Context: an optimization exercise on an open-source flow, tuned for small area and a short achievable clock period. The choices shown serve that exercise and are no tape-out recipe.
RTL that was checked went through simulation tests only; none was proved equivalent to the original.
The series may have gaps, and a smaller design here may also do less where the tests do not look.
The RTL of runs 2 and 3 was laid out without a check of its function.

==> flow/design.v <==
`timescale 1ns/1ps
module mac #(
    parameter N = 32
  )(
    input  wire                clk,
    input  wire                arst_n,
    input  wire                ce,
    input  wire                sload,
    input  wire signed [N-1:0] A,
    input  wire signed [N-1:0] B,
    output wire                pvalid,
    output wire signed [N-1:0] P
  );
  reg  [31:0] a_reg;
  reg  [31:0] b_reg;
  reg  [31:0] acc_hi;
  reg  [31:0] acc_lo;
  reg         sl;
  reg         hz;
  reg         pv;
  reg         v;
  wire [63:0] acc_in = {acc_hi & {32{~hz}}, acc_lo};
  wire [63:0] row0;
  wire [63:0] row1;
  wire [63:0] sum = row0 + row1;
  always @(posedge clk) begin
    if (ce) begin
      a_reg <= A;
      b_reg <= B;
    end
  end
  always @(posedge clk) begin
    if (ce && !sl)
      acc_hi <= sum[63:32];
  end
  always @(posedge clk or negedge arst_n) begin
    if (!arst_n)
      acc_lo <= 32'd0;
    else if (ce && !sl)
      acc_lo <= sum[31:0];
  end
  always @(posedge clk or negedge arst_n) begin
    if (!arst_n) begin
      sl <= 1'b1;
      hz <= 1'b1;
      pv <= 1'b0;
      v  <= 1'b0;
    end else if (ce) begin
      sl <= sload;
      hz <= sl;
      pv <= sl & ~hz;
      v  <= sl;
    end
  end
  wire pshow = ce ? (sl & ~hz) : pv;
  assign P      = acc_hi & {32{pshow}};
  assign pvalid = ce ? (sl & arst_n) : v;
  wire [32:0] bx = {b_reg, 1'b0};
  wire [32:0] ax = {a_reg[31], a_reg};
  wire [15:0] neg;
  genvar j;
  generate
    for (j = 0; j < 16; j = j + 1) begin : booth
      wire b2 = bx[2*j+2];
      wire b1 = bx[2*j+1];
      wire b0 = bx[2*j];
      wire one = b1 ^ b0;
      wire two = (b2 & ~b1 & ~b0) | (~b2 & b1 & b0);
      assign neg[j] = b2;
      wire [32:0] sel = ({33{one}} & ax) | ({33{two}} & {ax[31:0], 1'b0});
      wire [32:0] pp = sel ^ {33{b2}};
    end
  endgenerate
  wire hs0;
  wire hc0;
  wire hs1;
  wire hc1;
  wire fs0;
  wire fc0;
  wire hs2;
  wire hc2;
  wire fs1;
  wire fc1;
  wire hs3;
  wire hc3;
  wire fs2;
  wire fc2;
  wire fs3;
  wire fc3;
  wire hs4;
  wire hc4;
  wire fs4;
  wire fc4;
  wire fs5;
  wire fc5;
  wire hs5;
  wire hc5;
  wire fs6;
  wire fc6;
  wire fs7;
  wire fc7;
  wire fs8;
  wire fc8;
  wire hs6;
  wire hc6;
  wire fs9;
  wire fc9;
  wire fs10;
  wire fc10;
  wire fs11;
  wire fc11;
  wire hs7;
  wire hc7;
  wire fs12;
  wire fc12;
  wire fs13;
  wire fc13;
  wire fs14;
  wire fc14;
  wire fs15;
  wire fc15;
  wire hs8;
  wire hc8;
  wire fs16;
  wire fc16;
  wire fs17;
  wire fc17;
  wire fs18;
  wire fc18;
  wire fs19;
  wire fc19;
  wire hs9;
  wire hc9;
  wire fs20;
  wire fc20;
  wire fs21;
  wire fc21;
  wire fs22;
  wire fc22;
  wire fs23;
  wire fc23;
  wire fs24;
  wire fc24;
  wire hs10;
  wire hc10;
  wire fs25;
  wire fc25;
  wire fs26;
  wire fc26;
  wire fs27;
  wire fc27;
  wire fs28;
  wire fc28;
  wire fs29;
  wire fc29;
  wire hs11;
  wire hc11;
  wire fs30;
  wire fc30;
  wire fs31;
  wire fc31;
  wire fs32;
  wire fc32;
  wire fs33;
  wire fc33;
  wire fs34;
  wire fc34;
  wire fs35;
  wire fc35;
  wire hs12;
  wire hc12;
  wire fs36;
  wire fc36;
  wire fs37;
  wire fc37;
  wire fs38;
  wire fc38;
  wire fs39;
  wire fc39;
  wire fs40;
  wire fc40;
  wire fs41;
  wire fc41;
  wire hs13;
  wire hc13;
  wire fs42;
  wire fc42;
  wire fs43;
  wire fc43;
  wire fs44;
  wire fc44;
  wire fs45;
  wire fc45;
  wire fs46;
  wire fc46;
  wire fs47;
  wire fc47;
  wire fs48;
  wire fc48;
  wire hs14;
  wire hc14;
  wire fs49;
  wire fc49;
  wire fs50;
  wire fc50;
  wire fs51;
  wire fc51;
  wire fs52;
  wire fc52;
  wire fs53;
  wire fc53;
  wire fs54;
  wire fc54;
  wire fs55;
  wire fc55;
  wire hs15;
  wire hc15;
  wire fs56;
  wire fc56;
  wire fs57;
  wire fc57;
  wire fs58;
  wire fc58;
  wire fs59;
  wire fc59;
  wire fs60;
  wire fc60;
  wire fs61;
  wire fc61;
  wire fs62;
  wire fc62;
  wire fs63;
  wire fc63;
  wire hs16;
  wire hc16;
  wire fs64;
  wire fc64;
  wire fs65;
  wire fc65;
  wire fs66;
  wire fc66;
  wire fs67;
  wire fc67;
  wire fs68;
  wire fc68;
  wire fs69;
  wire fc69;
  wire fs70;
  wire fc70;
  wire fs71;
  wire fc71;
  wire hs17;
  wire hc17;
  wire fs72;
  wire fc72;
  wire fs73;
  wire fc73;
  wire fs74;
  wire fc74;
  wire fs75;
  wire fc75;
  wire fs76;
  wire fc76;
  wire fs77;
  wire fc77;
  wire fs78;
  wire fc78;
  wire fs79;
  wire fc79;
  wire fs80;
  wire fc80;
  wire hs18;
  wire hc18;
  wire fs81;
  wire fc81;
  wire fs82;
  wire fc82;
  wire fs83;
  wire fc83;
  wire fs84;
  wire fc84;
  wire fs85;
  wire fc85;
  wire fs86;
  wire fc86;
  wire fs87;
  wire fc87;
  wire fs88;
  wire fc88;
  wire fs89;
  wire fc89;
  wire hs19;
  wire hc19;
  wire fs90;
  wire fc90;
  wire fs91;
  wire fc91;
  wire fs92;
  wire fc92;
  wire fs93;
  wire fc93;
  wire fs94;
  wire fc94;
  wire fs95;
  wire fc95;
  wire fs96;
  wire fc96;
  wire fs97;
  wire fc97;
  wire fs98;
  wire fc98;
  wire fs99;
  wire fc99;
  wire hs20;
  wire hc20;
  wire fs100;
  wire fc100;
  wire fs101;
  wire fc101;
  wire fs102;
  wire fc102;
  wire fs103;
  wire fc103;
  wire fs104;
  wire fc104;
  wire fs105;
  wire fc105;
  wire fs106;
  wire fc106;
  wire fs107;
  wire fc107;
  wire fs108;
  wire fc108;
  wire fs109;
  wire fc109;
  wire hs21;
  wire hc21;
  wire fs110;
  wire fc110;
  wire fs111;
  wire fc111;
  wire fs112;
  wire fc112;
  wire fs113;
  wire fc113;
  wire fs114;
  wire fc114;
  wire fs115;
  wire fc115;
  wire fs116;
  wire fc116;
  wire fs117;
  wire fc117;
  wire fs118;
  wire fc118;
  wire fs119;
  wire fc119;
  wire fs120;
  wire fc120;
  wire hs22;
  wire hc22;
  wire fs121;
  wire fc121;
  wire fs122;
  wire fc122;
  wire fs123;
  wire fc123;
  wire fs124;
  wire fc124;
  wire fs125;
  wire fc125;
  wire fs126;
  wire fc126;
  wire fs127;
  wire fc127;
  wire fs128;
  wire fc128;
  wire fs129;
  wire fc129;
  wire fs130;
  wire fc130;
  wire fs131;
  wire fc131;
  wire hs23;
  wire hc23;
  wire fs132;
  wire fc132;
  wire fs133;
  wire fc133;
  wire fs134;
  wire fc134;
  wire fs135;
  wire fc135;
  wire fs136;
  wire fc136;
  wire fs137;
  wire fc137;
  wire fs138;
  wire fc138;
  wire fs139;
  wire fc139;
  wire fs140;
  wire fc140;
  wire fs141;
  wire fc141;
  wire fs142;
  wire fc142;
  wire fs143;
  wire fc143;
  wire hs24;
  wire hc24;
  wire fs144;
  wire fc144;
  wire fs145;
  wire fc145;
  wire fs146;
  wire fc146;
  wire fs147;
  wire fc147;
  wire fs148;
  wire fc148;
  wire fs149;
  wire fc149;
  wire fs150;
  wire fc150;
  wire fs151;
  wire fc151;
  wire fs152;
  wire fc152;
  wire fs153;
  wire fc153;
  wire fs154;
  wire fc154;
  wire fs155;
  wire fc155;
  wire hs25;
  wire hc25;
  wire fs156;
  wire fc156;
  wire fs157;
  wire fc157;
  wire fs158;
  wire fc158;
  wire fs159;
  wire fc159;
  wire fs160;
  wire fc160;
  wire fs161;
  wire fc161;
  wire fs162;
  wire fc162;
  wire fs163;
  wire fc163;
  wire fs164;
  wire fc164;
  wire fs165;
  wire fc165;
  wire fs166;
  wire fc166;
  wire fs167;
  wire fc167;
  wire fs168;
  wire fc168;
  wire hs26;
  wire hc26;
  wire fs169;
  wire fc169;
  wire fs170;
  wire fc170;
  wire fs171;
  wire fc171;
  wire fs172;
  wire fc172;
  wire fs173;
  wire fc173;
  wire fs174;
  wire fc174;
  wire fs175;
  wire fc175;
  wire fs176;
  wire fc176;
  wire fs177;
  wire fc177;
  wire fs178;
  wire fc178;
  wire fs179;
  wire fc179;
  wire fs180;
  wire fc180;
  wire fs181;
  wire fc181;
  wire hs27;
  wire hc27;
  wire fs182;
  wire fc182;
  wire fs183;
  wire fc183;
  wire fs184;
  wire fc184;
  wire fs185;
  wire fc185;
  wire fs186;
  wire fc186;
  wire fs187;
  wire fc187;
  wire fs188;
  wire fc188;
  wire fs189;
  wire fc189;
  wire fs190;
  wire fc190;
  wire fs191;
  wire fc191;
  wire fs192;
  wire fc192;
  wire fs193;
  wire fc193;
  wire fs194;
  wire fc194;
  wire fs195;
  wire fc195;
  wire hs28;
  wire hc28;
  wire fs196;
  wire fc196;
  wire fs197;
  wire fc197;
  wire fs198;
  wire fc198;
  wire fs199;
  wire fc199;
  wire fs200;
  wire fc200;
  wire fs201;
  wire fc201;
  wire fs202;
  wire fc202;
  wire fs203;
  wire fc203;
  wire fs204;
  wire fc204;
  wire fs205;
  wire fc205;
  wire fs206;
  wire fc206;
  wire fs207;
  wire fc207;
  wire fs208;
  wire fc208;
  wire fs209;
  wire fc209;
  wire hs29;
  wire hc29;
  wire fs210;
  wire fc210;
  wire fs211;
  wire fc211;
  wire fs212;
  wire fc212;
  wire fs213;
  wire fc213;
  wire fs214;
  wire fc214;
  wire fs215;
  wire fc215;
  wire fs216;
  wire fc216;
  wire fs217;
  wire fc217;
  wire fs218;
  wire fc218;
  wire fs219;
  wire fc219;
  wire fs220;
  wire fc220;
  wire fs221;
  wire fc221;
  wire fs222;
  wire fc222;
  wire fs223;
  wire fc223;
  wire fs224;
  wire fc224;
  wire hs30;
  wire hc30;
  wire fs225;
  wire fc225;
  wire fs226;
  wire fc226;
  wire fs227;
  wire fc227;
  wire fs228;
  wire fc228;
  wire fs229;
  wire fc229;
  wire fs230;
  wire fc230;
  wire fs231;
  wire fc231;
  wire fs232;
  wire fc232;
  wire fs233;
  wire fc233;
  wire fs234;
  wire fc234;
  wire fs235;
  wire fc235;
  wire fs236;
  wire fc236;
  wire fs237;
  wire fc237;
  wire fs238;
  wire fc238;
  wire fs239;
  wire fc239;
  wire hs31;
  wire hc31;
  wire fs240;
  wire fc240;
  wire fs241;
  wire fc241;
  wire fs242;
  wire fc242;
  wire fs243;
  wire fc243;
  wire fs244;
  wire fc244;
  wire fs245;
  wire fc245;
  wire fs246;
  wire fc246;
  wire fs247;
  wire fc247;
  wire fs248;
  wire fc248;
  wire fs249;
  wire fc249;
  wire fs250;
  wire fc250;
  wire fs251;
  wire fc251;
  wire fs252;
  wire fc252;
  wire fs253;
  wire fc253;
  wire fs254;
  wire fc254;
  wire fs255;
  wire fc255;
  wire fs256;
  wire fc256;
  wire fs257;
  wire fc257;
  wire fs258;
  wire fc258;
  wire fs259;
  wire fc259;
  wire fs260;
  wire fc260;
  wire fs261;
  wire fc261;
  wire fs262;
  wire fc262;
  wire fs263;
  wire fc263;
  wire fs264;
  wire fc264;
  wire fs265;
  wire fc265;
  wire fs266;
  wire fc266;
  wire fs267;
  wire fc267;
  wire fs268;
  wire fc268;
  wire fs269;
  wire fc269;
  wire fs270;
  wire fc270;
  wire hs32;
  wire hc32;
  wire fs271;
  wire fc271;
  wire fs272;
  wire fc272;
  wire fs273;
  wire fc273;
  wire fs274;
  wire fc274;
  wire fs275;
  wire fc275;
  wire fs276;
  wire fc276;
  wire fs277;
  wire fc277;
  wire fs278;
  wire fc278;
  wire fs279;
  wire fc279;
  wire fs280;
  wire fc280;
  wire fs281;
  wire fc281;
  wire fs282;
  wire fc282;
  wire fs283;
  wire fc283;
  wire fs284;
  wire fc284;
  wire fs285;
  wire fc285;
  wire fs286;
  wire fc286;
  wire fs287;
  wire fc287;
  wire fs288;
  wire fc288;
  wire fs289;
  wire fc289;
  wire fs290;
  wire fc290;
  wire fs291;
  wire fc291;
  wire fs292;
  wire fc292;
  wire fs293;
  wire fc293;
  wire fs294;
  wire fc294;
  wire fs295;
  wire fc295;
  wire fs296;
  wire fc296;
  wire fs297;
  wire fc297;
  wire fs298;
  wire fc298;
  wire fs299;
  wire fc299;
  wire hs33;
  wire hc33;
  wire fs300;
  wire fc300;
  wire fs301;
  wire fc301;
  wire fs302;
  wire fc302;
  wire fs303;
  wire fc303;
  wire fs304;
  wire fc304;
  wire fs305;
  wire fc305;
  wire fs306;
  wire fc306;
  wire fs307;
  wire fc307;
  wire fs308;
  wire fc308;
  wire fs309;
  wire fc309;
  wire fs310;
  wire fc310;
  wire fs311;
  wire fc311;
  wire fs312;
  wire fc312;
  wire fs313;
  wire fc313;
  wire fs314;
  wire fc314;
  wire fs315;
  wire fc315;
  wire fs316;
  wire fc316;
  wire fs317;
  wire fc317;
  wire fs318;
  wire fc318;
  wire fs319;
  wire fc319;
  wire fs320;
  wire fc320;
  wire fs321;
  wire fc321;
  wire fs322;
  wire fc322;
  wire fs323;
  wire fc323;
  wire fs324;
  wire fc324;
  wire fs325;
  wire fc325;
  wire fs326;
  wire fc326;
  wire hs34;
  wire hc34;
  wire fs327;
  wire fc327;
  wire fs328;
  wire fc328;
  wire fs329;
  wire fc329;
  wire fs330;
  wire fc330;
  wire fs331;
  wire fc331;
  wire fs332;
  wire fc332;
  wire fs333;
  wire fc333;
  wire fs334;
  wire fc334;
  wire fs335;
  wire fc335;
  wire fs336;
  wire fc336;
  wire fs337;
  wire fc337;
  wire fs338;
  wire fc338;
  wire fs339;
  wire fc339;
  wire fs340;
  wire fc340;
  wire fs341;
  wire fc341;
  wire fs342;
  wire fc342;
  wire fs343;
  wire fc343;
  wire fs344;
  wire fc344;
  wire fs345;
  wire fc345;
  wire fs346;
  wire fc346;
  wire fs347;
  wire fc347;
  wire fs348;
  wire fc348;
  wire fs349;
  wire fc349;
  wire fs350;
  wire fc350;
  wire fs351;
  wire fc351;
  wire hs35;
  wire hc35;
  wire fs352;
  wire fc352;
  wire fs353;
  wire fc353;
  wire fs354;
  wire fc354;
  wire fs355;
  wire fc355;
  wire fs356;
  wire fc356;
  wire fs357;
  wire fc357;
  wire fs358;
  wire fc358;
  wire fs359;
  wire fc359;
  wire fs360;
  wire fc360;
  wire fs361;
  wire fc361;
  wire fs362;
  wire fc362;
  wire fs363;
  wire fc363;
  wire fs364;
  wire fc364;
  wire fs365;
  wire fc365;
  wire fs366;
  wire fc366;
  wire fs367;
  wire fc367;
  wire fs368;
  wire fc368;
  wire fs369;
  wire fc369;
  wire fs370;
  wire fc370;
  wire fs371;
  wire fc371;
  wire fs372;
  wire fc372;
  wire fs373;
  wire fc373;
  wire fs374;
  wire fc374;
  wire hs36;
  wire hc36;
  wire fs375;
  wire fc375;
  wire fs376;
  wire fc376;
  wire fs377;
  wire fc377;
  wire fs378;
  wire fc378;
  wire fs379;
  wire fc379;
  wire fs380;
  wire fc380;
  wire fs381;
  wire fc381;
  wire fs382;
  wire fc382;
  wire fs383;
  wire fc383;
  wire fs384;
  wire fc384;
  wire fs385;
  wire fc385;
  wire fs386;
  wire fc386;
  wire fs387;
  wire fc387;
  wire fs388;
  wire fc388;
  wire fs389;
  wire fc389;
  wire fs390;
  wire fc390;
  wire fs391;
  wire fc391;
  wire fs392;
  wire fc392;
  wire fs393;
  wire fc393;
  wire fs394;
  wire fc394;
  wire fs395;
  wire fc395;
  wire hs37;
  wire hc37;
  wire fs396;
  wire fc396;
  wire fs397;
  wire fc397;
  wire fs398;
  wire fc398;
  wire fs399;
  wire fc399;
  wire fs400;
  wire fc400;
  wire fs401;
  wire fc401;
  wire fs402;
  wire fc402;
  wire fs403;
  wire fc403;
  wire fs404;
  wire fc404;
  wire fs405;
  wire fc405;
  wire fs406;
  wire fc406;
  wire fs407;
  wire fc407;
  wire fs408;
  wire fc408;
  wire fs409;
  wire fc409;
  wire fs410;
  wire fc410;
  wire fs411;
  wire fc411;
  wire fs412;
  wire fc412;
  wire fs413;
  wire fc413;
  wire fs414;
  wire fc414;
  wire hs38;
  wire hc38;
  wire fs415;
  wire fc415;
  wire fs416;
  wire fc416;
  wire fs417;
  wire fc417;
  wire fs418;
  wire fc418;
  wire fs419;
  wire fc419;
  wire fs420;
  wire fc420;
  wire fs421;
  wire fc421;
  wire fs422;
  wire fc422;
  wire fs423;
  wire fc423;
  wire fs424;
  wire fc424;
  wire fs425;
  wire fc425;
  wire fs426;
  wire fc426;
  wire fs427;
  wire fc427;
  wire fs428;
  wire fc428;
  wire fs429;
  wire fc429;
  wire fs430;
  wire fc430;
  wire fs431;
  wire fc431;
  wire hs39;
  wire hc39;
  wire fs432;
  wire fc432;
  wire fs433;
  wire fc433;
  wire fs434;
  wire fc434;
  wire fs435;
  wire fc435;
  wire fs436;
  wire fc436;
  wire fs437;
  wire fc437;
  wire fs438;
  wire fc438;
  wire fs439;
  wire fc439;
  wire fs440;
  wire fc440;
  wire fs441;
  wire fc441;
  wire fs442;
  wire fc442;
  wire fs443;
  wire fc443;
  wire fs444;
  wire fc444;
  wire fs445;
  wire fc445;
  wire fs446;
  wire fc446;
  wire hs40;
  wire hc40;
  wire fs447;
  wire fc447;
  wire fs448;
  wire fc448;
  wire fs449;
  wire fc449;
  wire fs450;
  wire fc450;
  wire fs451;
  wire fc451;
  wire fs452;
  wire fc452;
  wire fs453;
  wire fc453;
  wire fs454;
  wire fc454;
  wire fs455;
  wire fc455;
  wire fs456;
  wire fc456;
  wire fs457;
  wire fc457;
  wire fs458;
  wire fc458;
  wire fs459;
  wire fc459;
  wire hs41;
  wire hc41;
  wire fs460;
  wire fc460;
  wire fs461;
  wire fc461;
  wire fs462;
  wire fc462;
  wire fs463;
  wire fc463;
  wire fs464;
  wire fc464;
  wire fs465;
  wire fc465;
  wire fs466;
  wire fc466;
  wire fs467;
  wire fc467;
  wire fs468;
  wire fc468;
  wire fs469;
  wire fc469;
  wire fs470;
  wire fc470;
  wire hs42;
  wire hc42;
  wire fs471;
  wire fc471;
  wire fs472;
  wire fc472;
  wire fs473;
  wire fc473;
  wire fs474;
  wire fc474;
  wire fs475;
  wire fc475;
  wire fs476;
  wire fc476;
  wire fs477;
  wire fc477;
  wire fs478;
  wire fc478;
  wire fs479;
  wire fc479;
  wire hs43;
  wire hc43;
  wire fs480;
  wire fc480;
  wire fs481;
  wire fc481;
  wire fs482;
  wire fc482;
  wire fs483;
  wire fc483;
  wire fs484;
  wire fc484;
  wire fs485;
  wire fc485;
  wire fs486;
  wire fc486;
  wire hs44;
  wire hc44;
  wire fs487;
  wire fc487;
  wire fs488;
  wire fc488;
  wire fs489;
  wire fc489;
  wire fs490;
  wire fc490;
  wire fs491;
  wire fc491;
  wire hs45;
  wire hc45;
  wire fs492;
  wire fc492;
  wire fs493;
  wire fc493;
  wire fs494;
  wire fc494;
  wire hs46;
  wire hc46;
  wire fs495;
  wire fc495;
  wire hs47;
  assign hs0 = acc_in[0] ^ neg[0];
  assign hc0 = acc_in[0] & neg[0];
  assign hs1 = acc_in[1] ^ hc0;
  assign hc1 = acc_in[1] & hc0;
  assign fs0 = acc_in[2] ^ neg[1] ^ booth[0].pp[2];
  assign fc0 = (acc_in[2] & neg[1]) | (acc_in[2] & booth[0].pp[2]) | (neg[1] & booth[0].pp[2]);
  assign hs2 = booth[1].pp[0] ^ hc1;
  assign hc2 = booth[1].pp[0] & hc1;
  assign fs1 = acc_in[3] ^ booth[0].pp[3] ^ booth[1].pp[1];
  assign fc1 = (acc_in[3] & booth[0].pp[3]) | (acc_in[3] & booth[1].pp[1]) | (booth[0].pp[3] & booth[1].pp[1]);
  assign hs3 = hc2 ^ fc0;
  assign hc3 = hc2 & fc0;
  assign fs2 = acc_in[4] ^ neg[2] ^ booth[0].pp[4];
  assign fc2 = (acc_in[4] & neg[2]) | (acc_in[4] & booth[0].pp[4]) | (neg[2] & booth[0].pp[4]);
  assign fs3 = booth[1].pp[2] ^ booth[2].pp[0] ^ fc1;
  assign fc3 = (booth[1].pp[2] & booth[2].pp[0]) | (booth[1].pp[2] & fc1) | (booth[2].pp[0] & fc1);
  assign hs4 = fs2 ^ hc3;
  assign hc4 = fs2 & hc3;
  assign fs4 = acc_in[5] ^ booth[0].pp[5] ^ booth[1].pp[3];
  assign fc4 = (acc_in[5] & booth[0].pp[5]) | (acc_in[5] & booth[1].pp[3]) | (booth[0].pp[5] & booth[1].pp[3]);
  assign fs5 = booth[2].pp[1] ^ fc2 ^ fs4;
  assign fc5 = (booth[2].pp[1] & fc2) | (booth[2].pp[1] & fs4) | (fc2 & fs4);
  assign hs5 = fc3 ^ hc4;
  assign hc5 = fc3 & hc4;
  assign fs6 = acc_in[6] ^ neg[3] ^ booth[0].pp[6];
  assign fc6 = (acc_in[6] & neg[3]) | (acc_in[6] & booth[0].pp[6]) | (neg[3] & booth[0].pp[6]);
  assign fs7 = booth[1].pp[4] ^ booth[2].pp[2] ^ booth[3].pp[0];
  assign fc7 = (booth[1].pp[4] & booth[2].pp[2]) | (booth[1].pp[4] & booth[3].pp[0]) | (booth[2].pp[2] & booth[3].pp[0]);
  assign fs8 = fc4 ^ fs6 ^ fs7;
  assign fc8 = (fc4 & fs6) | (fc4 & fs7) | (fs6 & fs7);
  assign hs6 = fc5 ^ fs8;
  assign hc6 = fc5 & fs8;
  assign fs9 = acc_in[7] ^ booth[0].pp[7] ^ booth[1].pp[5];
  assign fc9 = (acc_in[7] & booth[0].pp[7]) | (acc_in[7] & booth[1].pp[5]) | (booth[0].pp[7] & booth[1].pp[5]);
  assign fs10 = booth[2].pp[3] ^ booth[3].pp[1] ^ fc6;
  assign fc10 = (booth[2].pp[3] & booth[3].pp[1]) | (booth[2].pp[3] & fc6) | (booth[3].pp[1] & fc6);
  assign fs11 = fc7 ^ fs9 ^ fc8;
  assign fc11 = (fc7 & fs9) | (fc7 & fc8) | (fs9 & fc8);
  assign hs7 = fs10 ^ hc6;
  assign hc7 = fs10 & hc6;
  assign fs12 = acc_in[8] ^ neg[4] ^ booth[0].pp[8];
  assign fc12 = (acc_in[8] & neg[4]) | (acc_in[8] & booth[0].pp[8]) | (neg[4] & booth[0].pp[8]);
  assign fs13 = booth[1].pp[6] ^ booth[2].pp[4] ^ booth[3].pp[2];
  assign fc13 = (booth[1].pp[6] & booth[2].pp[4]) | (booth[1].pp[6] & booth[3].pp[2]) | (booth[2].pp[4] & booth[3].pp[2]);
  assign fs14 = booth[4].pp[0] ^ fc9 ^ fs12;
  assign fc14 = (booth[4].pp[0] & fc9) | (booth[4].pp[0] & fs12) | (fc9 & fs12);
  assign fs15 = fs13 ^ fc10 ^ fs14;
  assign fc15 = (fs13 & fc10) | (fs13 & fs14) | (fc10 & fs14);
  assign hs8 = fc11 ^ hc7;
  assign hc8 = fc11 & hc7;
  assign fs16 = acc_in[9] ^ booth[0].pp[9] ^ booth[1].pp[7];
  assign fc16 = (acc_in[9] & booth[0].pp[9]) | (acc_in[9] & booth[1].pp[7]) | (booth[0].pp[9] & booth[1].pp[7]);
  assign fs17 = booth[2].pp[5] ^ booth[3].pp[3] ^ booth[4].pp[1];
  assign fc17 = (booth[2].pp[5] & booth[3].pp[3]) | (booth[2].pp[5] & booth[4].pp[1]) | (booth[3].pp[3] & booth[4].pp[1]);
  assign fs18 = fc12 ^ fc13 ^ fs16;
  assign fc18 = (fc12 & fc13) | (fc12 & fs16) | (fc13 & fs16);
  assign fs19 = fs17 ^ fc14 ^ fs18;
  assign fc19 = (fs17 & fc14) | (fs17 & fs18) | (fc14 & fs18);
  assign hs9 = fc15 ^ fs19;
  assign hc9 = fc15 & fs19;
  assign fs20 = acc_in[10] ^ neg[5] ^ booth[0].pp[10];
  assign fc20 = (acc_in[10] & neg[5]) | (acc_in[10] & booth[0].pp[10]) | (neg[5] & booth[0].pp[10]);
  assign fs21 = booth[1].pp[8] ^ booth[2].pp[6] ^ booth[3].pp[4];
  assign fc21 = (booth[1].pp[8] & booth[2].pp[6]) | (booth[1].pp[8] & booth[3].pp[4]) | (booth[2].pp[6] & booth[3].pp[4]);
  assign fs22 = booth[4].pp[2] ^ booth[5].pp[0] ^ fc16;
  assign fc22 = (booth[4].pp[2] & booth[5].pp[0]) | (booth[4].pp[2] & fc16) | (booth[5].pp[0] & fc16);
  assign fs23 = fc17 ^ fs20 ^ fs21;
  assign fc23 = (fc17 & fs20) | (fc17 & fs21) | (fs20 & fs21);
  assign fs24 = fc18 ^ fs22 ^ fs23;
  assign fc24 = (fc18 & fs22) | (fc18 & fs23) | (fs22 & fs23);
  assign hs10 = fc19 ^ fs24;
  assign hc10 = fc19 & fs24;
  assign fs25 = acc_in[11] ^ booth[0].pp[11] ^ booth[1].pp[9];
  assign fc25 = (acc_in[11] & booth[0].pp[11]) | (acc_in[11] & booth[1].pp[9]) | (booth[0].pp[11] & booth[1].pp[9]);
  assign fs26 = booth[2].pp[7] ^ booth[3].pp[5] ^ booth[4].pp[3];
  assign fc26 = (booth[2].pp[7] & booth[3].pp[5]) | (booth[2].pp[7] & booth[4].pp[3]) | (booth[3].pp[5] & booth[4].pp[3]);
  assign fs27 = booth[5].pp[1] ^ fc20 ^ fc21;
  assign fc27 = (booth[5].pp[1] & fc20) | (booth[5].pp[1] & fc21) | (fc20 & fc21);
  assign fs28 = fs25 ^ fs26 ^ fc22;
  assign fc28 = (fs25 & fs26) | (fs25 & fc22) | (fs26 & fc22);
  assign fs29 = fc23 ^ fs27 ^ fs28;
  assign fc29 = (fc23 & fs27) | (fc23 & fs28) | (fs27 & fs28);
  assign hs11 = fc24 ^ hc10;
  assign hc11 = fc24 & hc10;
  assign fs30 = acc_in[12] ^ neg[6] ^ booth[0].pp[12];
  assign fc30 = (acc_in[12] & neg[6]) | (acc_in[12] & booth[0].pp[12]) | (neg[6] & booth[0].pp[12]);
  assign fs31 = booth[1].pp[10] ^ booth[2].pp[8] ^ booth[3].pp[6];
  assign fc31 = (booth[1].pp[10] & booth[2].pp[8]) | (booth[1].pp[10] & booth[3].pp[6]) | (booth[2].pp[8] & booth[3].pp[6]);
  assign fs32 = booth[4].pp[4] ^ booth[5].pp[2] ^ booth[6].pp[0];
  assign fc32 = (booth[4].pp[4] & booth[5].pp[2]) | (booth[4].pp[4] & booth[6].pp[0]) | (booth[5].pp[2] & booth[6].pp[0]);
  assign fs33 = fc25 ^ fc26 ^ fs30;
  assign fc33 = (fc25 & fc26) | (fc25 & fs30) | (fc26 & fs30);
  assign fs34 = fs31 ^ fs32 ^ fc27;
  assign fc34 = (fs31 & fs32) | (fs31 & fc27) | (fs32 & fc27);
  assign fs35 = fs33 ^ fc28 ^ fs34;
  assign fc35 = (fs33 & fc28) | (fs33 & fs34) | (fc28 & fs34);
  assign hs12 = fc29 ^ fs35;
  assign hc12 = fc29 & fs35;
  assign fs36 = acc_in[13] ^ booth[0].pp[13] ^ booth[1].pp[11];
  assign fc36 = (acc_in[13] & booth[0].pp[13]) | (acc_in[13] & booth[1].pp[11]) | (booth[0].pp[13] & booth[1].pp[11]);
  assign fs37 = booth[2].pp[9] ^ booth[3].pp[7] ^ booth[4].pp[5];
  assign fc37 = (booth[2].pp[9] & booth[3].pp[7]) | (booth[2].pp[9] & booth[4].pp[5]) | (booth[3].pp[7] & booth[4].pp[5]);
  assign fs38 = booth[5].pp[3] ^ booth[6].pp[1] ^ fc30;
  assign fc38 = (booth[5].pp[3] & booth[6].pp[1]) | (booth[5].pp[3] & fc30) | (booth[6].pp[1] & fc30);
  assign fs39 = fc31 ^ fc32 ^ fs36;
  assign fc39 = (fc31 & fc32) | (fc31 & fs36) | (fc32 & fs36);
  assign fs40 = fs37 ^ fc33 ^ fs38;
  assign fc40 = (fs37 & fc33) | (fs37 & fs38) | (fc33 & fs38);
  assign fs41 = fs39 ^ fc34 ^ fs40;
  assign fc41 = (fs39 & fc34) | (fs39 & fs40) | (fc34 & fs40);
  assign hs13 = fc35 ^ fs41;
  assign hc13 = fc35 & fs41;
  assign fs42 = acc_in[14] ^ neg[7] ^ booth[0].pp[14];
  assign fc42 = (acc_in[14] & neg[7]) | (acc_in[14] & booth[0].pp[14]) | (neg[7] & booth[0].pp[14]);
  assign fs43 = booth[1].pp[12] ^ booth[2].pp[10] ^ booth[3].pp[8];
  assign fc43 = (booth[1].pp[12] & booth[2].pp[10]) | (booth[1].pp[12] & booth[3].pp[8]) | (booth[2].pp[10] & booth[3].pp[8]);
  assign fs44 = booth[4].pp[6] ^ booth[5].pp[4] ^ booth[6].pp[2];
  assign fc44 = (booth[4].pp[6] & booth[5].pp[4]) | (booth[4].pp[6] & booth[6].pp[2]) | (booth[5].pp[4] & booth[6].pp[2]);
  assign fs45 = booth[7].pp[0] ^ fc36 ^ fc37;
  assign fc45 = (booth[7].pp[0] & fc36) | (booth[7].pp[0] & fc37) | (fc36 & fc37);
  assign fs46 = fs42 ^ fs43 ^ fs44;
  assign fc46 = (fs42 & fs43) | (fs42 & fs44) | (fs43 & fs44);
  assign fs47 = fc38 ^ fc39 ^ fs45;
  assign fc47 = (fc38 & fc39) | (fc38 & fs45) | (fc39 & fs45);
  assign fs48 = fs46 ^ fc40 ^ fs47;
  assign fc48 = (fs46 & fc40) | (fs46 & fs47) | (fc40 & fs47);
  assign hs14 = fc41 ^ fs48;
  assign hc14 = fc41 & fs48;
  assign fs49 = acc_in[15] ^ booth[0].pp[15] ^ booth[1].pp[13];
  assign fc49 = (acc_in[15] & booth[0].pp[15]) | (acc_in[15] & booth[1].pp[13]) | (booth[0].pp[15] & booth[1].pp[13]);
  assign fs50 = booth[2].pp[11] ^ booth[3].pp[9] ^ booth[4].pp[7];
  assign fc50 = (booth[2].pp[11] & booth[3].pp[9]) | (booth[2].pp[11] & booth[4].pp[7]) | (booth[3].pp[9] & booth[4].pp[7]);
  assign fs51 = booth[5].pp[5] ^ booth[6].pp[3] ^ booth[7].pp[1];
  assign fc51 = (booth[5].pp[5] & booth[6].pp[3]) | (booth[5].pp[5] & booth[7].pp[1]) | (booth[6].pp[3] & booth[7].pp[1]);
  assign fs52 = fc42 ^ fc43 ^ fc44;
  assign fc52 = (fc42 & fc43) | (fc42 & fc44) | (fc43 & fc44);
  assign fs53 = fs49 ^ fs50 ^ fs51;
  assign fc53 = (fs49 & fs50) | (fs49 & fs51) | (fs50 & fs51);
  assign fs54 = fc45 ^ fc46 ^ fs52;
  assign fc54 = (fc45 & fc46) | (fc45 & fs52) | (fc46 & fs52);
  assign fs55 = fs53 ^ fc47 ^ fs54;
  assign fc55 = (fs53 & fc47) | (fs53 & fs54) | (fc47 & fs54);
  assign hs15 = fc48 ^ fs55;
  assign hc15 = fc48 & fs55;
  assign fs56 = acc_in[16] ^ neg[8] ^ booth[0].pp[16];
  assign fc56 = (acc_in[16] & neg[8]) | (acc_in[16] & booth[0].pp[16]) | (neg[8] & booth[0].pp[16]);
  assign fs57 = booth[1].pp[14] ^ booth[2].pp[12] ^ booth[3].pp[10];
  assign fc57 = (booth[1].pp[14] & booth[2].pp[12]) | (booth[1].pp[14] & booth[3].pp[10]) | (booth[2].pp[12] & booth[3].pp[10]);
  assign fs58 = booth[4].pp[8] ^ booth[5].pp[6] ^ booth[6].pp[4];
  assign fc58 = (booth[4].pp[8] & booth[5].pp[6]) | (booth[4].pp[8] & booth[6].pp[4]) | (booth[5].pp[6] & booth[6].pp[4]);
  assign fs59 = booth[7].pp[2] ^ booth[8].pp[0] ^ fc49;
  assign fc59 = (booth[7].pp[2] & booth[8].pp[0]) | (booth[7].pp[2] & fc49) | (booth[8].pp[0] & fc49);
  assign fs60 = fc50 ^ fc51 ^ fs56;
  assign fc60 = (fc50 & fc51) | (fc50 & fs56) | (fc51 & fs56);
  assign fs61 = fs57 ^ fs58 ^ fc52;
  assign fc61 = (fs57 & fs58) | (fs57 & fc52) | (fs58 & fc52);
  assign fs62 = fc53 ^ fs59 ^ fs60;
  assign fc62 = (fc53 & fs59) | (fc53 & fs60) | (fs59 & fs60);
  assign fs63 = fc54 ^ fs61 ^ fs62;
  assign fc63 = (fc54 & fs61) | (fc54 & fs62) | (fs61 & fs62);
  assign hs16 = fc55 ^ fs63;
  assign hc16 = fc55 & fs63;
  assign fs64 = acc_in[17] ^ booth[0].pp[17] ^ booth[1].pp[15];
  assign fc64 = (acc_in[17] & booth[0].pp[17]) | (acc_in[17] & booth[1].pp[15]) | (booth[0].pp[17] & booth[1].pp[15]);
  assign fs65 = booth[2].pp[13] ^ booth[3].pp[11] ^ booth[4].pp[9];
  assign fc65 = (booth[2].pp[13] & booth[3].pp[11]) | (booth[2].pp[13] & booth[4].pp[9]) | (booth[3].pp[11] & booth[4].pp[9]);
  assign fs66 = booth[5].pp[7] ^ booth[6].pp[5] ^ booth[7].pp[3];
  assign fc66 = (booth[5].pp[7] & booth[6].pp[5]) | (booth[5].pp[7] & booth[7].pp[3]) | (booth[6].pp[5] & booth[7].pp[3]);
  assign fs67 = booth[8].pp[1] ^ fc56 ^ fc57;
  assign fc67 = (booth[8].pp[1] & fc56) | (booth[8].pp[1] & fc57) | (fc56 & fc57);
  assign fs68 = fc58 ^ fs64 ^ fs65;
  assign fc68 = (fc58 & fs64) | (fc58 & fs65) | (fs64 & fs65);
  assign fs69 = fs66 ^ fc59 ^ fc60;
  assign fc69 = (fs66 & fc59) | (fs66 & fc60) | (fc59 & fc60);
  assign fs70 = fs67 ^ fs68 ^ fc61;
  assign fc70 = (fs67 & fs68) | (fs67 & fc61) | (fs68 & fc61);
  assign fs71 = fc62 ^ fs69 ^ fs70;
  assign fc71 = (fc62 & fs69) | (fc62 & fs70) | (fs69 & fs70);
  assign hs17 = fc63 ^ fs71;
  assign hc17 = fc63 & fs71;
  assign fs72 = acc_in[18] ^ neg[9] ^ booth[0].pp[18];
  assign fc72 = (acc_in[18] & neg[9]) | (acc_in[18] & booth[0].pp[18]) | (neg[9] & booth[0].pp[18]);
  assign fs73 = booth[1].pp[16] ^ booth[2].pp[14] ^ booth[3].pp[12];
  assign fc73 = (booth[1].pp[16] & booth[2].pp[14]) | (booth[1].pp[16] & booth[3].pp[12]) | (booth[2].pp[14] & booth[3].pp[12]);
  assign fs74 = booth[4].pp[10] ^ booth[5].pp[8] ^ booth[6].pp[6];
  assign fc74 = (booth[4].pp[10] & booth[5].pp[8]) | (booth[4].pp[10] & booth[6].pp[6]) | (booth[5].pp[8] & booth[6].pp[6]);
  assign fs75 = booth[7].pp[4] ^ booth[8].pp[2] ^ booth[9].pp[0];
  assign fc75 = (booth[7].pp[4] & booth[8].pp[2]) | (booth[7].pp[4] & booth[9].pp[0]) | (booth[8].pp[2] & booth[9].pp[0]);
  assign fs76 = fc64 ^ fc65 ^ fc66;
  assign fc76 = (fc64 & fc65) | (fc64 & fc66) | (fc65 & fc66);
  assign fs77 = fs72 ^ fs73 ^ fs74;
  assign fc77 = (fs72 & fs73) | (fs72 & fs74) | (fs73 & fs74);
  assign fs78 = fs75 ^ fc67 ^ fc68;
  assign fc78 = (fs75 & fc67) | (fs75 & fc68) | (fc67 & fc68);
  assign fs79 = fs76 ^ fs77 ^ fc69;
  assign fc79 = (fs76 & fs77) | (fs76 & fc69) | (fs77 & fc69);
  assign fs80 = fs78 ^ fc70 ^ fs79;
  assign fc80 = (fs78 & fc70) | (fs78 & fs79) | (fc70 & fs79);
  assign hs18 = fc71 ^ fs80;
  assign hc18 = fc71 & fs80;
  assign fs81 = acc_in[19] ^ booth[0].pp[19] ^ booth[1].pp[17];
  assign fc81 = (acc_in[19] & booth[0].pp[19]) | (acc_in[19] & booth[1].pp[17]) | (booth[0].pp[19] & booth[1].pp[17]);
  assign fs82 = booth[2].pp[15] ^ booth[3].pp[13] ^ booth[4].pp[11];
  assign fc82 = (booth[2].pp[15] & booth[3].pp[13]) | (booth[2].pp[15] & booth[4].pp[11]) | (booth[3].pp[13] & booth[4].pp[11]);
  assign fs83 = booth[5].pp[9] ^ booth[6].pp[7] ^ booth[7].pp[5];
  assign fc83 = (booth[5].pp[9] & booth[6].pp[7]) | (booth[5].pp[9] & booth[7].pp[5]) | (booth[6].pp[7] & booth[7].pp[5]);
  assign fs84 = booth[8].pp[3] ^ booth[9].pp[1] ^ fc72;
  assign fc84 = (booth[8].pp[3] & booth[9].pp[1]) | (booth[8].pp[3] & fc72) | (booth[9].pp[1] & fc72);
  assign fs85 = fc73 ^ fc74 ^ fc75;
  assign fc85 = (fc73 & fc74) | (fc73 & fc75) | (fc74 & fc75);
  assign fs86 = fs81 ^ fs82 ^ fs83;
  assign fc86 = (fs81 & fs82) | (fs81 & fs83) | (fs82 & fs83);
  assign fs87 = fc76 ^ fc77 ^ fs84;
  assign fc87 = (fc76 & fc77) | (fc76 & fs84) | (fc77 & fs84);
  assign fs88 = fs85 ^ fs86 ^ fc78;
  assign fc88 = (fs85 & fs86) | (fs85 & fc78) | (fs86 & fc78);
  assign fs89 = fs87 ^ fc79 ^ fs88;
  assign fc89 = (fs87 & fc79) | (fs87 & fs88) | (fc79 & fs88);
  assign hs19 = fc80 ^ fs89;
  assign hc19 = fc80 & fs89;
  assign fs90 = acc_in[20] ^ neg[10] ^ booth[0].pp[20];
  assign fc90 = (acc_in[20] & neg[10]) | (acc_in[20] & booth[0].pp[20]) | (neg[10] & booth[0].pp[20]);
  assign fs91 = booth[1].pp[18] ^ booth[2].pp[16] ^ booth[3].pp[14];
  assign fc91 = (booth[1].pp[18] & booth[2].pp[16]) | (booth[1].pp[18] & booth[3].pp[14]) | (booth[2].pp[16] & booth[3].pp[14]);
  assign fs92 = booth[4].pp[12] ^ booth[5].pp[10] ^ booth[6].pp[8];
  assign fc92 = (booth[4].pp[12] & booth[5].pp[10]) | (booth[4].pp[12] & booth[6].pp[8]) | (booth[5].pp[10] & booth[6].pp[8]);
  assign fs93 = booth[7].pp[6] ^ booth[8].pp[4] ^ booth[9].pp[2];
  assign fc93 = (booth[7].pp[6] & booth[8].pp[4]) | (booth[7].pp[6] & booth[9].pp[2]) | (booth[8].pp[4] & booth[9].pp[2]);
  assign fs94 = booth[10].pp[0] ^ fc81 ^ fc82;
  assign fc94 = (booth[10].pp[0] & fc81) | (booth[10].pp[0] & fc82) | (fc81 & fc82);
  assign fs95 = fc83 ^ fs90 ^ fs91;
  assign fc95 = (fc83 & fs90) | (fc83 & fs91) | (fs90 & fs91);
  assign fs96 = fs92 ^ fs93 ^ fc84;
  assign fc96 = (fs92 & fs93) | (fs92 & fc84) | (fs93 & fc84);
  assign fs97 = fc85 ^ fc86 ^ fs94;
  assign fc97 = (fc85 & fc86) | (fc85 & fs94) | (fc86 & fs94);
  assign fs98 = fs95 ^ fc87 ^ fs96;
  assign fc98 = (fs95 & fc87) | (fs95 & fs96) | (fc87 & fs96);
  assign fs99 = fs97 ^ fc88 ^ fs98;
  assign fc99 = (fs97 & fc88) | (fs97 & fs98) | (fc88 & fs98);
  assign hs20 = fc89 ^ fs99;
  assign hc20 = fc89 & fs99;
  assign fs100 = acc_in[21] ^ booth[0].pp[21] ^ booth[1].pp[19];
  assign fc100 = (acc_in[21] & booth[0].pp[21]) | (acc_in[21] & booth[1].pp[19]) | (booth[0].pp[21] & booth[1].pp[19]);
  assign fs101 = booth[2].pp[17] ^ booth[3].pp[15] ^ booth[4].pp[13];
  assign fc101 = (booth[2].pp[17] & booth[3].pp[15]) | (booth[2].pp[17] & booth[4].pp[13]) | (booth[3].pp[15] & booth[4].pp[13]);
  assign fs102 = booth[5].pp[11] ^ booth[6].pp[9] ^ booth[7].pp[7];
  assign fc102 = (booth[5].pp[11] & booth[6].pp[9]) | (booth[5].pp[11] & booth[7].pp[7]) | (booth[6].pp[9] & booth[7].pp[7]);
  assign fs103 = booth[8].pp[5] ^ booth[9].pp[3] ^ booth[10].pp[1];
  assign fc103 = (booth[8].pp[5] & booth[9].pp[3]) | (booth[8].pp[5] & booth[10].pp[1]) | (booth[9].pp[3] & booth[10].pp[1]);
  assign fs104 = fc90 ^ fc91 ^ fc92;
  assign fc104 = (fc90 & fc91) | (fc90 & fc92) | (fc91 & fc92);
  assign fs105 = fc93 ^ fs100 ^ fs101;
  assign fc105 = (fc93 & fs100) | (fc93 & fs101) | (fs100 & fs101);
  assign fs106 = fs102 ^ fs103 ^ fc94;
  assign fc106 = (fs102 & fs103) | (fs102 & fc94) | (fs103 & fc94);
  assign fs107 = fc95 ^ fs104 ^ fs105;
  assign fc107 = (fc95 & fs104) | (fc95 & fs105) | (fs104 & fs105);
  assign fs108 = fc96 ^ fc97 ^ fs106;
  assign fc108 = (fc96 & fc97) | (fc96 & fs106) | (fc97 & fs106);
  assign fs109 = fs107 ^ fc98 ^ fs108;
  assign fc109 = (fs107 & fc98) | (fs107 & fs108) | (fc98 & fs108);
  assign hs21 = fc99 ^ fs109;
  assign hc21 = fc99 & fs109;
  assign fs110 = acc_in[22] ^ neg[11] ^ booth[0].pp[22];
  assign fc110 = (acc_in[22] & neg[11]) | (acc_in[22] & booth[0].pp[22]) | (neg[11] & booth[0].pp[22]);
  assign fs111 = booth[1].pp[20] ^ booth[2].pp[18] ^ booth[3].pp[16];
  assign fc111 = (booth[1].pp[20] & booth[2].pp[18]) | (booth[1].pp[20] & booth[3].pp[16]) | (booth[2].pp[18] & booth[3].pp[16]);
  assign fs112 = booth[4].pp[14] ^ booth[5].pp[12] ^ booth[6].pp[10];
  assign fc112 = (booth[4].pp[14] & booth[5].pp[12]) | (booth[4].pp[14] & booth[6].pp[10]) | (booth[5].pp[12] & booth[6].pp[10]);
  assign fs113 = booth[7].pp[8] ^ booth[8].pp[6] ^ booth[9].pp[4];
  assign fc113 = (booth[7].pp[8] & booth[8].pp[6]) | (booth[7].pp[8] & booth[9].pp[4]) | (booth[8].pp[6] & booth[9].pp[4]);
  assign fs114 = booth[10].pp[2] ^ booth[11].pp[0] ^ fc100;
  assign fc114 = (booth[10].pp[2] & booth[11].pp[0]) | (booth[10].pp[2] & fc100) | (booth[11].pp[0] & fc100);
  assign fs115 = fc101 ^ fc102 ^ fc103;
  assign fc115 = (fc101 & fc102) | (fc101 & fc103) | (fc102 & fc103);
  assign fs116 = fs110 ^ fs111 ^ fs112;
  assign fc116 = (fs110 & fs111) | (fs110 & fs112) | (fs111 & fs112);
  assign fs117 = fs113 ^ fc104 ^ fc105;
  assign fc117 = (fs113 & fc104) | (fs113 & fc105) | (fc104 & fc105);
  assign fs118 = fs114 ^ fs115 ^ fs116;
  assign fc118 = (fs114 & fs115) | (fs114 & fs116) | (fs115 & fs116);
  assign fs119 = fc106 ^ fc107 ^ fs117;
  assign fc119 = (fc106 & fc107) | (fc106 & fs117) | (fc107 & fs117);
  assign fs120 = fs118 ^ fc108 ^ fs119;
  assign fc120 = (fs118 & fc108) | (fs118 & fs119) | (fc108 & fs119);
  assign hs22 = fc109 ^ fs120;
  assign hc22 = fc109 & fs120;
  assign fs121 = acc_in[23] ^ booth[0].pp[23] ^ booth[1].pp[21];
  assign fc121 = (acc_in[23] & booth[0].pp[23]) | (acc_in[23] & booth[1].pp[21]) | (booth[0].pp[23] & booth[1].pp[21]);
  assign fs122 = booth[2].pp[19] ^ booth[3].pp[17] ^ booth[4].pp[15];
  assign fc122 = (booth[2].pp[19] & booth[3].pp[17]) | (booth[2].pp[19] & booth[4].pp[15]) | (booth[3].pp[17] & booth[4].pp[15]);
  assign fs123 = booth[5].pp[13] ^ booth[6].pp[11] ^ booth[7].pp[9];
  assign fc123 = (booth[5].pp[13] & booth[6].pp[11]) | (booth[5].pp[13] & booth[7].pp[9]) | (booth[6].pp[11] & booth[7].pp[9]);
  assign fs124 = booth[8].pp[7] ^ booth[9].pp[5] ^ booth[10].pp[3];
  assign fc124 = (booth[8].pp[7] & booth[9].pp[5]) | (booth[8].pp[7] & booth[10].pp[3]) | (booth[9].pp[5] & booth[10].pp[3]);
  assign fs125 = booth[11].pp[1] ^ fc110 ^ fc111;
  assign fc125 = (booth[11].pp[1] & fc110) | (booth[11].pp[1] & fc111) | (fc110 & fc111);
  assign fs126 = fc112 ^ fc113 ^ fs121;
  assign fc126 = (fc112 & fc113) | (fc112 & fs121) | (fc113 & fs121);
  assign fs127 = fs122 ^ fs123 ^ fs124;
  assign fc127 = (fs122 & fs123) | (fs122 & fs124) | (fs123 & fs124);
  assign fs128 = fc114 ^ fc115 ^ fc116;
  assign fc128 = (fc114 & fc115) | (fc114 & fc116) | (fc115 & fc116);
  assign fs129 = fs125 ^ fs126 ^ fs127;
  assign fc129 = (fs125 & fs126) | (fs125 & fs127) | (fs126 & fs127);
  assign fs130 = fc117 ^ fc118 ^ fs128;
  assign fc130 = (fc117 & fc118) | (fc117 & fs128) | (fc118 & fs128);
  assign fs131 = fs129 ^ fc119 ^ fs130;
  assign fc131 = (fs129 & fc119) | (fs129 & fs130) | (fc119 & fs130);
  assign hs23 = fc120 ^ fs131;
  assign hc23 = fc120 & fs131;
  assign fs132 = acc_in[24] ^ neg[12] ^ booth[0].pp[24];
  assign fc132 = (acc_in[24] & neg[12]) | (acc_in[24] & booth[0].pp[24]) | (neg[12] & booth[0].pp[24]);
  assign fs133 = booth[1].pp[22] ^ booth[2].pp[20] ^ booth[3].pp[18];
  assign fc133 = (booth[1].pp[22] & booth[2].pp[20]) | (booth[1].pp[22] & booth[3].pp[18]) | (booth[2].pp[20] & booth[3].pp[18]);
  assign fs134 = booth[4].pp[16] ^ booth[5].pp[14] ^ booth[6].pp[12];
  assign fc134 = (booth[4].pp[16] & booth[5].pp[14]) | (booth[4].pp[16] & booth[6].pp[12]) | (booth[5].pp[14] & booth[6].pp[12]);
  assign fs135 = booth[7].pp[10] ^ booth[8].pp[8] ^ booth[9].pp[6];
  assign fc135 = (booth[7].pp[10] & booth[8].pp[8]) | (booth[7].pp[10] & booth[9].pp[6]) | (booth[8].pp[8] & booth[9].pp[6]);
  assign fs136 = booth[10].pp[4] ^ booth[11].pp[2] ^ booth[12].pp[0];
  assign fc136 = (booth[10].pp[4] & booth[11].pp[2]) | (booth[10].pp[4] & booth[12].pp[0]) | (booth[11].pp[2] & booth[12].pp[0]);
  assign fs137 = fc121 ^ fc122 ^ fc123;
  assign fc137 = (fc121 & fc122) | (fc121 & fc123) | (fc122 & fc123);
  assign fs138 = fc124 ^ fs132 ^ fs133;
  assign fc138 = (fc124 & fs132) | (fc124 & fs133) | (fs132 & fs133);
  assign fs139 = fs134 ^ fs135 ^ fs136;
  assign fc139 = (fs134 & fs135) | (fs134 & fs136) | (fs135 & fs136);
  assign fs140 = fc125 ^ fc126 ^ fc127;
  assign fc140 = (fc125 & fc126) | (fc125 & fc127) | (fc126 & fc127);
  assign fs141 = fs137 ^ fs138 ^ fs139;
  assign fc141 = (fs137 & fs138) | (fs137 & fs139) | (fs138 & fs139);
  assign fs142 = fc128 ^ fc129 ^ fs140;
  assign fc142 = (fc128 & fc129) | (fc128 & fs140) | (fc129 & fs140);
  assign fs143 = fs141 ^ fc130 ^ fs142;
  assign fc143 = (fs141 & fc130) | (fs141 & fs142) | (fc130 & fs142);
  assign hs24 = fc131 ^ fs143;
  assign hc24 = fc131 & fs143;
  assign fs144 = acc_in[25] ^ booth[0].pp[25] ^ booth[1].pp[23];
  assign fc144 = (acc_in[25] & booth[0].pp[25]) | (acc_in[25] & booth[1].pp[23]) | (booth[0].pp[25] & booth[1].pp[23]);
  assign fs145 = booth[2].pp[21] ^ booth[3].pp[19] ^ booth[4].pp[17];
  assign fc145 = (booth[2].pp[21] & booth[3].pp[19]) | (booth[2].pp[21] & booth[4].pp[17]) | (booth[3].pp[19] & booth[4].pp[17]);
  assign fs146 = booth[5].pp[15] ^ booth[6].pp[13] ^ booth[7].pp[11];
  assign fc146 = (booth[5].pp[15] & booth[6].pp[13]) | (booth[5].pp[15] & booth[7].pp[11]) | (booth[6].pp[13] & booth[7].pp[11]);
  assign fs147 = booth[8].pp[9] ^ booth[9].pp[7] ^ booth[10].pp[5];
  assign fc147 = (booth[8].pp[9] & booth[9].pp[7]) | (booth[8].pp[9] & booth[10].pp[5]) | (booth[9].pp[7] & booth[10].pp[5]);
  assign fs148 = booth[11].pp[3] ^ booth[12].pp[1] ^ fc132;
  assign fc148 = (booth[11].pp[3] & booth[12].pp[1]) | (booth[11].pp[3] & fc132) | (booth[12].pp[1] & fc132);
  assign fs149 = fc133 ^ fc134 ^ fc135;
  assign fc149 = (fc133 & fc134) | (fc133 & fc135) | (fc134 & fc135);
  assign fs150 = fc136 ^ fs144 ^ fs145;
  assign fc150 = (fc136 & fs144) | (fc136 & fs145) | (fs144 & fs145);
  assign fs151 = fs146 ^ fs147 ^ fc137;
  assign fc151 = (fs146 & fs147) | (fs146 & fc137) | (fs147 & fc137);
  assign fs152 = fc138 ^ fc139 ^ fs148;
  assign fc152 = (fc138 & fc139) | (fc138 & fs148) | (fc139 & fs148);
  assign fs153 = fs149 ^ fs150 ^ fc140;
  assign fc153 = (fs149 & fs150) | (fs149 & fc140) | (fs150 & fc140);
  assign fs154 = fs151 ^ fc141 ^ fs152;
  assign fc154 = (fs151 & fc141) | (fs151 & fs152) | (fc141 & fs152);
  assign fs155 = fc142 ^ fs153 ^ fs154;
  assign fc155 = (fc142 & fs153) | (fc142 & fs154) | (fs153 & fs154);
  assign hs25 = fc143 ^ fs155;
  assign hc25 = fc143 & fs155;
  assign fs156 = acc_in[26] ^ neg[13] ^ booth[0].pp[26];
  assign fc156 = (acc_in[26] & neg[13]) | (acc_in[26] & booth[0].pp[26]) | (neg[13] & booth[0].pp[26]);
  assign fs157 = booth[1].pp[24] ^ booth[2].pp[22] ^ booth[3].pp[20];
  assign fc157 = (booth[1].pp[24] & booth[2].pp[22]) | (booth[1].pp[24] & booth[3].pp[20]) | (booth[2].pp[22] & booth[3].pp[20]);
  assign fs158 = booth[4].pp[18] ^ booth[5].pp[16] ^ booth[6].pp[14];
  assign fc158 = (booth[4].pp[18] & booth[5].pp[16]) | (booth[4].pp[18] & booth[6].pp[14]) | (booth[5].pp[16] & booth[6].pp[14]);
  assign fs159 = booth[7].pp[12] ^ booth[8].pp[10] ^ booth[9].pp[8];
  assign fc159 = (booth[7].pp[12] & booth[8].pp[10]) | (booth[7].pp[12] & booth[9].pp[8]) | (booth[8].pp[10] & booth[9].pp[8]);
  assign fs160 = booth[10].pp[6] ^ booth[11].pp[4] ^ booth[12].pp[2];
  assign fc160 = (booth[10].pp[6] & booth[11].pp[4]) | (booth[10].pp[6] & booth[12].pp[2]) | (booth[11].pp[4] & booth[12].pp[2]);
  assign fs161 = booth[13].pp[0] ^ fc144 ^ fc145;
  assign fc161 = (booth[13].pp[0] & fc144) | (booth[13].pp[0] & fc145) | (fc144 & fc145);
  assign fs162 = fc146 ^ fc147 ^ fs156;
  assign fc162 = (fc146 & fc147) | (fc146 & fs156) | (fc147 & fs156);
  assign fs163 = fs157 ^ fs158 ^ fs159;
  assign fc163 = (fs157 & fs158) | (fs157 & fs159) | (fs158 & fs159);
  assign fs164 = fs160 ^ fc148 ^ fc149;
  assign fc164 = (fs160 & fc148) | (fs160 & fc149) | (fc148 & fc149);
  assign fs165 = fc150 ^ fs161 ^ fs162;
  assign fc165 = (fc150 & fs161) | (fc150 & fs162) | (fs161 & fs162);
  assign fs166 = fs163 ^ fc151 ^ fc152;
  assign fc166 = (fs163 & fc151) | (fs163 & fc152) | (fc151 & fc152);
  assign fs167 = fs164 ^ fs165 ^ fc153;
  assign fc167 = (fs164 & fs165) | (fs164 & fc153) | (fs165 & fc153);
  assign fs168 = fc154 ^ fs166 ^ fs167;
  assign fc168 = (fc154 & fs166) | (fc154 & fs167) | (fs166 & fs167);
  assign hs26 = fc155 ^ hc25;
  assign hc26 = fc155 & hc25;
  assign fs169 = acc_in[27] ^ booth[0].pp[27] ^ booth[1].pp[25];
  assign fc169 = (acc_in[27] & booth[0].pp[27]) | (acc_in[27] & booth[1].pp[25]) | (booth[0].pp[27] & booth[1].pp[25]);
  assign fs170 = booth[2].pp[23] ^ booth[3].pp[21] ^ booth[4].pp[19];
  assign fc170 = (booth[2].pp[23] & booth[3].pp[21]) | (booth[2].pp[23] & booth[4].pp[19]) | (booth[3].pp[21] & booth[4].pp[19]);
  assign fs171 = booth[5].pp[17] ^ booth[6].pp[15] ^ booth[7].pp[13];
  assign fc171 = (booth[5].pp[17] & booth[6].pp[15]) | (booth[5].pp[17] & booth[7].pp[13]) | (booth[6].pp[15] & booth[7].pp[13]);
  assign fs172 = booth[8].pp[11] ^ booth[9].pp[9] ^ booth[10].pp[7];
  assign fc172 = (booth[8].pp[11] & booth[9].pp[9]) | (booth[8].pp[11] & booth[10].pp[7]) | (booth[9].pp[9] & booth[10].pp[7]);
  assign fs173 = booth[11].pp[5] ^ booth[12].pp[3] ^ booth[13].pp[1];
  assign fc173 = (booth[11].pp[5] & booth[12].pp[3]) | (booth[11].pp[5] & booth[13].pp[1]) | (booth[12].pp[3] & booth[13].pp[1]);
  assign fs174 = fc156 ^ fc157 ^ fc158;
  assign fc174 = (fc156 & fc157) | (fc156 & fc158) | (fc157 & fc158);
  assign fs175 = fc159 ^ fc160 ^ fs169;
  assign fc175 = (fc159 & fc160) | (fc159 & fs169) | (fc160 & fs169);
  assign fs176 = fs170 ^ fs171 ^ fs172;
  assign fc176 = (fs170 & fs171) | (fs170 & fs172) | (fs171 & fs172);
  assign fs177 = fs173 ^ fc161 ^ fc162;
  assign fc177 = (fs173 & fc161) | (fs173 & fc162) | (fc161 & fc162);
  assign fs178 = fc163 ^ fs174 ^ fs175;
  assign fc178 = (fc163 & fs174) | (fc163 & fs175) | (fs174 & fs175);
  assign fs179 = fs176 ^ fc164 ^ fc165;
  assign fc179 = (fs176 & fc164) | (fs176 & fc165) | (fc164 & fc165);
  assign fs180 = fs177 ^ fs178 ^ fc166;
  assign fc180 = (fs177 & fs178) | (fs177 & fc166) | (fs178 & fc166);
  assign fs181 = fs179 ^ fc167 ^ fs180;
  assign fc181 = (fs179 & fc167) | (fs179 & fs180) | (fc167 & fs180);
  assign hs27 = fc168 ^ fs181;
  assign hc27 = fc168 & fs181;
  assign fs182 = acc_in[28] ^ neg[14] ^ booth[0].pp[28];
  assign fc182 = (acc_in[28] & neg[14]) | (acc_in[28] & booth[0].pp[28]) | (neg[14] & booth[0].pp[28]);
  assign fs183 = booth[1].pp[26] ^ booth[2].pp[24] ^ booth[3].pp[22];
  assign fc183 = (booth[1].pp[26] & booth[2].pp[24]) | (booth[1].pp[26] & booth[3].pp[22]) | (booth[2].pp[24] & booth[3].pp[22]);
  assign fs184 = booth[4].pp[20] ^ booth[5].pp[18] ^ booth[6].pp[16];
  assign fc184 = (booth[4].pp[20] & booth[5].pp[18]) | (booth[4].pp[20] & booth[6].pp[16]) | (booth[5].pp[18] & booth[6].pp[16]);
  assign fs185 = booth[7].pp[14] ^ booth[8].pp[12] ^ booth[9].pp[10];
  assign fc185 = (booth[7].pp[14] & booth[8].pp[12]) | (booth[7].pp[14] & booth[9].pp[10]) | (booth[8].pp[12] & booth[9].pp[10]);
  assign fs186 = booth[10].pp[8] ^ booth[11].pp[6] ^ booth[12].pp[4];
  assign fc186 = (booth[10].pp[8] & booth[11].pp[6]) | (booth[10].pp[8] & booth[12].pp[4]) | (booth[11].pp[6] & booth[12].pp[4]);
  assign fs187 = booth[13].pp[2] ^ booth[14].pp[0] ^ fc169;
  assign fc187 = (booth[13].pp[2] & booth[14].pp[0]) | (booth[13].pp[2] & fc169) | (booth[14].pp[0] & fc169);
  assign fs188 = fc170 ^ fc171 ^ fc172;
  assign fc188 = (fc170 & fc171) | (fc170 & fc172) | (fc171 & fc172);
  assign fs189 = fc173 ^ fs182 ^ fs183;
  assign fc189 = (fc173 & fs182) | (fc173 & fs183) | (fs182 & fs183);
  assign fs190 = fs184 ^ fs185 ^ fs186;
  assign fc190 = (fs184 & fs185) | (fs184 & fs186) | (fs185 & fs186);
  assign fs191 = fc174 ^ fc175 ^ fc176;
  assign fc191 = (fc174 & fc175) | (fc174 & fc176) | (fc175 & fc176);
  assign fs192 = fs187 ^ fs188 ^ fs189;
  assign fc192 = (fs187 & fs188) | (fs187 & fs189) | (fs188 & fs189);
  assign fs193 = fs190 ^ fc177 ^ fc178;
  assign fc193 = (fs190 & fc177) | (fs190 & fc178) | (fc177 & fc178);
  assign fs194 = fs191 ^ fs192 ^ fc179;
  assign fc194 = (fs191 & fs192) | (fs191 & fc179) | (fs192 & fc179);
  assign fs195 = fs193 ^ fc180 ^ fs194;
  assign fc195 = (fs193 & fc180) | (fs193 & fs194) | (fc180 & fs194);
  assign hs28 = fc181 ^ fs195;
  assign hc28 = fc181 & fs195;
  assign fs196 = acc_in[29] ^ booth[0].pp[29] ^ booth[1].pp[27];
  assign fc196 = (acc_in[29] & booth[0].pp[29]) | (acc_in[29] & booth[1].pp[27]) | (booth[0].pp[29] & booth[1].pp[27]);
  assign fs197 = booth[2].pp[25] ^ booth[3].pp[23] ^ booth[4].pp[21];
  assign fc197 = (booth[2].pp[25] & booth[3].pp[23]) | (booth[2].pp[25] & booth[4].pp[21]) | (booth[3].pp[23] & booth[4].pp[21]);
  assign fs198 = booth[5].pp[19] ^ booth[6].pp[17] ^ booth[7].pp[15];
  assign fc198 = (booth[5].pp[19] & booth[6].pp[17]) | (booth[5].pp[19] & booth[7].pp[15]) | (booth[6].pp[17] & booth[7].pp[15]);
  assign fs199 = booth[8].pp[13] ^ booth[9].pp[11] ^ booth[10].pp[9];
  assign fc199 = (booth[8].pp[13] & booth[9].pp[11]) | (booth[8].pp[13] & booth[10].pp[9]) | (booth[9].pp[11] & booth[10].pp[9]);
  assign fs200 = booth[11].pp[7] ^ booth[12].pp[5] ^ booth[13].pp[3];
  assign fc200 = (booth[11].pp[7] & booth[12].pp[5]) | (booth[11].pp[7] & booth[13].pp[3]) | (booth[12].pp[5] & booth[13].pp[3]);
  assign fs201 = booth[14].pp[1] ^ fc182 ^ fc183;
  assign fc201 = (booth[14].pp[1] & fc182) | (booth[14].pp[1] & fc183) | (fc182 & fc183);
  assign fs202 = fc184 ^ fc185 ^ fc186;
  assign fc202 = (fc184 & fc185) | (fc184 & fc186) | (fc185 & fc186);
  assign fs203 = fs196 ^ fs197 ^ fs198;
  assign fc203 = (fs196 & fs197) | (fs196 & fs198) | (fs197 & fs198);
  assign fs204 = fs199 ^ fs200 ^ fc187;
  assign fc204 = (fs199 & fs200) | (fs199 & fc187) | (fs200 & fc187);
  assign fs205 = fc188 ^ fc189 ^ fc190;
  assign fc205 = (fc188 & fc189) | (fc188 & fc190) | (fc189 & fc190);
  assign fs206 = fs201 ^ fs202 ^ fs203;
  assign fc206 = (fs201 & fs202) | (fs201 & fs203) | (fs202 & fs203);
  assign fs207 = fc191 ^ fs204 ^ fc192;
  assign fc207 = (fc191 & fs204) | (fc191 & fc192) | (fs204 & fc192);
  assign fs208 = fs205 ^ fs206 ^ fc193;
  assign fc208 = (fs205 & fs206) | (fs205 & fc193) | (fs206 & fc193);
  assign fs209 = fs207 ^ fc194 ^ fs208;
  assign fc209 = (fs207 & fc194) | (fs207 & fs208) | (fc194 & fs208);
  assign hs29 = fc195 ^ fs209;
  assign hc29 = fc195 & fs209;
  assign fs210 = acc_in[30] ^ neg[15] ^ booth[0].pp[30];
  assign fc210 = (acc_in[30] & neg[15]) | (acc_in[30] & booth[0].pp[30]) | (neg[15] & booth[0].pp[30]);
  assign fs211 = booth[1].pp[28] ^ booth[2].pp[26] ^ booth[3].pp[24];
  assign fc211 = (booth[1].pp[28] & booth[2].pp[26]) | (booth[1].pp[28] & booth[3].pp[24]) | (booth[2].pp[26] & booth[3].pp[24]);
  assign fs212 = booth[4].pp[22] ^ booth[5].pp[20] ^ booth[6].pp[18];
  assign fc212 = (booth[4].pp[22] & booth[5].pp[20]) | (booth[4].pp[22] & booth[6].pp[18]) | (booth[5].pp[20] & booth[6].pp[18]);
  assign fs213 = booth[7].pp[16] ^ booth[8].pp[14] ^ booth[9].pp[12];
  assign fc213 = (booth[7].pp[16] & booth[8].pp[14]) | (booth[7].pp[16] & booth[9].pp[12]) | (booth[8].pp[14] & booth[9].pp[12]);
  assign fs214 = booth[10].pp[10] ^ booth[11].pp[8] ^ booth[12].pp[6];
  assign fc214 = (booth[10].pp[10] & booth[11].pp[8]) | (booth[10].pp[10] & booth[12].pp[6]) | (booth[11].pp[8] & booth[12].pp[6]);
  assign fs215 = booth[13].pp[4] ^ booth[14].pp[2] ^ booth[15].pp[0];
  assign fc215 = (booth[13].pp[4] & booth[14].pp[2]) | (booth[13].pp[4] & booth[15].pp[0]) | (booth[14].pp[2] & booth[15].pp[0]);
  assign fs216 = fc196 ^ fc197 ^ fc198;
  assign fc216 = (fc196 & fc197) | (fc196 & fc198) | (fc197 & fc198);
  assign fs217 = fc199 ^ fc200 ^ fs210;
  assign fc217 = (fc199 & fc200) | (fc199 & fs210) | (fc200 & fs210);
  assign fs218 = fs211 ^ fs212 ^ fs213;
  assign fc218 = (fs211 & fs212) | (fs211 & fs213) | (fs212 & fs213);
  assign fs219 = fs214 ^ fs215 ^ fc201;
  assign fc219 = (fs214 & fs215) | (fs214 & fc201) | (fs215 & fc201);
  assign fs220 = fc202 ^ fc203 ^ fs216;
  assign fc220 = (fc202 & fc203) | (fc202 & fs216) | (fc203 & fs216);
  assign fs221 = fs217 ^ fs218 ^ fc204;
  assign fc221 = (fs217 & fs218) | (fs217 & fc204) | (fs218 & fc204);
  assign fs222 = fc205 ^ fs219 ^ fc206;
  assign fc222 = (fc205 & fs219) | (fc205 & fc206) | (fs219 & fc206);
  assign fs223 = fs220 ^ fs221 ^ fc207;
  assign fc223 = (fs220 & fs221) | (fs220 & fc207) | (fs221 & fc207);
  assign fs224 = fs222 ^ fc208 ^ fs223;
  assign fc224 = (fs222 & fc208) | (fs222 & fs223) | (fc208 & fs223);
  assign hs30 = fc209 ^ fs224;
  assign hc30 = fc209 & fs224;
  assign fs225 = acc_in[31] ^ booth[0].pp[31] ^ booth[1].pp[29];
  assign fc225 = (acc_in[31] & booth[0].pp[31]) | (acc_in[31] & booth[1].pp[29]) | (booth[0].pp[31] & booth[1].pp[29]);
  assign fs226 = booth[2].pp[27] ^ booth[3].pp[25] ^ booth[4].pp[23];
  assign fc226 = (booth[2].pp[27] & booth[3].pp[25]) | (booth[2].pp[27] & booth[4].pp[23]) | (booth[3].pp[25] & booth[4].pp[23]);
  assign fs227 = booth[5].pp[21] ^ booth[6].pp[19] ^ booth[7].pp[17];
  assign fc227 = (booth[5].pp[21] & booth[6].pp[19]) | (booth[5].pp[21] & booth[7].pp[17]) | (booth[6].pp[19] & booth[7].pp[17]);
  assign fs228 = booth[8].pp[15] ^ booth[9].pp[13] ^ booth[10].pp[11];
  assign fc228 = (booth[8].pp[15] & booth[9].pp[13]) | (booth[8].pp[15] & booth[10].pp[11]) | (booth[9].pp[13] & booth[10].pp[11]);
  assign fs229 = booth[11].pp[9] ^ booth[12].pp[7] ^ booth[13].pp[5];
  assign fc229 = (booth[11].pp[9] & booth[12].pp[7]) | (booth[11].pp[9] & booth[13].pp[5]) | (booth[12].pp[7] & booth[13].pp[5]);
  assign fs230 = booth[14].pp[3] ^ booth[15].pp[1] ^ fc210;
  assign fc230 = (booth[14].pp[3] & booth[15].pp[1]) | (booth[14].pp[3] & fc210) | (booth[15].pp[1] & fc210);
  assign fs231 = fc211 ^ fc212 ^ fc213;
  assign fc231 = (fc211 & fc212) | (fc211 & fc213) | (fc212 & fc213);
  assign fs232 = fc214 ^ fc215 ^ fs225;
  assign fc232 = (fc214 & fc215) | (fc214 & fs225) | (fc215 & fs225);
  assign fs233 = fs226 ^ fs227 ^ fs228;
  assign fc233 = (fs226 & fs227) | (fs226 & fs228) | (fs227 & fs228);
  assign fs234 = fs229 ^ fc216 ^ fc217;
  assign fc234 = (fs229 & fc216) | (fs229 & fc217) | (fc216 & fc217);
  assign fs235 = fc218 ^ fs230 ^ fs231;
  assign fc235 = (fc218 & fs230) | (fc218 & fs231) | (fs230 & fs231);
  assign fs236 = fs232 ^ fs233 ^ fc219;
  assign fc236 = (fs232 & fs233) | (fs232 & fc219) | (fs233 & fc219);
  assign fs237 = fc220 ^ fs234 ^ fs235;
  assign fc237 = (fc220 & fs234) | (fc220 & fs235) | (fs234 & fs235);
  assign fs238 = fc221 ^ fs236 ^ fc222;
  assign fc238 = (fc221 & fs236) | (fc221 & fc222) | (fs236 & fc222);
  assign fs239 = fs237 ^ fc223 ^ fs238;
  assign fc239 = (fs237 & fc223) | (fs237 & fs238) | (fc223 & fs238);
  assign hs31 = fc224 ^ fs239;
  assign hc31 = fc224 & fs239;
  assign fs240 = 1'b1 ^ acc_in[32] ^ ~booth[0].pp[32];
  assign fc240 = (1'b1 & acc_in[32]) | (1'b1 & ~booth[0].pp[32]) | (acc_in[32] & ~booth[0].pp[32]);
  assign fs241 = booth[1].pp[30] ^ booth[2].pp[28] ^ booth[3].pp[26];
  assign fc241 = (booth[1].pp[30] & booth[2].pp[28]) | (booth[1].pp[30] & booth[3].pp[26]) | (booth[2].pp[28] & booth[3].pp[26]);
  assign fs242 = booth[4].pp[24] ^ booth[5].pp[22] ^ booth[6].pp[20];
  assign fc242 = (booth[4].pp[24] & booth[5].pp[22]) | (booth[4].pp[24] & booth[6].pp[20]) | (booth[5].pp[22] & booth[6].pp[20]);
  assign fs243 = booth[7].pp[18] ^ booth[8].pp[16] ^ booth[9].pp[14];
  assign fc243 = (booth[7].pp[18] & booth[8].pp[16]) | (booth[7].pp[18] & booth[9].pp[14]) | (booth[8].pp[16] & booth[9].pp[14]);
  assign fs244 = booth[10].pp[12] ^ booth[11].pp[10] ^ booth[12].pp[8];
  assign fc244 = (booth[10].pp[12] & booth[11].pp[10]) | (booth[10].pp[12] & booth[12].pp[8]) | (booth[11].pp[10] & booth[12].pp[8]);
  assign fs245 = booth[13].pp[6] ^ booth[14].pp[4] ^ booth[15].pp[2];
  assign fc245 = (booth[13].pp[6] & booth[14].pp[4]) | (booth[13].pp[6] & booth[15].pp[2]) | (booth[14].pp[4] & booth[15].pp[2]);
  assign fs246 = fc225 ^ fc226 ^ fc227;
  assign fc246 = (fc225 & fc226) | (fc225 & fc227) | (fc226 & fc227);
  assign fs247 = fc228 ^ fc229 ^ fs240;
  assign fc247 = (fc228 & fc229) | (fc228 & fs240) | (fc229 & fs240);
  assign fs248 = fs241 ^ fs242 ^ fs243;
  assign fc248 = (fs241 & fs242) | (fs241 & fs243) | (fs242 & fs243);
  assign fs249 = fs244 ^ fs245 ^ fc230;
  assign fc249 = (fs244 & fs245) | (fs244 & fc230) | (fs245 & fc230);
  assign fs250 = fc231 ^ fc232 ^ fc233;
  assign fc250 = (fc231 & fc232) | (fc231 & fc233) | (fc232 & fc233);
  assign fs251 = fs246 ^ fs247 ^ fs248;
  assign fc251 = (fs246 & fs247) | (fs246 & fs248) | (fs247 & fs248);
  assign fs252 = fc234 ^ fc235 ^ fs249;
  assign fc252 = (fc234 & fc235) | (fc234 & fs249) | (fc235 & fs249);
  assign fs253 = fs250 ^ fs251 ^ fc236;
  assign fc253 = (fs250 & fs251) | (fs250 & fc236) | (fs251 & fc236);
  assign fs254 = fc237 ^ fs252 ^ fs253;
  assign fc254 = (fc237 & fs252) | (fc237 & fs253) | (fs252 & fs253);
  assign fs255 = fc238 ^ fs254 ^ fc239;
  assign fc255 = (fc238 & fs254) | (fc238 & fc239) | (fs254 & fc239);
  assign fs256 = 1'b1 ^ acc_in[33] ^ booth[1].pp[31];
  assign fc256 = (1'b1 & acc_in[33]) | (1'b1 & booth[1].pp[31]) | (acc_in[33] & booth[1].pp[31]);
  assign fs257 = booth[2].pp[29] ^ booth[3].pp[27] ^ booth[4].pp[25];
  assign fc257 = (booth[2].pp[29] & booth[3].pp[27]) | (booth[2].pp[29] & booth[4].pp[25]) | (booth[3].pp[27] & booth[4].pp[25]);
  assign fs258 = booth[5].pp[23] ^ booth[6].pp[21] ^ booth[7].pp[19];
  assign fc258 = (booth[5].pp[23] & booth[6].pp[21]) | (booth[5].pp[23] & booth[7].pp[19]) | (booth[6].pp[21] & booth[7].pp[19]);
  assign fs259 = booth[8].pp[17] ^ booth[9].pp[15] ^ booth[10].pp[13];
  assign fc259 = (booth[8].pp[17] & booth[9].pp[15]) | (booth[8].pp[17] & booth[10].pp[13]) | (booth[9].pp[15] & booth[10].pp[13]);
  assign fs260 = booth[11].pp[11] ^ booth[12].pp[9] ^ booth[13].pp[7];
  assign fc260 = (booth[11].pp[11] & booth[12].pp[9]) | (booth[11].pp[11] & booth[13].pp[7]) | (booth[12].pp[9] & booth[13].pp[7]);
  assign fs261 = booth[14].pp[5] ^ booth[15].pp[3] ^ fc240;
  assign fc261 = (booth[14].pp[5] & booth[15].pp[3]) | (booth[14].pp[5] & fc240) | (booth[15].pp[3] & fc240);
  assign fs262 = fc241 ^ fc242 ^ fc243;
  assign fc262 = (fc241 & fc242) | (fc241 & fc243) | (fc242 & fc243);
  assign fs263 = fc244 ^ fc245 ^ fs256;
  assign fc263 = (fc244 & fc245) | (fc244 & fs256) | (fc245 & fs256);
  assign fs264 = fs257 ^ fs258 ^ fs259;
  assign fc264 = (fs257 & fs258) | (fs257 & fs259) | (fs258 & fs259);
  assign fs265 = fs260 ^ fc246 ^ fc247;
  assign fc265 = (fs260 & fc246) | (fs260 & fc247) | (fc246 & fc247);
  assign fs266 = fc248 ^ fs261 ^ fs262;
  assign fc266 = (fc248 & fs261) | (fc248 & fs262) | (fs261 & fs262);
  assign fs267 = fs263 ^ fs264 ^ fc249;
  assign fc267 = (fs263 & fs264) | (fs263 & fc249) | (fs264 & fc249);
  assign fs268 = fc250 ^ fc251 ^ fs265;
  assign fc268 = (fc250 & fc251) | (fc250 & fs265) | (fc251 & fs265);
  assign fs269 = fs266 ^ fc252 ^ fs267;
  assign fc269 = (fs266 & fc252) | (fs266 & fs267) | (fc252 & fs267);
  assign fs270 = fs268 ^ fc253 ^ fs269;
  assign fc270 = (fs268 & fc253) | (fs268 & fs269) | (fc253 & fs269);
  assign hs32 = fc254 ^ fs270;
  assign hc32 = fc254 & fs270;
  assign fs271 = acc_in[34] ^ ~booth[1].pp[32] ^ booth[2].pp[30];
  assign fc271 = (acc_in[34] & ~booth[1].pp[32]) | (acc_in[34] & booth[2].pp[30]) | (~booth[1].pp[32] & booth[2].pp[30]);
  assign fs272 = booth[3].pp[28] ^ booth[4].pp[26] ^ booth[5].pp[24];
  assign fc272 = (booth[3].pp[28] & booth[4].pp[26]) | (booth[3].pp[28] & booth[5].pp[24]) | (booth[4].pp[26] & booth[5].pp[24]);
  assign fs273 = booth[6].pp[22] ^ booth[7].pp[20] ^ booth[8].pp[18];
  assign fc273 = (booth[6].pp[22] & booth[7].pp[20]) | (booth[6].pp[22] & booth[8].pp[18]) | (booth[7].pp[20] & booth[8].pp[18]);
  assign fs274 = booth[9].pp[16] ^ booth[10].pp[14] ^ booth[11].pp[12];
  assign fc274 = (booth[9].pp[16] & booth[10].pp[14]) | (booth[9].pp[16] & booth[11].pp[12]) | (booth[10].pp[14] & booth[11].pp[12]);
  assign fs275 = booth[12].pp[10] ^ booth[13].pp[8] ^ booth[14].pp[6];
  assign fc275 = (booth[12].pp[10] & booth[13].pp[8]) | (booth[12].pp[10] & booth[14].pp[6]) | (booth[13].pp[8] & booth[14].pp[6]);
  assign fs276 = booth[15].pp[4] ^ fc256 ^ fc257;
  assign fc276 = (booth[15].pp[4] & fc256) | (booth[15].pp[4] & fc257) | (fc256 & fc257);
  assign fs277 = fc258 ^ fc259 ^ fc260;
  assign fc277 = (fc258 & fc259) | (fc258 & fc260) | (fc259 & fc260);
  assign fs278 = fs271 ^ fs272 ^ fs273;
  assign fc278 = (fs271 & fs272) | (fs271 & fs273) | (fs272 & fs273);
  assign fs279 = fs274 ^ fs275 ^ fc261;
  assign fc279 = (fs274 & fs275) | (fs274 & fc261) | (fs275 & fc261);
  assign fs280 = fc262 ^ fc263 ^ fc264;
  assign fc280 = (fc262 & fc263) | (fc262 & fc264) | (fc263 & fc264);
  assign fs281 = fs276 ^ fs277 ^ fs278;
  assign fc281 = (fs276 & fs277) | (fs276 & fs278) | (fs277 & fs278);
  assign fs282 = fc265 ^ fc266 ^ fs279;
  assign fc282 = (fc265 & fc266) | (fc265 & fs279) | (fc266 & fs279);
  assign fs283 = fs280 ^ fs281 ^ fc267;
  assign fc283 = (fs280 & fs281) | (fs280 & fc267) | (fs281 & fc267);
  assign fs284 = fc268 ^ fs282 ^ fc269;
  assign fc284 = (fc268 & fs282) | (fc268 & fc269) | (fs282 & fc269);
  assign fs285 = fs283 ^ fc270 ^ fs284;
  assign fc285 = (fs283 & fc270) | (fs283 & fs284) | (fc270 & fs284);
  assign fs286 = 1'b1 ^ acc_in[35] ^ booth[2].pp[31];
  assign fc286 = (1'b1 & acc_in[35]) | (1'b1 & booth[2].pp[31]) | (acc_in[35] & booth[2].pp[31]);
  assign fs287 = booth[3].pp[29] ^ booth[4].pp[27] ^ booth[5].pp[25];
  assign fc287 = (booth[3].pp[29] & booth[4].pp[27]) | (booth[3].pp[29] & booth[5].pp[25]) | (booth[4].pp[27] & booth[5].pp[25]);
  assign fs288 = booth[6].pp[23] ^ booth[7].pp[21] ^ booth[8].pp[19];
  assign fc288 = (booth[6].pp[23] & booth[7].pp[21]) | (booth[6].pp[23] & booth[8].pp[19]) | (booth[7].pp[21] & booth[8].pp[19]);
  assign fs289 = booth[9].pp[17] ^ booth[10].pp[15] ^ booth[11].pp[13];
  assign fc289 = (booth[9].pp[17] & booth[10].pp[15]) | (booth[9].pp[17] & booth[11].pp[13]) | (booth[10].pp[15] & booth[11].pp[13]);
  assign fs290 = booth[12].pp[11] ^ booth[13].pp[9] ^ booth[14].pp[7];
  assign fc290 = (booth[12].pp[11] & booth[13].pp[9]) | (booth[12].pp[11] & booth[14].pp[7]) | (booth[13].pp[9] & booth[14].pp[7]);
  assign fs291 = booth[15].pp[5] ^ fc271 ^ fc272;
  assign fc291 = (booth[15].pp[5] & fc271) | (booth[15].pp[5] & fc272) | (fc271 & fc272);
  assign fs292 = fc273 ^ fc274 ^ fc275;
  assign fc292 = (fc273 & fc274) | (fc273 & fc275) | (fc274 & fc275);
  assign fs293 = fs286 ^ fs287 ^ fs288;
  assign fc293 = (fs286 & fs287) | (fs286 & fs288) | (fs287 & fs288);
  assign fs294 = fs289 ^ fs290 ^ fc276;
  assign fc294 = (fs289 & fs290) | (fs289 & fc276) | (fs290 & fc276);
  assign fs295 = fc277 ^ fc278 ^ fs291;
  assign fc295 = (fc277 & fc278) | (fc277 & fs291) | (fc278 & fs291);
  assign fs296 = fs292 ^ fs293 ^ fc279;
  assign fc296 = (fs292 & fs293) | (fs292 & fc279) | (fs293 & fc279);
  assign fs297 = fc280 ^ fs294 ^ fc281;
  assign fc297 = (fc280 & fs294) | (fc280 & fc281) | (fs294 & fc281);
  assign fs298 = fs295 ^ fc282 ^ fs296;
  assign fc298 = (fs295 & fc282) | (fs295 & fs296) | (fc282 & fs296);
  assign fs299 = fs297 ^ fc283 ^ fs298;
  assign fc299 = (fs297 & fc283) | (fs297 & fs298) | (fc283 & fs298);
  assign hs33 = fc284 ^ fs299;
  assign hc33 = fc284 & fs299;
  assign fs300 = acc_in[36] ^ ~booth[2].pp[32] ^ booth[3].pp[30];
  assign fc300 = (acc_in[36] & ~booth[2].pp[32]) | (acc_in[36] & booth[3].pp[30]) | (~booth[2].pp[32] & booth[3].pp[30]);
  assign fs301 = booth[4].pp[28] ^ booth[5].pp[26] ^ booth[6].pp[24];
  assign fc301 = (booth[4].pp[28] & booth[5].pp[26]) | (booth[4].pp[28] & booth[6].pp[24]) | (booth[5].pp[26] & booth[6].pp[24]);
  assign fs302 = booth[7].pp[22] ^ booth[8].pp[20] ^ booth[9].pp[18];
  assign fc302 = (booth[7].pp[22] & booth[8].pp[20]) | (booth[7].pp[22] & booth[9].pp[18]) | (booth[8].pp[20] & booth[9].pp[18]);
  assign fs303 = booth[10].pp[16] ^ booth[11].pp[14] ^ booth[12].pp[12];
  assign fc303 = (booth[10].pp[16] & booth[11].pp[14]) | (booth[10].pp[16] & booth[12].pp[12]) | (booth[11].pp[14] & booth[12].pp[12]);
  assign fs304 = booth[13].pp[10] ^ booth[14].pp[8] ^ booth[15].pp[6];
  assign fc304 = (booth[13].pp[10] & booth[14].pp[8]) | (booth[13].pp[10] & booth[15].pp[6]) | (booth[14].pp[8] & booth[15].pp[6]);
  assign fs305 = fc286 ^ fc287 ^ fc288;
  assign fc305 = (fc286 & fc287) | (fc286 & fc288) | (fc287 & fc288);
  assign fs306 = fc289 ^ fc290 ^ fs300;
  assign fc306 = (fc289 & fc290) | (fc289 & fs300) | (fc290 & fs300);
  assign fs307 = fs301 ^ fs302 ^ fs303;
  assign fc307 = (fs301 & fs302) | (fs301 & fs303) | (fs302 & fs303);
  assign fs308 = fs304 ^ fc291 ^ fc292;
  assign fc308 = (fs304 & fc291) | (fs304 & fc292) | (fc291 & fc292);
  assign fs309 = fc293 ^ fs305 ^ fs306;
  assign fc309 = (fc293 & fs305) | (fc293 & fs306) | (fs305 & fs306);
  assign fs310 = fs307 ^ fc294 ^ fc295;
  assign fc310 = (fs307 & fc294) | (fs307 & fc295) | (fc294 & fc295);
  assign fs311 = fs308 ^ fs309 ^ fc296;
  assign fc311 = (fs308 & fs309) | (fs308 & fc296) | (fs309 & fc296);
  assign fs312 = fc297 ^ fs310 ^ fc298;
  assign fc312 = (fc297 & fs310) | (fc297 & fc298) | (fs310 & fc298);
  assign fs313 = fs311 ^ fc299 ^ fs312;
  assign fc313 = (fs311 & fc299) | (fs311 & fs312) | (fc299 & fs312);
  assign fs314 = 1'b1 ^ acc_in[37] ^ booth[3].pp[31];
  assign fc314 = (1'b1 & acc_in[37]) | (1'b1 & booth[3].pp[31]) | (acc_in[37] & booth[3].pp[31]);
  assign fs315 = booth[4].pp[29] ^ booth[5].pp[27] ^ booth[6].pp[25];
  assign fc315 = (booth[4].pp[29] & booth[5].pp[27]) | (booth[4].pp[29] & booth[6].pp[25]) | (booth[5].pp[27] & booth[6].pp[25]);
  assign fs316 = booth[7].pp[23] ^ booth[8].pp[21] ^ booth[9].pp[19];
  assign fc316 = (booth[7].pp[23] & booth[8].pp[21]) | (booth[7].pp[23] & booth[9].pp[19]) | (booth[8].pp[21] & booth[9].pp[19]);
  assign fs317 = booth[10].pp[17] ^ booth[11].pp[15] ^ booth[12].pp[13];
  assign fc317 = (booth[10].pp[17] & booth[11].pp[15]) | (booth[10].pp[17] & booth[12].pp[13]) | (booth[11].pp[15] & booth[12].pp[13]);
  assign fs318 = booth[13].pp[11] ^ booth[14].pp[9] ^ booth[15].pp[7];
  assign fc318 = (booth[13].pp[11] & booth[14].pp[9]) | (booth[13].pp[11] & booth[15].pp[7]) | (booth[14].pp[9] & booth[15].pp[7]);
  assign fs319 = fc300 ^ fc301 ^ fc302;
  assign fc319 = (fc300 & fc301) | (fc300 & fc302) | (fc301 & fc302);
  assign fs320 = fc303 ^ fc304 ^ fs314;
  assign fc320 = (fc303 & fc304) | (fc303 & fs314) | (fc304 & fs314);
  assign fs321 = fs315 ^ fs316 ^ fs317;
  assign fc321 = (fs315 & fs316) | (fs315 & fs317) | (fs316 & fs317);
  assign fs322 = fs318 ^ fc305 ^ fc306;
  assign fc322 = (fs318 & fc305) | (fs318 & fc306) | (fc305 & fc306);
  assign fs323 = fc307 ^ fs319 ^ fs320;
  assign fc323 = (fc307 & fs319) | (fc307 & fs320) | (fs319 & fs320);
  assign fs324 = fs321 ^ fc308 ^ fc309;
  assign fc324 = (fs321 & fc308) | (fs321 & fc309) | (fc308 & fc309);
  assign fs325 = fs322 ^ fs323 ^ fc310;
  assign fc325 = (fs322 & fs323) | (fs322 & fc310) | (fs323 & fc310);
  assign fs326 = fs324 ^ fc311 ^ fs325;
  assign fc326 = (fs324 & fc311) | (fs324 & fs325) | (fc311 & fs325);
  assign hs34 = fc312 ^ fs326;
  assign hc34 = fc312 & fs326;
  assign fs327 = acc_in[38] ^ ~booth[3].pp[32] ^ booth[4].pp[30];
  assign fc327 = (acc_in[38] & ~booth[3].pp[32]) | (acc_in[38] & booth[4].pp[30]) | (~booth[3].pp[32] & booth[4].pp[30]);
  assign fs328 = booth[5].pp[28] ^ booth[6].pp[26] ^ booth[7].pp[24];
  assign fc328 = (booth[5].pp[28] & booth[6].pp[26]) | (booth[5].pp[28] & booth[7].pp[24]) | (booth[6].pp[26] & booth[7].pp[24]);
  assign fs329 = booth[8].pp[22] ^ booth[9].pp[20] ^ booth[10].pp[18];
  assign fc329 = (booth[8].pp[22] & booth[9].pp[20]) | (booth[8].pp[22] & booth[10].pp[18]) | (booth[9].pp[20] & booth[10].pp[18]);
  assign fs330 = booth[11].pp[16] ^ booth[12].pp[14] ^ booth[13].pp[12];
  assign fc330 = (booth[11].pp[16] & booth[12].pp[14]) | (booth[11].pp[16] & booth[13].pp[12]) | (booth[12].pp[14] & booth[13].pp[12]);
  assign fs331 = booth[14].pp[10] ^ booth[15].pp[8] ^ fc314;
  assign fc331 = (booth[14].pp[10] & booth[15].pp[8]) | (booth[14].pp[10] & fc314) | (booth[15].pp[8] & fc314);
  assign fs332 = fc315 ^ fc316 ^ fc317;
  assign fc332 = (fc315 & fc316) | (fc315 & fc317) | (fc316 & fc317);
  assign fs333 = fc318 ^ fs327 ^ fs328;
  assign fc333 = (fc318 & fs327) | (fc318 & fs328) | (fs327 & fs328);
  assign fs334 = fs329 ^ fs330 ^ fc319;
  assign fc334 = (fs329 & fs330) | (fs329 & fc319) | (fs330 & fc319);
  assign fs335 = fc320 ^ fc321 ^ fs331;
  assign fc335 = (fc320 & fc321) | (fc320 & fs331) | (fc321 & fs331);
  assign fs336 = fs332 ^ fs333 ^ fc322;
  assign fc336 = (fs332 & fs333) | (fs332 & fc322) | (fs333 & fc322);
  assign fs337 = fs334 ^ fc323 ^ fs335;
  assign fc337 = (fs334 & fc323) | (fs334 & fs335) | (fc323 & fs335);
  assign fs338 = fc324 ^ fs336 ^ fs337;
  assign fc338 = (fc324 & fs336) | (fc324 & fs337) | (fs336 & fs337);
  assign fs339 = fc325 ^ fs338 ^ fc326;
  assign fc339 = (fc325 & fs338) | (fc325 & fc326) | (fs338 & fc326);
  assign fs340 = 1'b1 ^ acc_in[39] ^ booth[4].pp[31];
  assign fc340 = (1'b1 & acc_in[39]) | (1'b1 & booth[4].pp[31]) | (acc_in[39] & booth[4].pp[31]);
  assign fs341 = booth[5].pp[29] ^ booth[6].pp[27] ^ booth[7].pp[25];
  assign fc341 = (booth[5].pp[29] & booth[6].pp[27]) | (booth[5].pp[29] & booth[7].pp[25]) | (booth[6].pp[27] & booth[7].pp[25]);
  assign fs342 = booth[8].pp[23] ^ booth[9].pp[21] ^ booth[10].pp[19];
  assign fc342 = (booth[8].pp[23] & booth[9].pp[21]) | (booth[8].pp[23] & booth[10].pp[19]) | (booth[9].pp[21] & booth[10].pp[19]);
  assign fs343 = booth[11].pp[17] ^ booth[12].pp[15] ^ booth[13].pp[13];
  assign fc343 = (booth[11].pp[17] & booth[12].pp[15]) | (booth[11].pp[17] & booth[13].pp[13]) | (booth[12].pp[15] & booth[13].pp[13]);
  assign fs344 = booth[14].pp[11] ^ booth[15].pp[9] ^ fc327;
  assign fc344 = (booth[14].pp[11] & booth[15].pp[9]) | (booth[14].pp[11] & fc327) | (booth[15].pp[9] & fc327);
  assign fs345 = fc328 ^ fc329 ^ fc330;
  assign fc345 = (fc328 & fc329) | (fc328 & fc330) | (fc329 & fc330);
  assign fs346 = fs340 ^ fs341 ^ fs342;
  assign fc346 = (fs340 & fs341) | (fs340 & fs342) | (fs341 & fs342);
  assign fs347 = fs343 ^ fc331 ^ fc332;
  assign fc347 = (fs343 & fc331) | (fs343 & fc332) | (fc331 & fc332);
  assign fs348 = fc333 ^ fs344 ^ fs345;
  assign fc348 = (fc333 & fs344) | (fc333 & fs345) | (fs344 & fs345);
  assign fs349 = fs346 ^ fc334 ^ fc335;
  assign fc349 = (fs346 & fc334) | (fs346 & fc335) | (fc334 & fc335);
  assign fs350 = fs347 ^ fs348 ^ fc336;
  assign fc350 = (fs347 & fs348) | (fs347 & fc336) | (fs348 & fc336);
  assign fs351 = fc337 ^ fs349 ^ fs350;
  assign fc351 = (fc337 & fs349) | (fc337 & fs350) | (fs349 & fs350);
  assign hs35 = fc338 ^ fs351;
  assign hc35 = fc338 & fs351;
  assign fs352 = acc_in[40] ^ ~booth[4].pp[32] ^ booth[5].pp[30];
  assign fc352 = (acc_in[40] & ~booth[4].pp[32]) | (acc_in[40] & booth[5].pp[30]) | (~booth[4].pp[32] & booth[5].pp[30]);
  assign fs353 = booth[6].pp[28] ^ booth[7].pp[26] ^ booth[8].pp[24];
  assign fc353 = (booth[6].pp[28] & booth[7].pp[26]) | (booth[6].pp[28] & booth[8].pp[24]) | (booth[7].pp[26] & booth[8].pp[24]);
  assign fs354 = booth[9].pp[22] ^ booth[10].pp[20] ^ booth[11].pp[18];
  assign fc354 = (booth[9].pp[22] & booth[10].pp[20]) | (booth[9].pp[22] & booth[11].pp[18]) | (booth[10].pp[20] & booth[11].pp[18]);
  assign fs355 = booth[12].pp[16] ^ booth[13].pp[14] ^ booth[14].pp[12];
  assign fc355 = (booth[12].pp[16] & booth[13].pp[14]) | (booth[12].pp[16] & booth[14].pp[12]) | (booth[13].pp[14] & booth[14].pp[12]);
  assign fs356 = booth[15].pp[10] ^ fc340 ^ fc341;
  assign fc356 = (booth[15].pp[10] & fc340) | (booth[15].pp[10] & fc341) | (fc340 & fc341);
  assign fs357 = fc342 ^ fc343 ^ fs352;
  assign fc357 = (fc342 & fc343) | (fc342 & fs352) | (fc343 & fs352);
  assign fs358 = fs353 ^ fs354 ^ fs355;
  assign fc358 = (fs353 & fs354) | (fs353 & fs355) | (fs354 & fs355);
  assign fs359 = fc344 ^ fc345 ^ fc346;
  assign fc359 = (fc344 & fc345) | (fc344 & fc346) | (fc345 & fc346);
  assign fs360 = fs356 ^ fs357 ^ fs358;
  assign fc360 = (fs356 & fs357) | (fs356 & fs358) | (fs357 & fs358);
  assign fs361 = fc347 ^ fc348 ^ fs359;
  assign fc361 = (fc347 & fc348) | (fc347 & fs359) | (fc348 & fs359);
  assign fs362 = fs360 ^ fc349 ^ fs361;
  assign fc362 = (fs360 & fc349) | (fs360 & fs361) | (fc349 & fs361);
  assign fs363 = fc350 ^ fs362 ^ fc351;
  assign fc363 = (fc350 & fs362) | (fc350 & fc351) | (fs362 & fc351);
  assign fs364 = 1'b1 ^ acc_in[41] ^ booth[5].pp[31];
  assign fc364 = (1'b1 & acc_in[41]) | (1'b1 & booth[5].pp[31]) | (acc_in[41] & booth[5].pp[31]);
  assign fs365 = booth[6].pp[29] ^ booth[7].pp[27] ^ booth[8].pp[25];
  assign fc365 = (booth[6].pp[29] & booth[7].pp[27]) | (booth[6].pp[29] & booth[8].pp[25]) | (booth[7].pp[27] & booth[8].pp[25]);
  assign fs366 = booth[9].pp[23] ^ booth[10].pp[21] ^ booth[11].pp[19];
  assign fc366 = (booth[9].pp[23] & booth[10].pp[21]) | (booth[9].pp[23] & booth[11].pp[19]) | (booth[10].pp[21] & booth[11].pp[19]);
  assign fs367 = booth[12].pp[17] ^ booth[13].pp[15] ^ booth[14].pp[13];
  assign fc367 = (booth[12].pp[17] & booth[13].pp[15]) | (booth[12].pp[17] & booth[14].pp[13]) | (booth[13].pp[15] & booth[14].pp[13]);
  assign fs368 = booth[15].pp[11] ^ fc352 ^ fc353;
  assign fc368 = (booth[15].pp[11] & fc352) | (booth[15].pp[11] & fc353) | (fc352 & fc353);
  assign fs369 = fc354 ^ fc355 ^ fs364;
  assign fc369 = (fc354 & fc355) | (fc354 & fs364) | (fc355 & fs364);
  assign fs370 = fs365 ^ fs366 ^ fs367;
  assign fc370 = (fs365 & fs366) | (fs365 & fs367) | (fs366 & fs367);
  assign fs371 = fc356 ^ fc357 ^ fc358;
  assign fc371 = (fc356 & fc357) | (fc356 & fc358) | (fc357 & fc358);
  assign fs372 = fs368 ^ fs369 ^ fs370;
  assign fc372 = (fs368 & fs369) | (fs368 & fs370) | (fs369 & fs370);
  assign fs373 = fc359 ^ fc360 ^ fs371;
  assign fc373 = (fc359 & fc360) | (fc359 & fs371) | (fc360 & fs371);
  assign fs374 = fs372 ^ fc361 ^ fs373;
  assign fc374 = (fs372 & fc361) | (fs372 & fs373) | (fc361 & fs373);
  assign hs36 = fc362 ^ fs374;
  assign hc36 = fc362 & fs374;
  assign fs375 = acc_in[42] ^ ~booth[5].pp[32] ^ booth[6].pp[30];
  assign fc375 = (acc_in[42] & ~booth[5].pp[32]) | (acc_in[42] & booth[6].pp[30]) | (~booth[5].pp[32] & booth[6].pp[30]);
  assign fs376 = booth[7].pp[28] ^ booth[8].pp[26] ^ booth[9].pp[24];
  assign fc376 = (booth[7].pp[28] & booth[8].pp[26]) | (booth[7].pp[28] & booth[9].pp[24]) | (booth[8].pp[26] & booth[9].pp[24]);
  assign fs377 = booth[10].pp[22] ^ booth[11].pp[20] ^ booth[12].pp[18];
  assign fc377 = (booth[10].pp[22] & booth[11].pp[20]) | (booth[10].pp[22] & booth[12].pp[18]) | (booth[11].pp[20] & booth[12].pp[18]);
  assign fs378 = booth[13].pp[16] ^ booth[14].pp[14] ^ booth[15].pp[12];
  assign fc378 = (booth[13].pp[16] & booth[14].pp[14]) | (booth[13].pp[16] & booth[15].pp[12]) | (booth[14].pp[14] & booth[15].pp[12]);
  assign fs379 = fc364 ^ fc365 ^ fc366;
  assign fc379 = (fc364 & fc365) | (fc364 & fc366) | (fc365 & fc366);
  assign fs380 = fc367 ^ fs375 ^ fs376;
  assign fc380 = (fc367 & fs375) | (fc367 & fs376) | (fs375 & fs376);
  assign fs381 = fs377 ^ fs378 ^ fc368;
  assign fc381 = (fs377 & fs378) | (fs377 & fc368) | (fs378 & fc368);
  assign fs382 = fc369 ^ fc370 ^ fs379;
  assign fc382 = (fc369 & fc370) | (fc369 & fs379) | (fc370 & fs379);
  assign fs383 = fs380 ^ fc371 ^ fs381;
  assign fc383 = (fs380 & fc371) | (fs380 & fs381) | (fc371 & fs381);
  assign fs384 = fc372 ^ fs382 ^ fc373;
  assign fc384 = (fc372 & fs382) | (fc372 & fc373) | (fs382 & fc373);
  assign fs385 = fs383 ^ fc374 ^ fs384;
  assign fc385 = (fs383 & fc374) | (fs383 & fs384) | (fc374 & fs384);
  assign fs386 = 1'b1 ^ acc_in[43] ^ booth[6].pp[31];
  assign fc386 = (1'b1 & acc_in[43]) | (1'b1 & booth[6].pp[31]) | (acc_in[43] & booth[6].pp[31]);
  assign fs387 = booth[7].pp[29] ^ booth[8].pp[27] ^ booth[9].pp[25];
  assign fc387 = (booth[7].pp[29] & booth[8].pp[27]) | (booth[7].pp[29] & booth[9].pp[25]) | (booth[8].pp[27] & booth[9].pp[25]);
  assign fs388 = booth[10].pp[23] ^ booth[11].pp[21] ^ booth[12].pp[19];
  assign fc388 = (booth[10].pp[23] & booth[11].pp[21]) | (booth[10].pp[23] & booth[12].pp[19]) | (booth[11].pp[21] & booth[12].pp[19]);
  assign fs389 = booth[13].pp[17] ^ booth[14].pp[15] ^ booth[15].pp[13];
  assign fc389 = (booth[13].pp[17] & booth[14].pp[15]) | (booth[13].pp[17] & booth[15].pp[13]) | (booth[14].pp[15] & booth[15].pp[13]);
  assign fs390 = fc375 ^ fc376 ^ fc377;
  assign fc390 = (fc375 & fc376) | (fc375 & fc377) | (fc376 & fc377);
  assign fs391 = fc378 ^ fs386 ^ fs387;
  assign fc391 = (fc378 & fs386) | (fc378 & fs387) | (fs386 & fs387);
  assign fs392 = fs388 ^ fs389 ^ fc379;
  assign fc392 = (fs388 & fs389) | (fs388 & fc379) | (fs389 & fc379);
  assign fs393 = fc380 ^ fs390 ^ fs391;
  assign fc393 = (fc380 & fs390) | (fc380 & fs391) | (fs390 & fs391);
  assign fs394 = fc381 ^ fc382 ^ fs392;
  assign fc394 = (fc381 & fc382) | (fc381 & fs392) | (fc382 & fs392);
  assign fs395 = fs393 ^ fc383 ^ fs394;
  assign fc395 = (fs393 & fc383) | (fs393 & fs394) | (fc383 & fs394);
  assign hs37 = fc384 ^ fs395;
  assign hc37 = fc384 & fs395;
  assign fs396 = acc_in[44] ^ ~booth[6].pp[32] ^ booth[7].pp[30];
  assign fc396 = (acc_in[44] & ~booth[6].pp[32]) | (acc_in[44] & booth[7].pp[30]) | (~booth[6].pp[32] & booth[7].pp[30]);
  assign fs397 = booth[8].pp[28] ^ booth[9].pp[26] ^ booth[10].pp[24];
  assign fc397 = (booth[8].pp[28] & booth[9].pp[26]) | (booth[8].pp[28] & booth[10].pp[24]) | (booth[9].pp[26] & booth[10].pp[24]);
  assign fs398 = booth[11].pp[22] ^ booth[12].pp[20] ^ booth[13].pp[18];
  assign fc398 = (booth[11].pp[22] & booth[12].pp[20]) | (booth[11].pp[22] & booth[13].pp[18]) | (booth[12].pp[20] & booth[13].pp[18]);
  assign fs399 = booth[14].pp[16] ^ booth[15].pp[14] ^ fc386;
  assign fc399 = (booth[14].pp[16] & booth[15].pp[14]) | (booth[14].pp[16] & fc386) | (booth[15].pp[14] & fc386);
  assign fs400 = fc387 ^ fc388 ^ fc389;
  assign fc400 = (fc387 & fc388) | (fc387 & fc389) | (fc388 & fc389);
  assign fs401 = fs396 ^ fs397 ^ fs398;
  assign fc401 = (fs396 & fs397) | (fs396 & fs398) | (fs397 & fs398);
  assign fs402 = fc390 ^ fc391 ^ fs399;
  assign fc402 = (fc390 & fc391) | (fc390 & fs399) | (fc391 & fs399);
  assign fs403 = fs400 ^ fs401 ^ fc392;
  assign fc403 = (fs400 & fs401) | (fs400 & fc392) | (fs401 & fc392);
  assign fs404 = fc393 ^ fs402 ^ fc394;
  assign fc404 = (fc393 & fs402) | (fc393 & fc394) | (fs402 & fc394);
  assign fs405 = fs403 ^ fc395 ^ fs404;
  assign fc405 = (fs403 & fc395) | (fs403 & fs404) | (fc395 & fs404);
  assign fs406 = 1'b1 ^ acc_in[45] ^ booth[7].pp[31];
  assign fc406 = (1'b1 & acc_in[45]) | (1'b1 & booth[7].pp[31]) | (acc_in[45] & booth[7].pp[31]);
  assign fs407 = booth[8].pp[29] ^ booth[9].pp[27] ^ booth[10].pp[25];
  assign fc407 = (booth[8].pp[29] & booth[9].pp[27]) | (booth[8].pp[29] & booth[10].pp[25]) | (booth[9].pp[27] & booth[10].pp[25]);
  assign fs408 = booth[11].pp[23] ^ booth[12].pp[21] ^ booth[13].pp[19];
  assign fc408 = (booth[11].pp[23] & booth[12].pp[21]) | (booth[11].pp[23] & booth[13].pp[19]) | (booth[12].pp[21] & booth[13].pp[19]);
  assign fs409 = booth[14].pp[17] ^ booth[15].pp[15] ^ fc396;
  assign fc409 = (booth[14].pp[17] & booth[15].pp[15]) | (booth[14].pp[17] & fc396) | (booth[15].pp[15] & fc396);
  assign fs410 = fc397 ^ fc398 ^ fs406;
  assign fc410 = (fc397 & fc398) | (fc397 & fs406) | (fc398 & fs406);
  assign fs411 = fs407 ^ fs408 ^ fc399;
  assign fc411 = (fs407 & fs408) | (fs407 & fc399) | (fs408 & fc399);
  assign fs412 = fc400 ^ fc401 ^ fs409;
  assign fc412 = (fc400 & fc401) | (fc400 & fs409) | (fc401 & fs409);
  assign fs413 = fs410 ^ fc402 ^ fs411;
  assign fc413 = (fs410 & fc402) | (fs410 & fs411) | (fc402 & fs411);
  assign fs414 = fs412 ^ fc403 ^ fs413;
  assign fc414 = (fs412 & fc403) | (fs412 & fs413) | (fc403 & fs413);
  assign hs38 = fc404 ^ fs414;
  assign hc38 = fc404 & fs414;
  assign fs415 = acc_in[46] ^ ~booth[7].pp[32] ^ booth[8].pp[30];
  assign fc415 = (acc_in[46] & ~booth[7].pp[32]) | (acc_in[46] & booth[8].pp[30]) | (~booth[7].pp[32] & booth[8].pp[30]);
  assign fs416 = booth[9].pp[28] ^ booth[10].pp[26] ^ booth[11].pp[24];
  assign fc416 = (booth[9].pp[28] & booth[10].pp[26]) | (booth[9].pp[28] & booth[11].pp[24]) | (booth[10].pp[26] & booth[11].pp[24]);
  assign fs417 = booth[12].pp[22] ^ booth[13].pp[20] ^ booth[14].pp[18];
  assign fc417 = (booth[12].pp[22] & booth[13].pp[20]) | (booth[12].pp[22] & booth[14].pp[18]) | (booth[13].pp[20] & booth[14].pp[18]);
  assign fs418 = booth[15].pp[16] ^ fc406 ^ fc407;
  assign fc418 = (booth[15].pp[16] & fc406) | (booth[15].pp[16] & fc407) | (fc406 & fc407);
  assign fs419 = fc408 ^ fs415 ^ fs416;
  assign fc419 = (fc408 & fs415) | (fc408 & fs416) | (fs415 & fs416);
  assign fs420 = fs417 ^ fc409 ^ fc410;
  assign fc420 = (fs417 & fc409) | (fs417 & fc410) | (fc409 & fc410);
  assign fs421 = fs418 ^ fs419 ^ fc411;
  assign fc421 = (fs418 & fs419) | (fs418 & fc411) | (fs419 & fc411);
  assign fs422 = fc412 ^ fs420 ^ fc413;
  assign fc422 = (fc412 & fs420) | (fc412 & fc413) | (fs420 & fc413);
  assign fs423 = fs421 ^ fc414 ^ fs422;
  assign fc423 = (fs421 & fc414) | (fs421 & fs422) | (fc414 & fs422);
  assign fs424 = 1'b1 ^ acc_in[47] ^ booth[8].pp[31];
  assign fc424 = (1'b1 & acc_in[47]) | (1'b1 & booth[8].pp[31]) | (acc_in[47] & booth[8].pp[31]);
  assign fs425 = booth[9].pp[29] ^ booth[10].pp[27] ^ booth[11].pp[25];
  assign fc425 = (booth[9].pp[29] & booth[10].pp[27]) | (booth[9].pp[29] & booth[11].pp[25]) | (booth[10].pp[27] & booth[11].pp[25]);
  assign fs426 = booth[12].pp[23] ^ booth[13].pp[21] ^ booth[14].pp[19];
  assign fc426 = (booth[12].pp[23] & booth[13].pp[21]) | (booth[12].pp[23] & booth[14].pp[19]) | (booth[13].pp[21] & booth[14].pp[19]);
  assign fs427 = booth[15].pp[17] ^ fc415 ^ fc416;
  assign fc427 = (booth[15].pp[17] & fc415) | (booth[15].pp[17] & fc416) | (fc415 & fc416);
  assign fs428 = fc417 ^ fs424 ^ fs425;
  assign fc428 = (fc417 & fs424) | (fc417 & fs425) | (fs424 & fs425);
  assign fs429 = fs426 ^ fc418 ^ fc419;
  assign fc429 = (fs426 & fc418) | (fs426 & fc419) | (fc418 & fc419);
  assign fs430 = fs427 ^ fs428 ^ fc420;
  assign fc430 = (fs427 & fs428) | (fs427 & fc420) | (fs428 & fc420);
  assign fs431 = fs429 ^ fc421 ^ fs430;
  assign fc431 = (fs429 & fc421) | (fs429 & fs430) | (fc421 & fs430);
  assign hs39 = fc422 ^ fs431;
  assign hc39 = fc422 & fs431;
  assign fs432 = acc_in[48] ^ ~booth[8].pp[32] ^ booth[9].pp[30];
  assign fc432 = (acc_in[48] & ~booth[8].pp[32]) | (acc_in[48] & booth[9].pp[30]) | (~booth[8].pp[32] & booth[9].pp[30]);
  assign fs433 = booth[10].pp[28] ^ booth[11].pp[26] ^ booth[12].pp[24];
  assign fc433 = (booth[10].pp[28] & booth[11].pp[26]) | (booth[10].pp[28] & booth[12].pp[24]) | (booth[11].pp[26] & booth[12].pp[24]);
  assign fs434 = booth[13].pp[22] ^ booth[14].pp[20] ^ booth[15].pp[18];
  assign fc434 = (booth[13].pp[22] & booth[14].pp[20]) | (booth[13].pp[22] & booth[15].pp[18]) | (booth[14].pp[20] & booth[15].pp[18]);
  assign fs435 = fc424 ^ fc425 ^ fc426;
  assign fc435 = (fc424 & fc425) | (fc424 & fc426) | (fc425 & fc426);
  assign fs436 = fs432 ^ fs433 ^ fs434;
  assign fc436 = (fs432 & fs433) | (fs432 & fs434) | (fs433 & fs434);
  assign fs437 = fc427 ^ fc428 ^ fs435;
  assign fc437 = (fc427 & fc428) | (fc427 & fs435) | (fc428 & fs435);
  assign fs438 = fs436 ^ fc429 ^ fs437;
  assign fc438 = (fs436 & fc429) | (fs436 & fs437) | (fc429 & fs437);
  assign fs439 = fc430 ^ fs438 ^ fc431;
  assign fc439 = (fc430 & fs438) | (fc430 & fc431) | (fs438 & fc431);
  assign fs440 = 1'b1 ^ acc_in[49] ^ booth[9].pp[31];
  assign fc440 = (1'b1 & acc_in[49]) | (1'b1 & booth[9].pp[31]) | (acc_in[49] & booth[9].pp[31]);
  assign fs441 = booth[10].pp[29] ^ booth[11].pp[27] ^ booth[12].pp[25];
  assign fc441 = (booth[10].pp[29] & booth[11].pp[27]) | (booth[10].pp[29] & booth[12].pp[25]) | (booth[11].pp[27] & booth[12].pp[25]);
  assign fs442 = booth[13].pp[23] ^ booth[14].pp[21] ^ booth[15].pp[19];
  assign fc442 = (booth[13].pp[23] & booth[14].pp[21]) | (booth[13].pp[23] & booth[15].pp[19]) | (booth[14].pp[21] & booth[15].pp[19]);
  assign fs443 = fc432 ^ fc433 ^ fc434;
  assign fc443 = (fc432 & fc433) | (fc432 & fc434) | (fc433 & fc434);
  assign fs444 = fs440 ^ fs441 ^ fs442;
  assign fc444 = (fs440 & fs441) | (fs440 & fs442) | (fs441 & fs442);
  assign fs445 = fc435 ^ fc436 ^ fs443;
  assign fc445 = (fc435 & fc436) | (fc435 & fs443) | (fc436 & fs443);
  assign fs446 = fs444 ^ fc437 ^ fs445;
  assign fc446 = (fs444 & fc437) | (fs444 & fs445) | (fc437 & fs445);
  assign hs40 = fc438 ^ fs446;
  assign hc40 = fc438 & fs446;
  assign fs447 = acc_in[50] ^ ~booth[9].pp[32] ^ booth[10].pp[30];
  assign fc447 = (acc_in[50] & ~booth[9].pp[32]) | (acc_in[50] & booth[10].pp[30]) | (~booth[9].pp[32] & booth[10].pp[30]);
  assign fs448 = booth[11].pp[28] ^ booth[12].pp[26] ^ booth[13].pp[24];
  assign fc448 = (booth[11].pp[28] & booth[12].pp[26]) | (booth[11].pp[28] & booth[13].pp[24]) | (booth[12].pp[26] & booth[13].pp[24]);
  assign fs449 = booth[14].pp[22] ^ booth[15].pp[20] ^ fc440;
  assign fc449 = (booth[14].pp[22] & booth[15].pp[20]) | (booth[14].pp[22] & fc440) | (booth[15].pp[20] & fc440);
  assign fs450 = fc441 ^ fc442 ^ fs447;
  assign fc450 = (fc441 & fc442) | (fc441 & fs447) | (fc442 & fs447);
  assign fs451 = fs448 ^ fc443 ^ fc444;
  assign fc451 = (fs448 & fc443) | (fs448 & fc444) | (fc443 & fc444);
  assign fs452 = fs449 ^ fs450 ^ fc445;
  assign fc452 = (fs449 & fs450) | (fs449 & fc445) | (fs450 & fc445);
  assign fs453 = fs451 ^ fc446 ^ fs452;
  assign fc453 = (fs451 & fc446) | (fs451 & fs452) | (fc446 & fs452);
  assign fs454 = 1'b1 ^ acc_in[51] ^ booth[10].pp[31];
  assign fc454 = (1'b1 & acc_in[51]) | (1'b1 & booth[10].pp[31]) | (acc_in[51] & booth[10].pp[31]);
  assign fs455 = booth[11].pp[29] ^ booth[12].pp[27] ^ booth[13].pp[25];
  assign fc455 = (booth[11].pp[29] & booth[12].pp[27]) | (booth[11].pp[29] & booth[13].pp[25]) | (booth[12].pp[27] & booth[13].pp[25]);
  assign fs456 = booth[14].pp[23] ^ booth[15].pp[21] ^ fc447;
  assign fc456 = (booth[14].pp[23] & booth[15].pp[21]) | (booth[14].pp[23] & fc447) | (booth[15].pp[21] & fc447);
  assign fs457 = fc448 ^ fs454 ^ fs455;
  assign fc457 = (fc448 & fs454) | (fc448 & fs455) | (fs454 & fs455);
  assign fs458 = fc449 ^ fc450 ^ fs456;
  assign fc458 = (fc449 & fc450) | (fc449 & fs456) | (fc450 & fs456);
  assign fs459 = fs457 ^ fc451 ^ fs458;
  assign fc459 = (fs457 & fc451) | (fs457 & fs458) | (fc451 & fs458);
  assign hs41 = fc452 ^ fs459;
  assign hc41 = fc452 & fs459;
  assign fs460 = acc_in[52] ^ ~booth[10].pp[32] ^ booth[11].pp[30];
  assign fc460 = (acc_in[52] & ~booth[10].pp[32]) | (acc_in[52] & booth[11].pp[30]) | (~booth[10].pp[32] & booth[11].pp[30]);
  assign fs461 = booth[12].pp[28] ^ booth[13].pp[26] ^ booth[14].pp[24];
  assign fc461 = (booth[12].pp[28] & booth[13].pp[26]) | (booth[12].pp[28] & booth[14].pp[24]) | (booth[13].pp[26] & booth[14].pp[24]);
  assign fs462 = booth[15].pp[22] ^ fc454 ^ fc455;
  assign fc462 = (booth[15].pp[22] & fc454) | (booth[15].pp[22] & fc455) | (fc454 & fc455);
  assign fs463 = fs460 ^ fs461 ^ fc456;
  assign fc463 = (fs460 & fs461) | (fs460 & fc456) | (fs461 & fc456);
  assign fs464 = fc457 ^ fs462 ^ fc458;
  assign fc464 = (fc457 & fs462) | (fc457 & fc458) | (fs462 & fc458);
  assign fs465 = fs463 ^ fc459 ^ fs464;
  assign fc465 = (fs463 & fc459) | (fs463 & fs464) | (fc459 & fs464);
  assign fs466 = 1'b1 ^ acc_in[53] ^ booth[11].pp[31];
  assign fc466 = (1'b1 & acc_in[53]) | (1'b1 & booth[11].pp[31]) | (acc_in[53] & booth[11].pp[31]);
  assign fs467 = booth[12].pp[29] ^ booth[13].pp[27] ^ booth[14].pp[25];
  assign fc467 = (booth[12].pp[29] & booth[13].pp[27]) | (booth[12].pp[29] & booth[14].pp[25]) | (booth[13].pp[27] & booth[14].pp[25]);
  assign fs468 = booth[15].pp[23] ^ fc460 ^ fc461;
  assign fc468 = (booth[15].pp[23] & fc460) | (booth[15].pp[23] & fc461) | (fc460 & fc461);
  assign fs469 = fs466 ^ fs467 ^ fc462;
  assign fc469 = (fs466 & fs467) | (fs466 & fc462) | (fs467 & fc462);
  assign fs470 = fs468 ^ fc463 ^ fs469;
  assign fc470 = (fs468 & fc463) | (fs468 & fs469) | (fc463 & fs469);
  assign hs42 = fc464 ^ fs470;
  assign hc42 = fc464 & fs470;
  assign fs471 = acc_in[54] ^ ~booth[11].pp[32] ^ booth[12].pp[30];
  assign fc471 = (acc_in[54] & ~booth[11].pp[32]) | (acc_in[54] & booth[12].pp[30]) | (~booth[11].pp[32] & booth[12].pp[30]);
  assign fs472 = booth[13].pp[28] ^ booth[14].pp[26] ^ booth[15].pp[24];
  assign fc472 = (booth[13].pp[28] & booth[14].pp[26]) | (booth[13].pp[28] & booth[15].pp[24]) | (booth[14].pp[26] & booth[15].pp[24]);
  assign fs473 = fc466 ^ fc467 ^ fs471;
  assign fc473 = (fc466 & fc467) | (fc466 & fs471) | (fc467 & fs471);
  assign fs474 = fs472 ^ fc468 ^ fs473;
  assign fc474 = (fs472 & fc468) | (fs472 & fs473) | (fc468 & fs473);
  assign fs475 = fc469 ^ fs474 ^ fc470;
  assign fc475 = (fc469 & fs474) | (fc469 & fc470) | (fs474 & fc470);
  assign fs476 = 1'b1 ^ acc_in[55] ^ booth[12].pp[31];
  assign fc476 = (1'b1 & acc_in[55]) | (1'b1 & booth[12].pp[31]) | (acc_in[55] & booth[12].pp[31]);
  assign fs477 = booth[13].pp[29] ^ booth[14].pp[27] ^ booth[15].pp[25];
  assign fc477 = (booth[13].pp[29] & booth[14].pp[27]) | (booth[13].pp[29] & booth[15].pp[25]) | (booth[14].pp[27] & booth[15].pp[25]);
  assign fs478 = fc471 ^ fc472 ^ fs476;
  assign fc478 = (fc471 & fc472) | (fc471 & fs476) | (fc472 & fs476);
  assign fs479 = fs477 ^ fc473 ^ fs478;
  assign fc479 = (fs477 & fc473) | (fs477 & fs478) | (fc473 & fs478);
  assign hs43 = fc474 ^ fs479;
  assign hc43 = fc474 & fs479;
  assign fs480 = acc_in[56] ^ ~booth[12].pp[32] ^ booth[13].pp[30];
  assign fc480 = (acc_in[56] & ~booth[12].pp[32]) | (acc_in[56] & booth[13].pp[30]) | (~booth[12].pp[32] & booth[13].pp[30]);
  assign fs481 = booth[14].pp[28] ^ booth[15].pp[26] ^ fc476;
  assign fc481 = (booth[14].pp[28] & booth[15].pp[26]) | (booth[14].pp[28] & fc476) | (booth[15].pp[26] & fc476);
  assign fs482 = fc477 ^ fs480 ^ fc478;
  assign fc482 = (fc477 & fs480) | (fc477 & fc478) | (fs480 & fc478);
  assign fs483 = fs481 ^ fc479 ^ fs482;
  assign fc483 = (fs481 & fc479) | (fs481 & fs482) | (fc479 & fs482);
  assign fs484 = 1'b1 ^ acc_in[57] ^ booth[13].pp[31];
  assign fc484 = (1'b1 & acc_in[57]) | (1'b1 & booth[13].pp[31]) | (acc_in[57] & booth[13].pp[31]);
  assign fs485 = booth[14].pp[29] ^ booth[15].pp[27] ^ fc480;
  assign fc485 = (booth[14].pp[29] & booth[15].pp[27]) | (booth[14].pp[29] & fc480) | (booth[15].pp[27] & fc480);
  assign fs486 = fs484 ^ fc481 ^ fs485;
  assign fc486 = (fs484 & fc481) | (fs484 & fs485) | (fc481 & fs485);
  assign hs44 = fc482 ^ fs486;
  assign hc44 = fc482 & fs486;
  assign fs487 = acc_in[58] ^ ~booth[13].pp[32] ^ booth[14].pp[30];
  assign fc487 = (acc_in[58] & ~booth[13].pp[32]) | (acc_in[58] & booth[14].pp[30]) | (~booth[13].pp[32] & booth[14].pp[30]);
  assign fs488 = booth[15].pp[28] ^ fc484 ^ fs487;
  assign fc488 = (booth[15].pp[28] & fc484) | (booth[15].pp[28] & fs487) | (fc484 & fs487);
  assign fs489 = fc485 ^ fs488 ^ fc486;
  assign fc489 = (fc485 & fs488) | (fc485 & fc486) | (fs488 & fc486);
  assign fs490 = 1'b1 ^ acc_in[59] ^ booth[14].pp[31];
  assign fc490 = (1'b1 & acc_in[59]) | (1'b1 & booth[14].pp[31]) | (acc_in[59] & booth[14].pp[31]);
  assign fs491 = booth[15].pp[29] ^ fc487 ^ fs490;
  assign fc491 = (booth[15].pp[29] & fc487) | (booth[15].pp[29] & fs490) | (fc487 & fs490);
  assign hs45 = fc488 ^ fs491;
  assign hc45 = fc488 & fs491;
  assign fs492 = acc_in[60] ^ ~booth[14].pp[32] ^ booth[15].pp[30];
  assign fc492 = (acc_in[60] & ~booth[14].pp[32]) | (acc_in[60] & booth[15].pp[30]) | (~booth[14].pp[32] & booth[15].pp[30]);
  assign fs493 = fc490 ^ fs492 ^ fc491;
  assign fc493 = (fc490 & fs492) | (fc490 & fc491) | (fs492 & fc491);
  assign fs494 = 1'b1 ^ acc_in[61] ^ booth[15].pp[31];
  assign fc494 = (1'b1 & acc_in[61]) | (1'b1 & booth[15].pp[31]) | (acc_in[61] & booth[15].pp[31]);
  assign hs46 = fc492 ^ fs494;
  assign hc46 = fc492 & fs494;
  assign fs495 = acc_in[62] ^ ~booth[15].pp[32] ^ fc494;
  assign fc495 = (acc_in[62] & ~booth[15].pp[32]) | (acc_in[62] & fc494) | (~booth[15].pp[32] & fc494);
  assign hs47 = 1'b1 ^ acc_in[63];
  assign row0 = {fc495, hc46, fc493, hc45, fc489, hc44, fc483, hc43, fc475, hc42, fc465, hc41, fc453, hc40, fc439, hc39, fc423, hc38, fc405, hc37, fc385, hc36, fc363, hc35, fc339, hc34, fc313, hc33, fc285, hc32, fc255, hc31, hc30, hc29, hc28, hc27, hc26, fs168, hc24, hc23, hc22, hc21, hc20, hc19, hc18, hc17, hc16, hc15, hc14, hc13, hc12, hc11, fs29, hc9, hc8, fs15, fs11, hc5, fs5, fs3, fs1, fs0, booth[0].pp[1], booth[0].pp[0]};
  assign row1 = {hs47, fs495, hs46, fs493, hs45, fs489, hs44, fs483, hs43, fs475, hs42, fs465, hs41, fs453, hs40, fs439, hs39, fs423, hs38, fs405, hs37, fs385, hs36, fs363, hs35, fs339, hs34, fs313, hs33, fs285, hs32, fs255, hs31, hs30, hs29, hs28, hs27, hs26, hs25, hs24, hs23, hs22, hs21, hs20, hs19, hs18, hs17, hs16, hs15, hs14, hs13, hs12, hs11, hs10, hs9, hs8, hs7, hs6, hs5, hs4, hs3, hs2, hs1, hs0};
endmodule
==> flow/run.sh <==
#!/bin/bash
# synth_recipe.tcl (not shown) runs the flow's synth.tcl, then flattens the netlist and writes it again
# the make line also repeats each setting of config.mk as NAME=value (left out here)
make -C /OpenROAD-flow-scripts/flow DESIGN_CONFIG=/design/flow/config.mk WORK_HOME=/design/flow/orfs CLKGATE_MAP_FILE= SYNTH_SCRIPT=/design/flow/synth_recipe.tcl finish
==> flow/config.mk <==
export PLATFORM = sky130hd
export DESIGN_NAME = mac
export DESIGN_NICKNAME = mac
export VERILOG_FILES = /design/flow/design.v
export SDC_FILE = /design/flow/constraint.sdc
export NUM_CORES = 4
export LEC_CHECK = 0
export CAP_MARGIN = 20
export CORE_MARGIN = 2
export CORE_UTILIZATION = 40
export SLEW_MARGIN = 20
==> flow/constraint.sdc <==
create_clock -name core_clock -period 16.5 [get_ports {clk}]
set_input_delay 3.3000 -clock core_clock [delete_from_list [all_inputs] [get_ports {clk}]]
set_output_delay 3.3000 -clock core_clock [all_outputs]
set_load 0.01 [all_outputs]
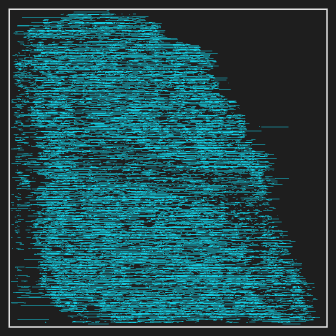
**Above:** run 1 (metal 1).
Scale: 1 px per micron.
The longest straight run is 96.6 microns. 5147 nets have wire on it. The wires run mostly horizontal. The layer holds 39% of the routed length.

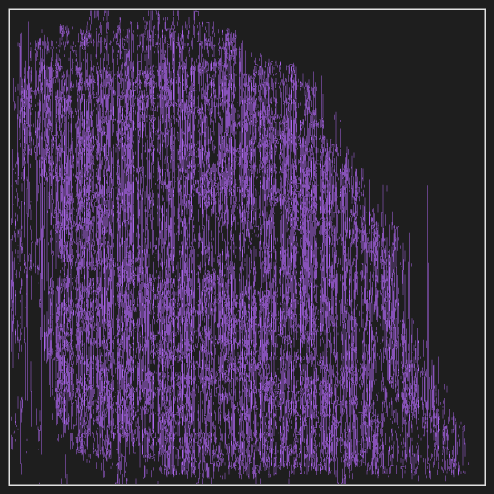
**Above:** run 1 (metal 2).
Scale: 1.5 px per micron.
The wires run mostly vertical. The layer holds 40% of the routed length.

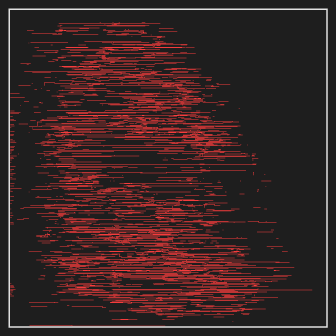
**Above:** run 1 (met3 routing).
Scale: 1 px per micron.
The layer holds 15% of the routed length. 689 nets have wire on it. The layer carries 25.5 mm of wire. The wires run mostly horizontal. The longest straight run is 215 microns.

-- run 1: worst max-delay path, cell delays in order, from the launching register on --
cell,delay [ns]
edfxtp_1,1.01
clkinv_1,0.81
nor2_1,1.08
a22oi_1,0.15
o221ai_1,0.47
fa_1,0.26
inv_1,0.06
fa_1,0.52
inv_1,0.05
fa_1,0.41
fa_1,0.42
inv_1,0.08
fa_1,0.39
inv_1,0.09
fa_1,0.39
inv_1,0.08
ha_1,0.24
ha_1,0.46
nand4_1,0.19
nor2_1,0.37
nor4b_1,0.29
o21ai_1,0.21
a31oi_1,0.83
nor2_1,0.16
o31ai_1,0.32
xnor2_1,0.11
-- run 1: cells by family (layout without fill, tap and decap cells) --
family / after synthesis / in the layout / share of synthesized area (%)
DFF: 132 / 132 / 9.71
muxes: 4 / 4 / 0.112
buffers and inverters: 1199 / 807 / 11.6
xor gates and xnor gates: 120 / 120 / 2.69
adders and majority gates: 744 / 744 / 32.2
other: 0 / 1 / 0
AOI/OAI and AO/OA: 1823 / 1823 / 29.8
and+or+nand+nor: 1293 / 1293 / 13.9
==> flow_summary.yaml, run 1 <==
sta:
  fmax_ghz: 0.103
  fin_ws_ns: 6.77
  fin_hold_ws_ns: 0.490
  clock_skew_ns: 0.0282
  post-route-min-period_ns: 9.73
  rsz0062_at_grt: "false"
  fin_crit_sh_pct: 58.9
  max_slew.worst_pin.slew_ns: 1.17
  setup_viol: 0
worst_setup_path:
  arrival_ns: 9.99
  reg2reg_to: "acc_hi[31]$_DFFE_PP_"
  reg2reg_depth: 25
  crit_path_end: "acc_hi[31]$_DFFE_PP_"
  crit_required_ns: 16.76
global_route:
  groute.usage.overall_pct: 34.2
  grt_pass1_wl_microns: 253000
  overflow: 0
  antenna_found_initial: 7
  grt_max_degree: 120
  grtUsageMet3_pct: 11.6
  grt_util_met1_pct: 46.3
  grt.busiest_layer: "met2"
  grt_pass1_vias: 36100
  use_met2_pct: 48.5
clock_tree:
  clockBufferDepth: 2
  cts_tree: "built"
  cts.sinks: 132
  cts_resized: 0
  clk_pin_slew_ns: 0.07
  postCtsHoldBufs: 0
  post_cts_buffers: 0
  worst_skew_pair.late_latency_ns: 0.52
  clockRootBuffer: "clkbuf_16"
  htree_num_levels: 4
layout:
  dominant_cells: "multi-input gates"
  fillCellCount: 9970
  buffer_area_share_pct: 4.93
  final_cells: 6200
  inv_count: 541
  nNetsFinal: 5585
  final_cell_mix: "736 x nand2_1, 532 x inv_1, 516 x a21oi_1, 481 x fa_1, 385 x o21ai_0"
  fin_util_pct: 42.2
  num-multi-input-gates: 3984
  multi_input_area_share_pct: 75.5
  nClkBuffers: 20
  area_growth_pct: 4.54
  final_common_cell: "nand2_1"
  seq_cells: 132
drt:
  vias: 40200
  dr_wl_met3_microns: 25500
  first_iter_violations: 6630
  route.detailed.drc: 0
  wl_per_cell_microns: 27.9
  viasPerCell: 6.48
  wl_met2_microns: 69700
  dr.pass1.iters: 10
  wirelength_met1_microns: 66900
  highest_layer: "met5"
floorplanning:
  die_h_microns: 316
  coreArea_sq_mm: 0.0967
  ios: 101
  rows: 114
  dieArea_sq_mm: 0.100
  initial_core_util_pct: 40.3
  num_tap_cells: 1276
min_path:
  holdCritPathClass: "reg2reg"
  min_to: "acc_lo[27]$_DFFE_PN0P_"
  whs_path_depth: 2
place:
  dp.cells: 6167
  placed_area_sq_mm: 0.0402
  dp_hpwl_microns: 122000
  dp_slack_ns: 7.18
  gp_congestion: 1.06
logic_synthesis:
  yosys.cell_types.count: 71
  syn_avg_cell_area_sq_um: 7.34
  syn_inst: 5315
  synth_common_cells: "737 x nand2_1, 535 x clkbuf_1, 533 x inv_1"
  synth_most_common_cell: "nand2_1"
  async_flop_share_pct: 27.3
  ys.flop_type: "edfxtp_1"
  post-synth-top-area-fraction_pct: 24.7
  yosys.area.top_type: "fa_1"
  yosysWarnings: 1
  synth-edff-count: 96
flow_run:
  maxCapViolCount: 0
outcome:
  outcome: "complete, no violations"
**Run 1: signal wires on met4**

Scale: 2 px per micron. Cells faint in the background.
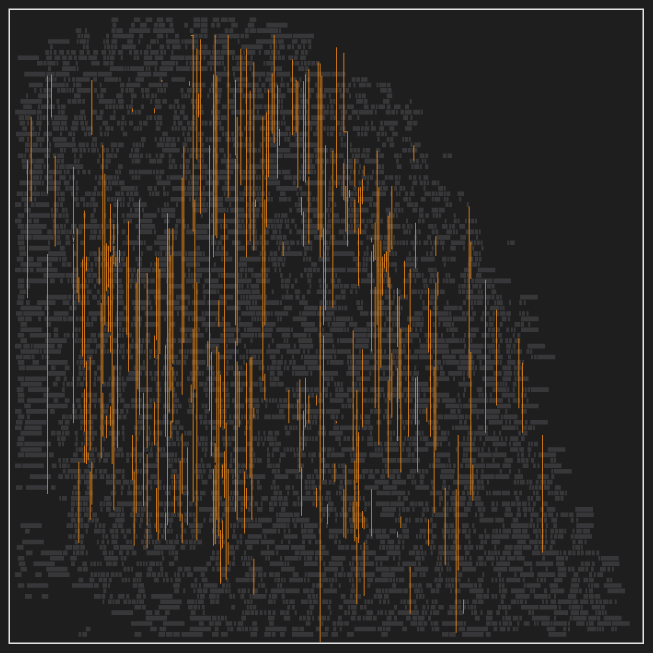

## Run 2: files that changed since run 1, shown whole
==> flow/design.v <==
`timescale 1ns/1ps
module mac #(
    parameter N = 32
  )(
    input  wire                clk,
    input  wire                arst_n,
    input  wire                ce,
    input  wire                sload,
    input  wire signed [N-1:0] A,
    input  wire signed [N-1:0] B,
    output wire                pvalid,
    output wire signed [N-1:0] P
  );
  reg signed [N-1:0]   a_reg;
  reg signed [N-1:0]   b_reg;
  reg signed [N-1:0]   p_reg;
  reg signed [2*N-1:0] mult_reg;
  reg signed [2*N-1:0] acc_reg;
  reg                  sload_reg;
  reg                  qpvalid;
  always @(posedge clk or negedge arst_n) begin : init
    if (arst_n == 1'b0) begin
      sload_reg <= 1'b1;
      a_reg    <= {N{1'b0}};
      b_reg    <= {N{1'b0}};
    end else if (ce == 1'b1) begin
      sload_reg <= sload;
      a_reg <= A;
      b_reg <= B;
    end
  end
  always @(negedge clk or negedge arst_n) begin : mult
    if (arst_n == 1'b0) begin
      mult_reg <= {2*N{1'b0}};
    end else if (ce == 1'b1) begin
      mult_reg <= a_reg * b_reg;
    end
  end
  always @(posedge clk or negedge arst_n) begin : accum
    if (arst_n == 1'b0) begin
      acc_reg  <= {2*N{1'b0}};
    end else if (ce == 1'b1) begin
      if (sload_reg == 1'b0) begin
        acc_reg <= acc_reg + mult_reg;
      end else begin
        acc_reg[2*N-1:N] <= {N{1'b0}};
      end
    end
  end
  always @(negedge clk or negedge arst_n) begin : result_extract
    if (arst_n == 1'b0) begin
      qpvalid <= 1'b0;
      p_reg   <= {N{1'b0}};
    end else if (ce == 1'b1) begin
      if (sload_reg == 1'b0) begin
        qpvalid <= 1'b0;
        p_reg   <= {N{1'b0}};
      end else begin
        qpvalid <= 1'b1;
        p_reg   <= acc_reg[2*N-1:N];
      end
    end
  end
  assign P = p_reg;
  assign pvalid = qpvalid;
endmodule
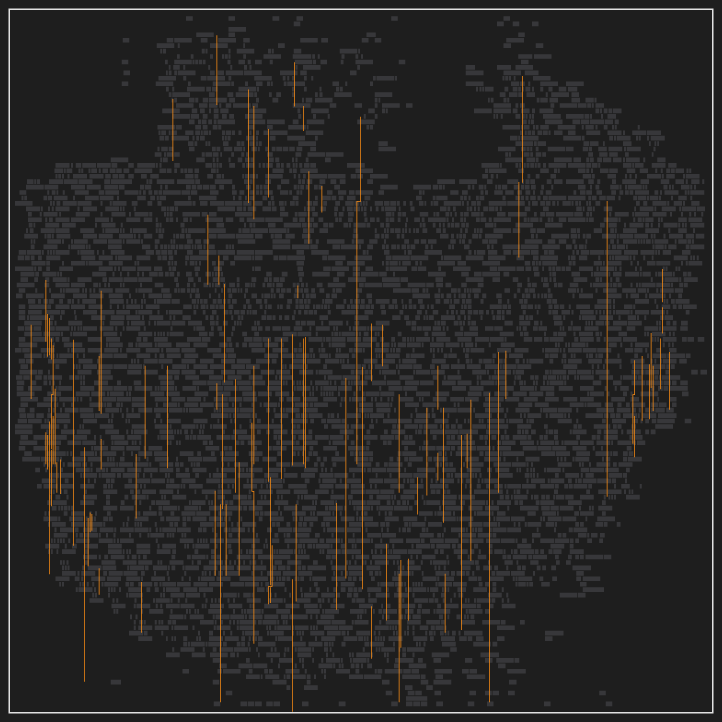
**Above:** run 2 (signal wires on met4).
Scale: 2 px per micron. Cells faint in the background.
The wires run mostly vertical. The longest straight run is 154 microns.

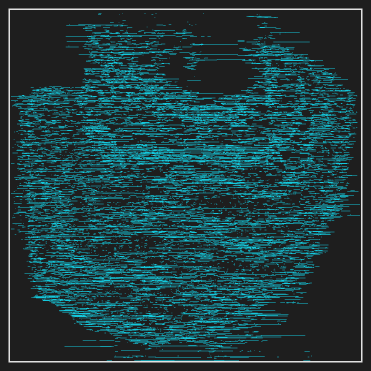
**Above:** run 2 (metal 1).
Scale: 1 px per micron.
routed vias: 34.2k
final wirelength: 124000 microns
met1 Use GR: 26.0%

==> run 2 against run 1 <==
Net effect: critical path type unchanged; still clean; highest routed layer is now met4; register-to-register slack got worse by 6.4 ns; core utilization increased by 2.3 points; setup slack got worse by 6.4 ns; global-route usage decreased by 13 points.
==> flow_summary.yaml, run 2 <==
global_route:
  overflow: 0
  grt_pass1_wl_microns: 208000
  groute.usage.overall_pct: 21.5
  antenna_found_initial: 1
worst_setup_path:
  cp.depth: 23
  crit_buf_inv: 5
  arrival_ns: 8.33
  crit_top_cell: "fa_1"
  crit_chain: "buf_4 > nand2_1 > fa_1 > inv_1 > fa_1 > fa_1 > fa_1 > fa_1 > fa_1 > fa_1 > inv_1 > fa_1 > inv_1 > ha_1 > nand4_1 > nor3_1 > buf_4 > o31ai_2 > o21ai_1 > a211oi_2 > o31ai_1 > xnor2_1 > mux2_2"
  cpLargestDelayFamily: "adder cells"
  slowest_stage: "dfrtp_1"
  crit_path_end: "mult_reg[60]$_DFFE_NN0P_"
  crit_required_ns: 8.70
  max_stage_delay_ns: 0.62
logic_synthesis:
  synth_most_common_cell: "fa_1"
  syn_avg_cell_area_sq_um: 9.53
  syn_inst: 5055
  synthAdderAreaFrac_pct: 51.4
  synth_common_cells: "1083 x fa_1, 1021 x inv_1, 622 x nand2_1"
  ys.flop_type: "dfrtp_1"
  yosys.area.top_type: "fa_1"
  yosys.area_share.simple_pct: 14.5
  async_flop_share_pct: 100
  yosys.cell_types.count: 80
  synth_top_family_by_area: "adder cells"
  synth-edff-count: 0
  synth-xor-area-share_pct: 2.16
  yosysWarnings: 1
  synth_mux_area_share_pct: 2.68
sta:
  setup_viol: 0
  clock_skew_ns: 0.0586
  rsz0062_at_grt: "false"
  fin_ws_ns: 0.371
  max_slew.worst_pin.slew_ns: 0.921
  fin_hold_ws_ns: 0.441
floorplanning:
  ios: 101
  coreArea_sq_mm: 0.120
  die_h_microns: 351
  rows: 127
  dieArea_sq_mm: 0.123
clock_tree:
  htree_num_levels: 2
  clk_pin_slew_ns: 0.05
  postCtsHoldBufs: 0
  post_cts_buffers: 0
  cts.sinks: 226
  clockBufferDepth: 3
place:
  dp_slack_ns: 0.146
  placed_area_sq_mm: 0.0520
  dp.cells: 6696
  gp_congestion: 0.883
  dp_hpwl_microns: 105000
layout:
  area_growth_pct: 10.5
  fillCellCount: 11600
  final_common_cell: "fa_1"
  final_cell_mix: "1082 x fa_1, 1019 x inv_1, 622 x nand2_1, 521 x and2_1, 247 x ha_1"
  nNetsFinal: 6518
outcome:
  outcome: "complete, no violations"
min_path:
  whs_path_depth: 1
  min_to: "p_reg[31]$_DFFE_NN0P_"
flow_run:
  maxCapViolCount: 0
drt:
  wl_per_cell_microns: 18.4
  dr.pass1.iters: 6
  first_iter_violations: 1931
  route.detailed.drc: 0
  viasPerCell: 5.06
## run 2: cell types whose count changed after synthesis, sizes merged, moves of 121 or more
cell    change
nor2      -210
inv       +488
a21oi     -378
clkbuf    -273
a22oi     -282
ha        +121
o21ai     -250
fa        +602
maj3      -137
and2      +493
o22ai     -133
## run 2: cell type report
type | instances | share of cell area (%)
multi-input cells | 3530 | 70.8
flip-flops and latches | 226 | 10.7
inverters | 1023 | 7.22
repair buffers | 305 | 5.30
well taps | 1612 | 3.79
clock buffers | 51 | 1.85
clock inverters | 11 | 0.383
## run 2: metal layers
layer | share of wire, % | up-vias | global-route usage, %
li1 | - | 15400 | -
met3 | 2.8 | 203 | 1.93
met2 | 53 | 598 | 40.2
met1 | 40 | 18000 | 26.0
met5 | 0 | - | 0
met4 | 3.4 | 0 | 6.82
**Run 2: metal 2**

Scale: 1.5 px per micron.
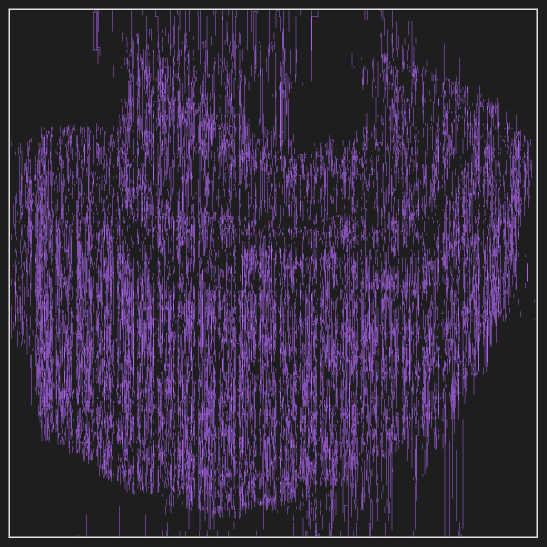

## Run 3: large edit since run 2, in outline
flow/design.v: 66 -> 2973 lines; modules unchanged: 0
  mac: edited, 65 -> 2246 lines
  mac_bsel: new, 12 lines
  mac_aoi22: new, 9 lines
  mac_xnor: new, 7 lines
  mac_bsel32: new, 8 lines
  mac_fa: new, 9 lines
  mac_fa1: new, 9 lines
  mac_ha: new, 8 lines
  mac_cpa: new, 648 lines
  mac_ga: new, 8 lines
  mac_gb: new, 8 lines
==> module mac_ga as of run 3 <==
module mac_ga (
    input  wire gh,
    input  wire ph,
    input  wire gl,
    output wire gn
  );
  assign gn = ~(gh | (ph & gl));
endmodule
==> module mac_ha as of run 3 <==
module mac_ha (
    input  wire x,
    input  wire y,
    output wire s,
    output wire c
  );
  assign {c, s} = x + y;
endmodule
==> module mac_aoi22 as of run 3 <==
module mac_aoi22 (
    input  wire a1,
    input  wire a0,
    input  wire one,
    input  wire two,
    output wire y
  );
  assign y = ~((one & a1) | (two & a0));
endmodule
==> module mac_fa as of run 3 <==
module mac_fa (
    input  wire x,
    input  wire y,
    input  wire z,
    output wire s,
    output wire c
  );
  assign {c, s} = x + y + z;
endmodule
==> module mac_fa1 as of run 3 <==
module mac_fa1 (
    input  wire x,
    input  wire y,
    output wire s,
    output wire c
  );
  assign s = ~(x ^ y);
  assign c = x | y;
endmodule
==> module mac_bsel32 as of run 3 <==
module mac_bsel32 (
    input  wire a,
    input  wire nz,
    input  wire neg,
    output wire ppn
  );
  assign ppn = ~((nz & a) ^ neg);
endmodule
==> module mac_bsel as of run 3 <==
module mac_bsel (
    input  wire a1,
    input  wire a0,
    input  wire one,
    input  wire two,
    input  wire neg,
    output wire pp
  );
  wire n;
  mac_aoi22 u_ao (.a1(a1), .a0(a0), .one(one), .two(two), .y(n));
  mac_xnor u_x (.a(n), .b(neg), .y(pp));
endmodule
==> module mac_xnor as of run 3 <==
module mac_xnor (
    input  wire a,
    input  wire b,
    output wire y
  );
  assign y = ~(a ^ b);
endmodule
==> module mac_gb as of run 3 <==
module mac_gb (
    input  wire gnh,
    input  wire pnh,
    input  wire gnl,
    output wire g
  );
  assign g = ~(gnh & (pnh | gnl));
endmodule
--- a/flow/config.mk
+++ b/flow/config.mk
@@ -6,6 +6,8 @@
 export NUM_CORES = 4
 export LEC_CHECK = 0
-export CAP_MARGIN = 20
+export CAP_MARGIN = 60
 export CORE_MARGIN = 2
 export CORE_UTILIZATION = 40
-export SLEW_MARGIN = 20
+export SETUP_SLACK_MARGIN = 5
+export SLEW_MARGIN = 60
+export SYNTH_HIERARCHICAL = 1
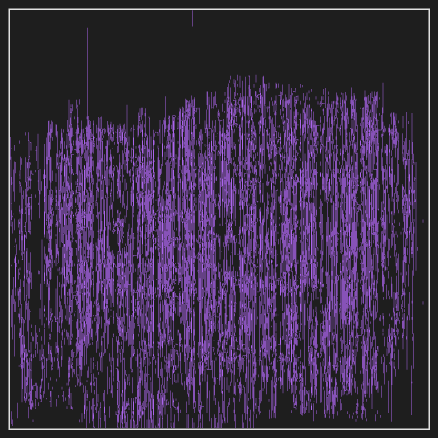
**Above:** run 3 (metal 2).
Scale: 1.5 px per micron.
The layer carries 49.8 mm of wire. The layer holds 48% of the routed length. The longest straight run is 83.6 microns. The wires run mostly vertical.

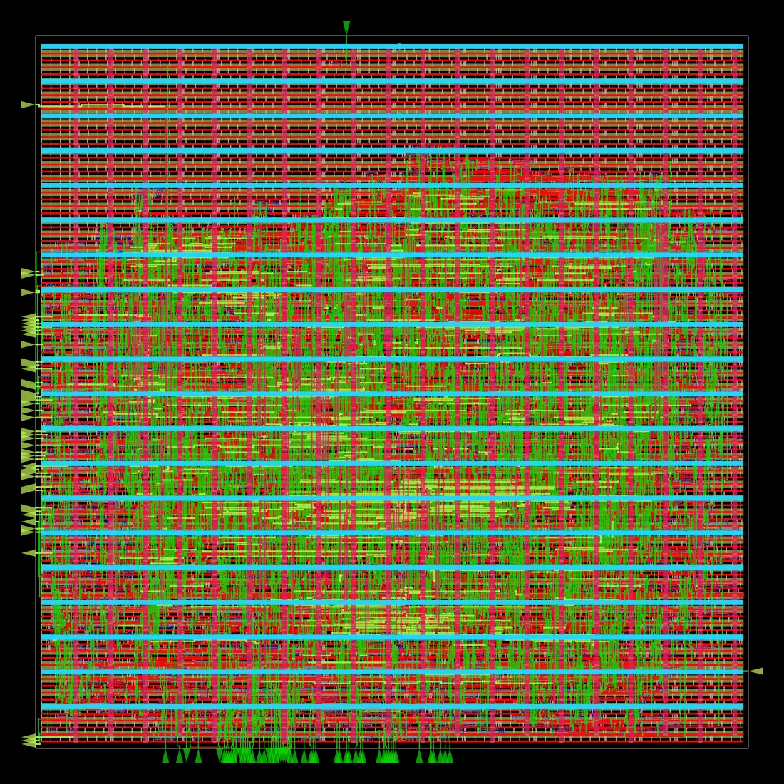
**Above:** run 3 (top view of the die).
Final Instance Count excl. Fillers: 3580
full die area: 0.0778 sq mm
Cell Rows: 100

==> run 3 against run 2 <==
Net effect: count of clock-buffer cells in the layout fell by 34; setup slack improved by 7.7 ns; first-iteration DRC count is 0.83% higher; core utilization is 1.8 points higher; clock skew is 0.040 ns lower; register-to-register slack improved by 7.7 ns.
==> flow_summary.yaml, run 3 <==
outcome:
  outcome: "complete, no violations"
sta:
  rsz0062_at_grt: "false"
  max_slew.worst_pin.slew_ns: 0.608
  fmax_ghz: 0.118
  clock_skew_ns: 0.0185
  fin_hold_ws_ns: 0.489
  fin_crit_sh_pct: 51.4
  setup_viol: 0
logic_synthesis:
  ys.flop_type: "edfxtp_1"
  yosysWarnings: 7
  synth-edff-count: 96
  synth_most_common_cell: "xnor2_1"
  synth_compound_area_share_pct: 25.2
  synth-xor-area-share_pct: 17.5
  yosys.area_share.simple_pct: 4.31
  synth_mux_area_share_pct: 1.63
  synthAdderAreaFrac_pct: 37.0
clock_tree:
  cts.sinks: 132
  cts_tree: "built"
  worst_skew_pair.late_latency_ns: 0.50
  clockRootBuffer: "clkbuf_16"
  post_cts_buffers: 0
  clk_pin_slew_ns: 0.08
  clockBufferDepth: 2
  postCtsHoldBufs: 0
worst_setup_path:
  arrival_ns: 8.73
  slowest_stage: "fa_1"
  crit_chain: "buf_6 > xor2_4 > buf_4 > a22oi_2 > xnor2_1 > fa_1 > fa_1 > fa_1 > fa_1 > fa_1 > fa_1 > ha_1 > ha_1 > and4_4 > and4_1 > a21oi_2 > inv_1 > a21oi_2 > o21ai_2 > a21oi_2 > o21ai_1 > a21oi_2 > xnor2_1"
  max_stage_delay_ns: 0.55
  cpLargestDelayFamily: "adder cells"
  cp.depth: 23
  crit_top_cell: "fa_1"
  reg2reg_depth: 23
  reg2reg_to: "acc_hi[31]$_DFFE_PP_"
  crit_buf_inv: 3
layout:
  nNetsFinal: 3272
  area_growth_pct: 14.4
  final_cell_mix: "554 x xnor2_1, 512 x a22oi_2, 480 x fa_1, 127 x ha_1, 98 x clkdlybuf4s50_1"
  final_common_cell: "xnor2_1"
drt:
  highest_layer: "met4"
  dr_wl_met3_microns: 7540
  route.detailed.drc: 0
  wl_met2_microns: 49800
  dr.pass1.iters: 5
  wl_per_cell_microns: 29.0
  wirelength_met1_microns: 42500
min_path:
  min_to: "v$_DFFE_PN0P_"
  holdCritPathClass: "reg2reg"
global_route:
  antenna_found_initial: 0
  grt_util_met1_pct: 35.0
  grt_pass1_wl_microns: 158000
  grt_max_degree: 69
  groute.usage.overall_pct: 27.2
  grt_pass1_vias: 24800
  overflow: 0
  grt.busiest_layer: "met2"
  use_met2_pct: 45.1
floorplanning:
  die_h_microns: 279
  ios: 101
  coreArea_sq_mm: 0.0747
place:
  dp_hpwl_microns: 67500
flow_run:
  maxCapViolCount: 0
run 3: layout make-up:
| class | instances | area (sq um) |
|---|---|---|
| Timing Repair Buffer | 212 | 2220 |
| Clock inverter | 15 | 183 |
| Antenna cell | 1 | 2.50 |
| Tap cell | 969 | 1210 |
| Inverter | 81 | 304 |
| Fill cell | 6737 | 40100 |
| Sequential cell | 132 | 3790 |
| Multi-Input combinational cell | 2153 | 26500 |
| Clock buffer | 17 | 425 |
run 3: stage by stage:
stage / instance area [sq um] / utilization [%] / worst slack (ns)
after detailed placement: 33900 / 45.4 / 8.01
after global routing: 34600 / 46.3 / 7.73
after global placement: 33500 / 44.8 / 7.79
final: 34600 / 46.3 / 8.03
after floorplan: 30300 / - / 6.03
after CTS: 34500 / 46.2 / 7.99
run 3: worst min-delay path: stages, from the launching register on:
cell and delay [ns]:
dfrtp_1 0.33, nand2b_1 0.07, nand2_1 0.06
**Run 3: signal wires on met4**

Scale: 3 px per micron. Cells faint in the background.
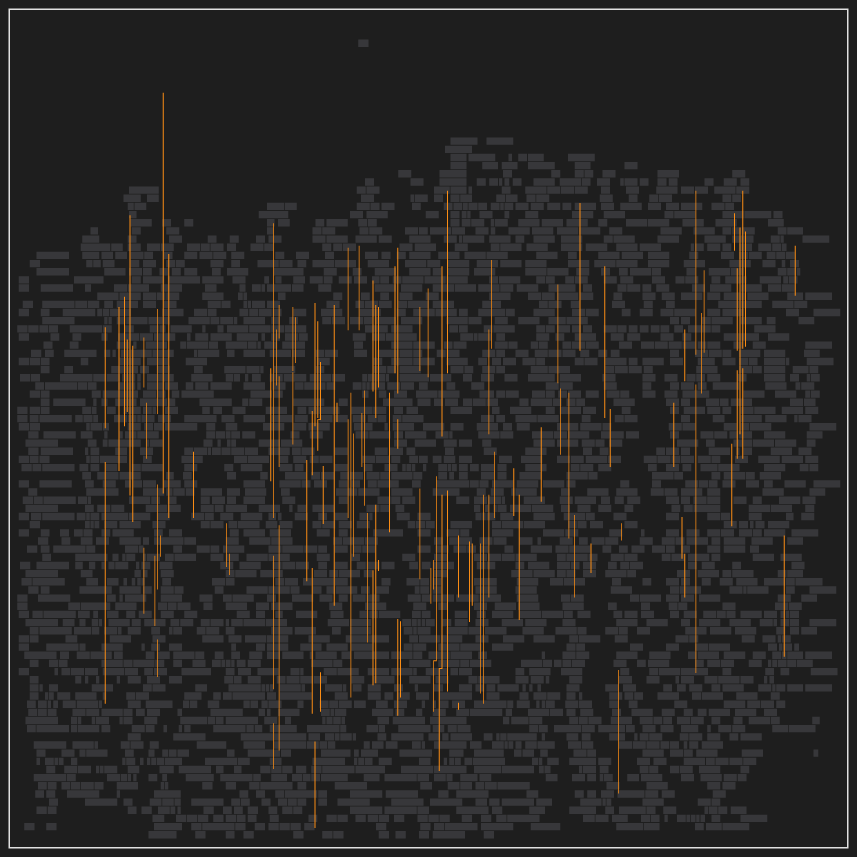

## Run 4: large edit since run 3, in outline
flow/design.v: 2973 -> 2984 lines; modules unchanged: 6
  mac: edited, 2246 -> 2258 lines
  mac_mux: new, 8 lines
  mac_bsel: edited, 12 -> 10 lines
  mac_bsel0: new, 8 lines
  mac_bsel32: edited, 8 -> 9 lines
  removed: mac_aoi22, mac_xnor
==> module mac_bsel32 as of run 4 <==
module mac_bsel32 (
    input  wire a31n,
    input  wire onen,
    input  wire twon,
    input  wire neg,
    output wire ppn
  );
  assign ppn = ~(~((onen & twon) | a31n) ^ neg);
endmodule
==> module mac_mux as of run 4 <==
module mac_mux (
    input  wire s,
    input  wire a1,
    input  wire a0,
    output wire y
  );
  assign y = s ? a1 : a0;
endmodule
==> module mac_bsel0 as of run 4 <==
module mac_bsel0 (
    input  wire a1n,
    input  wire onen,
    input  wire neg,
    output wire pp
  );
  assign pp = ~(onen | a1n) ^ neg;
endmodule
==> module mac_bsel as of run 4 <==
module mac_bsel (
    input  wire a1n,
    input  wire a0n,
    input  wire onen,
    input  wire twon,
    input  wire neg,
    output wire pp
  );
  assign pp = ~((onen | a1n) & (twon | a0n)) ^ neg;
endmodule
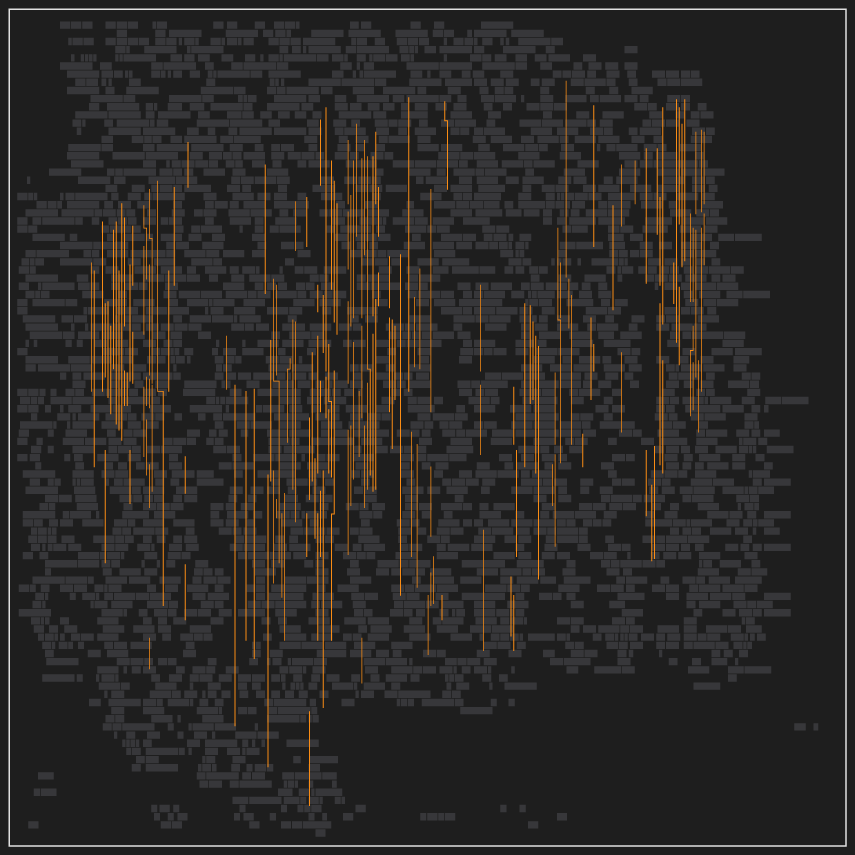
**Above:** run 4 (signal wires on met4).
Scale: 3 px per micron. Cells faint in the background.
The layer carries 6280 microns of wire. The wires run mostly vertical. 81 nets have wire on it. The layer holds 5.9% of the routed length.

==> run 4 against run 3 <==
Net effect: still clean on timing, DRC and antenna; final cell count fell by 1.3%; wire length rose by 2.1%; critical path type unchanged; critical endpoint unchanged; largest cell class unchanged.
==> flow_summary.yaml, run 4 <==
floorplanning:
  num_tap_cells: 969
  coreArea_sq_mm: 0.0744
  dieArea_sq_mm: 0.0775
  ios: 101
  die_h_microns: 278
  initial_core_util_pct: 40.5
logic_synthesis:
  synth_most_common_cell: "xor2_1"
  synth-edff-count: 112
  yosys.area.top_type: "fa_1"
  yosysWarnings: 7
  synth-xor-area-share_pct: 17.6
  synth_compound_area_share_pct: 24.2
  post-synth-top-area-fraction_pct: 31.9
  synth_top_family_by_area: "adder cells"
  ys.flop_type: "edfxtp_1"
  synth_common_cells: "533 x xor2_1, 496 x o22ai_2, 480 x fa_1"
  yosys.cell_types.count: 30
sta:
  fmax_ghz: 0.126
  rsz0062_at_grt: "false"
  fin_crit_sh_pct: 48.0
  fin_hold_ws_ns: 0.479
  post-route-min-period_ns: 7.91
  clock_skew_ns: 0.0323
  fin_ws_ns: 8.59
worst_setup_path:
  arrival_ns: 8.17
  crit_required_ns: 16.76
  crit_path_end: "acc_hi[31]$_DFFE_PP_"
flow_run:
  maxCapViolCount: 0
layout:
  final_cell_mix: "533 x xor2_1, 496 x o22ai_2, 480 x fa_1, 127 x ha_1, 114 x inv_1"
  dominant_cells: "multi-input gates"
  regArea_sq_mm: 0.00427
  multi_input_area_sq_mm: 0.0254
  fin_util_pct: 45.6
  nNetsFinal: 3225
  sh_seq_area_pct: 12.6
  num-multi-input-gates: 2064
  final-clk-cell-share_pct: 1.75
  area_growth_pct: 12.8
  final_common_cell: "xor2_1"
  final_cells: 3532
  nClkBuffers: 18
drt:
  route.detailed.drc: 0
  dr_wl_met3_microns: 8630
  wl_microns: 106000
  wirelength_met1_microns: 41200
  viasPerCell: 6.20
  wl_met2_microns: 50000
  wl_per_cell_microns: 30.0
  dr.pass1.iters: 5
  vias: 21900
  highest_layer: "met4"
place:
  dp.cells: 3498
  dp_hpwl_microns: 64800
  gp_congestion: 0.876
  placed_area_sq_mm: 0.0333
  dp_slack_ns: 8.57
global_route:
  grt_pass1_vias: 24400
  antenna_found_initial: 0
  grt_max_degree: 54
  use_met2_pct: 45.1
  groute.usage.overall_pct: 27.6
  grt.busiest_layer: "met2"
clock_tree:
  cts_tree: "built"
  worst_skew_pair.late_latency_ns: 0.52
  htree_num_levels: 4
  cts.sinks: 148
  cts_resized: 0
  post_cts_buffers: 0
  clk_pin_slew_ns: 0.08
outcome:
  outcome: "complete, no violations"
min_path:
  min_to: "v$_DFFE_PN0P_"
  whs_path_depth: 2
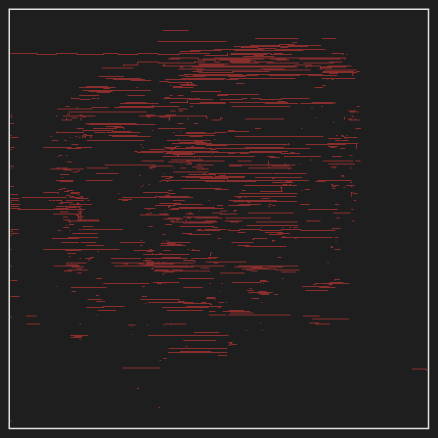
**Above:** run 4 (met3 routing).
Scale: 1.5 px per micron.
The wires run mostly horizontal. 216 nets have wire on it. The layer holds 8.1% of the routed length. The layer carries 8630 microns of wire. The longest straight run is 88.3 microns.

-- run 4: worst max-delay path, cell delays in order (launching register included) --
cell and delay, ns:
edfxtp_1 0.71, buf_4 0.58, o22ai_2 0.18, xor2_1 0.20, fa_1 0.59, fa_1 0.45
fa_1 0.45, fa_1 0.43, fa_1 0.54, fa_1 0.44, ha_1 0.31, ha_1 0.37
a21oi_2 0.19, o21ai_1 0.12, a21oi_2 0.11, o21ai_1 0.10, a21oi_4 0.35, inv_1 0.19
a21oi_2 0.40, o21ai_1 0.27, a21oi_2 0.27, o21ai_1 0.15, a21oi_2 0.15, xnor2_1 0.08
-- run 4: Yosys stat by module, one instance, submodules excluded --
module      cells  copies in the design  cell area (sq um)  flops+latches
mac_gb          1                    36               5.00              0
mac           358                     1               5830            148
mac_cpa       132                     1                900              0
mac_mux         1                     4               15.0              0
mac_bsel        2                   496               21.3              0
mac_ha          1                   111               12.5              0
mac_bsel0       2                    16               12.5              0
mac_fa          1                   480               20.0              0
mac_fa1         5                    16               27.5              0
mac_bsel32      2                    16               17.5              0
mac_ga          1                    78               8.76              0

==> layout pictures side by side <==
Top view of the die.
panel A
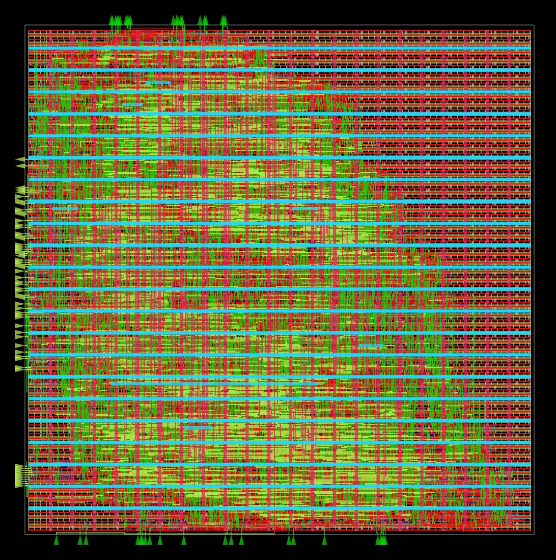
panel B
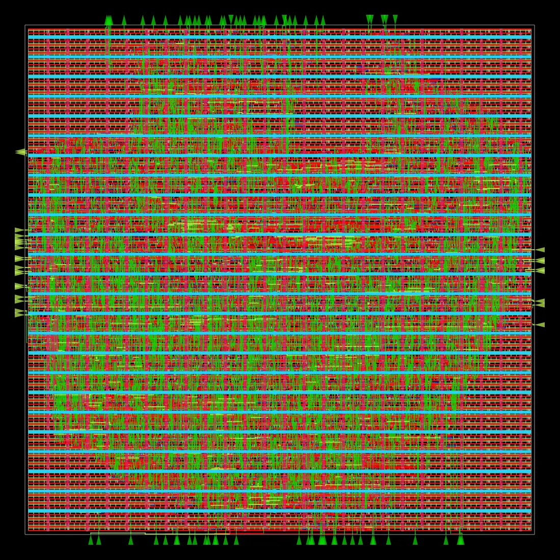
panel C
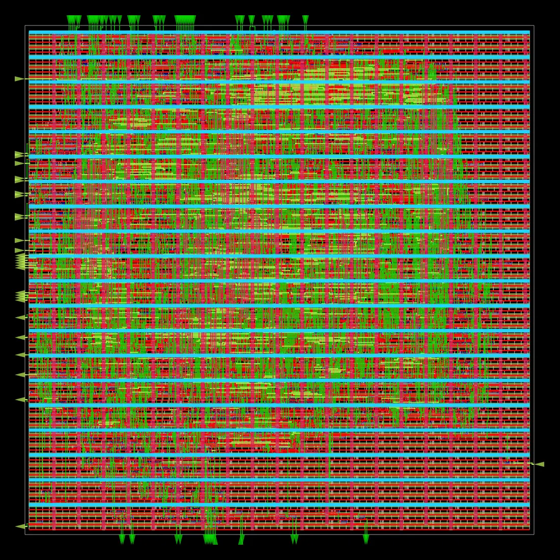
| picture | from |
|---|---|
| panel C | run 4 |
| panel A | run 1 |
| panel B | run 2 |
The one with the most wire is panel A.
The one with the largest die is panel B.

==> static timing again, ports no longer ideal <==
The results above use ideal ports. As a check the final layouts listed here were re-extracted and re-timed, cells and wires unchanged. Step 1, drivers: a clkbuf_16 drives clk and a buf_2 each remaining input, both assumed. Step 2 also shifts input and output timing later by t, the mid clock arrival at the registers, as if the neighbouring blocks saw the same clock. Slacks: no drivers / after step 1 / after step 2; pairs: no drivers / after step 1.
run	shift t [ns]	setup slack, ns	cell pins on the clock port's net
run 1	0.577	6.774 / 6.774 / 6.774	1
run 3	0.565	8.026 / 8.026 / 8.026	1
run 4	0.567	8.586 / 8.567 / 8.567	1
After both steps every run listed still meets setup and hold. For run 4, which loses most, drivers alone change the setup slack by -0.019 ns; drivers and shift together by -0.019 ns.
